What follows belongs to an exercise in optimizing a design on an open flow for small area and few clock cycles per item; a production flow would make more cautious choices. In this exercise RTL edits were held to simulation tests only and were not proved equivalent to the original. Not every run is shown, and edits may drop behaviour that the tests do not exercise. Power is estimated from default activity; no workload was simulated.

===== flow/design.v =====
module mac(clk, clr, pe, w, acc);
input clk, clr;
input [7:0] pe;
input [9:0] w;
output reg [24:0] acc;
wire [24:0] base = clr ? 25'd0 : acc;
wire m1 = base[9] ^ ~(pe[0] & w[9]);
wire m2 = base[9] & ~(pe[0] & w[9]);
wire m3 = base[5] ^ (pe[0] & w[5]);
wire m4 = base[5] & (pe[0] & w[5]);
wire m5 = base[6] ^ (pe[0] & w[6]) ^ (pe[1] & w[5]);
wire m6 = (base[6] & (pe[0] & w[6])) | ((pe[1] & w[5]) & (base[6] ^ (pe[0] & w[6])));
wire m7 = (pe[2] & w[4]) ^ (pe[3] & w[3]);
wire m8 = (pe[2] & w[4]) & (pe[3] & w[3]);
wire m9 = base[7] ^ (pe[0] & w[7]) ^ (pe[1] & w[6]);
wire m10 = (base[7] & (pe[0] & w[7])) | ((pe[1] & w[6]) & (base[7] ^ (pe[0] & w[7])));
wire m11 = (pe[2] & w[5]) ^ (pe[3] & w[4]) ^ (pe[4] & w[3]);
wire m12 = ((pe[2] & w[5]) & (pe[3] & w[4])) | ((pe[4] & w[3]) & ((pe[2] & w[5]) ^ (pe[3] & w[4])));
wire m13 = (pe[5] & w[2]) ^ (pe[6] & w[1]);
wire m14 = (pe[5] & w[2]) & (pe[6] & w[1]);
wire m15 = base[8] ^ (pe[0] & w[8]) ^ (pe[1] & w[7]);
wire m16 = (base[8] & (pe[0] & w[8])) | ((pe[1] & w[7]) & (base[8] ^ (pe[0] & w[8])));
wire m17 = (pe[2] & w[6]) ^ (pe[3] & w[5]) ^ (pe[4] & w[4]);
wire m18 = ((pe[2] & w[6]) & (pe[3] & w[5])) | ((pe[4] & w[4]) & ((pe[2] & w[6]) ^ (pe[3] & w[5])));
wire m19 = (pe[5] & w[3]) ^ (pe[6] & w[2]) ^ (pe[7] & w[1]);
wire m20 = ((pe[5] & w[3]) & (pe[6] & w[2])) | ((pe[7] & w[1]) & ((pe[5] & w[3]) ^ (pe[6] & w[2])));
wire m21 = m1 ^ (pe[1] & w[8]) ^ (pe[2] & w[7]);
wire m22 = (m1 & (pe[1] & w[8])) | ((pe[2] & w[7]) & (m1 ^ (pe[1] & w[8])));
wire m23 = (pe[3] & w[6]) ^ (pe[4] & w[5]) ^ (pe[5] & w[4]);
wire m24 = ((pe[3] & w[6]) & (pe[4] & w[5])) | ((pe[5] & w[4]) & ((pe[3] & w[6]) ^ (pe[4] & w[5])));
wire m25 = (pe[6] & w[3]) ^ (pe[7] & w[2]) ^ 1'b1;
wire m26 = ((pe[6] & w[3]) & (pe[7] & w[2])) | (1'b1 & ((pe[6] & w[3]) ^ (pe[7] & w[2])));
wire m27 = m2 ^ base[10] ^ ~(pe[1] & w[9]);
wire m28 = (m2 & base[10]) | (~(pe[1] & w[9]) & (m2 ^ base[10]));
wire m29 = (pe[2] & w[8]) ^ (pe[3] & w[7]) ^ (pe[4] & w[6]);
wire m30 = ((pe[2] & w[8]) & (pe[3] & w[7])) | ((pe[4] & w[6]) & ((pe[2] & w[8]) ^ (pe[3] & w[7])));
wire m31 = (pe[5] & w[5]) ^ (pe[6] & w[4]) ^ (pe[7] & w[3]);
wire m32 = ((pe[5] & w[5]) & (pe[6] & w[4])) | ((pe[7] & w[3]) & ((pe[5] & w[5]) ^ (pe[6] & w[4])));
wire m33 = base[11] ^ ~(pe[2] & w[9]) ^ (pe[3] & w[8]);
wire m34 = (base[11] & ~(pe[2] & w[9])) | ((pe[3] & w[8]) & (base[11] ^ ~(pe[2] & w[9])));
wire m35 = (pe[4] & w[7]) ^ (pe[5] & w[6]) ^ (pe[6] & w[5]);
wire m36 = ((pe[4] & w[7]) & (pe[5] & w[6])) | ((pe[6] & w[5]) & ((pe[4] & w[7]) ^ (pe[5] & w[6])));
wire m37 = base[12] ^ ~(pe[3] & w[9]) ^ (pe[4] & w[8]);
wire m38 = (base[12] & ~(pe[3] & w[9])) | ((pe[4] & w[8]) & (base[12] ^ ~(pe[3] & w[9])));
wire m39 = base[3] ^ (pe[0] & w[3]);
wire m40 = base[3] & (pe[0] & w[3]);
wire m41 = base[4] ^ (pe[0] & w[4]) ^ (pe[1] & w[3]);
wire m42 = (base[4] & (pe[0] & w[4])) | ((pe[1] & w[3]) & (base[4] ^ (pe[0] & w[4])));
wire m43 = (pe[2] & w[2]) ^ (pe[3] & w[1]);
wire m44 = (pe[2] & w[2]) & (pe[3] & w[1]);
wire m45 = m3 ^ (pe[1] & w[4]) ^ (pe[2] & w[3]);
wire m46 = (m3 & (pe[1] & w[4])) | ((pe[2] & w[3]) & (m3 ^ (pe[1] & w[4])));
wire m47 = (pe[3] & w[2]) ^ (pe[4] & w[1]) ^ (pe[5] & w[0]);
wire m48 = ((pe[3] & w[2]) & (pe[4] & w[1])) | ((pe[5] & w[0]) & ((pe[3] & w[2]) ^ (pe[4] & w[1])));
wire m49 = m4 ^ m5 ^ m7;
wire m50 = (m4 & m5) | (m7 & (m4 ^ m5));
wire m51 = (pe[4] & w[2]) ^ (pe[5] & w[1]) ^ (pe[6] & w[0]);
wire m52 = ((pe[4] & w[2]) & (pe[5] & w[1])) | ((pe[6] & w[0]) & ((pe[4] & w[2]) ^ (pe[5] & w[1])));
wire m53 = m6 ^ m8 ^ m9;
wire m54 = (m6 & m8) | (m9 & (m6 ^ m8));
wire m55 = m11 ^ m13 ^ (pe[7] & w[0]);
wire m56 = (m11 & m13) | ((pe[7] & w[0]) & (m11 ^ m13));
wire m57 = m10 ^ m12 ^ m14;
wire m58 = (m10 & m12) | (m14 & (m10 ^ m12));
wire m59 = m15 ^ m17 ^ m19;
wire m60 = (m15 & m17) | (m19 & (m15 ^ m17));
wire m61 = m16 ^ m18 ^ m20;
wire m62 = (m16 & m18) | (m20 & (m16 ^ m18));
wire m63 = m21 ^ m23 ^ m25;
wire m64 = (m21 & m23) | (m25 & (m21 ^ m23));
wire m65 = m22 ^ m24 ^ m26;
wire m66 = (m22 & m24) | (m26 & (m22 ^ m24));
wire m67 = m27 ^ m29 ^ m31;
wire m68 = (m27 & m29) | (m31 & (m27 ^ m29));
wire m69 = m28 ^ m30 ^ m32;
wire m70 = (m28 & m30) | (m32 & (m28 ^ m30));
wire m71 = m33 ^ m35 ^ (pe[7] & w[4]);
wire m72 = (m33 & m35) | ((pe[7] & w[4]) & (m33 ^ m35));
wire m73 = m34 ^ m36 ^ m37;
wire m74 = (m34 & m36) | (m37 & (m34 ^ m36));
wire m75 = (pe[5] & w[7]) ^ (pe[6] & w[6]) ^ (pe[7] & w[5]);
wire m76 = ((pe[5] & w[7]) & (pe[6] & w[6])) | ((pe[7] & w[5]) & ((pe[5] & w[7]) ^ (pe[6] & w[6])));
wire m77 = m38 ^ base[13] ^ ~(pe[4] & w[9]);
wire m78 = (m38 & base[13]) | (~(pe[4] & w[9]) & (m38 ^ base[13]));
wire m79 = (pe[5] & w[8]) ^ (pe[6] & w[7]) ^ (pe[7] & w[6]);
wire m80 = ((pe[5] & w[8]) & (pe[6] & w[7])) | ((pe[7] & w[6]) & ((pe[5] & w[8]) ^ (pe[6] & w[7])));
wire m81 = base[14] ^ ~(pe[5] & w[9]) ^ (pe[6] & w[8]);
wire m82 = (base[14] & ~(pe[5] & w[9])) | ((pe[6] & w[8]) & (base[14] ^ ~(pe[5] & w[9])));
wire m83 = base[2] ^ (pe[0] & w[2]);
wire m84 = base[2] & (pe[0] & w[2]);
wire m85 = m39 ^ (pe[1] & w[2]) ^ (pe[2] & w[1]);
wire m86 = (m39 & (pe[1] & w[2])) | ((pe[2] & w[1]) & (m39 ^ (pe[1] & w[2])));
wire m87 = m40 ^ m41 ^ m43;
wire m88 = (m40 & m41) | (m43 & (m40 ^ m41));
wire m89 = m42 ^ m44 ^ m45;
wire m90 = (m42 & m44) | (m45 & (m42 ^ m44));
wire m91 = m46 ^ m48 ^ m49;
wire m92 = (m46 & m48) | (m49 & (m46 ^ m48));
wire m93 = m50 ^ m52 ^ m53;
wire m94 = (m50 & m52) | (m53 & (m50 ^ m52));
wire m95 = m54 ^ m56 ^ m57;
wire m96 = (m54 & m56) | (m57 & (m54 ^ m56));
wire m97 = m58 ^ m60 ^ m61;
wire m98 = (m58 & m60) | (m61 & (m58 ^ m60));
wire m99 = m62 ^ m64 ^ m65;
wire m100 = (m62 & m64) | (m65 & (m62 ^ m64));
wire m101 = m66 ^ m68 ^ m69;
wire m102 = (m66 & m68) | (m69 & (m66 ^ m68));
wire m103 = m70 ^ m72 ^ m73;
wire m104 = (m70 & m72) | (m73 & (m70 ^ m72));
wire m105 = m74 ^ m76 ^ m77;
wire m106 = (m74 & m76) | (m77 & (m74 ^ m76));
wire m107 = m78 ^ m80 ^ m81;
wire m108 = (m78 & m80) | (m81 & (m78 ^ m80));
wire m109 = m82 ^ base[15] ^ ~(pe[6] & w[9]);
wire m110 = (m82 & base[15]) | (~(pe[6] & w[9]) & (m82 ^ base[15]));
wire m111 = base[1] ^ (pe[0] & w[1]);
wire m112 = base[1] & (pe[0] & w[1]);
wire m113 = m83 ^ (pe[1] & w[1]) ^ (pe[2] & w[0]);
wire m114 = (m83 & (pe[1] & w[1])) | ((pe[2] & w[0]) & (m83 ^ (pe[1] & w[1])));
wire m115 = m84 ^ m85 ^ (pe[3] & w[0]);
wire m116 = (m84 & m85) | ((pe[3] & w[0]) & (m84 ^ m85));
wire m117 = m86 ^ m87 ^ (pe[4] & w[0]);
wire m118 = (m86 & m87) | ((pe[4] & w[0]) & (m86 ^ m87));
wire m119 = m88 ^ m89 ^ m47;
wire m120 = (m88 & m89) | (m47 & (m88 ^ m89));
wire m121 = m90 ^ m91 ^ m51;
wire m122 = (m90 & m91) | (m51 & (m90 ^ m91));
wire m123 = m92 ^ m93 ^ m55;
wire m124 = (m92 & m93) | (m55 & (m92 ^ m93));
wire m125 = m94 ^ m95 ^ m59;
wire m126 = (m94 & m95) | (m59 & (m94 ^ m95));
wire m127 = m96 ^ m97 ^ m63;
wire m128 = (m96 & m97) | (m63 & (m96 ^ m97));
wire m129 = m98 ^ m99 ^ m67;
wire m130 = (m98 & m99) | (m67 & (m98 ^ m99));
wire m131 = m100 ^ m101 ^ m71;
wire m132 = (m100 & m101) | (m71 & (m100 ^ m101));
wire m133 = m102 ^ m103 ^ m75;
wire m134 = (m102 & m103) | (m75 & (m102 ^ m103));
wire m135 = m104 ^ m105 ^ m79;
wire m136 = (m104 & m105) | (m79 & (m104 ^ m105));
wire m137 = m106 ^ m107 ^ (pe[7] & w[7]);
wire m138 = (m106 & m107) | ((pe[7] & w[7]) & (m106 ^ m107));
wire m139 = m108 ^ m109 ^ (pe[7] & w[8]);
wire m140 = (m108 & m109) | ((pe[7] & w[8]) & (m108 ^ m109));
wire m141 = m110 ^ base[16] ^ ~(pe[7] & w[9]);
wire m142 = (m110 & base[16]) | (~(pe[7] & w[9]) & (m110 ^ base[16]));
wire m143 = base[17] ^ 1'b1;
wire m144 = base[17] & 1'b1;
wire m145 = base[18] ^ 1'b1;
wire m146 = base[18] & 1'b1;
wire m147 = base[19] ^ 1'b1;
wire m148 = base[19] & 1'b1;
wire m149 = base[20] ^ 1'b1;
wire m150 = base[20] & 1'b1;
wire m151 = base[21] ^ 1'b1;
wire m152 = base[21] & 1'b1;
wire m153 = base[22] ^ 1'b1;
wire m154 = base[22] & 1'b1;
wire m155 = base[23] ^ 1'b1;
wire m156 = base[23] & 1'b1;
wire m157 = base[24] ^ 1'b1;
wire m158 = base[24] & 1'b1;
wire m159 = base[0] ^ (pe[0] & w[0]);
wire m160 = base[0] & (pe[0] & w[0]);
wire m161 = m111 ^ (pe[1] & w[0]) ^ m160;
wire m162 = (m111 & (pe[1] & w[0])) | (m160 & (m111 ^ (pe[1] & w[0])));
wire m163 = m112 ^ m113 ^ m162;
wire m164 = (m112 & m113) | (m162 & (m112 ^ m113));
wire m165 = m114 ^ m115 ^ m164;
wire m166 = (m114 & m115) | (m164 & (m114 ^ m115));
wire m167 = m116 ^ m117 ^ m166;
wire m168 = (m116 & m117) | (m166 & (m116 ^ m117));
wire m169 = m118 ^ m119 ^ m168;
wire m170 = (m118 & m119) | (m168 & (m118 ^ m119));
wire m171 = m120 ^ m121 ^ m170;
wire m172 = (m120 & m121) | (m170 & (m120 ^ m121));
wire m173 = m122 ^ m123 ^ m172;
wire m174 = (m122 & m123) | (m172 & (m122 ^ m123));
wire m175 = m124 ^ m125 ^ m174;
wire m176 = (m124 & m125) | (m174 & (m124 ^ m125));
wire m177 = m126 ^ m127 ^ m176;
wire m178 = (m126 & m127) | (m176 & (m126 ^ m127));
wire m179 = m128 ^ m129 ^ m178;
wire m180 = (m128 & m129) | (m178 & (m128 ^ m129));
wire m181 = m130 ^ m131 ^ m180;
wire m182 = (m130 & m131) | (m180 & (m130 ^ m131));
wire m183 = m132 ^ m133 ^ m182;
wire m184 = (m132 & m133) | (m182 & (m132 ^ m133));
wire m185 = m134 ^ m135 ^ m184;
wire m186 = (m134 & m135) | (m184 & (m134 ^ m135));
wire m187 = m136 ^ m137 ^ m186;
wire m188 = (m136 & m137) | (m186 & (m136 ^ m137));
wire m189 = m138 ^ m139 ^ m188;
wire m190 = (m138 & m139) | (m188 & (m138 ^ m139));
wire m191 = m140 ^ m141 ^ m190;
wire m192 = (m140 & m141) | (m190 & (m140 ^ m141));
wire m193 = m142 ^ m143 ^ m192;
wire m194 = (m142 & m143) | (m192 & (m142 ^ m143));
wire m195 = m144 ^ m145 ^ m194;
wire m196 = (m144 & m145) | (m194 & (m144 ^ m145));
wire m197 = m146 ^ m147 ^ m196;
wire m198 = (m146 & m147) | (m196 & (m146 ^ m147));
wire m199 = m148 ^ m149 ^ m198;
wire m200 = (m148 & m149) | (m198 & (m148 ^ m149));
wire m201 = m150 ^ m151 ^ m200;
wire m202 = (m150 & m151) | (m200 & (m150 ^ m151));
wire m203 = m152 ^ m153 ^ m202;
wire m204 = (m152 & m153) | (m202 & (m152 ^ m153));
wire m205 = m154 ^ m155 ^ m204;
wire m206 = (m154 & m155) | (m204 & (m154 ^ m155));
wire m207 = m156 ^ m157 ^ m206;
wire m208 = (m156 & m157) | (m206 & (m156 ^ m157));
wire [24:0] sum = {m207, m205, m203, m201, m199, m197, m195, m193, m191, m189, m187, m185, m183, m181, m179, m177, m175, m173, m171, m169, m167, m165, m163, m161, m159};
always @(posedge clk) acc <= sum;
endmodule
module mac2(h, w, base, out);
input [23:0] h;
input [9:0] w;
input [24:0] base;
output [24:0] out;
wire n1 = w[9] ^ (w[0] & h[8]);
wire n2 = w[9] & (w[0] & h[8]);
wire n3 = base[0] ^ (w[0] & h[9]) ^ (w[1] & h[8]);
wire n4 = (base[0] & (w[0] & h[9])) | ((w[1] & h[8]) & (base[0] ^ (w[0] & h[9])));
wire n5 = (w[2] & h[7]) ^ (w[3] & h[6]) ^ (w[4] & h[5]);
wire n6 = ((w[2] & h[7]) & (w[3] & h[6])) | ((w[4] & h[5]) & ((w[2] & h[7]) ^ (w[3] & h[6])));
wire n7 = base[1] ^ (w[0] & h[10]) ^ (w[1] & h[9]);
wire n8 = (base[1] & (w[0] & h[10])) | ((w[1] & h[9]) & (base[1] ^ (w[0] & h[10])));
wire n9 = (w[2] & h[8]) ^ (w[3] & h[7]) ^ (w[4] & h[6]);
wire n10 = ((w[2] & h[8]) & (w[3] & h[7])) | ((w[4] & h[6]) & ((w[2] & h[8]) ^ (w[3] & h[7])));
wire n11 = base[2] ^ (w[0] & h[11]) ^ (w[1] & h[10]);
wire n12 = (base[2] & (w[0] & h[11])) | ((w[1] & h[10]) & (base[2] ^ (w[0] & h[11])));
wire n13 = (w[2] & h[9]) ^ (w[3] & h[8]) ^ (w[4] & h[7]);
wire n14 = ((w[2] & h[9]) & (w[3] & h[8])) | ((w[4] & h[7]) & ((w[2] & h[9]) ^ (w[3] & h[8])));
wire n15 = base[3] ^ (w[0] & h[12]) ^ (w[1] & h[11]);
wire n16 = (base[3] & (w[0] & h[12])) | ((w[1] & h[11]) & (base[3] ^ (w[0] & h[12])));
wire n17 = (w[2] & h[10]) ^ (w[3] & h[9]) ^ (w[4] & h[8]);
wire n18 = ((w[2] & h[10]) & (w[3] & h[9])) | ((w[4] & h[8]) & ((w[2] & h[10]) ^ (w[3] & h[9])));
wire n19 = base[4] ^ (w[0] & h[13]) ^ (w[1] & h[12]);
wire n20 = (base[4] & (w[0] & h[13])) | ((w[1] & h[12]) & (base[4] ^ (w[0] & h[13])));
wire n21 = (w[2] & h[11]) ^ (w[3] & h[10]) ^ (w[4] & h[9]);
wire n22 = ((w[2] & h[11]) & (w[3] & h[10])) | ((w[4] & h[9]) & ((w[2] & h[11]) ^ (w[3] & h[10])));
wire n23 = base[5] ^ (w[0] & h[14]) ^ (w[1] & h[13]);
wire n24 = (base[5] & (w[0] & h[14])) | ((w[1] & h[13]) & (base[5] ^ (w[0] & h[14])));
wire n25 = (w[2] & h[12]) ^ (w[3] & h[11]) ^ (w[4] & h[10]);
wire n26 = ((w[2] & h[12]) & (w[3] & h[11])) | ((w[4] & h[10]) & ((w[2] & h[12]) ^ (w[3] & h[11])));
wire n27 = base[6] ^ (w[0] & h[15]) ^ (w[1] & h[14]);
wire n28 = (base[6] & (w[0] & h[15])) | ((w[1] & h[14]) & (base[6] ^ (w[0] & h[15])));
wire n29 = (w[2] & h[13]) ^ (w[3] & h[12]) ^ (w[4] & h[11]);
wire n30 = ((w[2] & h[13]) & (w[3] & h[12])) | ((w[4] & h[11]) & ((w[2] & h[13]) ^ (w[3] & h[12])));
wire n31 = base[7] ^ (w[0] & h[16]) ^ (w[1] & h[15]);
wire n32 = (base[7] & (w[0] & h[16])) | ((w[1] & h[15]) & (base[7] ^ (w[0] & h[16])));
wire n33 = (w[2] & h[14]) ^ (w[3] & h[13]) ^ (w[4] & h[12]);
wire n34 = ((w[2] & h[14]) & (w[3] & h[13])) | ((w[4] & h[12]) & ((w[2] & h[14]) ^ (w[3] & h[13])));
wire n35 = base[8] ^ (w[0] & h[17]) ^ (w[1] & h[16]);
wire n36 = (base[8] & (w[0] & h[17])) | ((w[1] & h[16]) & (base[8] ^ (w[0] & h[17])));
wire n37 = (w[2] & h[15]) ^ (w[3] & h[14]) ^ (w[4] & h[13]);
wire n38 = ((w[2] & h[15]) & (w[3] & h[14])) | ((w[4] & h[13]) & ((w[2] & h[15]) ^ (w[3] & h[14])));
wire n39 = base[9] ^ (w[0] & h[18]) ^ (w[1] & h[17]);
wire n40 = (base[9] & (w[0] & h[18])) | ((w[1] & h[17]) & (base[9] ^ (w[0] & h[18])));
wire n41 = (w[2] & h[16]) ^ (w[3] & h[15]) ^ (w[4] & h[14]);
wire n42 = ((w[2] & h[16]) & (w[3] & h[15])) | ((w[4] & h[14]) & ((w[2] & h[16]) ^ (w[3] & h[15])));
wire n43 = base[10] ^ (w[0] & h[19]) ^ (w[1] & h[18]);
wire n44 = (base[10] & (w[0] & h[19])) | ((w[1] & h[18]) & (base[10] ^ (w[0] & h[19])));
wire n45 = (w[2] & h[17]) ^ (w[3] & h[16]) ^ (w[4] & h[15]);
wire n46 = ((w[2] & h[17]) & (w[3] & h[16])) | ((w[4] & h[15]) & ((w[2] & h[17]) ^ (w[3] & h[16])));
wire n47 = base[11] ^ (w[0] & h[20]) ^ (w[1] & h[19]);
wire n48 = (base[11] & (w[0] & h[20])) | ((w[1] & h[19]) & (base[11] ^ (w[0] & h[20])));
wire n49 = (w[2] & h[18]) ^ (w[3] & h[17]) ^ (w[4] & h[16]);
wire n50 = ((w[2] & h[18]) & (w[3] & h[17])) | ((w[4] & h[16]) & ((w[2] & h[18]) ^ (w[3] & h[17])));
wire n51 = base[12] ^ (w[0] & h[21]) ^ (w[1] & h[20]);
wire n52 = (base[12] & (w[0] & h[21])) | ((w[1] & h[20]) & (base[12] ^ (w[0] & h[21])));
wire n53 = (w[2] & h[19]) ^ (w[3] & h[18]) ^ (w[4] & h[17]);
wire n54 = ((w[2] & h[19]) & (w[3] & h[18])) | ((w[4] & h[17]) & ((w[2] & h[19]) ^ (w[3] & h[18])));
wire n55 = base[13] ^ (w[0] & h[22]) ^ (w[1] & h[21]);
wire n56 = (base[13] & (w[0] & h[22])) | ((w[1] & h[21]) & (base[13] ^ (w[0] & h[22])));
wire n57 = (w[2] & h[20]) ^ (w[3] & h[19]) ^ (w[4] & h[18]);
wire n58 = ((w[2] & h[20]) & (w[3] & h[19])) | ((w[4] & h[18]) & ((w[2] & h[20]) ^ (w[3] & h[19])));
wire n59 = base[14] ^ (w[0] & h[23]) ^ (w[1] & h[22]);
wire n60 = (base[14] & (w[0] & h[23])) | ((w[1] & h[22]) & (base[14] ^ (w[0] & h[23])));
wire n61 = (w[2] & h[21]) ^ (w[3] & h[20]) ^ (w[4] & h[19]);
wire n62 = ((w[2] & h[21]) & (w[3] & h[20])) | ((w[4] & h[19]) & ((w[2] & h[21]) ^ (w[3] & h[20])));
wire n63 = base[15] ^ (w[1] & h[23]) ^ (w[2] & h[22]);
wire n64 = (base[15] & (w[1] & h[23])) | ((w[2] & h[22]) & (base[15] ^ (w[1] & h[23])));
wire n65 = (w[3] & h[21]) ^ (w[4] & h[20]);
wire n66 = (w[3] & h[21]) & (w[4] & h[20]);
wire n67 = base[16] ^ (w[2] & h[23]) ^ (w[3] & h[22]);
wire n68 = (base[16] & (w[2] & h[23])) | ((w[3] & h[22]) & (base[16] ^ (w[2] & h[23])));
wire n69 = w[9] ^ (w[0] & h[5]);
wire n70 = w[9] & (w[0] & h[5]);
wire n71 = w[9] ^ (w[0] & h[6]) ^ (w[1] & h[5]);
wire n72 = (w[9] & (w[0] & h[6])) | ((w[1] & h[5]) & (w[9] ^ (w[0] & h[6])));
wire n73 = (w[2] & h[4]) ^ (w[3] & h[3]);
wire n74 = (w[2] & h[4]) & (w[3] & h[3]);
wire n75 = w[9] ^ (w[0] & h[7]) ^ (w[1] & h[6]);
wire n76 = (w[9] & (w[0] & h[7])) | ((w[1] & h[6]) & (w[9] ^ (w[0] & h[7])));
wire n77 = (w[2] & h[5]) ^ (w[3] & h[4]) ^ (w[4] & h[3]);
wire n78 = ((w[2] & h[5]) & (w[3] & h[4])) | ((w[4] & h[3]) & ((w[2] & h[5]) ^ (w[3] & h[4])));
wire n79 = (w[5] & h[2]) ^ (w[6] & h[1]);
wire n80 = (w[5] & h[2]) & (w[6] & h[1]);
wire n81 = n1 ^ (w[1] & h[7]) ^ (w[2] & h[6]);
wire n82 = (n1 & (w[1] & h[7])) | ((w[2] & h[6]) & (n1 ^ (w[1] & h[7])));
wire n83 = (w[3] & h[5]) ^ (w[4] & h[4]) ^ (w[5] & h[3]);
wire n84 = ((w[3] & h[5]) & (w[4] & h[4])) | ((w[5] & h[3]) & ((w[3] & h[5]) ^ (w[4] & h[4])));
wire n85 = (w[6] & h[2]) ^ (w[7] & h[1]) ^ (w[8] & h[0]);
wire n86 = ((w[6] & h[2]) & (w[7] & h[1])) | ((w[8] & h[0]) & ((w[6] & h[2]) ^ (w[7] & h[1])));
wire n87 = n2 ^ n3 ^ n5;
wire n88 = (n2 & n3) | (n5 & (n2 ^ n3));
wire n89 = (w[5] & h[4]) ^ (w[6] & h[3]) ^ (w[7] & h[2]);
wire n90 = ((w[5] & h[4]) & (w[6] & h[3])) | ((w[7] & h[2]) & ((w[5] & h[4]) ^ (w[6] & h[3])));
wire n91 = (w[8] & h[1]) ^ ~(w[9] & h[0]) ^ 1'b1;
wire n92 = ((w[8] & h[1]) & ~(w[9] & h[0])) | (1'b1 & ((w[8] & h[1]) ^ ~(w[9] & h[0])));
wire n93 = n4 ^ n6 ^ n7;
wire n94 = (n4 & n6) | (n7 & (n4 ^ n6));
wire n95 = n9 ^ (w[5] & h[5]) ^ (w[6] & h[4]);
wire n96 = (n9 & (w[5] & h[5])) | ((w[6] & h[4]) & (n9 ^ (w[5] & h[5])));
wire n97 = (w[7] & h[3]) ^ (w[8] & h[2]) ^ ~(w[9] & h[1]);
wire n98 = ((w[7] & h[3]) & (w[8] & h[2])) | (~(w[9] & h[1]) & ((w[7] & h[3]) ^ (w[8] & h[2])));
wire n99 = n8 ^ n10 ^ n11;
wire n100 = (n8 & n10) | (n11 & (n8 ^ n10));
wire n101 = n13 ^ (w[5] & h[6]) ^ (w[6] & h[5]);
wire n102 = (n13 & (w[5] & h[6])) | ((w[6] & h[5]) & (n13 ^ (w[5] & h[6])));
wire n103 = (w[7] & h[4]) ^ (w[8] & h[3]) ^ ~(w[9] & h[2]);
wire n104 = ((w[7] & h[4]) & (w[8] & h[3])) | (~(w[9] & h[2]) & ((w[7] & h[4]) ^ (w[8] & h[3])));
wire n105 = n12 ^ n14 ^ n15;
wire n106 = (n12 & n14) | (n15 & (n12 ^ n14));
wire n107 = n17 ^ (w[5] & h[7]) ^ (w[6] & h[6]);
wire n108 = (n17 & (w[5] & h[7])) | ((w[6] & h[6]) & (n17 ^ (w[5] & h[7])));
wire n109 = (w[7] & h[5]) ^ (w[8] & h[4]) ^ ~(w[9] & h[3]);
wire n110 = ((w[7] & h[5]) & (w[8] & h[4])) | (~(w[9] & h[3]) & ((w[7] & h[5]) ^ (w[8] & h[4])));
wire n111 = n16 ^ n18 ^ n19;
wire n112 = (n16 & n18) | (n19 & (n16 ^ n18));
wire n113 = n21 ^ (w[5] & h[8]) ^ (w[6] & h[7]);
wire n114 = (n21 & (w[5] & h[8])) | ((w[6] & h[7]) & (n21 ^ (w[5] & h[8])));
wire n115 = (w[7] & h[6]) ^ (w[8] & h[5]) ^ ~(w[9] & h[4]);
wire n116 = ((w[7] & h[6]) & (w[8] & h[5])) | (~(w[9] & h[4]) & ((w[7] & h[6]) ^ (w[8] & h[5])));
wire n117 = n20 ^ n22 ^ n23;
wire n118 = (n20 & n22) | (n23 & (n20 ^ n22));
wire n119 = n25 ^ (w[5] & h[9]) ^ (w[6] & h[8]);
wire n120 = (n25 & (w[5] & h[9])) | ((w[6] & h[8]) & (n25 ^ (w[5] & h[9])));
wire n121 = (w[7] & h[7]) ^ (w[8] & h[6]) ^ ~(w[9] & h[5]);
wire n122 = ((w[7] & h[7]) & (w[8] & h[6])) | (~(w[9] & h[5]) & ((w[7] & h[7]) ^ (w[8] & h[6])));
wire n123 = n24 ^ n26 ^ n27;
wire n124 = (n24 & n26) | (n27 & (n24 ^ n26));
wire n125 = n29 ^ (w[5] & h[10]) ^ (w[6] & h[9]);
wire n126 = (n29 & (w[5] & h[10])) | ((w[6] & h[9]) & (n29 ^ (w[5] & h[10])));
wire n127 = (w[7] & h[8]) ^ (w[8] & h[7]) ^ ~(w[9] & h[6]);
wire n128 = ((w[7] & h[8]) & (w[8] & h[7])) | (~(w[9] & h[6]) & ((w[7] & h[8]) ^ (w[8] & h[7])));
wire n129 = n28 ^ n30 ^ n31;
wire n130 = (n28 & n30) | (n31 & (n28 ^ n30));
wire n131 = n33 ^ (w[5] & h[11]) ^ (w[6] & h[10]);
wire n132 = (n33 & (w[5] & h[11])) | ((w[6] & h[10]) & (n33 ^ (w[5] & h[11])));
wire n133 = (w[7] & h[9]) ^ (w[8] & h[8]) ^ ~(w[9] & h[7]);
wire n134 = ((w[7] & h[9]) & (w[8] & h[8])) | (~(w[9] & h[7]) & ((w[7] & h[9]) ^ (w[8] & h[8])));
wire n135 = n32 ^ n34 ^ n35;
wire n136 = (n32 & n34) | (n35 & (n32 ^ n34));
wire n137 = n37 ^ (w[5] & h[12]) ^ (w[6] & h[11]);
wire n138 = (n37 & (w[5] & h[12])) | ((w[6] & h[11]) & (n37 ^ (w[5] & h[12])));
wire n139 = (w[7] & h[10]) ^ (w[8] & h[9]) ^ ~(w[9] & h[8]);
wire n140 = ((w[7] & h[10]) & (w[8] & h[9])) | (~(w[9] & h[8]) & ((w[7] & h[10]) ^ (w[8] & h[9])));
wire n141 = n36 ^ n38 ^ n39;
wire n142 = (n36 & n38) | (n39 & (n36 ^ n38));
wire n143 = n41 ^ (w[5] & h[13]) ^ (w[6] & h[12]);
wire n144 = (n41 & (w[5] & h[13])) | ((w[6] & h[12]) & (n41 ^ (w[5] & h[13])));
wire n145 = (w[7] & h[11]) ^ (w[8] & h[10]) ^ ~(w[9] & h[9]);
wire n146 = ((w[7] & h[11]) & (w[8] & h[10])) | (~(w[9] & h[9]) & ((w[7] & h[11]) ^ (w[8] & h[10])));
wire n147 = n40 ^ n42 ^ n43;
wire n148 = (n40 & n42) | (n43 & (n40 ^ n42));
wire n149 = n45 ^ (w[5] & h[14]) ^ (w[6] & h[13]);
wire n150 = (n45 & (w[5] & h[14])) | ((w[6] & h[13]) & (n45 ^ (w[5] & h[14])));
wire n151 = (w[7] & h[12]) ^ (w[8] & h[11]) ^ ~(w[9] & h[10]);
wire n152 = ((w[7] & h[12]) & (w[8] & h[11])) | (~(w[9] & h[10]) & ((w[7] & h[12]) ^ (w[8] & h[11])));
wire n153 = n44 ^ n46 ^ n47;
wire n154 = (n44 & n46) | (n47 & (n44 ^ n46));
wire n155 = n49 ^ (w[5] & h[15]) ^ (w[6] & h[14]);
wire n156 = (n49 & (w[5] & h[15])) | ((w[6] & h[14]) & (n49 ^ (w[5] & h[15])));
wire n157 = (w[7] & h[13]) ^ (w[8] & h[12]) ^ ~(w[9] & h[11]);
wire n158 = ((w[7] & h[13]) & (w[8] & h[12])) | (~(w[9] & h[11]) & ((w[7] & h[13]) ^ (w[8] & h[12])));
wire n159 = n48 ^ n50 ^ n51;
wire n160 = (n48 & n50) | (n51 & (n48 ^ n50));
wire n161 = n53 ^ (w[5] & h[16]) ^ (w[6] & h[15]);
wire n162 = (n53 & (w[5] & h[16])) | ((w[6] & h[15]) & (n53 ^ (w[5] & h[16])));
wire n163 = (w[7] & h[14]) ^ (w[8] & h[13]) ^ ~(w[9] & h[12]);
wire n164 = ((w[7] & h[14]) & (w[8] & h[13])) | (~(w[9] & h[12]) & ((w[7] & h[14]) ^ (w[8] & h[13])));
wire n165 = n52 ^ n54 ^ n55;
wire n166 = (n52 & n54) | (n55 & (n52 ^ n54));
wire n167 = n57 ^ (w[5] & h[17]) ^ (w[6] & h[16]);
wire n168 = (n57 & (w[5] & h[17])) | ((w[6] & h[16]) & (n57 ^ (w[5] & h[17])));
wire n169 = (w[7] & h[15]) ^ (w[8] & h[14]) ^ ~(w[9] & h[13]);
wire n170 = ((w[7] & h[15]) & (w[8] & h[14])) | (~(w[9] & h[13]) & ((w[7] & h[15]) ^ (w[8] & h[14])));
wire n171 = n56 ^ n58 ^ n59;
wire n172 = (n56 & n58) | (n59 & (n56 ^ n58));
wire n173 = n61 ^ (w[5] & h[18]) ^ (w[6] & h[17]);
wire n174 = (n61 & (w[5] & h[18])) | ((w[6] & h[17]) & (n61 ^ (w[5] & h[18])));
wire n175 = (w[7] & h[16]) ^ (w[8] & h[15]) ^ ~(w[9] & h[14]);
wire n176 = ((w[7] & h[16]) & (w[8] & h[15])) | (~(w[9] & h[14]) & ((w[7] & h[16]) ^ (w[8] & h[15])));
wire n177 = n60 ^ n62 ^ n63;
wire n178 = (n60 & n62) | (n63 & (n60 ^ n62));
wire n179 = n65 ^ (w[5] & h[19]) ^ (w[6] & h[18]);
wire n180 = (n65 & (w[5] & h[19])) | ((w[6] & h[18]) & (n65 ^ (w[5] & h[19])));
wire n181 = (w[7] & h[17]) ^ (w[8] & h[16]) ^ ~(w[9] & h[15]);
wire n182 = ((w[7] & h[17]) & (w[8] & h[16])) | (~(w[9] & h[15]) & ((w[7] & h[17]) ^ (w[8] & h[16])));
wire n183 = n64 ^ n66 ^ n67;
wire n184 = (n64 & n66) | (n67 & (n64 ^ n66));
wire n185 = (w[4] & h[21]) ^ (w[5] & h[20]) ^ (w[6] & h[19]);
wire n186 = ((w[4] & h[21]) & (w[5] & h[20])) | ((w[6] & h[19]) & ((w[4] & h[21]) ^ (w[5] & h[20])));
wire n187 = (w[7] & h[18]) ^ (w[8] & h[17]) ^ ~(w[9] & h[16]);
wire n188 = ((w[7] & h[18]) & (w[8] & h[17])) | (~(w[9] & h[16]) & ((w[7] & h[18]) ^ (w[8] & h[17])));
wire n189 = n68 ^ base[17] ^ (w[3] & h[23]);
wire n190 = (n68 & base[17]) | ((w[3] & h[23]) & (n68 ^ base[17]));
wire n191 = (w[4] & h[22]) ^ (w[5] & h[21]) ^ (w[6] & h[20]);
wire n192 = ((w[4] & h[22]) & (w[5] & h[21])) | ((w[6] & h[20]) & ((w[4] & h[22]) ^ (w[5] & h[21])));
wire n193 = (w[7] & h[19]) ^ (w[8] & h[18]) ^ ~(w[9] & h[17]);
wire n194 = ((w[7] & h[19]) & (w[8] & h[18])) | (~(w[9] & h[17]) & ((w[7] & h[19]) ^ (w[8] & h[18])));
wire n195 = base[18] ^ (w[4] & h[23]) ^ (w[5] & h[22]);
wire n196 = (base[18] & (w[4] & h[23])) | ((w[5] & h[22]) & (base[18] ^ (w[4] & h[23])));
wire n197 = (w[6] & h[21]) ^ (w[7] & h[20]) ^ (w[8] & h[19]);
wire n198 = ((w[6] & h[21]) & (w[7] & h[20])) | ((w[8] & h[19]) & ((w[6] & h[21]) ^ (w[7] & h[20])));
wire n199 = base[19] ^ (w[5] & h[23]) ^ (w[6] & h[22]);
wire n200 = (base[19] & (w[5] & h[23])) | ((w[6] & h[22]) & (base[19] ^ (w[5] & h[23])));
wire n201 = w[9] ^ (w[0] & h[3]);
wire n202 = w[9] & (w[0] & h[3]);
wire n203 = w[9] ^ (w[0] & h[4]) ^ (w[1] & h[3]);
wire n204 = (w[9] & (w[0] & h[4])) | ((w[1] & h[3]) & (w[9] ^ (w[0] & h[4])));
wire n205 = (w[2] & h[2]) ^ (w[3] & h[1]);
wire n206 = (w[2] & h[2]) & (w[3] & h[1]);
wire n207 = n69 ^ (w[1] & h[4]) ^ (w[2] & h[3]);
wire n208 = (n69 & (w[1] & h[4])) | ((w[2] & h[3]) & (n69 ^ (w[1] & h[4])));
wire n209 = (w[3] & h[2]) ^ (w[4] & h[1]) ^ (w[5] & h[0]);
wire n210 = ((w[3] & h[2]) & (w[4] & h[1])) | ((w[5] & h[0]) & ((w[3] & h[2]) ^ (w[4] & h[1])));
wire n211 = n70 ^ n71 ^ n73;
wire n212 = (n70 & n71) | (n73 & (n70 ^ n71));
wire n213 = (w[4] & h[2]) ^ (w[5] & h[1]) ^ (w[6] & h[0]);
wire n214 = ((w[4] & h[2]) & (w[5] & h[1])) | ((w[6] & h[0]) & ((w[4] & h[2]) ^ (w[5] & h[1])));
wire n215 = n72 ^ n74 ^ n75;
wire n216 = (n72 & n74) | (n75 & (n72 ^ n74));
wire n217 = n77 ^ n79 ^ (w[7] & h[0]);
wire n218 = (n77 & n79) | ((w[7] & h[0]) & (n77 ^ n79));
wire n219 = n76 ^ n78 ^ n80;
wire n220 = (n76 & n78) | (n80 & (n76 ^ n78));
wire n221 = n81 ^ n83 ^ n85;
wire n222 = (n81 & n83) | (n85 & (n81 ^ n83));
wire n223 = n82 ^ n84 ^ n86;
wire n224 = (n82 & n84) | (n86 & (n82 ^ n84));
wire n225 = n87 ^ n89 ^ n91;
wire n226 = (n87 & n89) | (n91 & (n87 ^ n89));
wire n227 = n88 ^ n90 ^ n92;
wire n228 = (n88 & n90) | (n92 & (n88 ^ n90));
wire n229 = n93 ^ n95 ^ n97;
wire n230 = (n93 & n95) | (n97 & (n93 ^ n95));
wire n231 = n94 ^ n96 ^ n98;
wire n232 = (n94 & n96) | (n98 & (n94 ^ n96));
wire n233 = n99 ^ n101 ^ n103;
wire n234 = (n99 & n101) | (n103 & (n99 ^ n101));
wire n235 = n100 ^ n102 ^ n104;
wire n236 = (n100 & n102) | (n104 & (n100 ^ n102));
wire n237 = n105 ^ n107 ^ n109;
wire n238 = (n105 & n107) | (n109 & (n105 ^ n107));
wire n239 = n106 ^ n108 ^ n110;
wire n240 = (n106 & n108) | (n110 & (n106 ^ n108));
wire n241 = n111 ^ n113 ^ n115;
wire n242 = (n111 & n113) | (n115 & (n111 ^ n113));
wire n243 = n112 ^ n114 ^ n116;
wire n244 = (n112 & n114) | (n116 & (n112 ^ n114));
wire n245 = n117 ^ n119 ^ n121;
wire n246 = (n117 & n119) | (n121 & (n117 ^ n119));
wire n247 = n118 ^ n120 ^ n122;
wire n248 = (n118 & n120) | (n122 & (n118 ^ n120));
wire n249 = n123 ^ n125 ^ n127;
wire n250 = (n123 & n125) | (n127 & (n123 ^ n125));
wire n251 = n124 ^ n126 ^ n128;
wire n252 = (n124 & n126) | (n128 & (n124 ^ n126));
wire n253 = n129 ^ n131 ^ n133;
wire n254 = (n129 & n131) | (n133 & (n129 ^ n131));
wire n255 = n130 ^ n132 ^ n134;
wire n256 = (n130 & n132) | (n134 & (n130 ^ n132));
wire n257 = n135 ^ n137 ^ n139;
wire n258 = (n135 & n137) | (n139 & (n135 ^ n137));
wire n259 = n136 ^ n138 ^ n140;
wire n260 = (n136 & n138) | (n140 & (n136 ^ n138));
wire n261 = n141 ^ n143 ^ n145;
wire n262 = (n141 & n143) | (n145 & (n141 ^ n143));
wire n263 = n142 ^ n144 ^ n146;
wire n264 = (n142 & n144) | (n146 & (n142 ^ n144));
wire n265 = n147 ^ n149 ^ n151;
wire n266 = (n147 & n149) | (n151 & (n147 ^ n149));
wire n267 = n148 ^ n150 ^ n152;
wire n268 = (n148 & n150) | (n152 & (n148 ^ n150));
wire n269 = n153 ^ n155 ^ n157;
wire n270 = (n153 & n155) | (n157 & (n153 ^ n155));
wire n271 = n154 ^ n156 ^ n158;
wire n272 = (n154 & n156) | (n158 & (n154 ^ n156));
wire n273 = n159 ^ n161 ^ n163;
wire n274 = (n159 & n161) | (n163 & (n159 ^ n161));
wire n275 = n160 ^ n162 ^ n164;
wire n276 = (n160 & n162) | (n164 & (n160 ^ n162));
wire n277 = n165 ^ n167 ^ n169;
wire n278 = (n165 & n167) | (n169 & (n165 ^ n167));
wire n279 = n166 ^ n168 ^ n170;
wire n280 = (n166 & n168) | (n170 & (n166 ^ n168));
wire n281 = n171 ^ n173 ^ n175;
wire n282 = (n171 & n173) | (n175 & (n171 ^ n173));
wire n283 = n172 ^ n174 ^ n176;
wire n284 = (n172 & n174) | (n176 & (n172 ^ n174));
wire n285 = n177 ^ n179 ^ n181;
wire n286 = (n177 & n179) | (n181 & (n177 ^ n179));
wire n287 = n178 ^ n180 ^ n182;
wire n288 = (n178 & n180) | (n182 & (n178 ^ n180));
wire n289 = n183 ^ n185 ^ n187;
wire n290 = (n183 & n185) | (n187 & (n183 ^ n185));
wire n291 = n184 ^ n186 ^ n188;
wire n292 = (n184 & n186) | (n188 & (n184 ^ n186));
wire n293 = n189 ^ n191 ^ n193;
wire n294 = (n189 & n191) | (n193 & (n189 ^ n191));
wire n295 = n190 ^ n192 ^ n194;
wire n296 = (n190 & n192) | (n194 & (n190 ^ n192));
wire n297 = n195 ^ n197 ^ ~(w[9] & h[18]);
wire n298 = (n195 & n197) | (~(w[9] & h[18]) & (n195 ^ n197));
wire n299 = n196 ^ n198 ^ n199;
wire n300 = (n196 & n198) | (n199 & (n196 ^ n198));
wire n301 = (w[7] & h[21]) ^ (w[8] & h[20]) ^ ~(w[9] & h[19]);
wire n302 = ((w[7] & h[21]) & (w[8] & h[20])) | (~(w[9] & h[19]) & ((w[7] & h[21]) ^ (w[8] & h[20])));
wire n303 = n200 ^ base[20] ^ (w[6] & h[23]);
wire n304 = (n200 & base[20]) | ((w[6] & h[23]) & (n200 ^ base[20]));
wire n305 = (w[7] & h[22]) ^ (w[8] & h[21]) ^ ~(w[9] & h[20]);
wire n306 = ((w[7] & h[22]) & (w[8] & h[21])) | (~(w[9] & h[20]) & ((w[7] & h[22]) ^ (w[8] & h[21])));
wire n307 = base[21] ^ (w[7] & h[23]) ^ (w[8] & h[22]);
wire n308 = (base[21] & (w[7] & h[23])) | ((w[8] & h[22]) & (base[21] ^ (w[7] & h[23])));
wire n309 = w[9] ^ (w[0] & h[2]);
wire n310 = w[9] & (w[0] & h[2]);
wire n311 = n201 ^ (w[1] & h[2]) ^ (w[2] & h[1]);
wire n312 = (n201 & (w[1] & h[2])) | ((w[2] & h[1]) & (n201 ^ (w[1] & h[2])));
wire n313 = n202 ^ n203 ^ n205;
wire n314 = (n202 & n203) | (n205 & (n202 ^ n203));
wire n315 = n204 ^ n206 ^ n207;
wire n316 = (n204 & n206) | (n207 & (n204 ^ n206));
wire n317 = n208 ^ n210 ^ n211;
wire n318 = (n208 & n210) | (n211 & (n208 ^ n210));
wire n319 = n212 ^ n214 ^ n215;
wire n320 = (n212 & n214) | (n215 & (n212 ^ n214));
wire n321 = n216 ^ n218 ^ n219;
wire n322 = (n216 & n218) | (n219 & (n216 ^ n218));
wire n323 = n220 ^ n222 ^ n223;
wire n324 = (n220 & n222) | (n223 & (n220 ^ n222));
wire n325 = n224 ^ n226 ^ n227;
wire n326 = (n224 & n226) | (n227 & (n224 ^ n226));
wire n327 = n228 ^ n230 ^ n231;
wire n328 = (n228 & n230) | (n231 & (n228 ^ n230));
wire n329 = n232 ^ n234 ^ n235;
wire n330 = (n232 & n234) | (n235 & (n232 ^ n234));
wire n331 = n236 ^ n238 ^ n239;
wire n332 = (n236 & n238) | (n239 & (n236 ^ n238));
wire n333 = n240 ^ n242 ^ n243;
wire n334 = (n240 & n242) | (n243 & (n240 ^ n242));
wire n335 = n244 ^ n246 ^ n247;
wire n336 = (n244 & n246) | (n247 & (n244 ^ n246));
wire n337 = n248 ^ n250 ^ n251;
wire n338 = (n248 & n250) | (n251 & (n248 ^ n250));
wire n339 = n252 ^ n254 ^ n255;
wire n340 = (n252 & n254) | (n255 & (n252 ^ n254));
wire n341 = n256 ^ n258 ^ n259;
wire n342 = (n256 & n258) | (n259 & (n256 ^ n258));
wire n343 = n260 ^ n262 ^ n263;
wire n344 = (n260 & n262) | (n263 & (n260 ^ n262));
wire n345 = n264 ^ n266 ^ n267;
wire n346 = (n264 & n266) | (n267 & (n264 ^ n266));
wire n347 = n268 ^ n270 ^ n271;
wire n348 = (n268 & n270) | (n271 & (n268 ^ n270));
wire n349 = n272 ^ n274 ^ n275;
wire n350 = (n272 & n274) | (n275 & (n272 ^ n274));
wire n351 = n276 ^ n278 ^ n279;
wire n352 = (n276 & n278) | (n279 & (n276 ^ n278));
wire n353 = n280 ^ n282 ^ n283;
wire n354 = (n280 & n282) | (n283 & (n280 ^ n282));
wire n355 = n284 ^ n286 ^ n287;
wire n356 = (n284 & n286) | (n287 & (n284 ^ n286));
wire n357 = n288 ^ n290 ^ n291;
wire n358 = (n288 & n290) | (n291 & (n288 ^ n290));
wire n359 = n292 ^ n294 ^ n295;
wire n360 = (n292 & n294) | (n295 & (n292 ^ n294));
wire n361 = n296 ^ n298 ^ n299;
wire n362 = (n296 & n298) | (n299 & (n296 ^ n298));
wire n363 = n300 ^ n302 ^ n303;
wire n364 = (n300 & n302) | (n303 & (n300 ^ n302));
wire n365 = n304 ^ n306 ^ n307;
wire n366 = (n304 & n306) | (n307 & (n304 ^ n306));
wire n367 = n308 ^ base[22] ^ (w[8] & h[23]);
wire n368 = (n308 & base[22]) | ((w[8] & h[23]) & (n308 ^ base[22]));
wire n369 = w[9] ^ (w[0] & h[1]);
wire n370 = w[9] & (w[0] & h[1]);
wire n371 = n309 ^ (w[1] & h[1]) ^ (w[2] & h[0]);
wire n372 = (n309 & (w[1] & h[1])) | ((w[2] & h[0]) & (n309 ^ (w[1] & h[1])));
wire n373 = n310 ^ n311 ^ (w[3] & h[0]);
wire n374 = (n310 & n311) | ((w[3] & h[0]) & (n310 ^ n311));
wire n375 = n312 ^ n313 ^ (w[4] & h[0]);
wire n376 = (n312 & n313) | ((w[4] & h[0]) & (n312 ^ n313));
wire n377 = n314 ^ n315 ^ n209;
wire n378 = (n314 & n315) | (n209 & (n314 ^ n315));
wire n379 = n316 ^ n317 ^ n213;
wire n380 = (n316 & n317) | (n213 & (n316 ^ n317));
wire n381 = n318 ^ n319 ^ n217;
wire n382 = (n318 & n319) | (n217 & (n318 ^ n319));
wire n383 = n320 ^ n321 ^ n221;
wire n384 = (n320 & n321) | (n221 & (n320 ^ n321));
wire n385 = n322 ^ n323 ^ n225;
wire n386 = (n322 & n323) | (n225 & (n322 ^ n323));
wire n387 = n324 ^ n325 ^ n229;
wire n388 = (n324 & n325) | (n229 & (n324 ^ n325));
wire n389 = n326 ^ n327 ^ n233;
wire n390 = (n326 & n327) | (n233 & (n326 ^ n327));
wire n391 = n328 ^ n329 ^ n237;
wire n392 = (n328 & n329) | (n237 & (n328 ^ n329));
wire n393 = n330 ^ n331 ^ n241;
wire n394 = (n330 & n331) | (n241 & (n330 ^ n331));
wire n395 = n332 ^ n333 ^ n245;
wire n396 = (n332 & n333) | (n245 & (n332 ^ n333));
wire n397 = n334 ^ n335 ^ n249;
wire n398 = (n334 & n335) | (n249 & (n334 ^ n335));
wire n399 = n336 ^ n337 ^ n253;
wire n400 = (n336 & n337) | (n253 & (n336 ^ n337));
wire n401 = n338 ^ n339 ^ n257;
wire n402 = (n338 & n339) | (n257 & (n338 ^ n339));
wire n403 = n340 ^ n341 ^ n261;
wire n404 = (n340 & n341) | (n261 & (n340 ^ n341));
wire n405 = n342 ^ n343 ^ n265;
wire n406 = (n342 & n343) | (n265 & (n342 ^ n343));
wire n407 = n344 ^ n345 ^ n269;
wire n408 = (n344 & n345) | (n269 & (n344 ^ n345));
wire n409 = n346 ^ n347 ^ n273;
wire n410 = (n346 & n347) | (n273 & (n346 ^ n347));
wire n411 = n348 ^ n349 ^ n277;
wire n412 = (n348 & n349) | (n277 & (n348 ^ n349));
wire n413 = n350 ^ n351 ^ n281;
wire n414 = (n350 & n351) | (n281 & (n350 ^ n351));
wire n415 = n352 ^ n353 ^ n285;
wire n416 = (n352 & n353) | (n285 & (n352 ^ n353));
wire n417 = n354 ^ n355 ^ n289;
wire n418 = (n354 & n355) | (n289 & (n354 ^ n355));
wire n419 = n356 ^ n357 ^ n293;
wire n420 = (n356 & n357) | (n293 & (n356 ^ n357));
wire n421 = n358 ^ n359 ^ n297;
wire n422 = (n358 & n359) | (n297 & (n358 ^ n359));
wire n423 = n360 ^ n361 ^ n301;
wire n424 = (n360 & n361) | (n301 & (n360 ^ n361));
wire n425 = n362 ^ n363 ^ n305;
wire n426 = (n362 & n363) | (n305 & (n362 ^ n363));
wire n427 = n364 ^ n365 ^ ~(w[9] & h[21]);
wire n428 = (n364 & n365) | (~(w[9] & h[21]) & (n364 ^ n365));
wire n429 = n366 ^ n367 ^ ~(w[9] & h[22]);
wire n430 = (n366 & n367) | (~(w[9] & h[22]) & (n366 ^ n367));
wire n431 = n368 ^ base[23] ^ ~(w[9] & h[23]);
wire n432 = (n368 & base[23]) | (~(w[9] & h[23]) & (n368 ^ base[23]));
wire n433 = base[24] ^ 1'b1;
wire n434 = base[24] & 1'b1;
wire n435 = w[9] ^ (w[0] & h[0]);
wire n436 = w[9] & (w[0] & h[0]);
wire n437 = n369 ^ (w[1] & h[0]) ^ n436;
wire n438 = (n369 & (w[1] & h[0])) | (n436 & (n369 ^ (w[1] & h[0])));
wire n439 = n370 ^ n371 ^ n438;
wire n440 = (n370 & n371) | (n438 & (n370 ^ n371));
wire n441 = n372 ^ n373 ^ n440;
wire n442 = (n372 & n373) | (n440 & (n372 ^ n373));
wire n443 = n374 ^ n375 ^ n442;
wire n444 = (n374 & n375) | (n442 & (n374 ^ n375));
wire n445 = n376 ^ n377 ^ n444;
wire n446 = (n376 & n377) | (n444 & (n376 ^ n377));
wire n447 = n378 ^ n379 ^ n446;
wire n448 = (n378 & n379) | (n446 & (n378 ^ n379));
wire n449 = n380 ^ n381 ^ n448;
wire n450 = (n380 & n381) | (n448 & (n380 ^ n381));
wire n451 = n382 ^ n383 ^ n450;
wire n452 = (n382 & n383) | (n450 & (n382 ^ n383));
wire n453 = n384 ^ n385 ^ n452;
wire n454 = (n384 & n385) | (n452 & (n384 ^ n385));
wire n455 = n386 ^ n387 ^ n454;
wire n456 = (n386 & n387) | (n454 & (n386 ^ n387));
wire n457 = n388 ^ n389 ^ n456;
wire n458 = (n388 & n389) | (n456 & (n388 ^ n389));
wire n459 = n390 ^ n391 ^ n458;
wire n460 = (n390 & n391) | (n458 & (n390 ^ n391));
wire n461 = n392 ^ n393 ^ n460;
wire n462 = (n392 & n393) | (n460 & (n392 ^ n393));
wire n463 = n394 ^ n395 ^ n462;
wire n464 = (n394 & n395) | (n462 & (n394 ^ n395));
wire n465 = n396 ^ n397 ^ n464;
wire n466 = (n396 & n397) | (n464 & (n396 ^ n397));
wire n467 = n398 ^ n399 ^ n466;
wire n468 = (n398 & n399) | (n466 & (n398 ^ n399));
wire n469 = n400 ^ n401 ^ n468;
wire n470 = (n400 & n401) | (n468 & (n400 ^ n401));
wire n471 = n402 ^ n403 ^ n470;
wire n472 = (n402 & n403) | (n470 & (n402 ^ n403));
wire n473 = n404 ^ n405 ^ n472;
wire n474 = (n404 & n405) | (n472 & (n404 ^ n405));
wire n475 = n406 ^ n407 ^ n474;
wire n476 = (n406 & n407) | (n474 & (n406 ^ n407));
wire n477 = n408 ^ n409 ^ n476;
wire n478 = (n408 & n409) | (n476 & (n408 ^ n409));
wire n479 = n410 ^ n411 ^ n478;
wire n480 = (n410 & n411) | (n478 & (n410 ^ n411));
wire n481 = n412 ^ n413 ^ n480;
wire n482 = (n412 & n413) | (n480 & (n412 ^ n413));
wire n483 = n414 ^ n415 ^ n482;
wire n484 = (n414 & n415) | (n482 & (n414 ^ n415));
wire n485 = n416 ^ n417 ^ n484;
wire n486 = (n416 & n417) | (n484 & (n416 ^ n417));
wire n487 = n418 ^ n419 ^ n486;
wire n488 = (n418 & n419) | (n486 & (n418 ^ n419));
wire n489 = n420 ^ n421 ^ n488;
wire n490 = (n420 & n421) | (n488 & (n420 ^ n421));
wire n491 = n422 ^ n423 ^ n490;
wire n492 = (n422 & n423) | (n490 & (n422 ^ n423));
wire n493 = n424 ^ n425 ^ n492;
wire n494 = (n424 & n425) | (n492 & (n424 ^ n425));
wire n495 = n426 ^ n427 ^ n494;
wire n496 = (n426 & n427) | (n494 & (n426 ^ n427));
wire n497 = n428 ^ n429 ^ n496;
wire n498 = (n428 & n429) | (n496 & (n428 ^ n429));
wire n499 = n430 ^ n431 ^ n498;
wire n500 = (n430 & n431) | (n498 & (n430 ^ n431));
wire n501 = n432 ^ n433 ^ n500;
wire n502 = (n432 & n433) | (n500 & (n432 ^ n433));
assign out = {n501, n499, n497, n495, n493, n491, n489, n487, n485, n483, n481, n479, n477, n475, n473, n471, n469, n467, n465, n463, n461, n459, n457, n455, n453};
endmodule
module compare(clk,act,first,pos,r0,r1,max_number,max_value_out);
input clk,act,first;
input [2:0] pos;
input [24:0] r0,r1;
output reg [3:0] max_number;
output reg [24:0] max_value_out;
wire [24:0] o0=r0[24]?25'd0:r0;
wire [24:0] o1=r1[24]?25'd0:r1;
wire c1=(o1>o0);
wire [24:0] cv=c1?o1:o0;
wire [3:0] ci={pos,c1};
wire [24:0] bv=first?25'd0:max_value_out;
wire [3:0] bi=first?4'd0:max_number;
always@(posedge clk)
begin
if(act)
begin
if(cv>bv)
begin
max_value_out<=cv;
max_number<=ci;
end
else
begin
max_value_out<=bv;
max_number<=bi;
end
end
end
endmodule
module signal_control(clk,rst,in_valid,in_ready,cnt,pos,l1_clr,l1_en,l2_act,l2_first,l2_bias,
  cmp_first,cmp_act,done);
input clk,rst,in_valid;
output in_ready;
output reg [9:0] cnt;
output reg [2:0] pos;
output l1_clr,l1_en,l2_act,l2_first,l2_bias,cmp_first,cmp_act;
output reg done;
reg [2:0] q;
reg pend,run;
wire l2=(cnt>=10'd785);
assign in_ready=~l2|(q==3'd4);
wire accept=in_valid&in_ready;
assign l1_clr=in_valid&&(cnt==10'd0);
assign l1_en=in_valid&&!l2&&(cnt!=10'd0);
assign l2_act=in_valid&&l2&&(cnt!=10'd805);
assign l2_bias=in_valid&&(cnt==10'd805);
assign l2_first=in_valid&&(cnt==10'd785);
assign cmp_first=pend&&(pos==3'd0);
assign cmp_act=cmp_first|run;
always@(posedge clk)
begin
if(rst)
begin
cnt<=10'd0;
q<=3'd0;
pos<=3'd0;
pend<=1'b0;
run<=1'b0;
done<=1'b0;
end
else
begin
pos<=(pos==3'd4)?3'd0:pos+3'd1;
if(accept)
cnt<=(cnt==10'd805)?10'd0:cnt+10'd1;
if(l2&&in_valid)
q<=(q==3'd4)?3'd0:q+3'd1;
if(accept&&(cnt==10'd805))
pend<=1'b1;
else if(cmp_first)
pend<=1'b0;
if(cmp_first)
run<=1'b1;
else if(pos==3'd4)
run<=1'b0;
done<=run&&(pos==3'd4);
end
end
endmodule
module neural_network(clk,rst,in_valid,in_ready,in_pixel,in_weights,done,result,score);
input clk,rst,in_valid;
output in_ready;
input [7:0]in_pixel;
input [199:0]in_weights;
output done;
output [3:0]result;
output [24:0]score;
wire [9:0] cnt;
wire [2:0] pos;
wire l1_clr,l1_en,l2_act,l2_first,l2_bias,cmp_first,cmp_act;
signal_control ctl(clk,rst,in_valid,in_ready,cnt,pos,l1_clr,l1_en,l2_act,l2_first,l2_bias,
  cmp_first,cmp_act,done);
wire [7:0] pe=l1_clr?8'd1:(l1_en?in_pixel:8'd0);
wire [24:0] acc [0:19];
genvar g;
generate
for(g=0;g<20;g=g+1) begin : l1
mac neu(clk,l1_clr,pe,in_weights[10*g+9:10*g],acc[g]);
end
endgenerate
wire [9:0] jw=cnt-10'd785;
wire [24:0] asel=acc[jw[4:0]];
wire [23:0] h=l2_bias?24'd512:((l2_act&&!asel[24])?asel[23:0]:24'd0);
reg [249:0] ring;
wire [24:0] u0,u1;
wire [24:0] base0=l2_first?25'd0:ring[24:0];
wire [24:0] base1=l2_first?25'd0:ring[49:25];
reg [9:0] w0,w1;
always@(*)
begin
case(pos)
3'd0: begin w0=in_weights[9:0]; w1=in_weights[19:10]; end
3'd1: begin w0=in_weights[29:20]; w1=in_weights[39:30]; end
3'd2: begin w0=in_weights[49:40]; w1=in_weights[59:50]; end
3'd3: begin w0=in_weights[69:60]; w1=in_weights[79:70]; end
default: begin w0=in_weights[89:80]; w1=in_weights[99:90]; end
endcase
end
mac2 un0(h,w0,base0,u0);
mac2 un1(h,w1,base1,u1);
always@(posedge clk)
ring<={u1,u0,ring[249:50]};
compare cmp(clk,cmp_act,cmp_first,pos,ring[24:0],ring[49:25],result,score);
endmodule

===== flow/run.sh =====
#!/bin/bash
# synth_recipe.tcl (not shown) runs the flow's synth.tcl, then flattens the netlist and writes it again
# the make line also repeats each setting of config.mk as NAME=value (left out here)
make -C /OpenROAD-flow-scripts/flow DESIGN_CONFIG=/design/flow/config.mk WORK_HOME=/design/flow/orfs CLKGATE_MAP_FILE= SYNTH_SCRIPT=/design/flow/synth_recipe.tcl finish

===== flow/config.mk =====
export PLATFORM = sky130hd
export DESIGN_NAME = neural_network
export DESIGN_NICKNAME = neural_network
export VERILOG_FILES = /design/flow/design.v
export SDC_FILE = /design/flow/constraint.sdc
export NUM_CORES = 4
export LEC_CHECK = 0
export CAP_MARGIN = 20
export CORE_MARGIN = 2
export CORE_UTILIZATION = 40
export SLEW_MARGIN = 20

===== flow/constraint.sdc =====
create_clock -name core_clock -period 25.0 [get_ports {clk}]
set_input_delay 5.0000 -clock core_clock [delete_from_list [all_inputs] [get_ports {clk}]]
set_output_delay 5.0000 -clock core_clock [all_outputs]
set_load 0.01 [all_outputs]

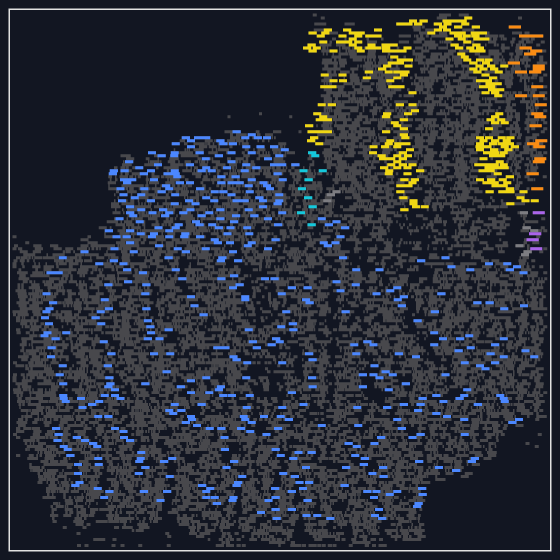
Figure 1: run 1, sequential cells grouped by signal name.
Other sequential cells in the stronger gray, the rest of the logic in the fainter gray.
yellow -> ring  # sequential cells 250
blue -> l1.neu.acc  # sequential cells 500
cyan -> ctl.cnt  # sequential cells 10
purple -> cmp.max_number  # sequential cells 4, where middle right
orange -> cmp.max_value_out  # sequential cells 25, where upper right

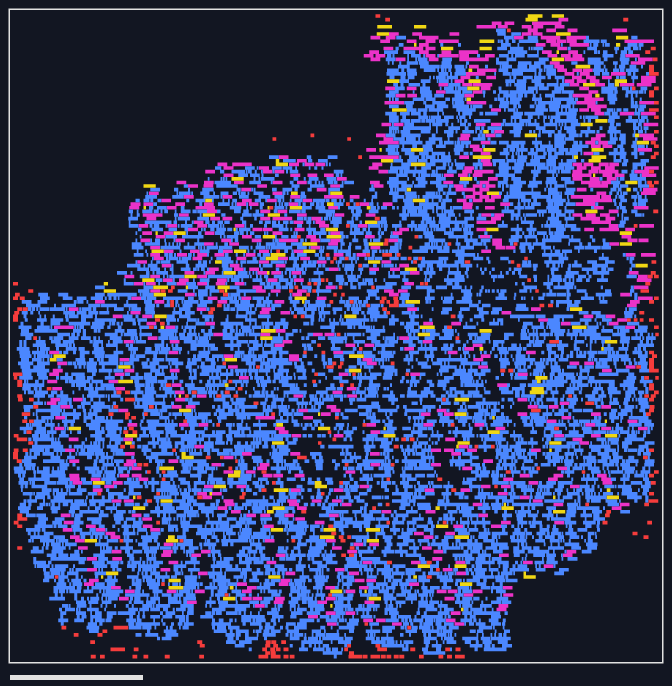
Figure 2: run 1, cell classes on the final placement.
Bar = 100 µm.
yellow -> clock drivers and dummy loads  # cells 197, share of their area 4.0%
blue -> remaining logic cells  # cells 8196, share of their area 76%
magenta -> registers  # cells 798, share of their area 16%
red -> remaining buffers and delay cells  # cells 387, share of their area 3.6%
area of all placed cells without fillers: 0.104 mm²
proportion of cell area occupied by registers: 15.6%
number of cell rows: 178
post-layout utilization of the core: 44.3%
total core area: 0.235 mm²

==> results.sh, run 1 <==
export IMPL_critPathMostFrequentCell="fa_1"
export IMPL_powerDensity_mw_per_mm2=92.2
export IMPL_area_delta_synth_final_pct=10.1
export IMPL_cp_end_kind="flop"
export IMPL_wl_mm=329
export IMPL_cell_count_of_the_worst_reg_to_reg_path=46
export IMPL_route_detailed_drc=0
export IMPL_final_setup_skew_ns=0.0788
export IMPL_p_leak_nw=48.9
export IMPL_netlist_top_cell_by_area="fa_1"
export IMPL_holdCritStartpoint="ring[69]"
export IMPL_post_route_period_util_pct=81.4
export IMPL_largest_net_degree_at_the_start_of_global_routing=200
export IMPL_yosys_cell_types_count=79
export IMPL_starting_density_pct=40.2
export IMPL_die_x_um=490
export IMPL_critical_path_n_buffers_inverters=2
export IMPL_drive_gt1_share_pct=4.27
export IMPL_dr_first_iter_drc_count=6183
export IMPL_final_nets=12157
export IMPL_synth_edff_count=29
export IMPL_synth_async_sr_flop_share_pct=0
export IMPL_dpl_instance_area_mm2=0.0999
export IMPL_largest_family_of_logic_cells_by_synthesized_area="adder cells"
export IMPL_cts_root_buffer="clkbuf_16"
export IMPL_path_max_fanout=22
export IMPL_floorplan_die_area_mm2=0.240
export IMPL_layout_filler_cells=22348
export IMPL_postLayoutSetupSlackWorst_ns=4.64
export IMPL_post_synth_xor_area_fraction_pct=0.473
export IMPL_slew_viol_final=0
export IMPL_status="timing/DRC/antenna clean"
export IMPL_synth_common_cells="inv_1 (2176), fa_1 (2160), and3_1 (1079)"
export IMPL_floorplan_die_height_um=490
export IMPL_layout_cells_excl_fill=12753
export IMPL_setup_viol_count_final=0
export IMPL_grt_overflow_total=0
export IMPL_worstSetupStartpointType="primary input"
export IMPL_worst_hold_path_type="reg -> reg"
export IMPL_critical_path_top_delay_family="adder cells"
export IMPL_postSynth_topFlopCell="dfxtp_1"
export IMPL_critical_path_max_stage_delay_ns=0.98
export IMPL_timing_worst_slew_pin_value_ns=1.21
export IMPL_grt_first_pass_wirelength_mm=497
export IMPL_upper_clock_frequency_limit_mhz=49.1
export IMPL_gr_usage_all_layers_pct=27.9
Testbench counts for the RTL of run 1, summed over its fixed seeds: cycles 21,448, items 24.
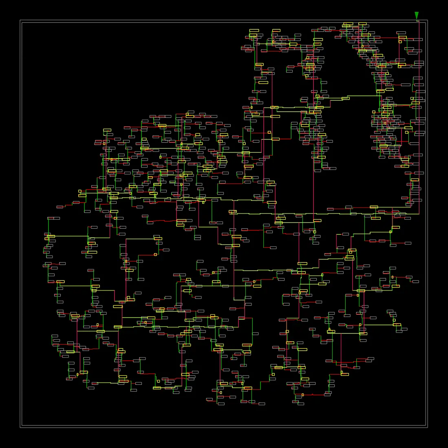
Figure 3: run 1, clock wiring as the flow saved it.
clock latency on the worst-skew pair: 0.81 ns
TritonCTS Buffers: 106

-- run 1: cell usage in the layout, fill, tap and decap left out, types with 10 or more instances in the layout --
cell type	instances
nand4_1	32
a21o_1	11
buf_4	139
o211ai_1	11
diode_2	25
nor3_1	18
edfxtp_1	29
clkdlybuf4s50_1	234
clkbuf_8	12
xor2_1	21
nand2b_1	42
and3_1	1078
inv_1	2176
o2bb2ai_1	10
xnor2_1	30
a22oi_1	126
a221oi_1	22
a22o_1	44
dfxtp_1	769
and2_1	526
o21ai_0	27
nand3_1	34
a222oi_1	43
or3_1	18
clkinvlp_4	10
clkinv_2	21
nor2b_1	172
nor2_1	74
nand2_1	937
mux2i_1	67
clkbuf_16	107
fa_1	2160
bufinv_16	20
a21oi_1	58
ha_1	294
-- run 1: how the worst max path moves through the flow --
stage	startpoint	endpoint	slack, ns	cells past startpoint
final	in_valid	ring[224]	4.64	43
after global routing	in_valid	ring[224]	3.98	43
after CTS	in_valid	ring[224]	4.67	43
after detailed placement	in_valid	ring[224]	3.83	43
after global placement	in_valid	ring[249]	3.97	43
after floorplan	in_valid	ring[249]	6.03	44
-- run 1: cell type report --
| cell class | instances | area, µm² | share of cell area, % |
|---|---|---|---|
| Inverter | 2176 | 8170 | 7.85 |
| Tap cell | 3150 | 3940 | 3.79 |
| Timing Repair Buffer | 387 | 3570 | 3.44 |
| Sequential cell | 798 | 16300 | 15.6 |
| Clock inverter | 70 | 1100 | 1.06 |
| Clock buffer | 127 | 2870 | 2.76 |
| Antenna cell | 25 | 62.6 | 0.0602 |
| Multi-Input combinational cell | 6020 | 68000 | 65.4 |
-- run 1: report_power, final --
| part | switching [mW] | internal, mW | leakage (nW) |
|---|---|---|---|
| clock | 0.707 | 1.04 | 1.91 |
| combinational | 3.22 | 2.15 | 40.4 |
| sequential | 0.638 | 1.84 | 6.64 |
-- run 1: state kept, by name (all words and copies together), names as in the netlist --
signal / flops
cmp.max_number: 4
cmp.max_value_out: 25
ctl.cnt: 10
ctl.done: 1
ctl.pend: 1
ctl.pos: 3
ctl.q: 3
ctl.run: 1
l1.neu.acc: 500
ring: 250
-- run 1: cells by family (layout without fill, tap and decap cells) --
logic type / after synthesis / after routing
flip-flops: 798 / 798
AND/OR/NAND/NOR: 3005 / 3005
other: 0 / 25
multiplexers: 77 / 77
buffers and inverters: 2722 / 2760
XOR/XNOR: 51 / 51
AO/OA/AOI/OAI: 430 / 430
adder cells (fa/ha/maj): 2457 / 2457
-- run 1: routing by layer --
metal  share of wire (%)  global-route usage [%]  vias to the layer above  wire, µm
li1                    -                       -                    28618         -
met1                  40                    37.2                    35881    132000
met2                  43                    41.7                     3176    143000
met3                  11                    8.66                      746     36700
met4                 5.2                    12.5                       68     17200
met5                0.14                       0                        -       457
--- run 2 (diff from run 1) ---
--- a/flow/design.v
+++ b/flow/design.v
@@ -730,27 +730,28 @@
 input [24:0] r0,r1;
 output reg [3:0] max_number;
 output reg [24:0] max_value_out;
-wire [24:0] o0=r0[24]?25'd0:r0;
-wire [24:0] o1=r1[24]?25'd0:r1;
-wire c1=(o1>o0);
-wire [24:0] cv=c1?o1:o0;
-wire [3:0] ci={pos,c1};
-wire [24:0] bv=first?25'd0:max_value_out;
-wire [3:0] bi=first?4'd0:max_number;
+wire [23:0] o0=r0[24]?24'd0:r0[23:0];
+wire [23:0] o1=r1[24]?24'd0:r1[23:0];
+wire [24:0] g1,g2;
+assign g1[0]=1'b0;
+assign g2[0]=1'b0;
+wire [23:0] cv;
+genvar i;
+generate
+for(i=0;i<24;i=i+1) begin : cmp
+assign g1[i+1]=(o1[i]&~o0[i])|(o1[i]&g1[i])|(~o0[i]&g1[i]);
+assign cv[i]=g1[24]?o1[i]:o0[i];
+assign g2[i+1]=(cv[i]&~max_value_out[i])|(cv[i]&g2[i])|(~max_value_out[i]&g2[i]);
+end
+endgenerate
+wire c1=g1[24];
+wire gt=g2[24];
 always@(posedge clk)
 begin
-if(act)
-begin
-if(cv>bv)
+if(act&&(first||gt))
 begin
-max_value_out<=cv;
-max_number<=ci;
-end
-else
-begin
-max_value_out<=bv;
-max_number<=bi;
-end
+max_value_out<={1'b0,cv};
+max_number<={pos,c1};
 end
 end
 endmodule
--- a/flow/config.mk
+++ b/flow/config.mk
@@ -7,5 +7,6 @@
 export LEC_CHECK = 0
 export CAP_MARGIN = 20
 export CORE_MARGIN = 2
-export CORE_UTILIZATION = 40
+export CORE_UTILIZATION = 60
+export PLACE_DENSITY = 0.7
 export SLEW_MARGIN = 20
==> run 2 against run 1 <==
  * Global-route usage rose by 10 points
  * Still clean
  * Die area is 35% lower
  * Register-to-register slack gained 0.75 ns
  * Clock skew decreased by 0.014 ns
  * Hold slack lost 0.018 ns
  * Utilization increased by 21 points
  * Wire length decreased by 14%
  * Sequential cell count shrank 1
  * Sequential share of layout area up 0.55 points
  * Fmax shrank 0.87%
  * Critical endpoint unchanged
  * First-iteration DRC count is 8.6% lower
==> results.sh, run 2 <==
export IMPL_post_route_period_util_pct=82.2
export IMPL_path_max_fanout=33
export IMPL_synth_nets=11951
export IMPL_reg_largest_list="l1.neu.acc: 500 flops, ring: 250 flops, cmp.max_value_out: 24 flops"
export IMPL_synth_common_cells="inv_1 (2206), fa_1 (2160), and2_1 (1552)"
export IMPL_status="timing/DRC/antenna clean"
export IMPL_starting_density_pct=60.2
export IMPL_worstSetupStartpointType="primary input"
export IMPL_synth_async_sr_flop_share_pct=0
export IMPL_synth_top_cell_area_share_pct=46.8
export IMPL_dr_first_iter_drc_count=5649
export IMPL_path_clk_slew_ns=0.06
export IMPL_upper_clock_frequency_limit_mhz=48.7
export IMPL_floorplan_die_area_mm2=0.157
export IMPL_largest_reg_flops=500
export IMPL_route_detailed_drc=0
export IMPL_powerDensity_mw_per_mm2=87.6
export IMPL_setup_viol_count_final=0
export IMPL_postSynth_topFlopCell="dfxtp_1"
export IMPL_p_leak_nw=44.9
export IMPL_drive_gt1_share_pct=3.77
export IMPL_final_common_cell="inv_1"
export IMPL_final_nets=11997
export IMPL_synth_edff_count=28
export IMPL_timing_worst_slew_pin_value_ns=1.24
export IMPL_netlist_top_cell_by_area="fa_1"
export IMPL_layout_cells_excl_fill=11519
export IMPL_gr_usage_all_layers_pct=38.0
export IMPL_top_usage_layer="met2"
export IMPL_groute_layer_met3_usage_pct=9.65
export IMPL_critical_path_max_stage_delay_ns=0.84
export IMPL_grt_first_pass_wirelength_mm=441
export IMPL_final_cell_mix="inv_1 (2206), fa_1 (2160), and2_1 (1552), nand2_1 (1007), dfxtp_1 (769)"
export IMPL_use_met1_pct=50.2
export IMPL_layout_filler_cells=12550
export IMPL_floorplan_die_height_um=396
export IMPL_cell_count_of_the_worst_reg_to_reg_path=53
export IMPL_critPathMostFrequentCell="fa_1"
export IMPL_area_delta_synth_final_pct=8.49
export IMPL_globalRouteMet2Util_pct=58.6
export IMPL_die_x_um=396
export IMPL_yosys_cell_types_count=79
export IMPL_grt_pass1_vias=71157
export IMPL_grt_overflow_total=0
export IMPL_worst_hold_path_type="reg -> reg"
export IMPL_largest_net_degree_at_the_start_of_global_routing=144
export IMPL_slew_viol_final=0
export IMPL_cp_end_kind="flop"
export IMPL_cts_root_buffer="clkbuf_16"
Testbench counts for the RTL of run 2, summed over its fixed seeds: cycles 21,448, items 24.
-- run 2: cell count changes after synthesis, sizes merged, moves of 25 or more --
cell	previous run	this run
ha	297	249
inv	2176	2209
clkbuf	459	327
nor2	74	232
nor2b	173	33
and2	533	1552
and3	1079	10
a22o	44	12
nand2	937	1008
mux2i	69	28
a21oi	64	89
-- run 2: layout make-up --
class	instances	area, µm²	area share, %
sequential	797	16200	16.2
clock buffer	130	2710	2.70
multi-input combinational	5924	66500	66.3
clock inverter	40	586	0.584
timing repair buffer	352	3340	3.33
antenna	23	57.6	0.0574
inverter	2209	8290	8.27
tap	2044	2560	2.55
-- run 2: logic make-up after synthesis --
logic type	after synthesis	share of synthesized area, %
AND/OR/NAND/NOR	2948	16.6
XOR/XNOR	52	0.493
AO/OA/AOI/OAI	467	3.86
adder cells (fa/ha/maj)	2413	50.2
multiplexers	43	0.486
flip-flops	797	17.6
buffers and inverters	2610	10.7
other	1	0.00406
-- run 2: stage by stage --
| step | utilization, % | setup WS (ns) | cell area, µm² | hold WS [ns] |
|---|---|---|---|---|
| after global placement | 63.1 | 3.98 | 96900 | 0.310 |
| final | 65.3 | 4.46 | 100000 | 0.303 |
| after global routing | 65.3 | 3.97 | 100000 | 0.319 |
| after detailed placement | 63.1 | 3.79 | 96900 | 0.312 |
| after CTS | 65.2 | 4.54 | 100000 | 0.308 |
| after floorplan | - | 6.11 | 92400 | 0.310 |
-- run 2: worst max path at each step --
| stage | end | slack (ns) | cells after the start |
|---|---|---|---|
| after detailed placement | ring[224] | 3.79 | 48 |
| after CTS | ring[224] | 4.54 | 48 |
| after floorplan | ring[249] | 6.11 | 48 |
| after global placement | ring[224] | 3.98 | 48 |
| after global routing | ring[224] | 3.97 | 48 |
| final | ring[224] | 4.46 | 48 |
-- run 2: worst max-delay path, delay by kind of cell --
kind                     cells  cell delay [ns]
AND/OR/NAND/NOR              5             0.76
adder cells (fa/ha/maj)     29            11.63
AO/OA/AOI/OAI                6             1.88
XOR/XNOR                     2             0.31
buffers and inverters        6             1.55
-- run 2: power by group --
part	total, mW	leakage (nW)	internal, mW	switching [mW]
Combinational	4.95	36.6	2.04	2.90
Clock	1.48	1.62	0.849	0.631
Sequential	2.36	6.65	1.84	0.522
-- run 2: per-layer routing --
layer / share of wire [%] / up-vias / routed length, µm
met4: 5.8 / 38 / 16400
met5: 0.089 / - / 252
li1: - / 27138 / -
met3: 11 / 692 / 31300
met1: 38 / 33798 / 107000
met2: 45 / 3103 / 129000
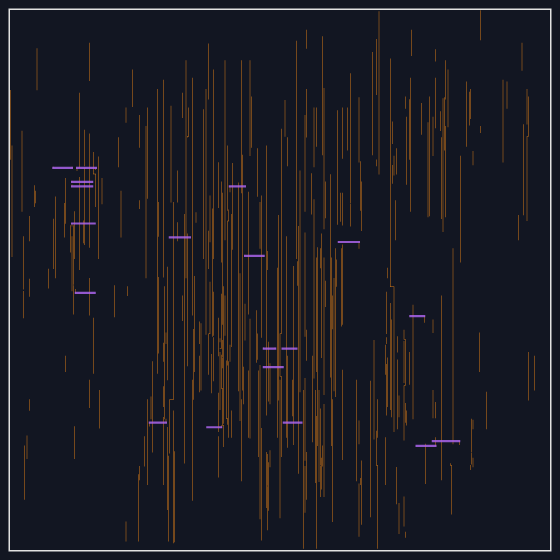
Figure 4: run 2, metal layers overlaid.
Only two layers are drawn.
orange -> M4  # wire length 16400 µm
purple -> M5  # wire length 252 µm

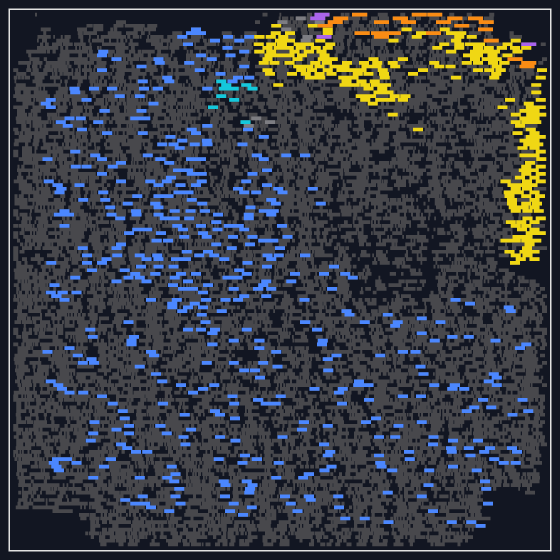
Figure 5: run 2, sequential cells grouped by signal name.
Other sequential cells in the stronger gray, the rest of the logic in the fainter gray.
blue -> l1.neu.acc  # sequential cells 500, where all over the die
yellow -> ring  # sequential cells 250
purple -> cmp.max_number  # sequential cells 4, where top center
orange -> cmp.max_value_out  # sequential cells 24, where upper right
cyan -> ctl.cnt  # sequential cells 10, where top center

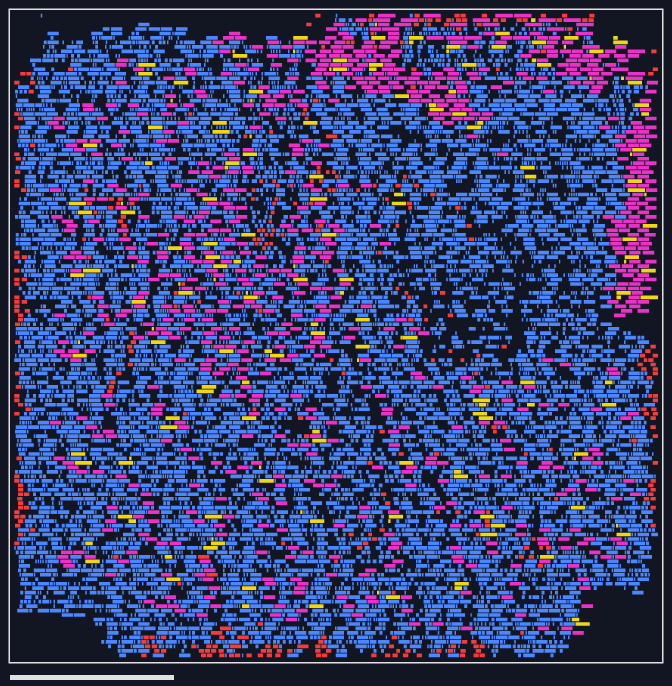
Figure 6: run 2, cell classes on the final placement.
Bar = 100 µm.
total core area: 0.154 mm²
area of all placed cells without fillers: 0.100 mm²
number of cell rows: 144

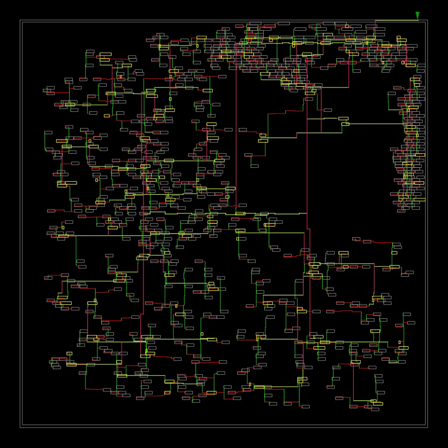
Figure 7: run 2, clock wiring as the flow saved it.
TritonCTS Buffers: 93
skew final: 0.0644 ns
clock latency on the worst-skew pair: 0.77 ns
number of sequential cells in the layout: 797
power of the clock network: 1.48 mW

--- run 3 (diff from run 2) ---
==> flow/flow/run.sh (new file) <==
#!/bin/bash
# Standard layout, with one extra step between synthesis and floorplan:
# flow/polopt.py removes the inverters Yosys leaves between full adders by
# choosing, per full adder, whether it works on complemented signals (a full
# adder is self-dual), and adds back one inverter per signal that still needs
# both polarities. Registers and ports are untouched; the netlist stays
# equivalent. Every tool writes its full output to a log in this folder.
set -euo pipefail
R=orfs/results/${FLOW_PLATFORM}/neural_network/base
bash standard.sh synth > synth.log 2>&1
cp $R/1_2_yosys.v 1_2_yosys.standard.v
python3 flow/polopt.py 1_2_yosys.standard.v $R/1_2_yosys.v > polopt.log 2>&1
rm -f $R/1_synth.odb $R/1_synth.sdc
bash standard.sh finish > finish.log 2>&1
==> flow/flow/polopt.py (new file) <==
#!/usr/bin/env python3
"""Inverter-polarity optimisation of a Yosys gate-level netlist (sky130hd).

Full adders are self-dual: FA(~a,~b,~c) = (~sum, ~cout). Yosys's adder
extraction leaves many inverters between full adders. This pass removes all
inverters and buffers that drive internal nets, chooses for every full adder
(and maj3) whether it works on complemented signals, swaps gates for their
complement (and2 <-> nand2 ...) where that saves area, and adds back one
inverter per signal that still needs its other polarity. Registers, ports and
every cell's function are kept; the netlist stays equivalent.

usage: polopt.py in.v out.v
"""
import re, sys, random

PFX = "sky130_fd_sc_hd__"
OUT_PINS = {"X", "Y", "Q", "Q_N", "SUM", "COUT", "HI", "LO"}

AREA = {}
OUTPIN = {}
def load_areas(lib):
    t = open(lib).read()
    for m in re.finditer(r'cell \("?' + PFX + r'(\w+)"?\)', t):
        nxt = t.find("cell (", m.end())
        seg = t[m.end():nxt if nxt > 0 else len(t)]
        outs = re.findall(r'pin \("?(\w+)"?\)\s*\{[^{}]*?direction\s*:\s*"?output', seg)
        OUTPIN[m.group(1)] = outs
    starts = [(m.start(), m.group(1)) for m in re.finditer(r'cell \("?' + PFX + r'(\w+)"?\)', t)]
    for st, name in starts:
        m = re.compile(r'area\s*:\s*([\d.]+)').search(t, st)
        AREA[name] = float(m.group(1))

PAIRS = [("and2", "nand2"), ("and3", "nand3"), ("and4", "nand4"), ("or2", "nor2"), ("or3", "nor3"),
         ("or4", "nor4"), ("xor2", "xnor2"), ("xor3", "xnor3"), ("a21o", "a21oi"), ("a22o", "a22oi"),
         ("a31o", "a31oi"), ("a32o", "a32oi"), ("a41o", "a41oi"), ("a211o", "a211oi"),
         ("a221o", "a221oi"), ("a311o", "a311oi"), ("a2111o", "a2111oi"), ("o21a", "o21ai"),
         ("o22a", "o22ai"), ("o31a", "o31ai"), ("o32a", "o32ai"), ("o41a", "o41ai"),
         ("o211a", "o211ai"), ("o221a", "o221ai"), ("o311a", "o311ai"), ("o2111a", "o2111ai"),
         ("a2bb2o", "a2bb2oi"), ("o2bb2a", "o2bb2ai"), ("a21bo", "a21boi"), ("o21ba", "o21bai"),
         ("mux2", "mux2i"), ("and2b", "nand2b"), ("or2b", "nor2b"), ("and3b", "nand3b"),
         ("and4b", "nand4b"), ("and4bb", "nand4bb"), ("or3b", "nor3b"), ("or4b", "nor4b"),
         ("or4bb", "nor4bb")]
COMP = {}
for a, b in PAIRS:
    COMP[a] = b
    COMP[b] = a
SELF_DUAL = {"fa", "maj3"}

def split_type(t):
    base, _, size = t.rpartition("_")
    return base, size

def comp_cell(t):
    """complement cell type and new output pin name, or None"""
    base, size = split_type(t)
    if base not in COMP:
        return None
    cb = COMP[base]
    cands = [c for c in AREA if split_type(c)[0] == cb]
    if not cands:
        return None
    best = cb + "_" + size if (cb + "_" + size) in AREA else None
    if best is None:
        # nearest drive: prefer _1
        best = cb + "_1" if (cb + "_1") in AREA else sorted(cands)[0]
    return best

def outpin(t):
    base, _ = split_type(t)
    if base in ("fa", "ha"):
        return None
    # inverting outputs are Y, others X
    return None

def parse(text):
    m = re.search(r"^module\s+(\S+)\s*\((.*?)\);", text, re.M | re.S)
    head_end = m.end()
    endm = text.rfind("endmodule")
    body = text[head_end:endm]
    cells = []
    decls = []
    pos = 0
    cell_re = re.compile(r"\s*(" + PFX + r"\w+)\s+(\S+)\s*\((.*?)\);\s*$", re.S)
    # split body into statements by ';'
    stmts = []
    cur = []
    i = 0
    # statements end with ';' but escaped names never contain ';'
    for part in body.split(";"):
        stmts.append(part)
    stmts = stmts[:-1] if stmts and not stmts[-1].strip() else stmts
    for s in stmts:
        st = s.strip()
        if not st:
            continue
        if st.startswith(PFX):
            mm = re.match(r"(" + PFX + r"\w+)\s+(\S+)\s*\((.*)\)\s*$", st, re.S)
            if not mm:
                raise SystemExit("cannot parse cell: " + st[:200])
            typ, name, pins = mm.group(1), mm.group(2), mm.group(3)
            conns = []
            for pm in re.finditer(r"\.(\w+)\(\s*((?:\\\S+\s)|[^()\s]+(?:\[\d+\])?)\s*\)", pins):
                conns.append([pm.group(1), pm.group(2).strip()])
            npins = len(re.findall(r"(?m)^\s*\.\w+\(", pins))
            if len(conns) != npins:
                raise SystemExit("pin parse mismatch: " + st[:300])
            cells.append({"type": typ[len(PFX):], "name": name, "pins": conns})
        else:
            if st.startswith("assign"):
                raise SystemExit("assign statements not supported: " + st[:200])
            decls.append(st)
    return text[:head_end], decls, cells, text[endm:]

def netname(n):
    # normalise escaped names: keep as written without trailing space
    return n.strip()

def main():
    src, dst = sys.argv[1], sys.argv[2]
    lib = sys.argv[3] if len(sys.argv) > 3 else "/OpenROAD-flow-scripts/flow/platforms/sky130hd/lib/sky130_fd_sc_hd__tt_025C_1v80.lib"
    load_areas(lib)
    text = open(src).read()
    head, decls, cells, tail = parse(text)
    ports = set()
    for d in decls:
        mm = re.match(r"(input|output|inout)\s+(\[\d+:\d+\]\s+)?(\S+)", d)
        if mm:
            ports.add(mm.group(3))
    def is_port(net):
        base = re.sub(r"\[\d+\]$", "", net)
        return base in ports or net in ports
    driver = {}
    for ci, c in enumerate(cells):
        for p, n in c["pins"]:
            if p in OUT_PINS:
                n = netname(n)
                if n in driver:
                    raise SystemExit("multiple drivers " + n)
                driver[n] = (ci, p)
    # removable cells: inverters / buffers whose output is not a port
    removable = set()
    for ci, c in enumerate(cells):
        b, _ = split_type(c["type"])
        if b in ("inv", "clkinv", "buf", "clkbuf"):
            out = [n for p, n in c["pins"] if p in OUT_PINS][0]
            inp = [n for p, n in c["pins"] if p == "A"][0]
            if not is_port(out) and not inp.startswith(("1'", "0'")):
                removable.add(ci)
    def parity_of(c):
        return 1 if split_type(c["type"])[0] in ("inv", "clkinv") else 0
    rootcache = {}
    def root(net):
        net = netname(net)
        if net in rootcache:
            return rootcache[net]
        par = 0
        n = net
        seen = 0
        while n in driver and driver[n][0] in removable:
            c = cells[driver[n][0]]
            par ^= parity_of(c)
            n = netname([x for p, x in c["pins"] if p == "A"][0])
            seen += 1
            if seen > 1000:
                raise SystemExit("loop")
        rootcache[net] = (n, par)
        return n, par
    # references: (cell index, pin index) -> (root, parity)
    refs = {}  # root -> list of [ci, pi, parity]
    for ci, c in enumerate(cells):
        if ci in removable:
            continue
        for pi, (p, n) in enumerate(c["pins"]):
            if p in OUT_PINS:
                continue
            if n.startswith(("1'", "0'")):
                continue
            r, par = root(n)
            refs.setdefault(r, []).append([ci, pi, par])
    # output ports driven by removable cells would have been excluded; ports are fixed consumers
    # output-port nets driven through removable chains: treat the port net itself as root consumer
    # (only if a port net is the output of a removable cell, which we excluded above)
    flip = [0] * len(cells)
    selfdual = [split_type(c["type"])[0] in SELF_DUAL for c in cells]
    # root driver info
    def drv_cell(r):
        d = driver.get(r)
        return d[0] if d else None
    swappable = {}
    for r in refs:
        ci = drv_cell(r)
        if ci is not None and not selfdual[ci]:
            cc = comp_cell(cells[ci]["type"])
            if cc:
                # only if the cell has a single output
                outs = [p for p, n in cells[ci]["pins"] if p in OUT_PINS]
                if len(outs) == 1:
                    swappable[r] = cc
    INV = AREA["inv_1"]
    def root_cost(r):
        ci = drv_cell(r)
        fd = flip[ci] if (ci is not None and selfdual[ci]) else 0
        need0 = need1 = False
        for cj, pi, par in refs[r]:
            q = par ^ fd ^ (flip[cj] if selfdual[cj] else 0)
            if q:
                need1 = True
            else:
                need0 = True
        if not need1:
            return 0.0, 0
        if not need0 and r in swappable:
            d = AREA[swappable[r]] - AREA[cells[ci]["type"]]
            if d < INV:
                return d, 2
        return INV, 1
    # roots touched by each self-dual cell
    touch = {}
    for ci, c in enumerate(cells):
        if not selfdual[ci]:
            continue
        rs = set()
        for p, n in c["pins"]:
            if p in OUT_PINS:
                if netname(n) in refs:
                    rs.add(netname(n))
            elif not n.startswith(("1'", "0'")):
                rs.add(root(n)[0])
        touch[ci] = [r for r in rs if r in refs]
    def total():
        return sum(root_cost(r)[0] for r in refs)
    before = total()
    removed_area = sum(AREA[cells[ci]["type"]] for ci in removable)
    order = [ci for ci in range(len(cells)) if selfdual[ci]]
    rng = random.Random(1)
    for it in range(30):
        improved = 0
        rng.shuffle(order)
        for ci in order:
            rs = touch[ci]
            old = sum(root_cost(r)[0] for r in rs)
            flip[ci] ^= 1
            new = sum(root_cost(r)[0] for r in rs)
            if new < old - 1e-9:
                improved += 1
            else:
                flip[ci] ^= 1
        if not improved:
            break
    # simulated annealing on top of the greedy result
    import math
    cur = total()
    best = cur
    bestflip = flip[:]
    T = 4.0
    steps = int(__import__("os").environ.get("POLOPT_STEPS", "2000000"))
    for st in range(steps):
        T = 4.0 * (1 - st / steps) + 0.05
        ci = order[rng.randrange(len(order))]
        rs = touch[ci]
        old = sum(root_cost(r)[0] for r in rs)
        flip[ci] ^= 1
        new = sum(root_cost(r)[0] for r in rs)
        dlt = new - old
        if dlt <= 0 or rng.random() < math.exp(-dlt / T):
            cur += dlt
            if cur < best - 1e-9:
                best = cur
                bestflip = flip[:]
        else:
            flip[ci] ^= 1
    flip[:] = bestflip
    after = total()
    # rebuild
    newcells = []
    newwires = []
    k = 0
    invnet = {}
    for r in refs:
        cost, kind = root_cost(r)
        ci = drv_cell(r)
        fd = flip[ci] if (ci is not None and selfdual[ci]) else 0
        if kind == 2:
            # swap driver to complement; physical polarity of r inverts
            c = cells[ci]
            old_t = c["type"]
            new_t = swappable[r]
            oldb = split_type(old_t)[0]
            c["type"] = new_t
            assert len(OUTPIN[new_t]) == 1, new_t
            newout = OUTPIN[new_t][0]
            for pp in c["pins"]:
                if pp[0] in OUT_PINS:
                    pp[0] = newout
            fd ^= 1
        for cj, pi, par in refs[r]:
            q = par ^ fd ^ (flip[cj] if selfdual[cj] else 0)
            if q:
                if r not in invnet:
                    k += 1
                    w = "_polinv_%d_" % k
                    newwires.append(w)
                    invnet[r] = w
                    newcells.append({"type": "inv_1", "name": "_polinvc_%d_" % k,
                                     "pins": [["A", r], ["Y", w]]})
                cells[cj]["pins"][pi][1] = invnet[r]
            else:
                cells[cj]["pins"][pi][1] = r
    out = [head]
    for d in decls:
        out.append("  " + d + " ;")
    for w in newwires:
        out.append("  wire %s;" % w)
    def fmt(n):
        return n + " " if n.startswith("\\") else n
    for ci, c in enumerate(cells + newcells):
        if ci < len(cells) and ci in removable:
            continue
        pins = ",\n".join("    .%s(%s)" % (p, fmt(n)) for p, n in c["pins"])
        out.append("  %s%s %s (\n%s\n  );" % (PFX, c["type"], c["name"], pins))
    out.append(tail)
    open(dst, "w").write("\n".join(out))
    nflip = sum(flip)
    sys.stderr.write("removed %d inv/buf cells (%.1f um2); added %d inverters; flipped %d self-dual cells; "
                     "cost before %.1f after %.1f\n" % (len(removable), removed_area, k, nflip, before, after))

if __name__ == "__main__":
    main()
==> flow/standard.sh (new file) <==
#!/bin/bash
# synth_recipe.tcl (not shown) runs the flow's synth.tcl, then flattens the netlist and writes it again
# the make line also repeats each setting of config.mk as NAME=value (left out here)
make -C /OpenROAD-flow-scripts/flow DESIGN_CONFIG=/design/flow/config.mk WORK_HOME=/design/flow/orfs CLKGATE_MAP_FILE= SYNTH_SCRIPT=/design/flow/synth_recipe.tcl "${@:-finish}"
removed: flow/run.sh
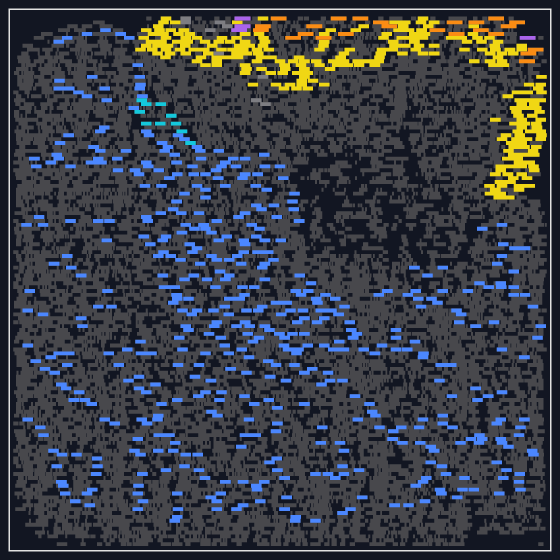
Figure 8: run 3, sequential cells grouped by signal name.
Other sequential cells in the stronger gray, the rest of the logic in the fainter gray.
cyan -> ctl.cnt  # sequential cells 10, where upper left
yellow -> ring  # sequential cells 250, where a horizontal strip, top
orange -> cmp.max_value_out  # sequential cells 24
blue -> l1.neu.acc  # sequential cells 500
purple -> cmp.max_number  # sequential cells 4

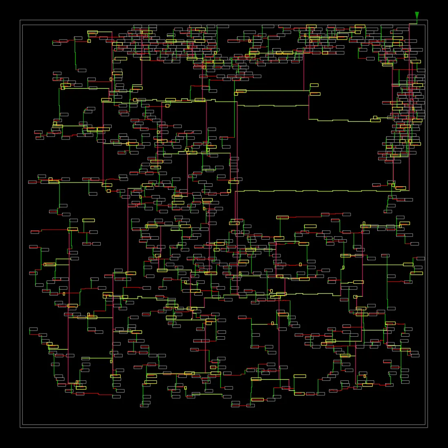
Figure 9: run 3, clock wiring as the flow saved it.
clock sink count: 797
skew final: 0.0559 ns
clock latency on the worst-skew pair: 0.74 ns
power of the clock network: 1.49 mW
TritonCTS Buffers: 92

==> run 3 against run 2 <==
  * Still clean on timing, DRC and antenna
  * Via count is 7.8% lower
  * Register-to-register slack improved by 0.13 ns
  * First-iteration DRC count up 8.1%
  * Utilization is 2.6 points higher
  * Synthesized cell count is 19% lower
  * Hold slack better by 0.015 ns
  * Sequential share of layout area increased by 1.1 points
  * Cell area decreased by 6.6%
  * Sequential power barely moved
  * Critical path type unchanged
  * Largest power group unchanged
==> results.sh, run 3 <==
export IMPL_cell_count_of_the_worst_reg_to_reg_path=49
export IMPL_status="timing/DRC/antenna clean"
export IMPL_critical_path_top_delay_family="adder cells"
export IMPL_std_cell_rows=136
export IMPL_layout_filler_cells=10648
export IMPL_upper_clock_frequency_limit_mhz=51.5
export IMPL_cp_endpoint="ring[224]"
export IMPL_p_leak_nw=33.4
export IMPL_critical_path_max_stage_delay_ns=0.66
export IMPL_sequential_cell_area_mm2=0.0162
export IMPL_dr_first_iter_drc_count=6107
export IMPL_layout_cells_excl_fill=9896
export IMPL_worstSetupPathDepth=45
export IMPL_post_place_setup_slack_ns=4.73
export IMPL_floorplan_die_area_mm2=0.142
export IMPL_coreArea_mm2=0.138
export IMPL_pwr_share_clk_pct=16.3
export IMPL_p_seq_share_pct=25.9
export IMPL_setup_viol_count_final=0
export IMPL_powerDensity_mw_per_mm2=97.5
export IMPL_die_x_um=377
export IMPL_slew_viol_final=0
export IMPL_final_nets=10621
export IMPL_path_max_fanout=33
export IMPL_cp_end_kind="flop"
export IMPL_floorplan_die_height_um=377
export IMPL_worst_setup_path_startpoint="in_valid"
export IMPL_synth_nets=10176
export IMPL_cts_root_buffer="clkbuf_16"
export IMPL_starting_density_pct=60.6
export IMPL_grt_first_pass_wirelength_mm=417
export IMPL_power_share_combinational_pct=57.8
export IMPL_worst_hold_path_type="reg -> reg"
export IMPL_grt_pass1_vias=66602
export IMPL_multi_input_area_mm2=0.0653
export IMPL_timing_worst_slew_pin_value_ns=1.23
export IMPL_largest_register="l1.neu.acc"
export IMPL_syn_cell_area_mm2=0.0836
export IMPL_finalHoldViolCount=0
export IMPL_path_clk_slew_ns=0.06
export IMPL_sw_frac_of_total_pct=44.8
export IMPL_p_sw_mw=4.09
export IMPL_largest_net_degree_at_the_start_of_global_routing=123
export IMPL_internal_power_mw=5.04
export IMPL_drive_gt1_share_pct=9.34
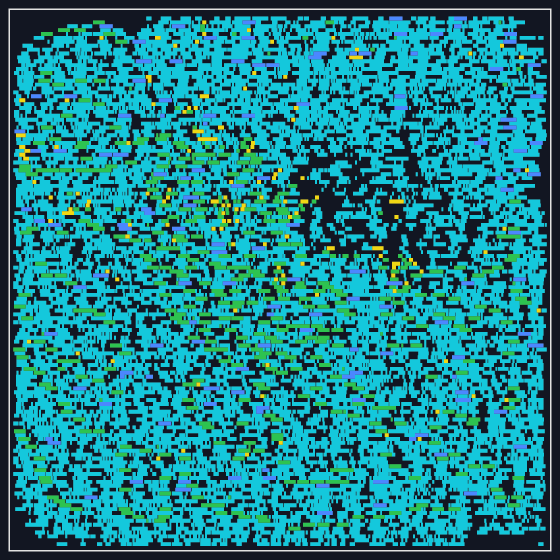
Figure 10: run 3, cell sizes after repair.
green -> x2  # cells 485
cyan -> x1 and smaller  # cells 7322
yellow -> x3 and x4  # cells 133
blue -> x6 and larger  # cells 136
area of all placed cells without fillers: 0.0936 mm²
area growth from synthesis to layout: 12.0%
minimum setup slack in the final design: 5.57 ns
count of plain and timing-repair buffers in the layout: 352

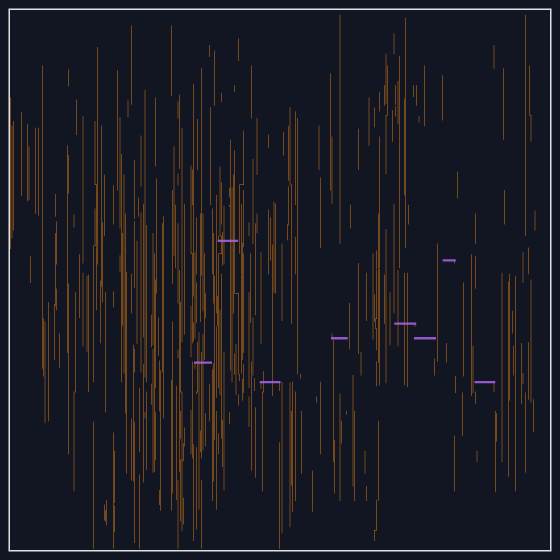
Figure 11: run 3, metal layers overlaid.
Only two layers are drawn.
average detailed-routed wire length per instance: 27.2 µm
routed wire length: 269 mm
vias after detailed routing: 59746
Total GRT Usage: 40.1%

run 3: changes by cell type in the layout (fill, tap and decap cells not counted), sizes merged, moves of 13 or more:
cell / before / now
inv: 2213 / 840
and2: 1552 / 664
nand2: 1008 / 1896
nor2: 232 / 185
or2: 0 / 47
clkbuf: 133 / 120
run 3: metal layers:
layer	share of wire [%]	vias to the layer above	track usage [%]
met1	37	31460	53.6
met4	6.7	16	22.2
met3	11	703	10.8
met5	0.035	-	0
met2	45	3197	60.0
li1	-	24370	-
run 3: cell type report:
type / count / area share (%)
flip-flops and latches: 797 / 17.3
inverters: 834 / 3.34
repair buffers: 352 / 3.58
well taps: 1794 / 2.40
clock buffers: 119 / 2.74
diodes: 26 / 0.0695
clock inverters: 50 / 0.734
multi-input cells: 5924 / 69.8
run 3: power groups by stage:
| stage | Combinational [mW] | Sequential (mW) | Clock [mW] |
|---|---|---|---|
| floorplan | 3.91 | 2.02 | 0 |
| global placement | 5.02 | 2.35 | 0 |
| detailed placement | 5.25 | 2.35 | 0 |
| CTS | 5.32 | 2.33 | 1.50 |
| global route | 6.10 | 2.37 | 1.55 |
| finish | 5.27 | 2.36 | 1.49 |
run 3: worst register-to-register path: cells and delay by family (launching register included):
family,cells,cell delay [ns]
compound gates,4,2.42
xor+xnor,3,0.39
fa+ha+maj,30,11.84
buf+inv,6,1.12
flops,1,0.45
simple gates,6,1.32
run 3: worst min path at each step:
| stage | from | endpoint | slack [ns] | depth (start not counted) |
|---|---|---|---|---|
| global route | ring[179] | ring[129] | 0.33 | 0 |
| CTS | ring[147] | ring[97] | 0.32 | 0 |
| finish | ring[200] | ring[150] | 0.32 | 0 |
| floorplan | ring[50] | ring[0] | 0.31 | 0 |
| global placement | ring[90] | ring[40] | 0.31 | 0 |
| detailed placement | ring[150] | ring[100] | 0.31 | 0 |
run 3: per-stage QoR:
step	area [µm²]	hold WS [ns]	util (%)
floorplan	84500	0.310	-
global placement	90300	0.310	65.5
detailed placement	90300	0.312	65.5
CTS	93500	0.321	67.9
global route	93600	0.325	67.9
finish	93600	0.318	67.9
--- run 4 (diff from run 3) ---
==> flow/flow/run.sh (replaced) <==
#!/bin/bash
# Standard layout, with one extra step between synthesis and floorplan:
# flow/polopt.py removes the inverters Yosys leaves between full adders by
# choosing, per full adder, whether it works on complemented signals (a full
# adder is self-dual), and adds back one inverter per signal that still needs
# both polarities. Registers and ports are untouched; the netlist stays
# equivalent. Port buffers use the smallest buffer cell. Every tool writes
# its full output to a log in this folder.
set -euo pipefail
R=orfs/results/${FLOW_PLATFORM}/neural_network/base
bash standard.sh synth > synth.log 2>&1
cp $R/1_2_yosys.v 1_2_yosys.standard.v
python3 flow/polopt.py 1_2_yosys.standard.v $R/1_2_yosys.v > polopt.log 2>&1
rm -f $R/1_synth.odb $R/1_synth.sdc
bash standard.sh finish "BUFFER_PORTS_ARGS=-buffer_cell sky130_fd_sc_hd__buf_1" > finish.log 2>&1
--- a/flow/flow/polopt.py
+++ b/flow/flow/polopt.py
@@ -44,7 +44,7 @@
 for a, b in PAIRS:
     COMP[a] = b
     COMP[b] = a
-SELF_DUAL = {"fa", "maj3"}
+SELF_DUAL = {"fa", "maj3", "buf", "clkbuf"}
 
 def split_type(t):
     base, _, size = t.rpartition("_")
@@ -129,6 +129,8 @@
     def is_port(net):
         base = re.sub(r"\[\d+\]$", "", net)
         return base in ports or net in ports
+    def is_const(n):
+        return n.startswith(("1'", "0'"))
     driver = {}
     for ci, c in enumerate(cells):
         for p, n in c["pins"]:
@@ -137,17 +139,14 @@
                 if n in driver:
                     raise SystemExit("multiple drivers " + n)
                 driver[n] = (ci, p)
-    # removable cells: inverters / buffers whose output is not a port
+    base_of = [split_type(c["type"])[0] for c in cells]
     removable = set()
     for ci, c in enumerate(cells):
-        b, _ = split_type(c["type"])
-        if b in ("inv", "clkinv", "buf", "clkbuf"):
+        if base_of[ci] in ("inv", "clkinv"):
             out = [n for p, n in c["pins"] if p in OUT_PINS][0]
             inp = [n for p, n in c["pins"] if p == "A"][0]
-            if not is_port(out) and not inp.startswith(("1'", "0'")):
+            if not is_port(netname(out)) and not is_const(inp):
                 removable.add(ci)
-    def parity_of(c):
-        return 1 if split_type(c["type"])[0] in ("inv", "clkinv") else 0
     rootcache = {}
     def root(net):
         net = netname(net)
@@ -155,115 +154,182 @@
             return rootcache[net]
         par = 0
         n = net
-        seen = 0
         while n in driver and driver[n][0] in removable:
             c = cells[driver[n][0]]
-            par ^= parity_of(c)
+            par ^= 1
             n = netname([x for p, x in c["pins"] if p == "A"][0])
-            seen += 1
-            if seen > 1000:
-                raise SystemExit("loop")
         rootcache[net] = (n, par)
         return n, par
-    # references: (cell index, pin index) -> (root, parity)
-    refs = {}  # root -> list of [ci, pi, parity]
+    SD, HA, FIX = 1, 2, 0
+    kind = []
+    for ci, c in enumerate(cells):
+        b = base_of[ci]
+        if b in SELF_DUAL:
+            kind.append(SD)
+        elif b == "ha" and c["type"] == "ha_1":
+            kind.append(HA)
+        else:
+            kind.append(FIX)
+    refs = {}
     for ci, c in enumerate(cells):
         if ci in removable:
             continue
         for pi, (p, n) in enumerate(c["pins"]):
-            if p in OUT_PINS:
-                continue
-            if n.startswith(("1'", "0'")):
+            if p in OUT_PINS or is_const(n):
                 continue
             r, par = root(n)
-            refs.setdefault(r, []).append([ci, pi, par])
-    # output ports driven by removable cells would have been excluded; ports are fixed consumers
-    # output-port nets driven through removable chains: treat the port net itself as root consumer
-    # (only if a port net is the output of a removable cell, which we excluded above)
+            refs.setdefault(r, []).append((ci, pi, par))
     flip = [0] * len(cells)
-    selfdual = [split_type(c["type"])[0] in SELF_DUAL for c in cells]
-    # root driver info
     def drv_cell(r):
         d = driver.get(r)
         return d[0] if d else None
     swappable = {}
     for r in refs:
         ci = drv_cell(r)
-        if ci is not None and not selfdual[ci]:
+        if ci is not None and kind[ci] == FIX:
             cc = comp_cell(cells[ci]["type"])
-            if cc:
-                # only if the cell has a single output
-                outs = [p for p, n in cells[ci]["pins"] if p in OUT_PINS]
-                if len(outs) == 1:
-                    swappable[r] = cc
+            outs = [p for p, n in cells[ci]["pins"] if p in OUT_PINS]
+            if cc and len(outs) == 1 and len(OUTPIN.get(cc, [])) == 1:
+                swappable[r] = (cc, AREA[cc] - AREA[cells[ci]["type"]])
     INV = AREA["inv_1"]
-    def root_cost(r):
-        ci = drv_cell(r)
-        fd = flip[ci] if (ci is not None and selfdual[ci]) else 0
-        need0 = need1 = False
-        for cj, pi, par in refs[r]:
-            q = par ^ fd ^ (flip[cj] if selfdual[cj] else 0)
+    HA_EXTRA = AREA["xnor2_1"] + AREA["or2_1"] - AREA["ha_1"]
+    def needs(r, ph):
+        """(any consumer wants phase 0, any wants 1) when r is driven with phase ph"""
+        n0 = n1 = False
+        for cj, pi, par in refs.get(r, ()):
+            q = par ^ ph ^ (flip[cj] if kind[cj] else 0)
             if q:
-                need1 = True
+                n1 = True
             else:
-                need0 = True
-        if not need1:
-            return 0.0, 0
-        if not need0 and r in swappable:
-            d = AREA[swappable[r]] - AREA[cells[ci]["type"]]
-            if d < INV:
-                return d, 2
-        return INV, 1
-    # roots touched by each self-dual cell
-    touch = {}
+                n0 = True
+        return n0, n1
+    def root_cost(r):
+        """cost, phase for a root not driven by a half adder"""
+        ci = drv_cell(r)
+        if ci is not None and kind[ci] == SD:
+            ph = flip[ci]
+            return (INV if needs(r, ph)[1] else 0.0), ph
+        n0, n1 = needs(r, 0)
+        c0 = INV if n1 else 0.0
+        if r in swappable:
+            c1 = swappable[r][1] + (INV if n0 else 0.0)
+            if c1 < c0 - 1e-9:
+                return c1, 1
+        return c0, 0
+    ha_out = {}
     for ci, c in enumerate(cells):
-        if not selfdual[ci]:
-            continue
-        rs = set()
-        for p, n in c["pins"]:
-            if p in OUT_PINS:
-                if netname(n) in refs:
-                    rs.add(netname(n))
-            elif not n.startswith(("1'", "0'")):
-                rs.add(root(n)[0])
-        touch[ci] = [r for r in rs if r in refs]
+        if kind[ci] == HA:
+            pins = dict((p, netname(n)) for p, n in c["pins"])
+            ha_out[ci] = (pins["SUM"], pins["COUT"])
+    def ha_extra(f, phs, phc):
+        if f == 0:
+            return HA_EXTRA if (phs == 1 and phc == 0) else 0.0
+        return HA_EXTRA if phc == 1 else 0.0
+    def ha_cost(h):
+        rs, rc = ha_out[h]
+        f = flip[h]
+        best = None
+        for phs in (0, 1):
+            ns = needs(rs, phs)
+            cs = INV if ns[1] else 0.0
+            for phc in (0, 1):
+                nc = needs(rc, phc)
+                cc = INV if nc[1] else 0.0
+                v = ha_extra(f, phs, phc) + cs + cc
+                if best is None or v < best[0] - 1e-9:
+                    best = (v, phs, phc)
+        return best
+    ha_driven = {}
+    for h, (rs, rc) in ha_out.items():
+        ha_driven[rs] = h
+        ha_driven[rc] = h
+    var = [ci for ci in range(len(cells)) if kind[ci] in (SD, HA)]
+    affected = {}
+    for ci in var:
+        items = set()
+        for p, n in cells[ci]["pins"]:
+            if is_const(n):
+                continue
+            r = netname(n) if p in OUT_PINS else root(n)[0]
+            if r in ha_driven:
+                items.add(("h", ha_driven[r]))
+            elif r in refs:
+                items.add(("r", r))
+        if kind[ci] == HA:
+            items.add(("h", ci))
+        affected[ci] = list(items)
+    def item_cost(it):
+        return ha_cost(it[1])[0] if it[0] == "h" else root_cost(it[1])[0]
     def total():
-        return sum(root_cost(r)[0] for r in refs)
+        t = sum(ha_cost(h)[0] for h in ha_out)
+        t += sum(root_cost(r)[0] for r in refs if r not in ha_driven)
+        return t
     before = total()
-    removed_area = sum(AREA[cells[ci]["type"]] for ci in removable)
-    order = [ci for ci in range(len(cells)) if selfdual[ci]]
-    rng = random.Random(1)
-    for it in range(30):
-        improved = 0
-        rng.shuffle(order)
-        for ci in order:
-            rs = touch[ci]
-            old = sum(root_cost(r)[0] for r in rs)
+    # 1. 2-colour self-dual cells (and half adders) joined by signals from self-dual cells
+    adj = {}
+    for r, lst in refs.items():
+        u = drv_cell(r)
+        if u is None or kind[u] != SD:
+            continue
+        for cj, pi, par in lst:
+            if kind[cj] in (SD, HA):
+                adj.setdefault(u, []).append((cj, par))
+                adj.setdefault(cj, []).append((u, par))
+    comp_of = {}
+    comps = []
+    for s0 in var:
+        if s0 in comp_of or s0 not in adj:
+            continue
+        comp = [s0]
+        comp_of[s0] = len(comps)
+        flip[s0] = 0
+        stack = [s0]
+        while stack:
+            u = stack.pop()
+            for v, par in adj[u]:
+                if v not in comp_of:
+                    comp_of[v] = len(comps)
+                    flip[v] = flip[u] ^ par
+                    comp.append(v)
+                    stack.append(v)
+        comps.append(comp)
+    def move_delta(cis):
+        items = set()
+        for ci in cis:
+            items.update(affected[ci])
+        old = sum(item_cost(it) for it in items)
+        for ci in cis:
             flip[ci] ^= 1
-            new = sum(root_cost(r)[0] for r in rs)
-            if new < old - 1e-9:
+        new = sum(item_cost(it) for it in items)
+        return new - old
+    for it in range(20):
+        improved = 0
+        for comp in comps:
+            if move_delta(comp) < -1e-9:
+                improved += 1
+            else:
+                for ci in comp:
+                    flip[ci] ^= 1
+        for ci in var:
+            if move_delta([ci]) < -1e-9:
                 improved += 1
             else:
                 flip[ci] ^= 1
         if not improved:
             break
-    # simulated annealing on top of the greedy result
+    # 2. annealing from there, keeping the best state
     import math
+    rng = random.Random(1)
     cur = total()
     best = cur
     bestflip = flip[:]
-    T = 4.0
-    steps = int(__import__("os").environ.get("POLOPT_STEPS", "2000000"))
+    steps = int(__import__("os").environ.get("POLOPT_STEPS", "1000000"))
     for st in range(steps):
-        T = 4.0 * (1 - st / steps) + 0.05
-        ci = order[rng.randrange(len(order))]
-        rs = touch[ci]
-        old = sum(root_cost(r)[0] for r in rs)
-        flip[ci] ^= 1
-        new = sum(root_cost(r)[0] for r in rs)
-        dlt = new - old
-        if dlt <= 0 or rng.random() < math.exp(-dlt / T):
-            cur += dlt
+        T = 2.0 * (1 - st / steps) + 0.02
+        ci = var[rng.randrange(len(var))]
+        d = move_delta([ci])
+        if d <= 0 or rng.random() < math.exp(-d / T):
+            cur += d
             if cur < best - 1e-9:
                 best = cur
                 bestflip = flip[:]
@@ -274,38 +340,60 @@
     # rebuild
     newcells = []
     newwires = []
-    k = 0
+    counter = [0]
     invnet = {}
-    for r in refs:
-        cost, kind = root_cost(r)
-        ci = drv_cell(r)
-        fd = flip[ci] if (ci is not None and selfdual[ci]) else 0
-        if kind == 2:
-            # swap driver to complement; physical polarity of r inverts
-            c = cells[ci]
-            old_t = c["type"]
-            new_t = swappable[r]
-            oldb = split_type(old_t)[0]
-            c["type"] = new_t
-            assert len(OUTPIN[new_t]) == 1, new_t
-            newout = OUTPIN[new_t][0]
-            for pp in c["pins"]:
-                if pp[0] in OUT_PINS:
-                    pp[0] = newout
-            fd ^= 1
-        for cj, pi, par in refs[r]:
-            q = par ^ fd ^ (flip[cj] if selfdual[cj] else 0)
+    def connect(r, ph):
+        for cj, pi, par in refs.get(r, ()):
+            q = par ^ ph ^ (flip[cj] if kind[cj] else 0)
             if q:
                 if r not in invnet:
-                    k += 1
-                    w = "_polinv_%d_" % k
+                    counter[0] += 1
+                    w = "_polinv_%d_" % counter[0]
                     newwires.append(w)
                     invnet[r] = w
-                    newcells.append({"type": "inv_1", "name": "_polinvc_%d_" % k,
+                    newcells.append({"type": "inv_1", "name": "_polinvc_%d_" % counter[0],
                                      "pins": [["A", r], ["Y", w]]})
                 cells[cj]["pins"][pi][1] = invnet[r]
             else:
                 cells[cj]["pins"][pi][1] = r
+    for r in refs:
+        if r in ha_driven:
+            continue
+        cost, ph = root_cost(r)
+        ci = drv_cell(r)
+        if ph == 1 and (ci is None or kind[ci] != SD):
+            c = cells[ci]
+            new_t = swappable[r][0]
+            c["type"] = new_t
+            for pp in c["pins"]:
+                if pp[0] in OUT_PINS:
+                    pp[0] = OUTPIN[new_t][0]
+        connect(r, ph)
+    ha_plan = {}
+    for h in ha_out:
+        v, phs, phc = ha_cost(h)
+        ha_plan[h] = (phs, phc)
+        rs, rc = ha_out[h]
+        connect(rs, phs)
+        connect(rc, phc)
+    dropped = set()
+    for h, (phs, phc) in ha_plan.items():
+        f = flip[h]
+        if f == 0 and phs == 0 and phc == 0:
+            continue
+        pins = dict((p, n) for p, n in cells[h]["pins"])
+        a, b = pins["A"], pins["B"]
+        rs, rc = ha_out[h]
+        st = "xnor2_1" if phs else "xor2_1"
+        if f == 0:
+            ct = "nand2_1" if phc else "and2_1"
+        else:
+            ct = "or2_1" if phc else "nor2_1"
+        dropped.add(h)
+        newcells.append({"type": st, "name": cells[h]["name"] + "_s",
+                         "pins": [["A", a], ["B", b], [OUTPIN[st][0], rs]]})
+        newcells.append({"type": ct, "name": cells[h]["name"] + "_c",
+                         "pins": [["A", a], ["B", b], [OUTPIN[ct][0], rc]]})
     out = [head]
     for d in decls:
         out.append("  " + d + " ;")
@@ -314,15 +402,14 @@
     def fmt(n):
         return n + " " if n.startswith("\\") else n
     for ci, c in enumerate(cells + newcells):
-        if ci < len(cells) and ci in removable:
+        if ci < len(cells) and (ci in removable or ci in dropped):
             continue
         pins = ",\n".join("    .%s(%s)" % (p, fmt(n)) for p, n in c["pins"])
         out.append("  %s%s %s (\n%s\n  );" % (PFX, c["type"], c["name"], pins))
     out.append(tail)
     open(dst, "w").write("\n".join(out))
-    nflip = sum(flip)
-    sys.stderr.write("removed %d inv/buf cells (%.1f um2); added %d inverters; flipped %d self-dual cells; "
-                     "cost before %.1f after %.1f\n" % (len(removable), removed_area, k, nflip, before, after))
+    sys.stderr.write("removed %d inverters; added %d; flipped %d cells; decomposed %d half adders; "
+                     "cost before %.1f after %.1f\n" % (len(removable), counter[0], sum(flip), len(dropped), before, after))
 
 if __name__ == "__main__":
     main()
--- a/flow/config.mk
+++ b/flow/config.mk
@@ -8,5 +8,8 @@
 export CAP_MARGIN = 20
 export CORE_MARGIN = 2
 export CORE_UTILIZATION = 60
+export CTS_BUF_LIST = sky130_fd_sc_hd__clkbuf_8 sky130_fd_sc_hd__clkbuf_16
+export CTS_CLUSTER_DIAMETER = 60
+export CTS_CLUSTER_SIZE = 30
 export PLACE_DENSITY = 0.7
 export SLEW_MARGIN = 20
==> run 4 against run 3 <==
  * Count of clock-buffer cells in the layout down 24
  * Cell area down 3.7%
  * Still clean
  * Hold slack worse by 0.012 ns
  * Final cell count up 0.18%
  * Largest cell class unchanged
  * Fmax down 1.4%
  * Utilization down 2.5 points
==> results.sh, run 4 <==
export IMPL_status="timing/DRC/antenna clean"
export IMPL_critPathMostFrequentCell="fa_1"
export IMPL_critical_path_n_buffers_inverters=5
export IMPL_timing_worst_slew_pin_value_ns=1.30
export IMPL_grt_first_pass_wirelength_mm=409
export IMPL_worstSetupStartpointType="primary input"
export IMPL_largest_net_degree_at_the_start_of_global_routing=114
export IMPL_cell_count_of_the_worst_reg_to_reg_path=49
export IMPL_wl_mm=265
export IMPL_cp_endpoint="ring[223]"
export IMPL_die_x_um=377
export IMPL_syn_cell_area_mm2=0.0836
export IMPL_path_clk_slew_ns=0.10
export IMPL_finalHoldViolCount=0
export IMPL_critical_path_top_delay_family="adder cells"
export IMPL_worstSetupPathDepth=45
export IMPL_grt_overflow_total=0
export IMPL_cts_num_sinks=797
export IMPL_multi_input_area_mm2=0.0635
export IMPL_floorplan_die_height_um=377
export IMPL_slew_viol_final=0
export IMPL_std_cell_rows=136
export IMPL_coreArea_mm2=0.138
export IMPL_cp_end_kind="flop"
export IMPL_critical_path_max_stage_delay_ns=0.75
export IMPL_area_delta_synth_final_pct=7.80
export IMPL_worst_setup_path_startpoint="in_valid"
-- run 4: cell count changes in the layout (fill, tap and decap cells not counted), sizes merged, moves of 24 or more --
| cell | before | now |
|---|---|---|
| inv | 840 | 681 |
| xnor2 | 27 | 170 |
| xor2 | 25 | 83 |
| nand2 | 1896 | 2364 |
| clkdlybuf4s50 | 239 | 0 |
| ha | 249 | 44 |
| or2 | 47 | 171 |
| nor2 | 185 | 233 |
| buf | 112 | 347 |
| and2 | 664 | 229 |
| clkbuf | 120 | 96 |
-- run 4: layout make-up --
class	count	share of cell area [%]
Inverter	650	2.71
Multi-Input combinational cell	6125	70.5
Timing Repair Buffer	348	2.02
Clock buffer	95	2.64
Tap cell	1794	2.49
Sequential cell	797	18.0
Antenna cell	21	0.0583
Clock inverter	84	1.55
-- run 4: metrics by stage --
step | hold WS, ns | setup WS, ns | util, %
4_1_cts | 0.304 | 5.36 | 65.3
5_1_grt | 0.304 | 4.69 | 65.4
6_report | 0.305 | 5.29 | 65.4
3_3_place_gp | 0.309 | 4.73 | 62.6
2_1_floorplan | 0.310 | 6.49 | -
3_5_place_dp | 0.312 | 4.57 | 62.6
-- run 4: per-layer routing --
metal | global-route usage (%) | vias to the layer above | part of all wire, %
met5 | 0 | - | 0.076
met4 | 18.3 | 32 | 5.4
met2 | 58.3 | 3595 | 44
met3 | 12.4 | 644 | 13
met1 | 52.8 | 31296 | 37
li1 | - | 24424 | -
-- run 4: worst reg2reg max path: cells and delay by family, from the launching register on --
| family | cells | cell delay, ns |
|---|---|---|
| adder cells (fa/ha/maj) | 28 | 11.55 |
| AND/OR/NAND/NOR | 8 | 2.52 |
| AO/OA/AOI/OAI | 7 | 1.83 |
| buffers and inverters | 4 | 1.07 |
| flip-flops | 1 | 0.46 |
| XOR/XNOR | 2 | 0.33 |
-- run 4: worst min-delay path by stage --
stage                         start        end  slack (ns)  cells after the start
after detailed placement  ring[150]  ring[100]        0.31                      0
final                     ring[226]  ring[176]        0.31                      0
after floorplan            ring[50]    ring[0]        0.31                      0
after global placement     ring[65]   ring[15]        0.31                      0
after CTS                 ring[226]  ring[176]        0.30                      0
after global routing      ring[226]  ring[176]        0.30                      0
-- run 4: power by group --
part           internal (mW)  switching (mW)
Clock                  0.863           0.763
Sequential              1.84           0.507
Combinational           2.14            2.89
Total                   4.84            4.16
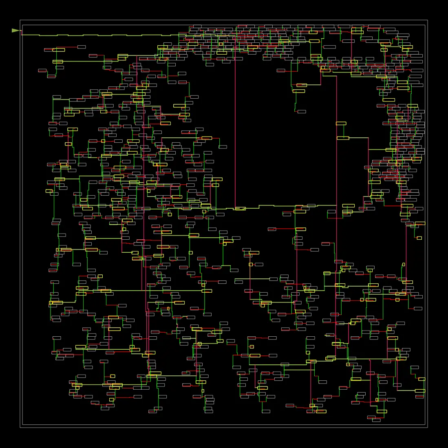
Figure 12: run 4, clock wiring as the flow saved it.
skew final: 0.0476 ns
power of the clock network: 1.63 mW
number of clock buffers in the layout: 95
clock latency on the worst-skew pair: 0.76 ns
TritonCTS Buffers: 95

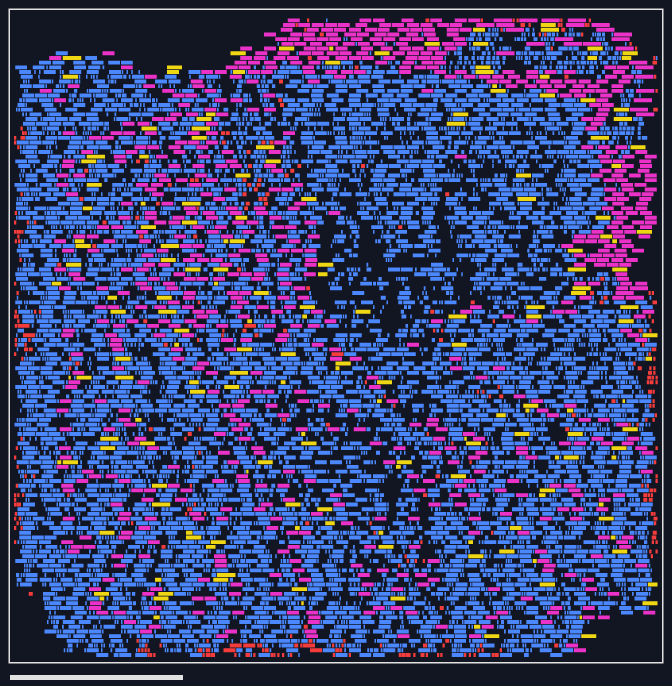
Figure 13: run 4, cell classes on the final placement.
Bar = 100 µm.
blue -> remaining logic cells  # cells 6775, share of their area 75%
magenta -> registers  # cells 797, share of their area 18%
red -> remaining buffers and delay cells  # cells 348, share of their area 2.1%
yellow -> clock drivers and dummy loads  # cells 179, share of their area 4.3%

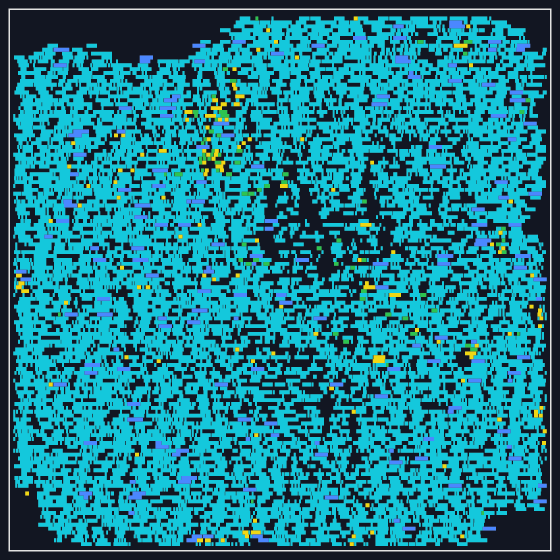
Figure 14: run 4, cell sizes after repair.
green -> x2  # cells 72
cyan -> x1 and smaller  # cells 7726
yellow -> x3 and x4  # cells 133
blue -> x6 and larger  # cells 168

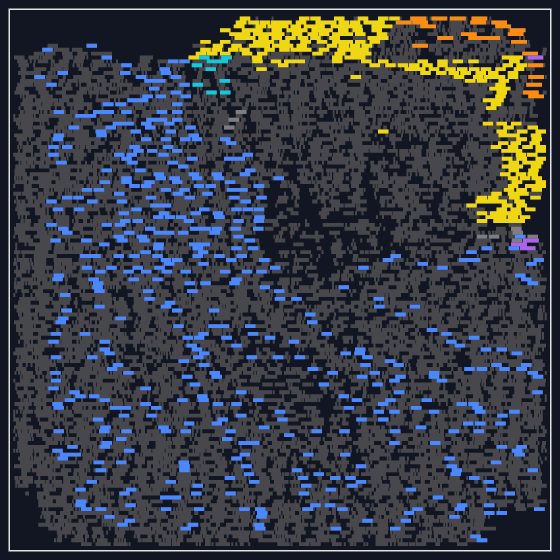
Figure 15: run 4, sequential cells grouped by signal name.
Other sequential cells in the stronger gray, the rest of the logic in the fainter gray.
post-layout utilization of the core: 65.4%
proportion of cell area occupied by registers: 18.0%
power attributed to sequential cells: 2.34 mW
sequential standard cell area: 0.0162 mm²

Figure 16. Metal layers overlaid (run 4).
Only two layers are drawn.
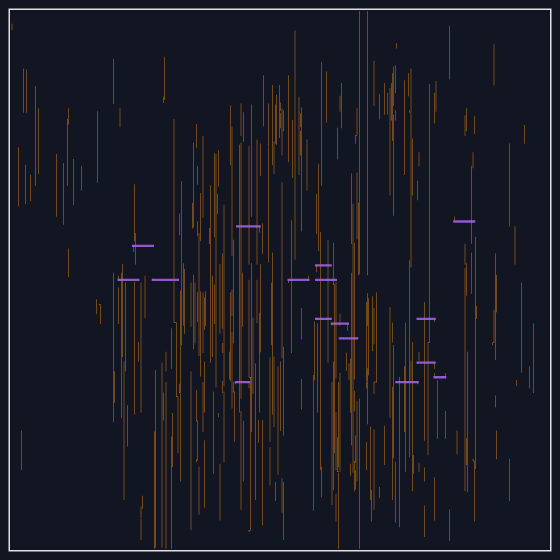

--- run 5 (diff from run 4) ---
--- a/flow/config.mk
+++ b/flow/config.mk
@@ -5,6 +5,7 @@
 export SDC_FILE = /design/flow/constraint.sdc
 export NUM_CORES = 4
 export LEC_CHECK = 0
+export ABC_AREA = 1
 export CAP_MARGIN = 20
 export CORE_MARGIN = 2
 export CORE_UTILIZATION = 60
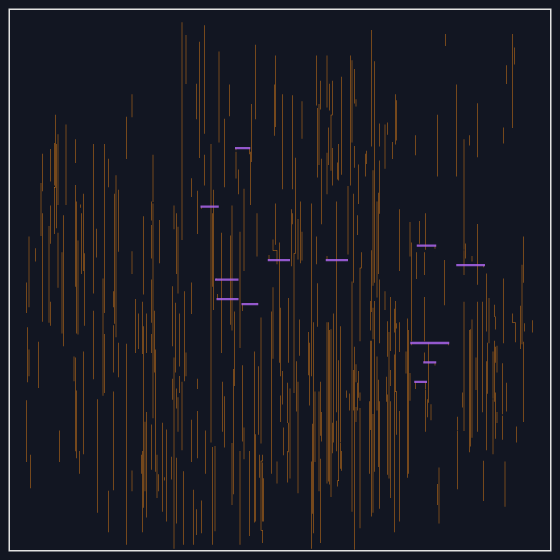
Figure 17: run 5, metal layers overlaid.
Only two layers are drawn.
average detailed-routed wire length per instance: 25.9 µm
routed wire length: 259 mm
Total GRT Usage: 38.7%
vias after detailed routing: 59099

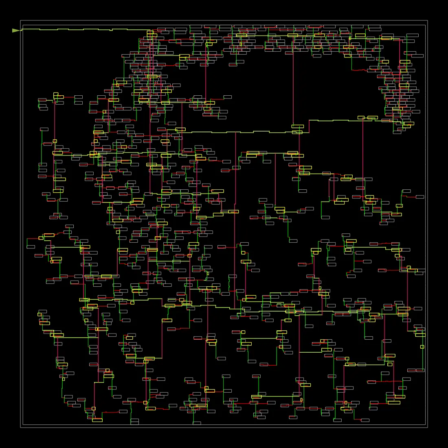
Figure 18: run 5, clock wiring as the flow saved it.
skew final: 0.0533 ns
number of clock buffers in the layout: 99

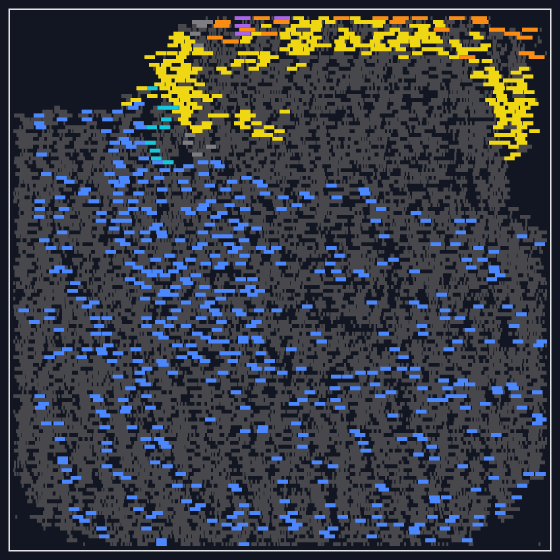
Figure 19: run 5, sequential cells grouped by signal name.
Other sequential cells in the stronger gray, the rest of the logic in the fainter gray.
blue -> l1.neu.acc  # sequential cells 500
yellow -> ring  # sequential cells 250, where a horizontal strip, top
orange -> cmp.max_value_out  # sequential cells 24
cyan -> ctl.cnt  # sequential cells 10, where upper left
purple -> cmp.max_number  # sequential cells 4, where top center

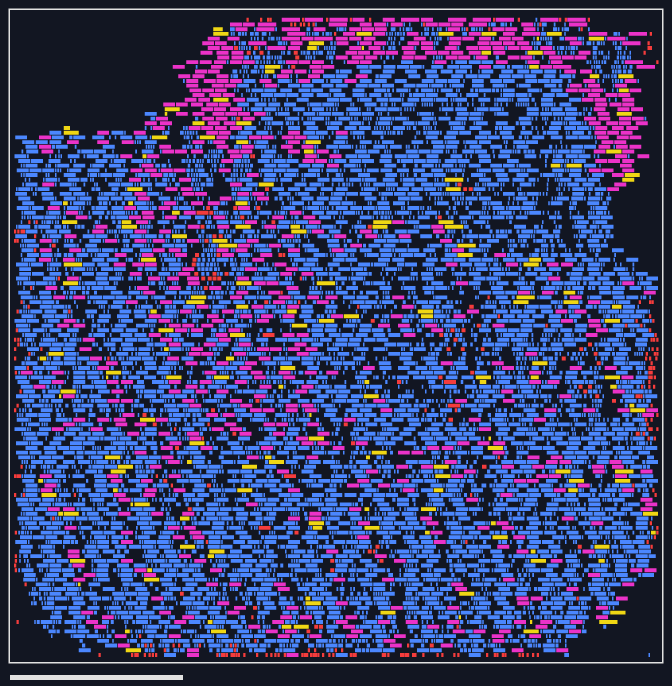
Figure 20: run 5, cell classes on the final placement.
Bar = 100 µm.
blue -> remaining logic cells  # cells 6854, share of their area 75%
yellow -> clock drivers and dummy loads  # cells 176, share of their area 4.1%
red -> remaining buffers and delay cells  # cells 332, share of their area 1.9%
magenta -> registers  # cells 797, share of their area 19%
number of cell rows: 136
total core area: 0.138 mm²

==> run 5 against run 4 <==
  * Still clean on timing, DRC and antenna
  * Synthesized cell count increased by 0.31%
  * First-iteration DRC count shrank 15%
  * Wire length shrank 2.3%
  * Hold slack lost 0.025 ns
  * Sequential share of layout area rose by 0.077 points
  * Largest power group unchanged
  * Highest routed layer unchanged
==> results.sh, run 5 <==
export IMPL_path_clk_slew_ns=0.10
export IMPL_layout_cell_area_non_filler_mm2=0.0897
export IMPL_tritoncts_buffers=94
export IMPL_largest_net_degree_at_the_start_of_global_routing=148
export IMPL_p_sw_mw=3.88
export IMPL_route_detailed_drc=0
export IMPL_post_route_period_util_pct=75.3
export IMPL_final_cell_mix="fa_1 (2160), nor2_1 (1405), nand2_1 (1225), dfxtp_1 (769), inv_1 (649)"
export IMPL_dpl_instance_area_mm2=0.0861
export IMPL_clk_insertion_delay_late_ns=0.76
export IMPL_die_x_um=377
export IMPL_largest_register="l1.neu.acc"
export IMPL_p_leak_nw=40.8
export IMPL_grt_pass1_vias=66210
export IMPL_powerDensity_mw_per_mm2=97.0
export IMPL_final_nets=10596
export IMPL_cts_root_buffer="clkbuf_16"
export IMPL_worst_setup_path_startpoint="in_valid"
export IMPL_cp_end_kind="flop"
export IMPL_status="timing/DRC/antenna clean"
export IMPL_timing_worst_slew_pin_value_ns=1.03
export IMPL_setup_viol_count_final=0
export IMPL_hold_slack_ns=0.281
export IMPL_cts_num_sinks=797
export IMPL_final_common_cell="fa_1"
export IMPL_pwr_share_clk_pct=17.8
export IMPL_p_seq_share_pct=25.4
export IMPL_critical_path_max_stage_delay_ns=0.54
export IMPL_largest_reg_flops=500
export IMPL_syn_cell_area_mm2=0.0835
export IMPL_critPathMostFrequentCell="fa_1"
export IMPL_worst_hold_path_type="reg -> reg"
export IMPL_reg_largest_list="l1.neu.acc: 500 flops, ring: 250 flops, cmp.max_value_out: 24 flops"
export IMPL_holdCritStartpoint="ring[243]"
export IMPL_post_place_setup_slack_ns=5.32
==> run 5: worst paths after layout <==
| path | to | slack (ns) | cells after the start |
|---|---|---|---|
| worst min-delay path | ring[193] | 0.28 | 0 |
| worst max-delay path | ring[248] | 6.18 | 44 |
| worst max register to register | ring[248] | 7.52 | 55 |
| worst min register to register | ring[193] | 0.28 | 0 |
==> run 5: power by group through the flow <==
stage / Sequential [mW] / Combinational (mW) / Clock (mW)
2_1_floorplan: 2.03 / 3.54 / 0
3_3_place_gp: 2.20 / 4.67 / 0
3_5_place_dp: 2.21 / 4.89 / 0
4_1_cts: 2.19 / 4.96 / 1.56
5_1_grt: 2.25 / 5.70 / 1.62
6_report: 2.21 / 4.94 / 1.55
==> run 5: worst max-delay path: cells and delay by family <==
family	cells	cell delay, ns
AO/OA/AOI/OAI	4	0.73
adder cells (fa/ha/maj)	29	11.58
AND/OR/NAND/NOR	3	0.52
buffers and inverters	8	1.53
==> run 5: layout make-up <==
cell class                      count  area, µm²
Antenna cell                       15       37.5
Clock buffer                       99       2440
Clock inverter                     77       1100
Fill cell                       10949      48100
Inverter                          652       2450
Multi-Input combinational cell   6202      63500
Sequential cell                   797      16200
Tap cell                         1794       2240
Timing Repair Buffer              332       1670
==> run 5: routing by layer <==
metal | vias up | GRT usage (%) | share of wire (%) | wire length [µm]
met5 | - | 0 | 0.061 | 157
met4 | 24 | 19.4 | 6.2 | 16100
met3 | 783 | 13.2 | 13 | 32800
met2 | 3351 | 57.8 | 44 | 114000
met1 | 30637 | 50.6 | 37 | 95600
li1 | 24304 | - | - | -
--- run 6 (diff from run 5) ---
--- a/flow/design.v
+++ b/flow/design.v
@@ -4,215 +4,197 @@
 input [9:0] w;
 output reg [24:0] acc;
 wire [24:0] base = clr ? 25'd0 : acc;
-wire m1 = base[9] ^ ~(pe[0] & w[9]);
-wire m2 = base[9] & ~(pe[0] & w[9]);
-wire m3 = base[5] ^ (pe[0] & w[5]);
-wire m4 = base[5] & (pe[0] & w[5]);
-wire m5 = base[6] ^ (pe[0] & w[6]) ^ (pe[1] & w[5]);
-wire m6 = (base[6] & (pe[0] & w[6])) | ((pe[1] & w[5]) & (base[6] ^ (pe[0] & w[6])));
-wire m7 = (pe[2] & w[4]) ^ (pe[3] & w[3]);
-wire m8 = (pe[2] & w[4]) & (pe[3] & w[3]);
-wire m9 = base[7] ^ (pe[0] & w[7]) ^ (pe[1] & w[6]);
-wire m10 = (base[7] & (pe[0] & w[7])) | ((pe[1] & w[6]) & (base[7] ^ (pe[0] & w[7])));
-wire m11 = (pe[2] & w[5]) ^ (pe[3] & w[4]) ^ (pe[4] & w[3]);
-wire m12 = ((pe[2] & w[5]) & (pe[3] & w[4])) | ((pe[4] & w[3]) & ((pe[2] & w[5]) ^ (pe[3] & w[4])));
-wire m13 = (pe[5] & w[2]) ^ (pe[6] & w[1]);
-wire m14 = (pe[5] & w[2]) & (pe[6] & w[1]);
-wire m15 = base[8] ^ (pe[0] & w[8]) ^ (pe[1] & w[7]);
-wire m16 = (base[8] & (pe[0] & w[8])) | ((pe[1] & w[7]) & (base[8] ^ (pe[0] & w[8])));
-wire m17 = (pe[2] & w[6]) ^ (pe[3] & w[5]) ^ (pe[4] & w[4]);
-wire m18 = ((pe[2] & w[6]) & (pe[3] & w[5])) | ((pe[4] & w[4]) & ((pe[2] & w[6]) ^ (pe[3] & w[5])));
-wire m19 = (pe[5] & w[3]) ^ (pe[6] & w[2]) ^ (pe[7] & w[1]);
-wire m20 = ((pe[5] & w[3]) & (pe[6] & w[2])) | ((pe[7] & w[1]) & ((pe[5] & w[3]) ^ (pe[6] & w[2])));
-wire m21 = m1 ^ (pe[1] & w[8]) ^ (pe[2] & w[7]);
-wire m22 = (m1 & (pe[1] & w[8])) | ((pe[2] & w[7]) & (m1 ^ (pe[1] & w[8])));
-wire m23 = (pe[3] & w[6]) ^ (pe[4] & w[5]) ^ (pe[5] & w[4]);
-wire m24 = ((pe[3] & w[6]) & (pe[4] & w[5])) | ((pe[5] & w[4]) & ((pe[3] & w[6]) ^ (pe[4] & w[5])));
-wire m25 = (pe[6] & w[3]) ^ (pe[7] & w[2]) ^ 1'b1;
-wire m26 = ((pe[6] & w[3]) & (pe[7] & w[2])) | (1'b1 & ((pe[6] & w[3]) ^ (pe[7] & w[2])));
-wire m27 = m2 ^ base[10] ^ ~(pe[1] & w[9]);
-wire m28 = (m2 & base[10]) | (~(pe[1] & w[9]) & (m2 ^ base[10]));
-wire m29 = (pe[2] & w[8]) ^ (pe[3] & w[7]) ^ (pe[4] & w[6]);
-wire m30 = ((pe[2] & w[8]) & (pe[3] & w[7])) | ((pe[4] & w[6]) & ((pe[2] & w[8]) ^ (pe[3] & w[7])));
-wire m31 = (pe[5] & w[5]) ^ (pe[6] & w[4]) ^ (pe[7] & w[3]);
-wire m32 = ((pe[5] & w[5]) & (pe[6] & w[4])) | ((pe[7] & w[3]) & ((pe[5] & w[5]) ^ (pe[6] & w[4])));
-wire m33 = base[11] ^ ~(pe[2] & w[9]) ^ (pe[3] & w[8]);
-wire m34 = (base[11] & ~(pe[2] & w[9])) | ((pe[3] & w[8]) & (base[11] ^ ~(pe[2] & w[9])));
-wire m35 = (pe[4] & w[7]) ^ (pe[5] & w[6]) ^ (pe[6] & w[5]);
-wire m36 = ((pe[4] & w[7]) & (pe[5] & w[6])) | ((pe[6] & w[5]) & ((pe[4] & w[7]) ^ (pe[5] & w[6])));
-wire m37 = base[12] ^ ~(pe[3] & w[9]) ^ (pe[4] & w[8]);
-wire m38 = (base[12] & ~(pe[3] & w[9])) | ((pe[4] & w[8]) & (base[12] ^ ~(pe[3] & w[9])));
-wire m39 = base[3] ^ (pe[0] & w[3]);
-wire m40 = base[3] & (pe[0] & w[3]);
-wire m41 = base[4] ^ (pe[0] & w[4]) ^ (pe[1] & w[3]);
-wire m42 = (base[4] & (pe[0] & w[4])) | ((pe[1] & w[3]) & (base[4] ^ (pe[0] & w[4])));
-wire m43 = (pe[2] & w[2]) ^ (pe[3] & w[1]);
-wire m44 = (pe[2] & w[2]) & (pe[3] & w[1]);
-wire m45 = m3 ^ (pe[1] & w[4]) ^ (pe[2] & w[3]);
-wire m46 = (m3 & (pe[1] & w[4])) | ((pe[2] & w[3]) & (m3 ^ (pe[1] & w[4])));
-wire m47 = (pe[3] & w[2]) ^ (pe[4] & w[1]) ^ (pe[5] & w[0]);
-wire m48 = ((pe[3] & w[2]) & (pe[4] & w[1])) | ((pe[5] & w[0]) & ((pe[3] & w[2]) ^ (pe[4] & w[1])));
-wire m49 = m4 ^ m5 ^ m7;
-wire m50 = (m4 & m5) | (m7 & (m4 ^ m5));
-wire m51 = (pe[4] & w[2]) ^ (pe[5] & w[1]) ^ (pe[6] & w[0]);
-wire m52 = ((pe[4] & w[2]) & (pe[5] & w[1])) | ((pe[6] & w[0]) & ((pe[4] & w[2]) ^ (pe[5] & w[1])));
-wire m53 = m6 ^ m8 ^ m9;
-wire m54 = (m6 & m8) | (m9 & (m6 ^ m8));
-wire m55 = m11 ^ m13 ^ (pe[7] & w[0]);
-wire m56 = (m11 & m13) | ((pe[7] & w[0]) & (m11 ^ m13));
-wire m57 = m10 ^ m12 ^ m14;
-wire m58 = (m10 & m12) | (m14 & (m10 ^ m12));
-wire m59 = m15 ^ m17 ^ m19;
-wire m60 = (m15 & m17) | (m19 & (m15 ^ m17));
-wire m61 = m16 ^ m18 ^ m20;
-wire m62 = (m16 & m18) | (m20 & (m16 ^ m18));
-wire m63 = m21 ^ m23 ^ m25;
-wire m64 = (m21 & m23) | (m25 & (m21 ^ m23));
-wire m65 = m22 ^ m24 ^ m26;
-wire m66 = (m22 & m24) | (m26 & (m22 ^ m24));
-wire m67 = m27 ^ m29 ^ m31;
-wire m68 = (m27 & m29) | (m31 & (m27 ^ m29));
-wire m69 = m28 ^ m30 ^ m32;
-wire m70 = (m28 & m30) | (m32 & (m28 ^ m30));
-wire m71 = m33 ^ m35 ^ (pe[7] & w[4]);
-wire m72 = (m33 & m35) | ((pe[7] & w[4]) & (m33 ^ m35));
-wire m73 = m34 ^ m36 ^ m37;
-wire m74 = (m34 & m36) | (m37 & (m34 ^ m36));
-wire m75 = (pe[5] & w[7]) ^ (pe[6] & w[6]) ^ (pe[7] & w[5]);
-wire m76 = ((pe[5] & w[7]) & (pe[6] & w[6])) | ((pe[7] & w[5]) & ((pe[5] & w[7]) ^ (pe[6] & w[6])));
-wire m77 = m38 ^ base[13] ^ ~(pe[4] & w[9]);
-wire m78 = (m38 & base[13]) | (~(pe[4] & w[9]) & (m38 ^ base[13]));
-wire m79 = (pe[5] & w[8]) ^ (pe[6] & w[7]) ^ (pe[7] & w[6]);
-wire m80 = ((pe[5] & w[8]) & (pe[6] & w[7])) | ((pe[7] & w[6]) & ((pe[5] & w[8]) ^ (pe[6] & w[7])));
-wire m81 = base[14] ^ ~(pe[5] & w[9]) ^ (pe[6] & w[8]);
-wire m82 = (base[14] & ~(pe[5] & w[9])) | ((pe[6] & w[8]) & (base[14] ^ ~(pe[5] & w[9])));
-wire m83 = base[2] ^ (pe[0] & w[2]);
-wire m84 = base[2] & (pe[0] & w[2]);
-wire m85 = m39 ^ (pe[1] & w[2]) ^ (pe[2] & w[1]);
-wire m86 = (m39 & (pe[1] & w[2])) | ((pe[2] & w[1]) & (m39 ^ (pe[1] & w[2])));
-wire m87 = m40 ^ m41 ^ m43;
-wire m88 = (m40 & m41) | (m43 & (m40 ^ m41));
-wire m89 = m42 ^ m44 ^ m45;
-wire m90 = (m42 & m44) | (m45 & (m42 ^ m44));
-wire m91 = m46 ^ m48 ^ m49;
-wire m92 = (m46 & m48) | (m49 & (m46 ^ m48));
-wire m93 = m50 ^ m52 ^ m53;
-wire m94 = (m50 & m52) | (m53 & (m50 ^ m52));
-wire m95 = m54 ^ m56 ^ m57;
-wire m96 = (m54 & m56) | (m57 & (m54 ^ m56));
-wire m97 = m58 ^ m60 ^ m61;
-wire m98 = (m58 & m60) | (m61 & (m58 ^ m60));
-wire m99 = m62 ^ m64 ^ m65;
-wire m100 = (m62 & m64) | (m65 & (m62 ^ m64));
-wire m101 = m66 ^ m68 ^ m69;
-wire m102 = (m66 & m68) | (m69 & (m66 ^ m68));
-wire m103 = m70 ^ m72 ^ m73;
-wire m104 = (m70 & m72) | (m73 & (m70 ^ m72));
-wire m105 = m74 ^ m76 ^ m77;
-wire m106 = (m74 & m76) | (m77 & (m74 ^ m76));
-wire m107 = m78 ^ m80 ^ m81;
-wire m108 = (m78 & m80) | (m81 & (m78 ^ m80));
-wire m109 = m82 ^ base[15] ^ ~(pe[6] & w[9]);
-wire m110 = (m82 & base[15]) | (~(pe[6] & w[9]) & (m82 ^ base[15]));
-wire m111 = base[1] ^ (pe[0] & w[1]);
-wire m112 = base[1] & (pe[0] & w[1]);
-wire m113 = m83 ^ (pe[1] & w[1]) ^ (pe[2] & w[0]);
-wire m114 = (m83 & (pe[1] & w[1])) | ((pe[2] & w[0]) & (m83 ^ (pe[1] & w[1])));
-wire m115 = m84 ^ m85 ^ (pe[3] & w[0]);
-wire m116 = (m84 & m85) | ((pe[3] & w[0]) & (m84 ^ m85));
-wire m117 = m86 ^ m87 ^ (pe[4] & w[0]);
-wire m118 = (m86 & m87) | ((pe[4] & w[0]) & (m86 ^ m87));
-wire m119 = m88 ^ m89 ^ m47;
-wire m120 = (m88 & m89) | (m47 & (m88 ^ m89));
-wire m121 = m90 ^ m91 ^ m51;
-wire m122 = (m90 & m91) | (m51 & (m90 ^ m91));
-wire m123 = m92 ^ m93 ^ m55;
-wire m124 = (m92 & m93) | (m55 & (m92 ^ m93));
-wire m125 = m94 ^ m95 ^ m59;
-wire m126 = (m94 & m95) | (m59 & (m94 ^ m95));
-wire m127 = m96 ^ m97 ^ m63;
-wire m128 = (m96 & m97) | (m63 & (m96 ^ m97));
-wire m129 = m98 ^ m99 ^ m67;
-wire m130 = (m98 & m99) | (m67 & (m98 ^ m99));
-wire m131 = m100 ^ m101 ^ m71;
-wire m132 = (m100 & m101) | (m71 & (m100 ^ m101));
-wire m133 = m102 ^ m103 ^ m75;
-wire m134 = (m102 & m103) | (m75 & (m102 ^ m103));
-wire m135 = m104 ^ m105 ^ m79;
-wire m136 = (m104 & m105) | (m79 & (m104 ^ m105));
-wire m137 = m106 ^ m107 ^ (pe[7] & w[7]);
-wire m138 = (m106 & m107) | ((pe[7] & w[7]) & (m106 ^ m107));
-wire m139 = m108 ^ m109 ^ (pe[7] & w[8]);
-wire m140 = (m108 & m109) | ((pe[7] & w[8]) & (m108 ^ m109));
-wire m141 = m110 ^ base[16] ^ ~(pe[7] & w[9]);
-wire m142 = (m110 & base[16]) | (~(pe[7] & w[9]) & (m110 ^ base[16]));
-wire m143 = base[17] ^ 1'b1;
-wire m144 = base[17] & 1'b1;
-wire m145 = base[18] ^ 1'b1;
-wire m146 = base[18] & 1'b1;
-wire m147 = base[19] ^ 1'b1;
-wire m148 = base[19] & 1'b1;
-wire m149 = base[20] ^ 1'b1;
-wire m150 = base[20] & 1'b1;
-wire m151 = base[21] ^ 1'b1;
-wire m152 = base[21] & 1'b1;
-wire m153 = base[22] ^ 1'b1;
-wire m154 = base[22] & 1'b1;
-wire m155 = base[23] ^ 1'b1;
-wire m156 = base[23] & 1'b1;
-wire m157 = base[24] ^ 1'b1;
-wire m158 = base[24] & 1'b1;
-wire m159 = base[0] ^ (pe[0] & w[0]);
-wire m160 = base[0] & (pe[0] & w[0]);
-wire m161 = m111 ^ (pe[1] & w[0]) ^ m160;
-wire m162 = (m111 & (pe[1] & w[0])) | (m160 & (m111 ^ (pe[1] & w[0])));
-wire m163 = m112 ^ m113 ^ m162;
-wire m164 = (m112 & m113) | (m162 & (m112 ^ m113));
-wire m165 = m114 ^ m115 ^ m164;
-wire m166 = (m114 & m115) | (m164 & (m114 ^ m115));
-wire m167 = m116 ^ m117 ^ m166;
-wire m168 = (m116 & m117) | (m166 & (m116 ^ m117));
-wire m169 = m118 ^ m119 ^ m168;
-wire m170 = (m118 & m119) | (m168 & (m118 ^ m119));
-wire m171 = m120 ^ m121 ^ m170;
-wire m172 = (m120 & m121) | (m170 & (m120 ^ m121));
-wire m173 = m122 ^ m123 ^ m172;
-wire m174 = (m122 & m123) | (m172 & (m122 ^ m123));
-wire m175 = m124 ^ m125 ^ m174;
-wire m176 = (m124 & m125) | (m174 & (m124 ^ m125));
-wire m177 = m126 ^ m127 ^ m176;
-wire m178 = (m126 & m127) | (m176 & (m126 ^ m127));
-wire m179 = m128 ^ m129 ^ m178;
-wire m180 = (m128 & m129) | (m178 & (m128 ^ m129));
-wire m181 = m130 ^ m131 ^ m180;
-wire m182 = (m130 & m131) | (m180 & (m130 ^ m131));
-wire m183 = m132 ^ m133 ^ m182;
-wire m184 = (m132 & m133) | (m182 & (m132 ^ m133));
-wire m185 = m134 ^ m135 ^ m184;
-wire m186 = (m134 & m135) | (m184 & (m134 ^ m135));
-wire m187 = m136 ^ m137 ^ m186;
-wire m188 = (m136 & m137) | (m186 & (m136 ^ m137));
-wire m189 = m138 ^ m139 ^ m188;
-wire m190 = (m138 & m139) | (m188 & (m138 ^ m139));
-wire m191 = m140 ^ m141 ^ m190;
-wire m192 = (m140 & m141) | (m190 & (m140 ^ m141));
-wire m193 = m142 ^ m143 ^ m192;
-wire m194 = (m142 & m143) | (m192 & (m142 ^ m143));
-wire m195 = m144 ^ m145 ^ m194;
-wire m196 = (m144 & m145) | (m194 & (m144 ^ m145));
-wire m197 = m146 ^ m147 ^ m196;
-wire m198 = (m146 & m147) | (m196 & (m146 ^ m147));
-wire m199 = m148 ^ m149 ^ m198;
-wire m200 = (m148 & m149) | (m198 & (m148 ^ m149));
-wire m201 = m150 ^ m151 ^ m200;
-wire m202 = (m150 & m151) | (m200 & (m150 ^ m151));
-wire m203 = m152 ^ m153 ^ m202;
-wire m204 = (m152 & m153) | (m202 & (m152 ^ m153));
-wire m205 = m154 ^ m155 ^ m204;
-wire m206 = (m154 & m155) | (m204 & (m154 ^ m155));
-wire m207 = m156 ^ m157 ^ m206;
-wire m208 = (m156 & m157) | (m206 & (m156 ^ m157));
-wire [24:0] sum = {m207, m205, m203, m201, m199, m197, m195, m193, m191, m189, m187, m185, m183, m181, m179, m177, m175, m173, m171, m169, m167, m165, m163, m161, m159};
+wire m1 = base[5] ^ (pe[0] & w[5]);
+wire m2 = base[5] & (pe[0] & w[5]);
+wire m3 = base[6] ^ (pe[0] & w[6]) ^ (pe[1] & w[5]);
+wire m4 = (base[6] & (pe[0] & w[6])) | ((pe[1] & w[5]) & (base[6] ^ (pe[0] & w[6])));
+wire m5 = (pe[2] & w[4]) ^ (pe[3] & w[3]);
+wire m6 = (pe[2] & w[4]) & (pe[3] & w[3]);
+wire m7 = base[7] ^ (pe[0] & w[7]) ^ (pe[1] & w[6]);
+wire m8 = (base[7] & (pe[0] & w[7])) | ((pe[1] & w[6]) & (base[7] ^ (pe[0] & w[7])));
+wire m9 = (pe[2] & w[5]) ^ (pe[3] & w[4]) ^ (pe[4] & w[3]);
+wire m10 = ((pe[2] & w[5]) & (pe[3] & w[4])) | ((pe[4] & w[3]) & ((pe[2] & w[5]) ^ (pe[3] & w[4])));
+wire m11 = (pe[5] & w[2]) ^ (pe[6] & w[1]);
+wire m12 = (pe[5] & w[2]) & (pe[6] & w[1]);
+wire m13 = base[8] ^ (pe[0] & w[8]) ^ (pe[1] & w[7]);
+wire m14 = (base[8] & (pe[0] & w[8])) | ((pe[1] & w[7]) & (base[8] ^ (pe[0] & w[8])));
+wire m15 = (pe[2] & w[6]) ^ (pe[3] & w[5]) ^ (pe[4] & w[4]);
+wire m16 = ((pe[2] & w[6]) & (pe[3] & w[5])) | ((pe[4] & w[4]) & ((pe[2] & w[6]) ^ (pe[3] & w[5])));
+wire m17 = (pe[5] & w[3]) ^ (pe[6] & w[2]) ^ (pe[7] & w[1]);
+wire m18 = ((pe[5] & w[3]) & (pe[6] & w[2])) | ((pe[7] & w[1]) & ((pe[5] & w[3]) ^ (pe[6] & w[2])));
+wire m19 = base[9] ^ (pe[0] & ~w[9]) ^ (pe[1] & w[8]);
+wire m20 = (base[9] & (pe[0] & ~w[9])) | ((pe[1] & w[8]) & (base[9] ^ (pe[0] & ~w[9])));
+wire m21 = (pe[2] & w[7]) ^ (pe[3] & w[6]) ^ (pe[4] & w[5]);
+wire m22 = ((pe[2] & w[7]) & (pe[3] & w[6])) | ((pe[4] & w[5]) & ((pe[2] & w[7]) ^ (pe[3] & w[6])));
+wire m23 = (pe[5] & w[4]) ^ (pe[6] & w[3]) ^ (pe[7] & w[2]);
+wire m24 = ((pe[5] & w[4]) & (pe[6] & w[3])) | ((pe[7] & w[2]) & ((pe[5] & w[4]) ^ (pe[6] & w[3])));
+wire m25 = base[10] ^ (pe[1] & ~w[9]) ^ (pe[2] & w[8]);
+wire m26 = (base[10] & (pe[1] & ~w[9])) | ((pe[2] & w[8]) & (base[10] ^ (pe[1] & ~w[9])));
+wire m27 = (pe[3] & w[7]) ^ (pe[4] & w[6]) ^ (pe[5] & w[5]);
+wire m28 = ((pe[3] & w[7]) & (pe[4] & w[6])) | ((pe[5] & w[5]) & ((pe[3] & w[7]) ^ (pe[4] & w[6])));
+wire m29 = (pe[6] & w[4]) ^ (pe[7] & w[3]);
+wire m30 = (pe[6] & w[4]) & (pe[7] & w[3]);
+wire m31 = base[11] ^ (pe[2] & ~w[9]) ^ (pe[3] & w[8]);
+wire m32 = (base[11] & (pe[2] & ~w[9])) | ((pe[3] & w[8]) & (base[11] ^ (pe[2] & ~w[9])));
+wire m33 = (pe[4] & w[7]) ^ (pe[5] & w[6]) ^ (pe[6] & w[5]);
+wire m34 = ((pe[4] & w[7]) & (pe[5] & w[6])) | ((pe[6] & w[5]) & ((pe[4] & w[7]) ^ (pe[5] & w[6])));
+wire m35 = base[12] ^ (pe[3] & ~w[9]) ^ (pe[4] & w[8]);
+wire m36 = (base[12] & (pe[3] & ~w[9])) | ((pe[4] & w[8]) & (base[12] ^ (pe[3] & ~w[9])));
+wire m37 = base[3] ^ (pe[0] & w[3]);
+wire m38 = base[3] & (pe[0] & w[3]);
+wire m39 = base[4] ^ (pe[0] & w[4]) ^ (pe[1] & w[3]);
+wire m40 = (base[4] & (pe[0] & w[4])) | ((pe[1] & w[3]) & (base[4] ^ (pe[0] & w[4])));
+wire m41 = (pe[2] & w[2]) ^ (pe[3] & w[1]);
+wire m42 = (pe[2] & w[2]) & (pe[3] & w[1]);
+wire m43 = m1 ^ (pe[1] & w[4]) ^ (pe[2] & w[3]);
+wire m44 = (m1 & (pe[1] & w[4])) | ((pe[2] & w[3]) & (m1 ^ (pe[1] & w[4])));
+wire m45 = (pe[3] & w[2]) ^ (pe[4] & w[1]) ^ (pe[5] & w[0]);
+wire m46 = ((pe[3] & w[2]) & (pe[4] & w[1])) | ((pe[5] & w[0]) & ((pe[3] & w[2]) ^ (pe[4] & w[1])));
+wire m47 = m2 ^ m3 ^ m5;
+wire m48 = (m2 & m3) | (m5 & (m2 ^ m3));
+wire m49 = (pe[4] & w[2]) ^ (pe[5] & w[1]) ^ (pe[6] & w[0]);
+wire m50 = ((pe[4] & w[2]) & (pe[5] & w[1])) | ((pe[6] & w[0]) & ((pe[4] & w[2]) ^ (pe[5] & w[1])));
+wire m51 = m4 ^ m6 ^ m7;
+wire m52 = (m4 & m6) | (m7 & (m4 ^ m6));
+wire m53 = m9 ^ m11 ^ (pe[7] & w[0]);
+wire m54 = (m9 & m11) | ((pe[7] & w[0]) & (m9 ^ m11));
+wire m55 = m8 ^ m10 ^ m12;
+wire m56 = (m8 & m10) | (m12 & (m8 ^ m10));
+wire m57 = m13 ^ m15 ^ m17;
+wire m58 = (m13 & m15) | (m17 & (m13 ^ m15));
+wire m59 = m14 ^ m16 ^ m18;
+wire m60 = (m14 & m16) | (m18 & (m14 ^ m16));
+wire m61 = m19 ^ m21 ^ m23;
+wire m62 = (m19 & m21) | (m23 & (m19 ^ m21));
+wire m63 = m20 ^ m22 ^ m24;
+wire m64 = (m20 & m22) | (m24 & (m20 ^ m22));
+wire m65 = m25 ^ m27 ^ m29;
+wire m66 = (m25 & m27) | (m29 & (m25 ^ m27));
+wire m67 = m26 ^ m28 ^ m30;
+wire m68 = (m26 & m28) | (m30 & (m26 ^ m28));
+wire m69 = m31 ^ m33 ^ (pe[7] & w[4]);
+wire m70 = (m31 & m33) | ((pe[7] & w[4]) & (m31 ^ m33));
+wire m71 = m32 ^ m34 ^ m35;
+wire m72 = (m32 & m34) | (m35 & (m32 ^ m34));
+wire m73 = (pe[5] & w[7]) ^ (pe[6] & w[6]) ^ (pe[7] & w[5]);
+wire m74 = ((pe[5] & w[7]) & (pe[6] & w[6])) | ((pe[7] & w[5]) & ((pe[5] & w[7]) ^ (pe[6] & w[6])));
+wire m75 = m36 ^ base[13] ^ (pe[4] & ~w[9]);
+wire m76 = (m36 & base[13]) | ((pe[4] & ~w[9]) & (m36 ^ base[13]));
+wire m77 = (pe[5] & w[8]) ^ (pe[6] & w[7]) ^ (pe[7] & w[6]);
+wire m78 = ((pe[5] & w[8]) & (pe[6] & w[7])) | ((pe[7] & w[6]) & ((pe[5] & w[8]) ^ (pe[6] & w[7])));
+wire m79 = base[14] ^ (pe[5] & ~w[9]) ^ (pe[6] & w[8]);
+wire m80 = (base[14] & (pe[5] & ~w[9])) | ((pe[6] & w[8]) & (base[14] ^ (pe[5] & ~w[9])));
+wire m81 = base[2] ^ (pe[0] & w[2]);
+wire m82 = base[2] & (pe[0] & w[2]);
+wire m83 = m37 ^ (pe[1] & w[2]) ^ (pe[2] & w[1]);
+wire m84 = (m37 & (pe[1] & w[2])) | ((pe[2] & w[1]) & (m37 ^ (pe[1] & w[2])));
+wire m85 = m38 ^ m39 ^ m41;
+wire m86 = (m38 & m39) | (m41 & (m38 ^ m39));
+wire m87 = m40 ^ m42 ^ m43;
+wire m88 = (m40 & m42) | (m43 & (m40 ^ m42));
+wire m89 = m44 ^ m46 ^ m47;
+wire m90 = (m44 & m46) | (m47 & (m44 ^ m46));
+wire m91 = m48 ^ m50 ^ m51;
+wire m92 = (m48 & m50) | (m51 & (m48 ^ m50));
+wire m93 = m52 ^ m54 ^ m55;
+wire m94 = (m52 & m54) | (m55 & (m52 ^ m54));
+wire m95 = m56 ^ m58 ^ m59;
+wire m96 = (m56 & m58) | (m59 & (m56 ^ m58));
+wire m97 = m60 ^ m62 ^ m63;
+wire m98 = (m60 & m62) | (m63 & (m60 ^ m62));
+wire m99 = m64 ^ m66 ^ m67;
+wire m100 = (m64 & m66) | (m67 & (m64 ^ m66));
+wire m101 = m68 ^ m70 ^ m71;
+wire m102 = (m68 & m70) | (m71 & (m68 ^ m70));
+wire m103 = m72 ^ m74 ^ m75;
+wire m104 = (m72 & m74) | (m75 & (m72 ^ m74));
+wire m105 = m76 ^ m78 ^ m79;
+wire m106 = (m76 & m78) | (m79 & (m76 ^ m78));
+wire m107 = m80 ^ base[15] ^ (pe[6] & ~w[9]);
+wire m108 = (m80 & base[15]) | ((pe[6] & ~w[9]) & (m80 ^ base[15]));
+wire m109 = base[1] ^ (pe[0] & w[1]);
+wire m110 = base[1] & (pe[0] & w[1]);
+wire m111 = m81 ^ (pe[1] & w[1]) ^ (pe[2] & w[0]);
+wire m112 = (m81 & (pe[1] & w[1])) | ((pe[2] & w[0]) & (m81 ^ (pe[1] & w[1])));
+wire m113 = m82 ^ m83 ^ (pe[3] & w[0]);
+wire m114 = (m82 & m83) | ((pe[3] & w[0]) & (m82 ^ m83));
+wire m115 = m84 ^ m85 ^ (pe[4] & w[0]);
+wire m116 = (m84 & m85) | ((pe[4] & w[0]) & (m84 ^ m85));
+wire m117 = m86 ^ m87 ^ m45;
+wire m118 = (m86 & m87) | (m45 & (m86 ^ m87));
+wire m119 = m88 ^ m89 ^ m49;
+wire m120 = (m88 & m89) | (m49 & (m88 ^ m89));
+wire m121 = m90 ^ m91 ^ m53;
+wire m122 = (m90 & m91) | (m53 & (m90 ^ m91));
+wire m123 = m92 ^ m93 ^ m57;
+wire m124 = (m92 & m93) | (m57 & (m92 ^ m93));
+wire m125 = m94 ^ m95 ^ m61;
+wire m126 = (m94 & m95) | (m61 & (m94 ^ m95));
+wire m127 = m96 ^ m97 ^ m65;
+wire m128 = (m96 & m97) | (m65 & (m96 ^ m97));
+wire m129 = m98 ^ m99 ^ m69;
+wire m130 = (m98 & m99) | (m69 & (m98 ^ m99));
+wire m131 = m100 ^ m101 ^ m73;
+wire m132 = (m100 & m101) | (m73 & (m100 ^ m101));
+wire m133 = m102 ^ m103 ^ m77;
+wire m134 = (m102 & m103) | (m77 & (m102 ^ m103));
+wire m135 = m104 ^ m105 ^ (pe[7] & w[7]);
+wire m136 = (m104 & m105) | ((pe[7] & w[7]) & (m104 ^ m105));
+wire m137 = m106 ^ m107 ^ (pe[7] & w[8]);
+wire m138 = (m106 & m107) | ((pe[7] & w[8]) & (m106 ^ m107));
+wire m139 = m108 ^ base[16] ^ (pe[7] & ~w[9]);
+wire m140 = (m108 & base[16]) | ((pe[7] & ~w[9]) & (m108 ^ base[16]));
+wire m141 = base[0] ^ (pe[0] & w[0]);
+wire m142 = base[0] & (pe[0] & w[0]);
+wire m143 = m109 ^ (pe[1] & w[0]) ^ m142;
+wire m144 = (m109 & (pe[1] & w[0])) | (m142 & (m109 ^ (pe[1] & w[0])));
+wire m145 = m110 ^ m111 ^ m144;
+wire m146 = (m110 & m111) | (m144 & (m110 ^ m111));
+wire m147 = m112 ^ m113 ^ m146;
+wire m148 = (m112 & m113) | (m146 & (m112 ^ m113));
+wire m149 = m114 ^ m115 ^ m148;
+wire m150 = (m114 & m115) | (m148 & (m114 ^ m115));
+wire m151 = m116 ^ m117 ^ m150;
+wire m152 = (m116 & m117) | (m150 & (m116 ^ m117));
+wire m153 = m118 ^ m119 ^ m152;
+wire m154 = (m118 & m119) | (m152 & (m118 ^ m119));
+wire m155 = m120 ^ m121 ^ m154;
+wire m156 = (m120 & m121) | (m154 & (m120 ^ m121));
+wire m157 = m122 ^ m123 ^ m156;
+wire m158 = (m122 & m123) | (m156 & (m122 ^ m123));
+wire m159 = m124 ^ m125 ^ m158;
+wire m160 = (m124 & m125) | (m158 & (m124 ^ m125));
+wire m161 = m126 ^ m127 ^ m160;
+wire m162 = (m126 & m127) | (m160 & (m126 ^ m127));
+wire m163 = m128 ^ m129 ^ m162;
+wire m164 = (m128 & m129) | (m162 & (m128 ^ m129));
+wire m165 = m130 ^ m131 ^ m164;
+wire m166 = (m130 & m131) | (m164 & (m130 ^ m131));
+wire m167 = m132 ^ m133 ^ m166;
+wire m168 = (m132 & m133) | (m166 & (m132 ^ m133));
+wire m169 = m134 ^ m135 ^ m168;
+wire m170 = (m134 & m135) | (m168 & (m134 ^ m135));
+wire m171 = m136 ^ m137 ^ m170;
+wire m172 = (m136 & m137) | (m170 & (m136 ^ m137));
+wire m173 = m138 ^ m139 ^ m172;
+wire m174 = (m138 & m139) | (m172 & (m138 ^ m139));
+wire m175 = m140 ^ base[17] ^ m174;
+wire m176 = (m140 & base[17]) | (m174 & (m140 ^ base[17]));
+wire m177 = base[18] ^ m176;
+wire m178 = base[18] & m176;
+wire m179 = base[19] ^ m178;
+wire m180 = base[19] & m178;
+wire m181 = base[20] ^ m180;
+wire m182 = base[20] & m180;
+wire m183 = base[21] ^ m182;
+wire m184 = base[21] & m182;
+wire m185 = base[22] ^ m184;
+wire m186 = base[22] & m184;
+wire m187 = base[23] ^ m186;
+wire m188 = base[23] & m186;
+wire m189 = base[24] ^ m188;
+wire m190 = base[24] & m188;
+wire [24:0] sum = {m189, m187, m185, m183, m181, m179, m177, m175, m173, m171, m169, m167, m165, m163, m161, m159, m157, m155, m153, m151, m149, m147, m145, m143, m141};
 always @(posedge clk) acc <= sum;
 endmodule
 module mac2(h, w, base, out);
@@ -826,9 +808,22 @@
 mac neu(clk,l1_clr,pe,in_weights[10*g+9:10*g],acc[g]);
 end
 endgenerate
+reg [15:0] psum;
+wire [15:0] pbase=l1_clr?16'd0:psum;
+wire [16:0] pc;
+assign pc[0]=1'b0;
+generate
+for(g=0;g<16;g=g+1) begin : pacc
+wire pb=(g<8)?pe[g]:1'b0;
+assign pc[g+1]=(pbase[g]&pb)|(pc[g]&(pbase[g]^pb));
+end
+endgenerate
+always@(posedge clk)
+psum<=pbase^{8'd0,pe}^pc[15:0];
 wire [9:0] jw=cnt-10'd785;
 wire [24:0] asel=acc[jw[4:0]];
-wire [23:0] h=l2_bias?24'd512:((l2_act&&!asel[24])?asel[23:0]:24'd0);
+wire [24:0] hid={asel[24:9]-psum,asel[8:0]};
+wire [23:0] h=l2_bias?24'd512:((l2_act&&!hid[24])?hid[23:0]:24'd0);
 reg [249:0] ring;
 wire [24:0] u0,u1;
 wire [24:0] base0=l2_first?25'd0:ring[24:0];
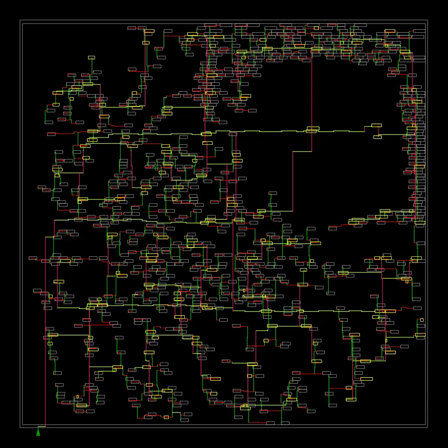
Figure 21: run 6, clock wiring as the flow saved it.
number of sequential cells in the layout: 813
power of the clock network: 1.54 mW
number of clock buffers in the layout: 100

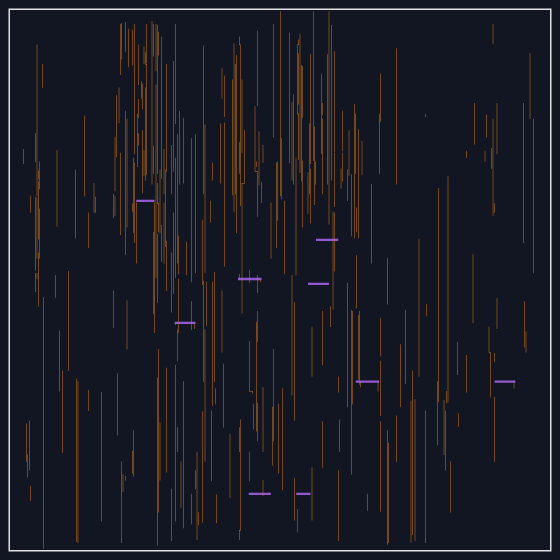
Figure 22: run 6, metal layers overlaid.
Only two layers are drawn.
orange -> M4  # wire length 13900 µm
purple -> M5  # wire length 115 µm

==> run 6 against run 5 <==
  * Still clean
  * Final cell count increased by 1.1%
  * Count of clock-buffer cells in the layout increased by 1
  * Clock power about the same
  * Wire length decreased by 2.6%
  * Largest cell class unchanged
  * Largest power group unchanged
==> results.sh, run 6 <==
export IMPL_grt_pass1_vias=65634
export IMPL_cts_root_buffer="clkbuf_16"
export IMPL_multi_input_area_mm2=0.0619
export IMPL_final_nets=10794
export IMPL_starting_density_pct=60.4
export IMPL_floorplan_die_area_mm2=0.141
export IMPL_wl_per_cell_um=25.0
export IMPL_critical_path_max_stage_delay_ns=0.76
export IMPL_path_max_fanout=30
export IMPL_finalHoldViolCount=0
export IMPL_coreArea_mm2=0.137
export IMPL_grt_first_pass_wirelength_mm=395
export IMPL_grt_overflow_total=0
export IMPL_post_cts_resized=0
export IMPL_p_seq_share_pct=25.4
export IMPL_synth_nets=10696
export IMPL_path_clk_slew_ns=0.09
export IMPL_gr_usage_all_layers_pct=37.6
export IMPL_via_count=59249
export IMPL_p_leak_nw=42.6
export IMPL_wl_mm=252
export IMPL_largest_register="l1.neu.acc"
export IMPL_largest_reg_flops=500
export IMPL_power_share_combinational_pct=54.6
export IMPL_upper_clock_frequency_limit_mhz=49.7
export IMPL_hold_path_depth=0
export IMPL_layout_cells_excl_fill=10079
export IMPL_setup_viol_count_final=0
export IMPL_tritoncts_buffers=94
export IMPL_final_common_cell="fa_1"
export IMPL_worstSetupStartpointType="flop"
export IMPL_reg_largest_list="l1.neu.acc: 500 flops, ring: 250 flops, cmp.max_value_out: 24 flops"
export IMPL_floorplan_die_height_um=376
export IMPL_pwr_share_clk_pct=20.0
export IMPL_status="timing/DRC/antenna clean"
export IMPL_drive_gt1_share_pct=4.07
export IMPL_worst_hold_path_type="reg -> reg"
export IMPL_die_x_um=376
export IMPL_cp_end_kind="flop"
export IMPL_setup_worst_path_class="reg -> reg"
export IMPL_slew_viol_final=0
export IMPL_p_sw_mw=3.51
export IMPL_std_cell_rows=136
export IMPL_dp_cells=9893
export IMPL_clk_insertion_delay_late_ns=0.76
export IMPL_timing_worst_slew_pin_value_ns=1.19
export IMPL_post_place_setup_slack_ns=5.09
export IMPL_sequential_cell_area_mm2=0.0166
export IMPL_sw_frac_of_total_pct=45.6
export IMPL_internal_power_mw=4.19
export IMPL_cell_count_of_the_worst_reg_to_reg_path=75
export IMPL_dr_first_iter_drc_count=5551
export IMPL_route_detailed_drc=0
export IMPL_critPathMostFrequentCell="fa_1"
export IMPL_cts_num_sinks=813
export IMPL_final_cell_mix="fa_1 (2048), nor2_1 (2042), inv_1 (892), dfxtp_1 (785), nand2_1 (622)"
export IMPL_largest_net_degree_at_the_start_of_global_routing=146
Testbench counts for the RTL of run 6, summed over its fixed seeds: cycles 21,448, items 24.
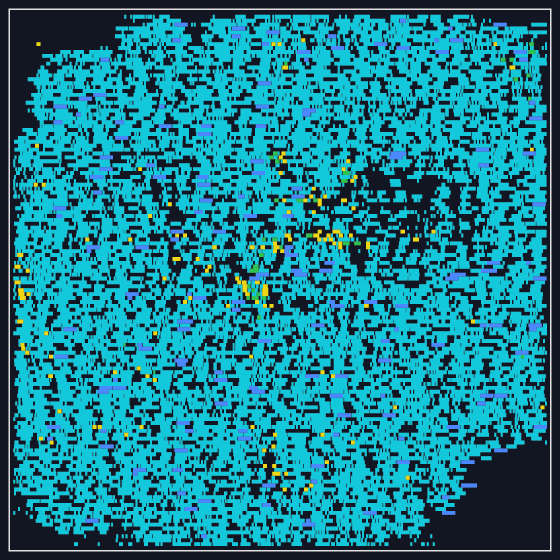
Figure 23: run 6, cell sizes after repair.
count of plain and timing-repair buffers in the layout: 346
minimum setup slack in the final design: 4.87 ns
area of all placed cells without fillers: 0.0893 mm²
area growth from synthesis to layout: 7.59%

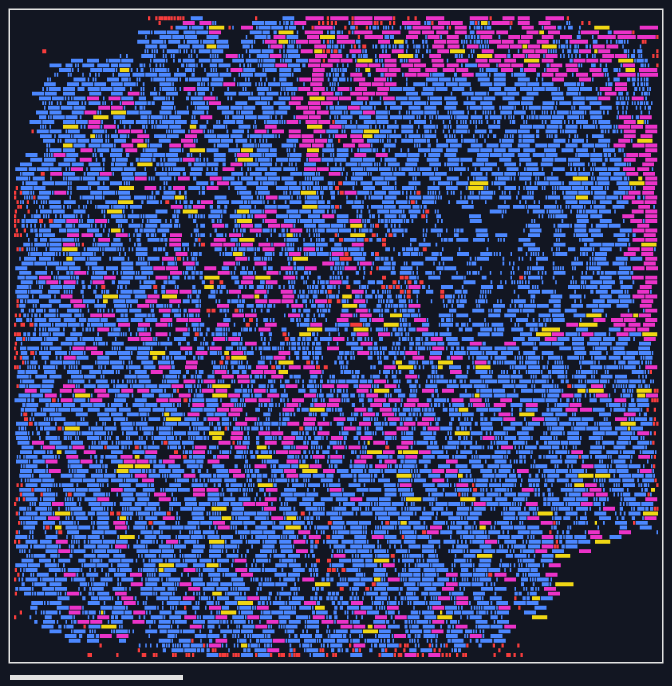
Figure 24: run 6, cell classes on the final placement.
Bar = 100 µm.
red -> remaining buffers and delay cells  # cells 346, share of their area 2.0%
yellow -> clock drivers and dummy loads  # cells 175, share of their area 4.0%
blue -> remaining logic cells  # cells 6940, share of their area 75%
magenta -> registers  # cells 813, share of their area 19%

## run 6: cell type report
class	count	area share (%)
clock inverter	75	1.16
antenna	11	0.0308
clock buffer	100	2.75
inverter	891	3.75
tap	1794	2.51
multi-input combinational	6049	69.3
sequential	813	18.5
timing repair buffer	346	1.93
## run 6: final timing paths
kind / slack (ns) / startpoint / to
hold reg to reg: 0.32 / ring[200] / ring[150]
setup / recovery: 4.87 / ctl.cnt[0] / ring[249]
hold / removal: 0.32 / ring[200] / ring[150]
setup reg to reg: 4.87 / ctl.cnt[0] / ring[249]
## run 6: per-layer routing
layer | global-route usage, % | wire, µm
met1 | 49.9 | 94900
met5 | 0 | 115
met3 | 10.3 | 27300
met2 | 58.3 | 116000
met4 | 17.1 | 13900
## run 6: stage by stage
step           utilization [%]  total power [mW]  instance area, µm²
2_1_floorplan                -              4.82               83000
3_3_place_gp              62.4              6.00               85800
3_5_place_dp              62.4              6.17               85800
4_1_cts                   65.0              7.74               89300
5_1_grt                   65.0              8.42               89300
6_report                  65.0              7.71               89300
## run 6: power by group through the flow
stage | Clock, mW | Combinational [mW] | Sequential, mW
5_1_grt | 1.61 | 4.83 | 1.98
2_1_floorplan | 0 | 2.98 | 1.84
3_3_place_gp | 0 | 4.03 | 1.96
6_report | 1.54 | 4.21 | 1.96
4_1_cts | 1.56 | 4.24 | 1.94
3_5_place_dp | 0 | 4.21 | 1.96
## run 6: worst max-delay path: cells and delay by family (launching register included)
family,cells,cell delay (ns)
AO/OA/AOI/OAI,10,1.25
XOR/XNOR,3,0.64
adder cells (fa/ha/maj),30,11.71
flip-flops,1,0.36
AND/OR/NAND/NOR,25,3.99
buffers and inverters,7,2.10
Figure 25. Sequential cells grouped by signal name (run 6).
Other sequential cells in the stronger gray, the rest of the logic in the fainter gray.
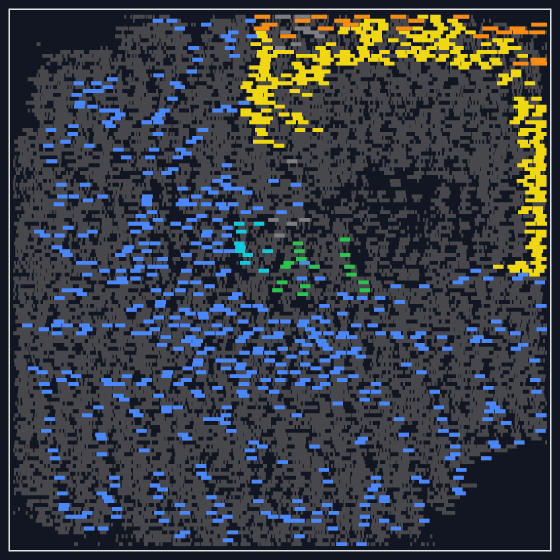

--- run 7 (diff from run 6) ---
--- a/flow/design.v
+++ b/flow/design.v
@@ -810,16 +810,16 @@
 endgenerate
 reg [15:0] psum;
 wire [15:0] pbase=l1_clr?16'd0:psum;
+wire [15:0] pex={8'd0,pe};
 wire [16:0] pc;
 assign pc[0]=1'b0;
 generate
 for(g=0;g<16;g=g+1) begin : pacc
-wire pb=(g<8)?pe[g]:1'b0;
-assign pc[g+1]=(pbase[g]&pb)|(pc[g]&(pbase[g]^pb));
+assign pc[g+1]=(pbase[g]&pex[g])|(pc[g]&(pbase[g]^pex[g]));
 end
 endgenerate
 always@(posedge clk)
-psum<=pbase^{8'd0,pe}^pc[15:0];
+psum<=pbase^pex^pc[15:0];
 wire [9:0] jw=cnt-10'd785;
 wire [24:0] asel=acc[jw[4:0]];
 wire [24:0] hid={asel[24:9]-psum,asel[8:0]};
==> flow/flow/run.sh (replaced) <==
#!/bin/bash
# Standard layout, with one extra step between synthesis and floorplan:
# flow/polopt.py removes the inverters Yosys leaves around full and half adders.
# A full adder is self-dual, so each one may work on complemented signals; a
# half adder may become an XOR/XNOR plus a NAND/NOR/AND/OR gate; gates may be
# swapped for their complement, or for a form with one inverted input. One
# inverter is added back for each signal that still needs both polarities.
# Registers and ports are untouched and the netlist stays equivalent.
# Port buffers use the smallest buffer cell. Every tool writes its full
# output to a log in this folder.
set -euo pipefail
R=orfs/results/${FLOW_PLATFORM}/neural_network/base
bash standard.sh synth > synth.log 2>&1
cp $R/1_2_yosys.v 1_2_yosys.standard.v
python3 flow/polopt.py 1_2_yosys.standard.v $R/1_2_yosys.v > polopt.log 2>&1
rm -f $R/1_synth.odb $R/1_synth.sdc
bash standard.sh finish "BUFFER_PORTS_ARGS=-buffer_cell sky130_fd_sc_hd__buf_1" > finish.log 2>&1
--- a/flow/flow/polopt.py
+++ b/flow/flow/polopt.py
@@ -3,11 +3,13 @@
 
 Full adders are self-dual: FA(~a,~b,~c) = (~sum, ~cout). Yosys's adder
 extraction leaves many inverters between full adders. This pass removes all
-inverters and buffers that drive internal nets, chooses for every full adder
-(and maj3) whether it works on complemented signals, swaps gates for their
-complement (and2 <-> nand2 ...) where that saves area, and adds back one
-inverter per signal that still needs its other polarity. Registers, ports and
-every cell's function are kept; the netlist stays equivalent.
+inverters that drive internal nets, chooses for every full adder, maj3 and
+buffer whether it works on complemented signals (2-colouring the adder trees,
+then local moves and annealing), lets a half adder become XOR/XNOR plus a
+NAND/NOR/AND/OR gate, swaps gates for their complement (and2 <-> nand2 ...)
+or for a form with an inverted input (nor2 <-> nor2b ...) where that saves
+area, and adds back one inverter per signal that still needs its other
+polarity. Registers and ports are kept; the netlist stays equivalent.
 
 usage: polopt.py in.v out.v
 """
@@ -342,10 +344,55 @@
     newwires = []
     counter = [0]
     invnet = {}
+    ABSORB = {("nor2", "A"): ("nor2b", {"A": "B_N", "B": "A"}), ("nor2", "B"): ("nor2b", {"B": "B_N"}),
+              ("nand2", "A"): ("nand2b", {"A": "A_N"}), ("nand2", "B"): ("nand2b", {"B": "A_N", "A": "B"}),
+              ("and2", "A"): ("and2b", {"A": "A_N"}), ("and2", "B"): ("and2b", {"B": "A_N", "A": "B"}),
+              ("or2", "A"): ("or2b", {"A": "B_N", "B": "A"}), ("or2", "B"): ("or2b", {"B": "B_N"}),
+              ("nor2b", "B_N"): ("nor2", {"B_N": "B"}), ("nand2b", "A_N"): ("nand2", {"A_N": "A"}),
+              ("and2b", "A_N"): ("and2", {"A_N": "A"}), ("or2b", "B_N"): ("or2", {"B_N": "B"})}
+    modified = set()
+    def absorb_option(cj, pi):
+        """(new type, renames, area delta) to take an inverted input at pin pi, or None"""
+        if kind[cj] != FIX or cj in modified or cj in removable:
+            return None
+        t = cells[cj]["type"]
+        b, size = split_type(t)
+        key = (b, cells[cj]["pins"][pi][0])
+        if key not in ABSORB:
+            return None
+        nb, ren = ABSORB[key]
+        nt = nb + "_" + size if (nb + "_" + size) in AREA else nb + "_1"
+        if nt not in AREA:
+            return None
+        return nt, ren, AREA[nt] - AREA[t]
+    absorbed = [0]
     def connect(r, ph):
+        inv_need = []
         for cj, pi, par in refs.get(r, ()):
             q = par ^ ph ^ (flip[cj] if kind[cj] else 0)
             if q:
+                inv_need.append((cj, pi))
+            else:
+                cells[cj]["pins"][pi][1] = r
+        if not inv_need:
+            return
+        opts = [absorb_option(cj, pi) for cj, pi in inv_need]
+        if all(o is not None for o in opts) and len(set(cj for cj, pi in inv_need)) == len(inv_need) \
+                and sum(o[2] for o in opts) < INV:
+            take = [True] * len(inv_need)
+        else:
+            take = [o is not None and o[2] < 0 for o in opts]
+        for (cj, pi), o, tk in zip(inv_need, opts, take):
+            if tk and cj not in modified:
+                nt, ren, d = o
+                modified.add(cj)
+                cells[cj]["type"] = nt
+                for pp in cells[cj]["pins"]:
+                    if pp[0] in ren:
+                        pp[0] = ren[pp[0]]
+                cells[cj]["pins"][pi][1] = r
+                absorbed[0] += 1
+            else:
                 if r not in invnet:
                     counter[0] += 1
                     w = "_polinv_%d_" % counter[0]
@@ -354,8 +401,7 @@
                     newcells.append({"type": "inv_1", "name": "_polinvc_%d_" % counter[0],
                                      "pins": [["A", r], ["Y", w]]})
                 cells[cj]["pins"][pi][1] = invnet[r]
-            else:
-                cells[cj]["pins"][pi][1] = r
+    phases = {}
     for r in refs:
         if r in ha_driven:
             continue
@@ -368,6 +414,8 @@
             for pp in c["pins"]:
                 if pp[0] in OUT_PINS:
                     pp[0] = OUTPIN[new_t][0]
+        phases[r] = ph
+    for r, ph in phases.items():
         connect(r, ph)
     ha_plan = {}
     for h in ha_out:
@@ -409,7 +457,7 @@
     out.append(tail)
     open(dst, "w").write("\n".join(out))
     sys.stderr.write("removed %d inverters; added %d; flipped %d cells; decomposed %d half adders; "
-                     "cost before %.1f after %.1f\n" % (len(removable), counter[0], sum(flip), len(dropped), before, after))
+                     "cost before %.1f after %.1f; %d inverted inputs absorbed\n" % (len(removable), counter[0], sum(flip), len(dropped), before, after, absorbed[0]))
 
 if __name__ == "__main__":
     main()
--- a/flow/config.mk
+++ b/flow/config.mk
@@ -8,9 +8,9 @@
 export ABC_AREA = 1
 export CAP_MARGIN = 20
 export CORE_MARGIN = 2
-export CORE_UTILIZATION = 60
+export CORE_UTILIZATION = 65
 export CTS_BUF_LIST = sky130_fd_sc_hd__clkbuf_8 sky130_fd_sc_hd__clkbuf_16
 export CTS_CLUSTER_DIAMETER = 60
 export CTS_CLUSTER_SIZE = 30
-export PLACE_DENSITY = 0.7
+export PLACE_DENSITY = 0.75
 export SLEW_MARGIN = 20
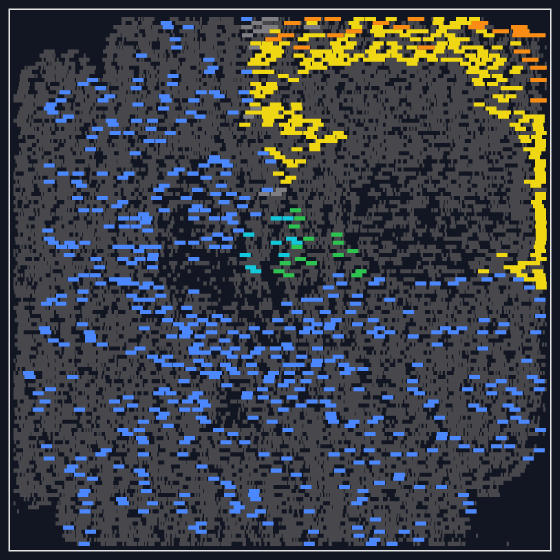
Figure 26: run 7, sequential cells grouped by signal name.
Other sequential cells in the stronger gray, the rest of the logic in the fainter gray.
blue -> l1.neu.acc  # sequential cells 500, where all over the die
yellow -> ring  # sequential cells 250
orange -> cmp.max_value_out  # sequential cells 24
cyan -> ctl.cnt  # sequential cells 10, where center
green -> psum  # sequential cells 16, where center
power attributed to sequential cells: 1.98 mW
proportion of cell area occupied by registers: 18.7%

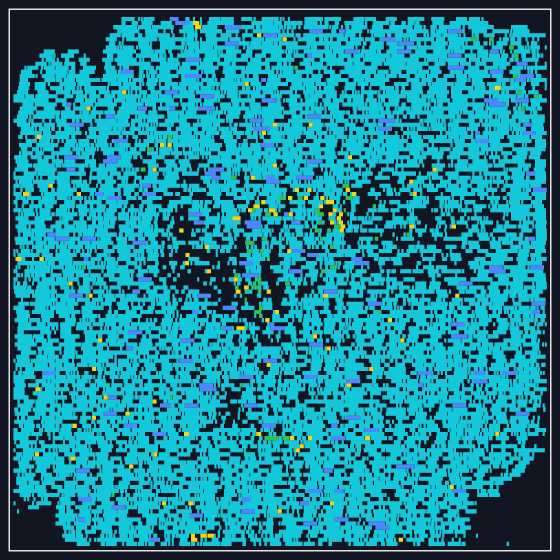
Figure 27: run 7, cell sizes after repair.
area of all placed cells without fillers: 0.0888 mm²
area growth from synthesis to layout: 7.17%
minimum setup slack in the final design: 4.36 ns
count of plain and timing-repair buffers in the layout: 326

==> run 7 against run 6 <==
  * First-iteration DRC count rose by 11%
  * Hold slack got worse by 0.012 ns
  * Sequential cell count did not move
  * Count of clock-buffer cells in the layout fell by 6
  * Cell area fell by 0.64%
  * Clock skew fell by 0.0078 ns
  * Register-to-register slack got worse by 0.50 ns
  * Critical endpoint is now ring[248]
  * Wire length rose by 3.1%
  * Combinational power barely moved
  * Sequential power barely moved
  * Fmax fell by 2.4%
==> results.sh, run 7 <==
export IMPL_critical_path_n_buffers_inverters=9
export IMPL_layout_core_utilization_pct=70.4
export IMPL_layout_filler_cells=9254
export IMPL_reg_largest_list="l1.neu.acc: 500 flops, ring: 250 flops, cmp.max_value_out: 24 flops"
export IMPL_setup_viol_count_final=0
export IMPL_final_nets=10625
export IMPL_power_share_combinational_pct=54.6
export IMPL_pwr_share_clk_pct=19.7
export IMPL_internal_power_mw=4.14
export IMPL_critical_path_max_stage_delay_ns=0.61
export IMPL_floorplan_die_area_mm2=0.130
export IMPL_holdCritStartpoint="ring[130]"
export IMPL_clk_insertion_delay_late_ns=0.76
export IMPL_cp_end_kind="flop"
export IMPL_path_max_fanout=23
export IMPL_slew_viol_final=0
export IMPL_cts_root_buffer="clkbuf_16"
export IMPL_largest_net_degree_at_the_start_of_global_routing=144
export IMPL_timing_worst_slew_pin_value_ns=1.08
export IMPL_grt_pass1_vias=65986
export IMPL_via_count=59968
export IMPL_upper_clock_frequency_limit_mhz=48.5
export IMPL_p_sw_mw=3.57
export IMPL_final_cell_mix="fa_1 (2048), nor2_1 (1921), dfxtp_1 (785), inv_1 (718), nand2_1 (662)"
export IMPL_std_cell_rows=130
export IMPL_dr_first_iter_drc_count=6174
export IMPL_largest_register="l1.neu.acc"
export IMPL_floorplan_die_height_um=361
export IMPL_path_clk_slew_ns=0.09
export IMPL_status="timing/DRC/antenna clean"
export IMPL_worst_hold_path_type="reg -> reg"
export IMPL_powerDensity_mw_per_mm2=86.8
export IMPL_wl_per_cell_um=26.6
export IMPL_worstSetupStartpointType="flop"
export IMPL_wl_mm=260
export IMPL_finalHoldViolCount=0
export IMPL_grt_first_pass_wirelength_mm=404
export IMPL_multi_input_area_mm2=0.0623
Testbench counts for the RTL of run 7, summed over its fixed seeds: cycles 21,448, items 24.
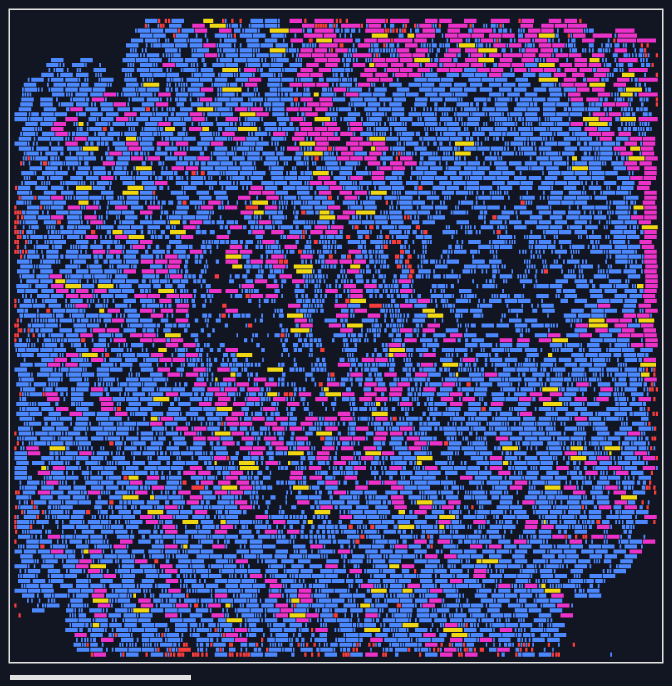
Figure 28: run 7, cell classes on the final placement.
Bar = 100 µm.
magenta -> registers  # cells 813, share of their area 19%
blue -> remaining logic cells  # cells 6808, share of their area 75%
yellow -> clock drivers and dummy loads  # cells 168, share of their area 4.0%
red -> remaining buffers and delay cells  # cells 326, share of their area 1.8%

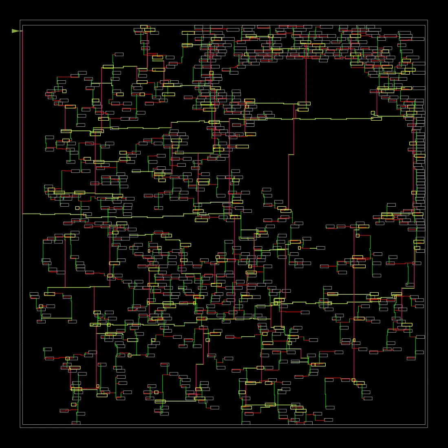
Figure 29: run 7, clock wiring as the flow saved it.
power of the clock network: 1.52 mW
skew final: 0.0597 ns
TritonCTS Buffers: 90
number of clock buffers in the layout: 94
clock sink count: 813

## run 7: cell count changes in the layout (fill, tap and decap cells not counted), moves of 9 or more
cell / before / now
buf_4: 104 / 82
clkinv_16: 3 / 12
and2b_1: 0 / 45
nand2_1: 622 / 662
nor2b_1: 0 / 131
nand3_1: 31 / 49
diode_2: 11 / 20
nor2_1: 2042 / 1921
nor4_1: 35 / 26
or2_1: 73 / 58
inv_1: 892 / 718
ha_1: 340 / 327
or2b_1: 0 / 11
and2_1: 294 / 250
## run 7: worst paths after layout
check	end	slack, ns	cells after the start
setup reg to reg	ring[248]	4.36	80
setup / recovery	ring[248]	4.36	80
hold reg to reg	ring[80]	0.31	0
hold / removal	ring[80]	0.31	0
## run 7: worst reg2reg max path: cells and delay by family, from the launching register on
kind / cells / cell delay (ns)
compound gates: 10 / 1.52
xor+xnor: 2 / 0.35
fa+ha+maj: 29 / 11.76
buf+inv: 9 / 2.58
flops: 1 / 0.36
simple gates: 30 / 3.98
## run 7: area by class of cell
type                            count  share of cell area (%)
Multi-Input combinational cell   6089                    70.2
Timing Repair Buffer              326                    1.80
Clock buffer                       94                    2.61
Sequential cell                   813                    18.7
Inverter                          719                    3.05
Antenna cell                       20                  0.0564
Tap cell                         1650                    2.33
Clock inverter                     74                    1.27
## run 7: layer usage
metal,share of wire [%],GRT usage (%)
met4,6.5,22.1
met3,12,12.2
met1,36,55.7
met2,45,63.2
met5,0.048,0
## run 7: metrics by stage
step	hold WS [ns]	power, mW	instance area (µm²)
final	0.309	7.71	88800
after global routing	0.315	8.34	88700
after CTS	0.313	7.67	88700
after floorplan	0.310	4.76	82800
after global placement	0.310	5.96	85200
after detailed placement	0.312	6.13	85300
## run 7: power groups by stage
stage | clock [mW] | sequential [mW] | combinational [mW]
2_1_floorplan | 0 | 1.83 | 2.93
3_3_place_gp | 0 | 1.99 | 3.97
3_5_place_dp | 0 | 1.98 | 4.15
4_1_cts | 1.52 | 1.96 | 4.19
5_1_grt | 1.57 | 2.00 | 4.78
6_report | 1.52 | 1.98 | 4.21
--- run 8 (diff from run 7) ---
--- a/flow/config.mk
+++ b/flow/config.mk
@@ -10,7 +10,7 @@
 export CORE_MARGIN = 2
 export CORE_UTILIZATION = 65
 export CTS_BUF_LIST = sky130_fd_sc_hd__clkbuf_8 sky130_fd_sc_hd__clkbuf_16
-export CTS_CLUSTER_DIAMETER = 60
+export CTS_CLUSTER_DIAMETER = 80
 export CTS_CLUSTER_SIZE = 30
 export PLACE_DENSITY = 0.75
 export SLEW_MARGIN = 20
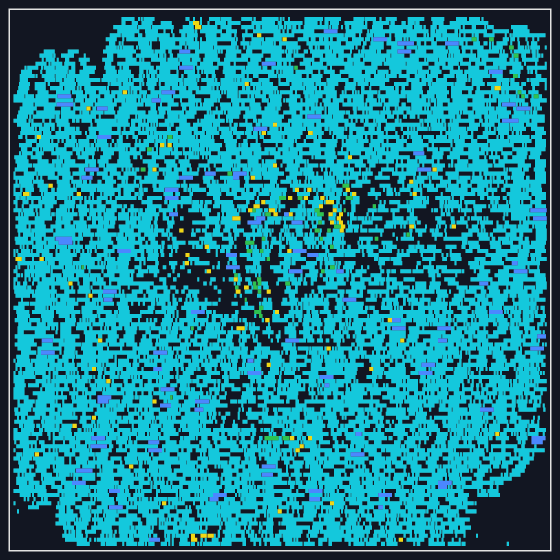
Figure 30: run 8, cell sizes after repair.
green -> x2  # cells 56
blue -> x6 and larger  # cells 101
cyan -> x1 and smaller  # cells 7798
yellow -> x3 and x4  # cells 96

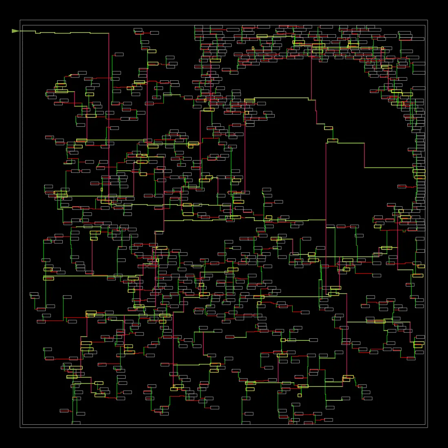
Figure 31: run 8, clock wiring as the flow saved it.
TritonCTS Buffers: 55
power of the clock network: 1.13 mW
skew final: 0.0474 ns

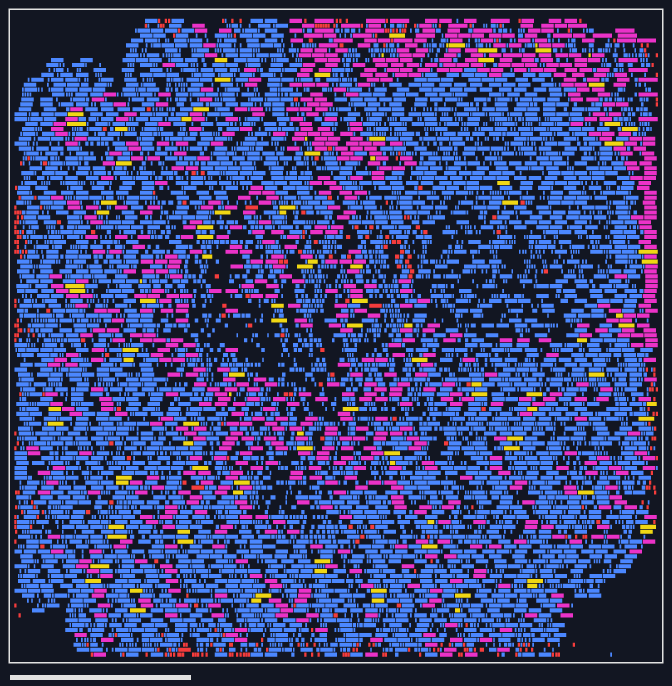
Figure 32: run 8, cell classes on the final placement.
Bar = 100 µm.
blue -> remaining logic cells  # cells 6808, share of their area 76%
red -> remaining buffers and delay cells  # cells 326, share of their area 1.9%
yellow -> clock drivers and dummy loads  # cells 104, share of their area 2.6%
magenta -> registers  # cells 813, share of their area 19%

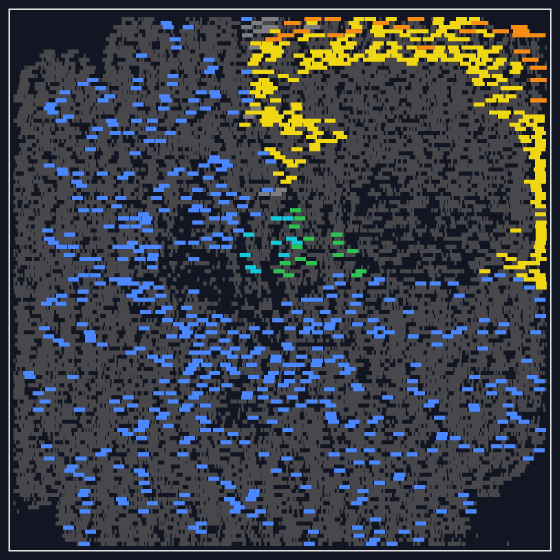
Figure 33: run 8, sequential cells grouped by signal name.
Other sequential cells in the stronger gray, the rest of the logic in the fainter gray.
post-layout utilization of the core: 69.4%
sequential standard cell area: 0.0166 mm²
proportion of cell area occupied by registers: 18.9%

==> run 8 against run 7 <==
  * Still clean on timing, DRC and antenna
  * Largest power group unchanged
  * Critical path depth is the same
  * Cell area shrank 1.4%
  * Synthesized area is the same
  * Final cell count shrank 0.71%
  * Clock power shrank 26%
  * Sequential power is essentially flat
  * Die area is the same
  * Critical endpoint unchanged
  * Wire length shrank 0.53%
  * Global-route usage shrank 0.21 points
==> results.sh, run 8 <==
export IMPL_upper_clock_frequency_limit_mhz=48.5
export IMPL_rrSetupSlack_ns=4.40
export IMPL_holdCritStartpoint="ring[211]"
export IMPL_p_leak_nw=41.7
export IMPL_powerDensity_mw_per_mm2=83.6
export IMPL_floorplan_die_height_um=361
export IMPL_area_delta_synth_final_pct=5.65
export IMPL_final_common_cell="fa_1"
export IMPL_grt_pass1_vias=65642
export IMPL_post_cts_resized=0
export IMPL_std_cell_rows=130
export IMPL_post_place_setup_slack_ns=4.64
export IMPL_gr_usage_all_layers_pct=41.7
export IMPL_path_clk_slew_ns=0.11
export IMPL_status="timing/DRC/antenna clean"
export IMPL_timing_rr_end="ring[248]"
export IMPL_largest_reg_flops=500
export IMPL_cp_end_kind="flop"
export IMPL_cts_root_buffer="clkbuf_16"
export IMPL_floorplan_die_area_mm2=0.130
export IMPL_layout_filler_cells=9385
export IMPL_critical_path_max_stage_delay_ns=0.69
export IMPL_largest_net_degree_at_the_start_of_global_routing=144
export IMPL_path_max_fanout=23
export IMPL_slew_viol_final=0
export IMPL_timing_worst_slew_pin_value_ns=1.16
export IMPL_final_cell_mix="fa_1 (2048), nor2_1 (1921), dfxtp_1 (785), inv_1 (718), nand2_1 (662)"
export IMPL_cts_num_sinks=813
export IMPL_wl_per_cell_um=26.6
export IMPL_final_nets=10590
export IMPL_multi_input_area_mm2=0.0623
export IMPL_grt_first_pass_wirelength_mm=402
export IMPL_hold_slack_ns=0.311
export IMPL_drive_gt1_share_pct=3.14
export IMPL_via_count=59598
export IMPL_die_x_um=361
export IMPL_critPathMostFrequentCell="fa_1"
export IMPL_finalHoldViolCount=0
export IMPL_route_detailed_drc=0
export IMPL_largest_register="l1.neu.acc"
export IMPL_post_route_period_util_pct=82.4
export IMPL_postLayoutSetupSlackWorst_ns=4.40
export IMPL_worst_hold_path_type="reg -> reg"
export IMPL_setup_viol_count_final=0
export IMPL_dr_first_iter_drc_count=6029
export IMPL_dpl_instance_area_mm2=0.0853
export IMPL_cell_count_of_the_worst_reg_to_reg_path=80
export IMPL_worstSetupStartpointType="flop"
export IMPL_starting_density_pct=65.7
export IMPL_crit_reg2reg_launch="ctl.cnt[0]"
export IMPL_synth_nets=10557
## run 8: changes by cell type in the layout (fill, tap and decap cells not counted), moves of 5 or more
cell / change
clkinv_4: -7
clkinv_8: -7
clkinvlp_4: -6
inv_6: -7
clkinv_16: -6
inv_16: +9
clkbuf_16: -34
diode_2: -5
## run 8: worst max-delay path by stage
stage,startpoint,endpoint,slack [ns],cells past startpoint
detailed placement,ctl.cnt[0],ring[248],4.64,80
CTS,ctl.cnt[0],ring[249],4.57,82
global route,ctl.cnt[0],ring[249],2.85,82
floorplan,in_valid,ring[248],6.37,50
global placement,ctl.cnt[0],ring[248],4.92,80
finish,ctl.cnt[0],ring[248],4.40,80
## run 8: power breakdown
group | internal (mW) | switching (mW) | leakage, nW | total, mW
clock | 0.491 | 0.641 | 1.07 | 1.13
combinational | 1.64 | 2.56 | 33.8 | 4.20
sequential | 1.72 | 0.261 | 6.75 | 1.98
## run 8: metal layers
layer	up-vias	part of all wire, %	wire, µm	GRT usage (%)
met5	-	0.076	196	0
met4	28	6.7	17300	22.8
met3	866	13	33300	12.9
met2	3749	45	115000	62.4
met1	30612	36	92400	55.0
li1	24343	-	-	-
## run 8: worst max-delay path, delay by kind of cell (launching register included)
family / cells / cell delay (ns)
adders and majority gates: 29 / 11.74
DFF: 1 / 0.36
xor gates and xnor gates: 2 / 0.35
and+or+nand+nor: 31 / 4.23
buffers and inverters: 9 / 2.60
AOI/OAI and AO/OA: 9 / 1.23
## run 8: final cells by class
cell class,count,share of cell area [%]
Antenna cell,15,0.0429
Clock buffer,58,1.65
Clock inverter,46,0.874
Inverter,719,3.09
Multi-Input combinational cell,6089,71.2
Sequential cell,813,18.9
Tap cell,1650,2.36
Timing Repair Buffer,326,1.82
## run 8: through the flow
step / util (%) / cells / total power, mW
global route: 69.4 / 9712 / 7.95
finish: 69.4 / 9716 / 7.31
floorplan: - / 7971 / 4.76
global placement: 67.6 / 9597 / 5.96
detailed placement: 67.6 / 9597 / 6.13
CTS: 69.4 / 9701 / 7.29
--- run 9 (diff from run 8) ---
--- a/flow/config.mk
+++ b/flow/config.mk
@@ -10,7 +10,7 @@
 export CORE_MARGIN = 2
 export CORE_UTILIZATION = 65
 export CTS_BUF_LIST = sky130_fd_sc_hd__clkbuf_8 sky130_fd_sc_hd__clkbuf_16
-export CTS_CLUSTER_DIAMETER = 80
+export CTS_CLUSTER_DIAMETER = 70
 export CTS_CLUSTER_SIZE = 30
 export PLACE_DENSITY = 0.75
 export SLEW_MARGIN = 20
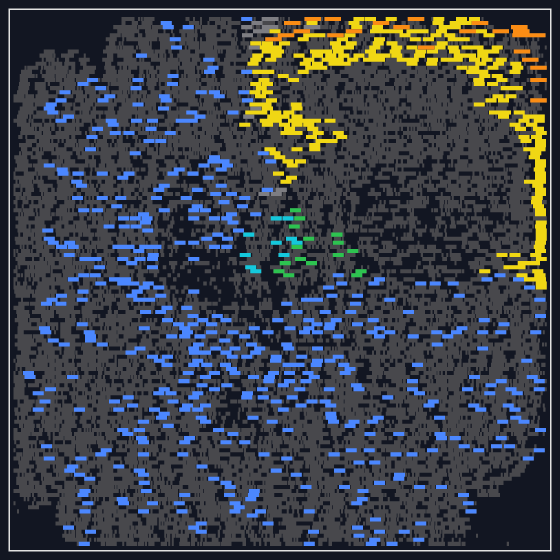
Figure 34: run 9, sequential cells grouped by signal name.
Other sequential cells in the stronger gray, the rest of the logic in the fainter gray.
cyan -> ctl.cnt  # sequential cells 10, where center
green -> psum  # sequential cells 16, where center
yellow -> ring  # sequential cells 250
orange -> cmp.max_value_out  # sequential cells 24
blue -> l1.neu.acc  # sequential cells 500, where all over the die

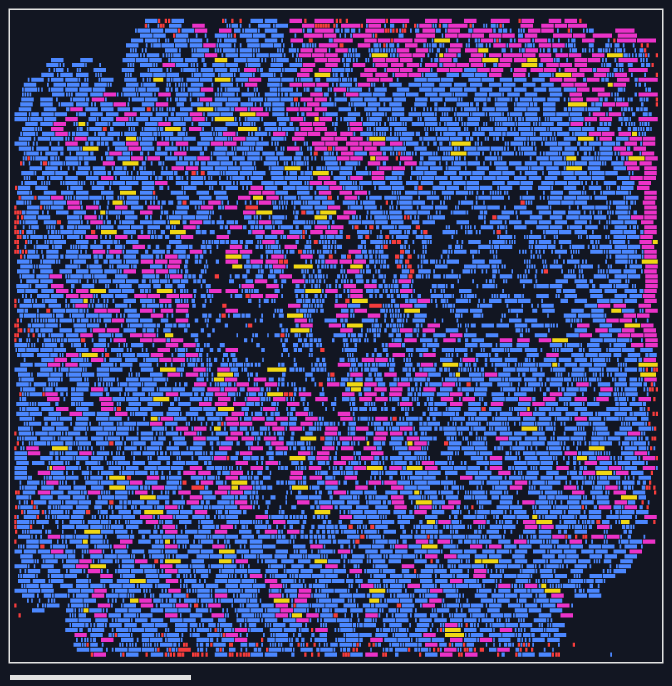
Figure 35: run 9, cell classes on the final placement.
Bar = 100 µm.
blue -> remaining logic cells  # cells 6808, share of their area 76%
red -> remaining buffers and delay cells  # cells 326, share of their area 1.9%
magenta -> registers  # cells 813, share of their area 19%
yellow -> clock drivers and dummy loads  # cells 132, share of their area 3.2%

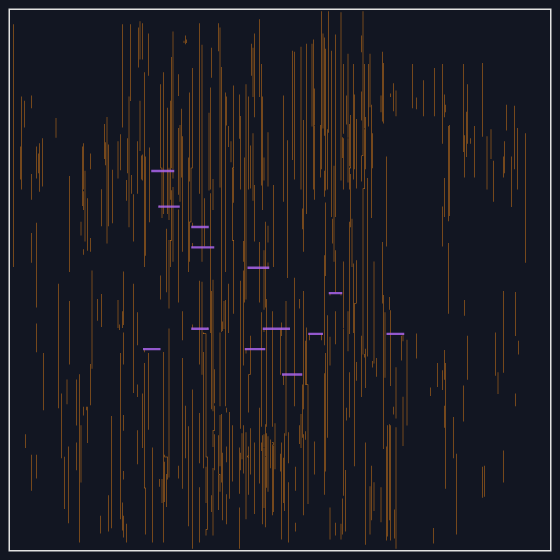
Figure 36: run 9, metal layers overlaid.
Only two layers are drawn.
vias after detailed routing: 59763
routed wire length: 259 mm
Total GRT Usage: 41.8%
average detailed-routed wire length per instance: 26.6 µm

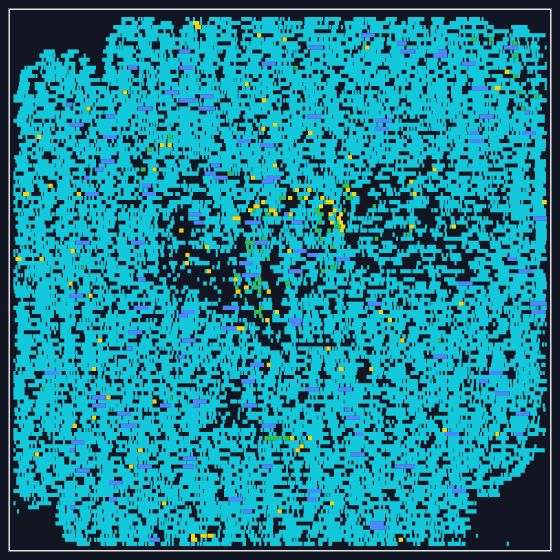
Figure 37: run 9, cell sizes after repair.
blue -> x6 and larger  # cells 123
green -> x2  # cells 58
cyan -> x1 and smaller  # cells 7792
yellow -> x3 and x4  # cells 106

==> run 9 against run 8 <==
  * Still clean on timing, DRC and antenna
  * Combinational power is essentially flat
  * Wire length is 0.30% higher
  * Clock skew increased by 0.0093 ns
  * Highest routed layer unchanged
==> results.sh, run 9 <==
export IMPL_largest_register="l1.neu.acc"
export IMPL_power_total_mw=7.48
export IMPL_setup_worst_path_class="reg -> reg"
export IMPL_layout_filler_cells=9339
export IMPL_floorplan_die_height_um=361
export IMPL_floorplan_die_area_mm2=0.130
export IMPL_worstSetupStartpointType="flop"
export IMPL_crit_reg2reg_launch="ctl.cnt[0]"
export IMPL_finalHoldViolCount=0
export IMPL_final_common_cell="fa_1"
export IMPL_hold_path_depth=0
export IMPL_path_max_fanout=23
export IMPL_area_delta_synth_final_pct=6.29
export IMPL_final_nets=10606
export IMPL_final_setup_skew_ns=0.0567
export IMPL_path_clk_slew_ns=0.10
export IMPL_timing_hold_worst_endpoint="ring[180]"
export IMPL_synth_nets=10557
export IMPL_die_x_um=361
export IMPL_critical_path_max_stage_delay_ns=0.61
export IMPL_sw_frac_of_total_pct=46.6
export IMPL_setup_viol_count_final=0
export IMPL_powerDensity_mw_per_mm2=85.0
export IMPL_cell_count_of_the_worst_reg_to_reg_path=80
export IMPL_dpl_instance_area_mm2=0.0853
export IMPL_route_detailed_drc=0
export IMPL_cts_num_sinks=813
export IMPL_worst_hold_path_type="reg -> reg"
export IMPL_timing_worst_slew_pin_value_ns=1.14
export IMPL_drive_gt1_share_pct=3.55
export IMPL_p_leak_nw=41.9
export IMPL_largest_net_degree_at_the_start_of_global_routing=144
export IMPL_layout_core_utilization_pct=69.8
export IMPL_status="timing/DRC/antenna clean"
[run 9: metrics by stage]
step           hold WS [ns]  setup WS (ns)
3_3_place_gp          0.310           4.92
4_1_cts               0.311           4.58
2_1_floorplan         0.310           6.37
5_1_grt               0.318           2.90
6_report              0.312           4.44
3_5_place_dp          0.312           4.64
[run 9: power groups by stage]
stage	sequential, mW	combinational (mW)	clock, mW
5_1_grt	2.00	4.78	1.34
2_1_floorplan	1.83	2.93	0
3_3_place_gp	1.99	3.97	0
4_1_cts	1.96	4.19	1.30
3_5_place_dp	1.98	4.15	0
6_report	1.98	4.21	1.29
[run 9: layout make-up]
cell class / count / area (µm²) / area share [%]
multi-input combinational: 6089 / 62300 / 70.8
tap: 1650 / 2060 / 2.35
inverter: 719 / 2700 / 3.07
timing repair buffer: 326 / 1600 / 1.81
clock buffer: 77 / 1880 / 2.14
sequential: 813 / 16600 / 18.8
antenna: 13 / 32.5 / 0.0370
clock inverter: 55 / 860 / 0.976
[run 9: worst max-delay path: cells and delay by family (launching register included)]
| family | cells | cell delay (ns) |
|---|---|---|
| flops | 1 | 0.35 |
| fa+ha+maj | 29 | 11.68 |
| compound gates | 10 | 1.53 |
| simple gates | 30 | 3.93 |
| buf+inv | 9 | 2.56 |
| xor+xnor | 2 | 0.35 |
[run 9: metal layers]
| metal | vias up | wire, µm | global-route usage, % |
|---|---|---|---|
| li1 | 24403 | - | - |
| met4 | 26 | 17500 | 22.2 |
| met3 | 892 | 33100 | 12.7 |
| met5 | - | 149 | 0 |
| met1 | 30681 | 93100 | 55.3 |
| met2 | 3761 | 115000 | 62.8 |
[run 9: worst max-delay path by stage]
stage / start / to / slack [ns] / cells after the start
6_report: ctl.cnt[0] / ring[248] / 4.44 / 80
2_1_floorplan: in_valid / ring[248] / 6.37 / 50
4_1_cts: ctl.cnt[0] / ring[249] / 4.58 / 82
3_3_place_gp: ctl.cnt[0] / ring[248] / 4.92 / 80
3_5_place_dp: ctl.cnt[0] / ring[248] / 4.64 / 80
5_1_grt: ctl.cnt[0] / ring[249] / 2.90 / 82
--- run 10 (diff from run 9) ---
--- a/flow/config.mk
+++ b/flow/config.mk
@@ -8,9 +8,9 @@
 export ABC_AREA = 1
 export CAP_MARGIN = 20
 export CORE_MARGIN = 2
-export CORE_UTILIZATION = 65
+export CORE_UTILIZATION = 70
 export CTS_BUF_LIST = sky130_fd_sc_hd__clkbuf_8 sky130_fd_sc_hd__clkbuf_16
 export CTS_CLUSTER_DIAMETER = 70
 export CTS_CLUSTER_SIZE = 30
-export PLACE_DENSITY = 0.75
+export PLACE_DENSITY = 0.8
 export SLEW_MARGIN = 20
==> run 10 against run 9 <==
  * Clock skew is 0.0031 ns higher
  * Final cell count fell by 1.3%
  * Sequential power barely moved
  * Combinational power grew 1%
  * Global-route usage rose by 3.1 points
  * Critical path type unchanged
  * Critical endpoint is now ring[224]
  * Largest cell class unchanged
==> results.sh, run 10 <==
export IMPL_final_setup_skew_ns=0.0598
export IMPL_cts_root_buffer="clkbuf_16"
export IMPL_dr_first_iter_drc_count=6774
export IMPL_post_cts_resized=0
export IMPL_floorplan_die_area_mm2=0.121
export IMPL_groute_layer_met3_usage_pct=13.6
export IMPL_status="timing/DRC/antenna clean"
export IMPL_power_total_mw=7.40
export IMPL_path_clk_slew_ns=0.10
export IMPL_path_max_fanout=23
export IMPL_critPathMostFrequentCell="fa_1"
export IMPL_final_cell_mix="fa_1 (2048), nor2_1 (1921), dfxtp_1 (785), inv_1 (722), nand2_1 (662)"
export IMPL_clk_insertion_delay_late_ns=0.69
export IMPL_cell_count_of_the_worst_reg_to_reg_path=79
export IMPL_slew_viol_final=0
export IMPL_cp_endpoint="ring[224]"
export IMPL_rrSetupSlack_ns=4.55
export IMPL_syn_cell_area_mm2=0.0828
export IMPL_largest_register="l1.neu.acc"
export IMPL_wl_per_cell_um=26.9
export IMPL_die_x_um=348
export IMPL_powerDensity_mw_per_mm2=84.6
export IMPL_timing_worst_slew_pin_value_ns=1.20
export IMPL_grt_pass1_vias=66187
export IMPL_floorplan_die_height_um=348
export IMPL_setup_worst_path_class="reg -> reg"
export IMPL_synth_nets=10557
export IMPL_std_cell_rows=126
export IMPL_largest_reg_flops=500
==> run 10: how the worst min path moves through the flow <==
stage                          from         to  slack (ns)  cells after the start
after CTS                 ring[204]  ring[154]        0.31                      0
final                     ring[204]  ring[154]        0.31                      0
after floorplan            ring[50]    ring[0]        0.31                      0
after global routing       ring[64]   ring[14]        0.31                      0
after detailed placement  ring[212]  ring[162]        0.31                      0
after global placement    ring[181]  ring[131]        0.31                      0
==> run 10: report_power, final <==
group	total [mW]	internal, mW	switching [mW]
combinational	4.26	1.66	2.60
clock	1.16	0.568	0.589
sequential	1.98	1.72	0.258
total	7.40	3.95	3.45
==> run 10: area by class of cell <==
class                      count  area [µm²]  area share (%)
multi-input combinational   6089       62400            71.3
sequential                   813       16600            18.9
inverter                     719        2700            3.09
tap                         1536        1920            2.20
clock buffer                  71        1750            2.01
timing repair buffer         323        1570            1.80
clock inverter                46         551           0.629
antenna                       21        52.6          0.0601
==> run 10: critical path: cells and delay by family (launching register included) <==
kind,cells,cell delay (ns)
AO/OA/AOI/OAI,10,1.55
XOR/XNOR,4,0.61
adder cells (fa/ha/maj),29,11.44
buffers and inverters,10,2.62
flip-flops,1,0.35
AND/OR/NAND/NOR,26,3.82
==> run 10: per-stage QoR <==
step | worst slack (ns) | area (µm²) | util [%] | std cells
CTS | 4.83 | 87400 | 74.2 | 9597
finish | 4.55 | 87500 | 74.3 | 9618
detailed placement | 4.82 | 85100 | 72.3 | 9480
global placement | 5.26 | 85100 | 72.3 | 9480
floorplan | 6.37 | 82800 | - | 7971
global route | 3.28 | 87400 | 74.2 | 9606
==> run 10: metal layers <==
layer / part of all wire (%) / vias to the layer above
met5: 0.080 / -
met4: 7.3 / 28
met3: 13 / 1014
met2: 45 / 4132
met1: 35 / 30663
li1: - / 24364
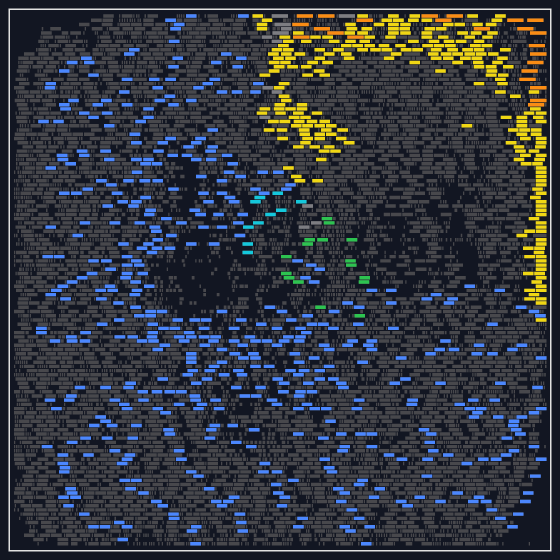
Figure 38: run 10, sequential cells grouped by signal name.
Other sequential cells in the stronger gray, the rest of the logic in the fainter gray.
cyan -> ctl.cnt  # sequential cells 10
yellow -> ring  # sequential cells 250
orange -> cmp.max_value_out  # sequential cells 24
blue -> l1.neu.acc  # sequential cells 500, where all over the die
green -> psum  # sequential cells 16, where center
not colored = 13

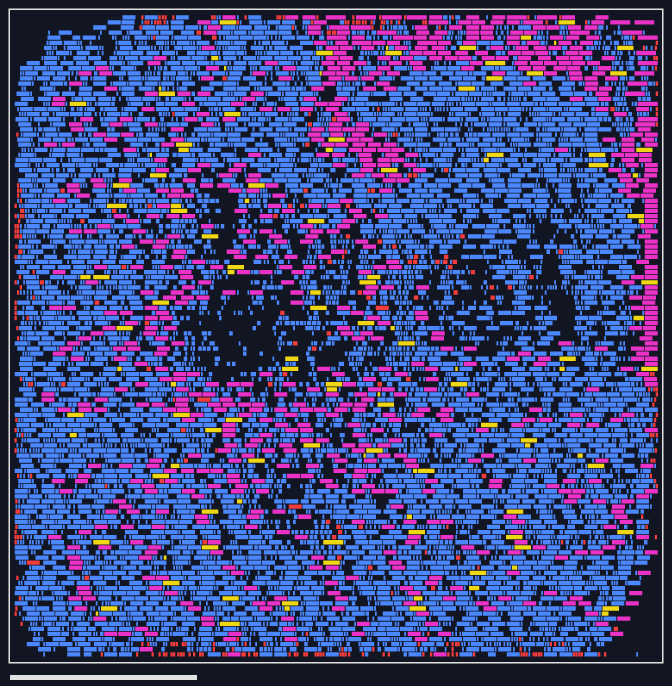
Figure 39: run 10, cell classes on the final placement.
Bar = 100 µm.
total core area: 0.118 mm²
proportion of cell area occupied by registers: 18.9%

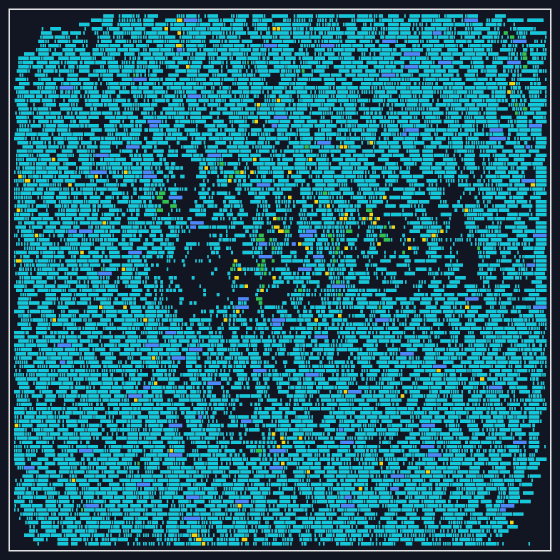
Figure 40: run 10, cell sizes after repair.
green -> x2  # cells 59
cyan -> x1 and smaller  # cells 7799
blue -> x6 and larger  # cells 100
yellow -> x3 and x4  # cells 103

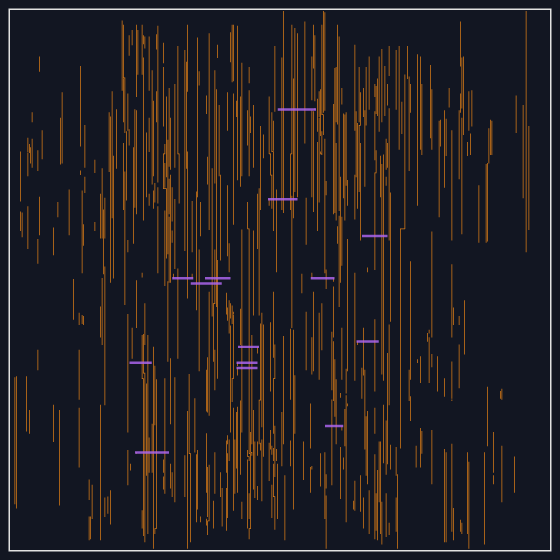
Figure 41: run 10, metal layers overlaid.
Only two layers are drawn.
purple -> M5  # wire length 206 µm
orange -> M4  # wire length 19000 µm

[re-timing with driven ports]
In the flow no input, the clock included, has a driving cell. The finished layouts below were timed again as built, in two steps. Step 1 sets driving cells, clkbuf_16 on the clock port and buf_2 on the other inputs (assumed; they add their load-dependent delay and slew). Step 2 moves the port delays by t, midway between the first and last clock arrival at a register: inputs arrive t later, outputs are due t later. That takes back most of the time a late clock gives input paths. a / b / c = ideal / step 1 / step 2; a / b = the first two.
run | t, ns | setup WS [ns] | worst slew at a driven data input, ns
run 1 | 0.881 | 4.641 / 4.631 / 3.751 | 0.22
run 2 | 0.822 | 4.462 / 4.528 / 3.706 | 0.25
run 3 | 0.791 | 5.567 / 5.626 / 4.835 | 0.19
run 4 | 0.810 | 5.294 / 5.342 / 4.532 | 0.20
run 5 | 0.816 | 6.179 / 6.165 / 5.349 | 0.20
run 6 | 0.812 | 4.869 / 4.869 / 4.869 | 0.18
run 7 | 0.811 | 4.365 / 4.365 / 4.365 | 0.14
run 8 | 0.802 | 4.399 / 4.399 / 4.399 | 0.14
run 9 | 0.799 | 4.443 / 4.443 / 4.443 | 0.16
run 10 | 0.745 | 4.551 / 4.551 / 4.551 | 0.15
After both steps every run listed still meets setup and hold. The setup slack of run 1, which loses most, moves by -0.010 ns with the drivers and by -0.890 ns with both steps.
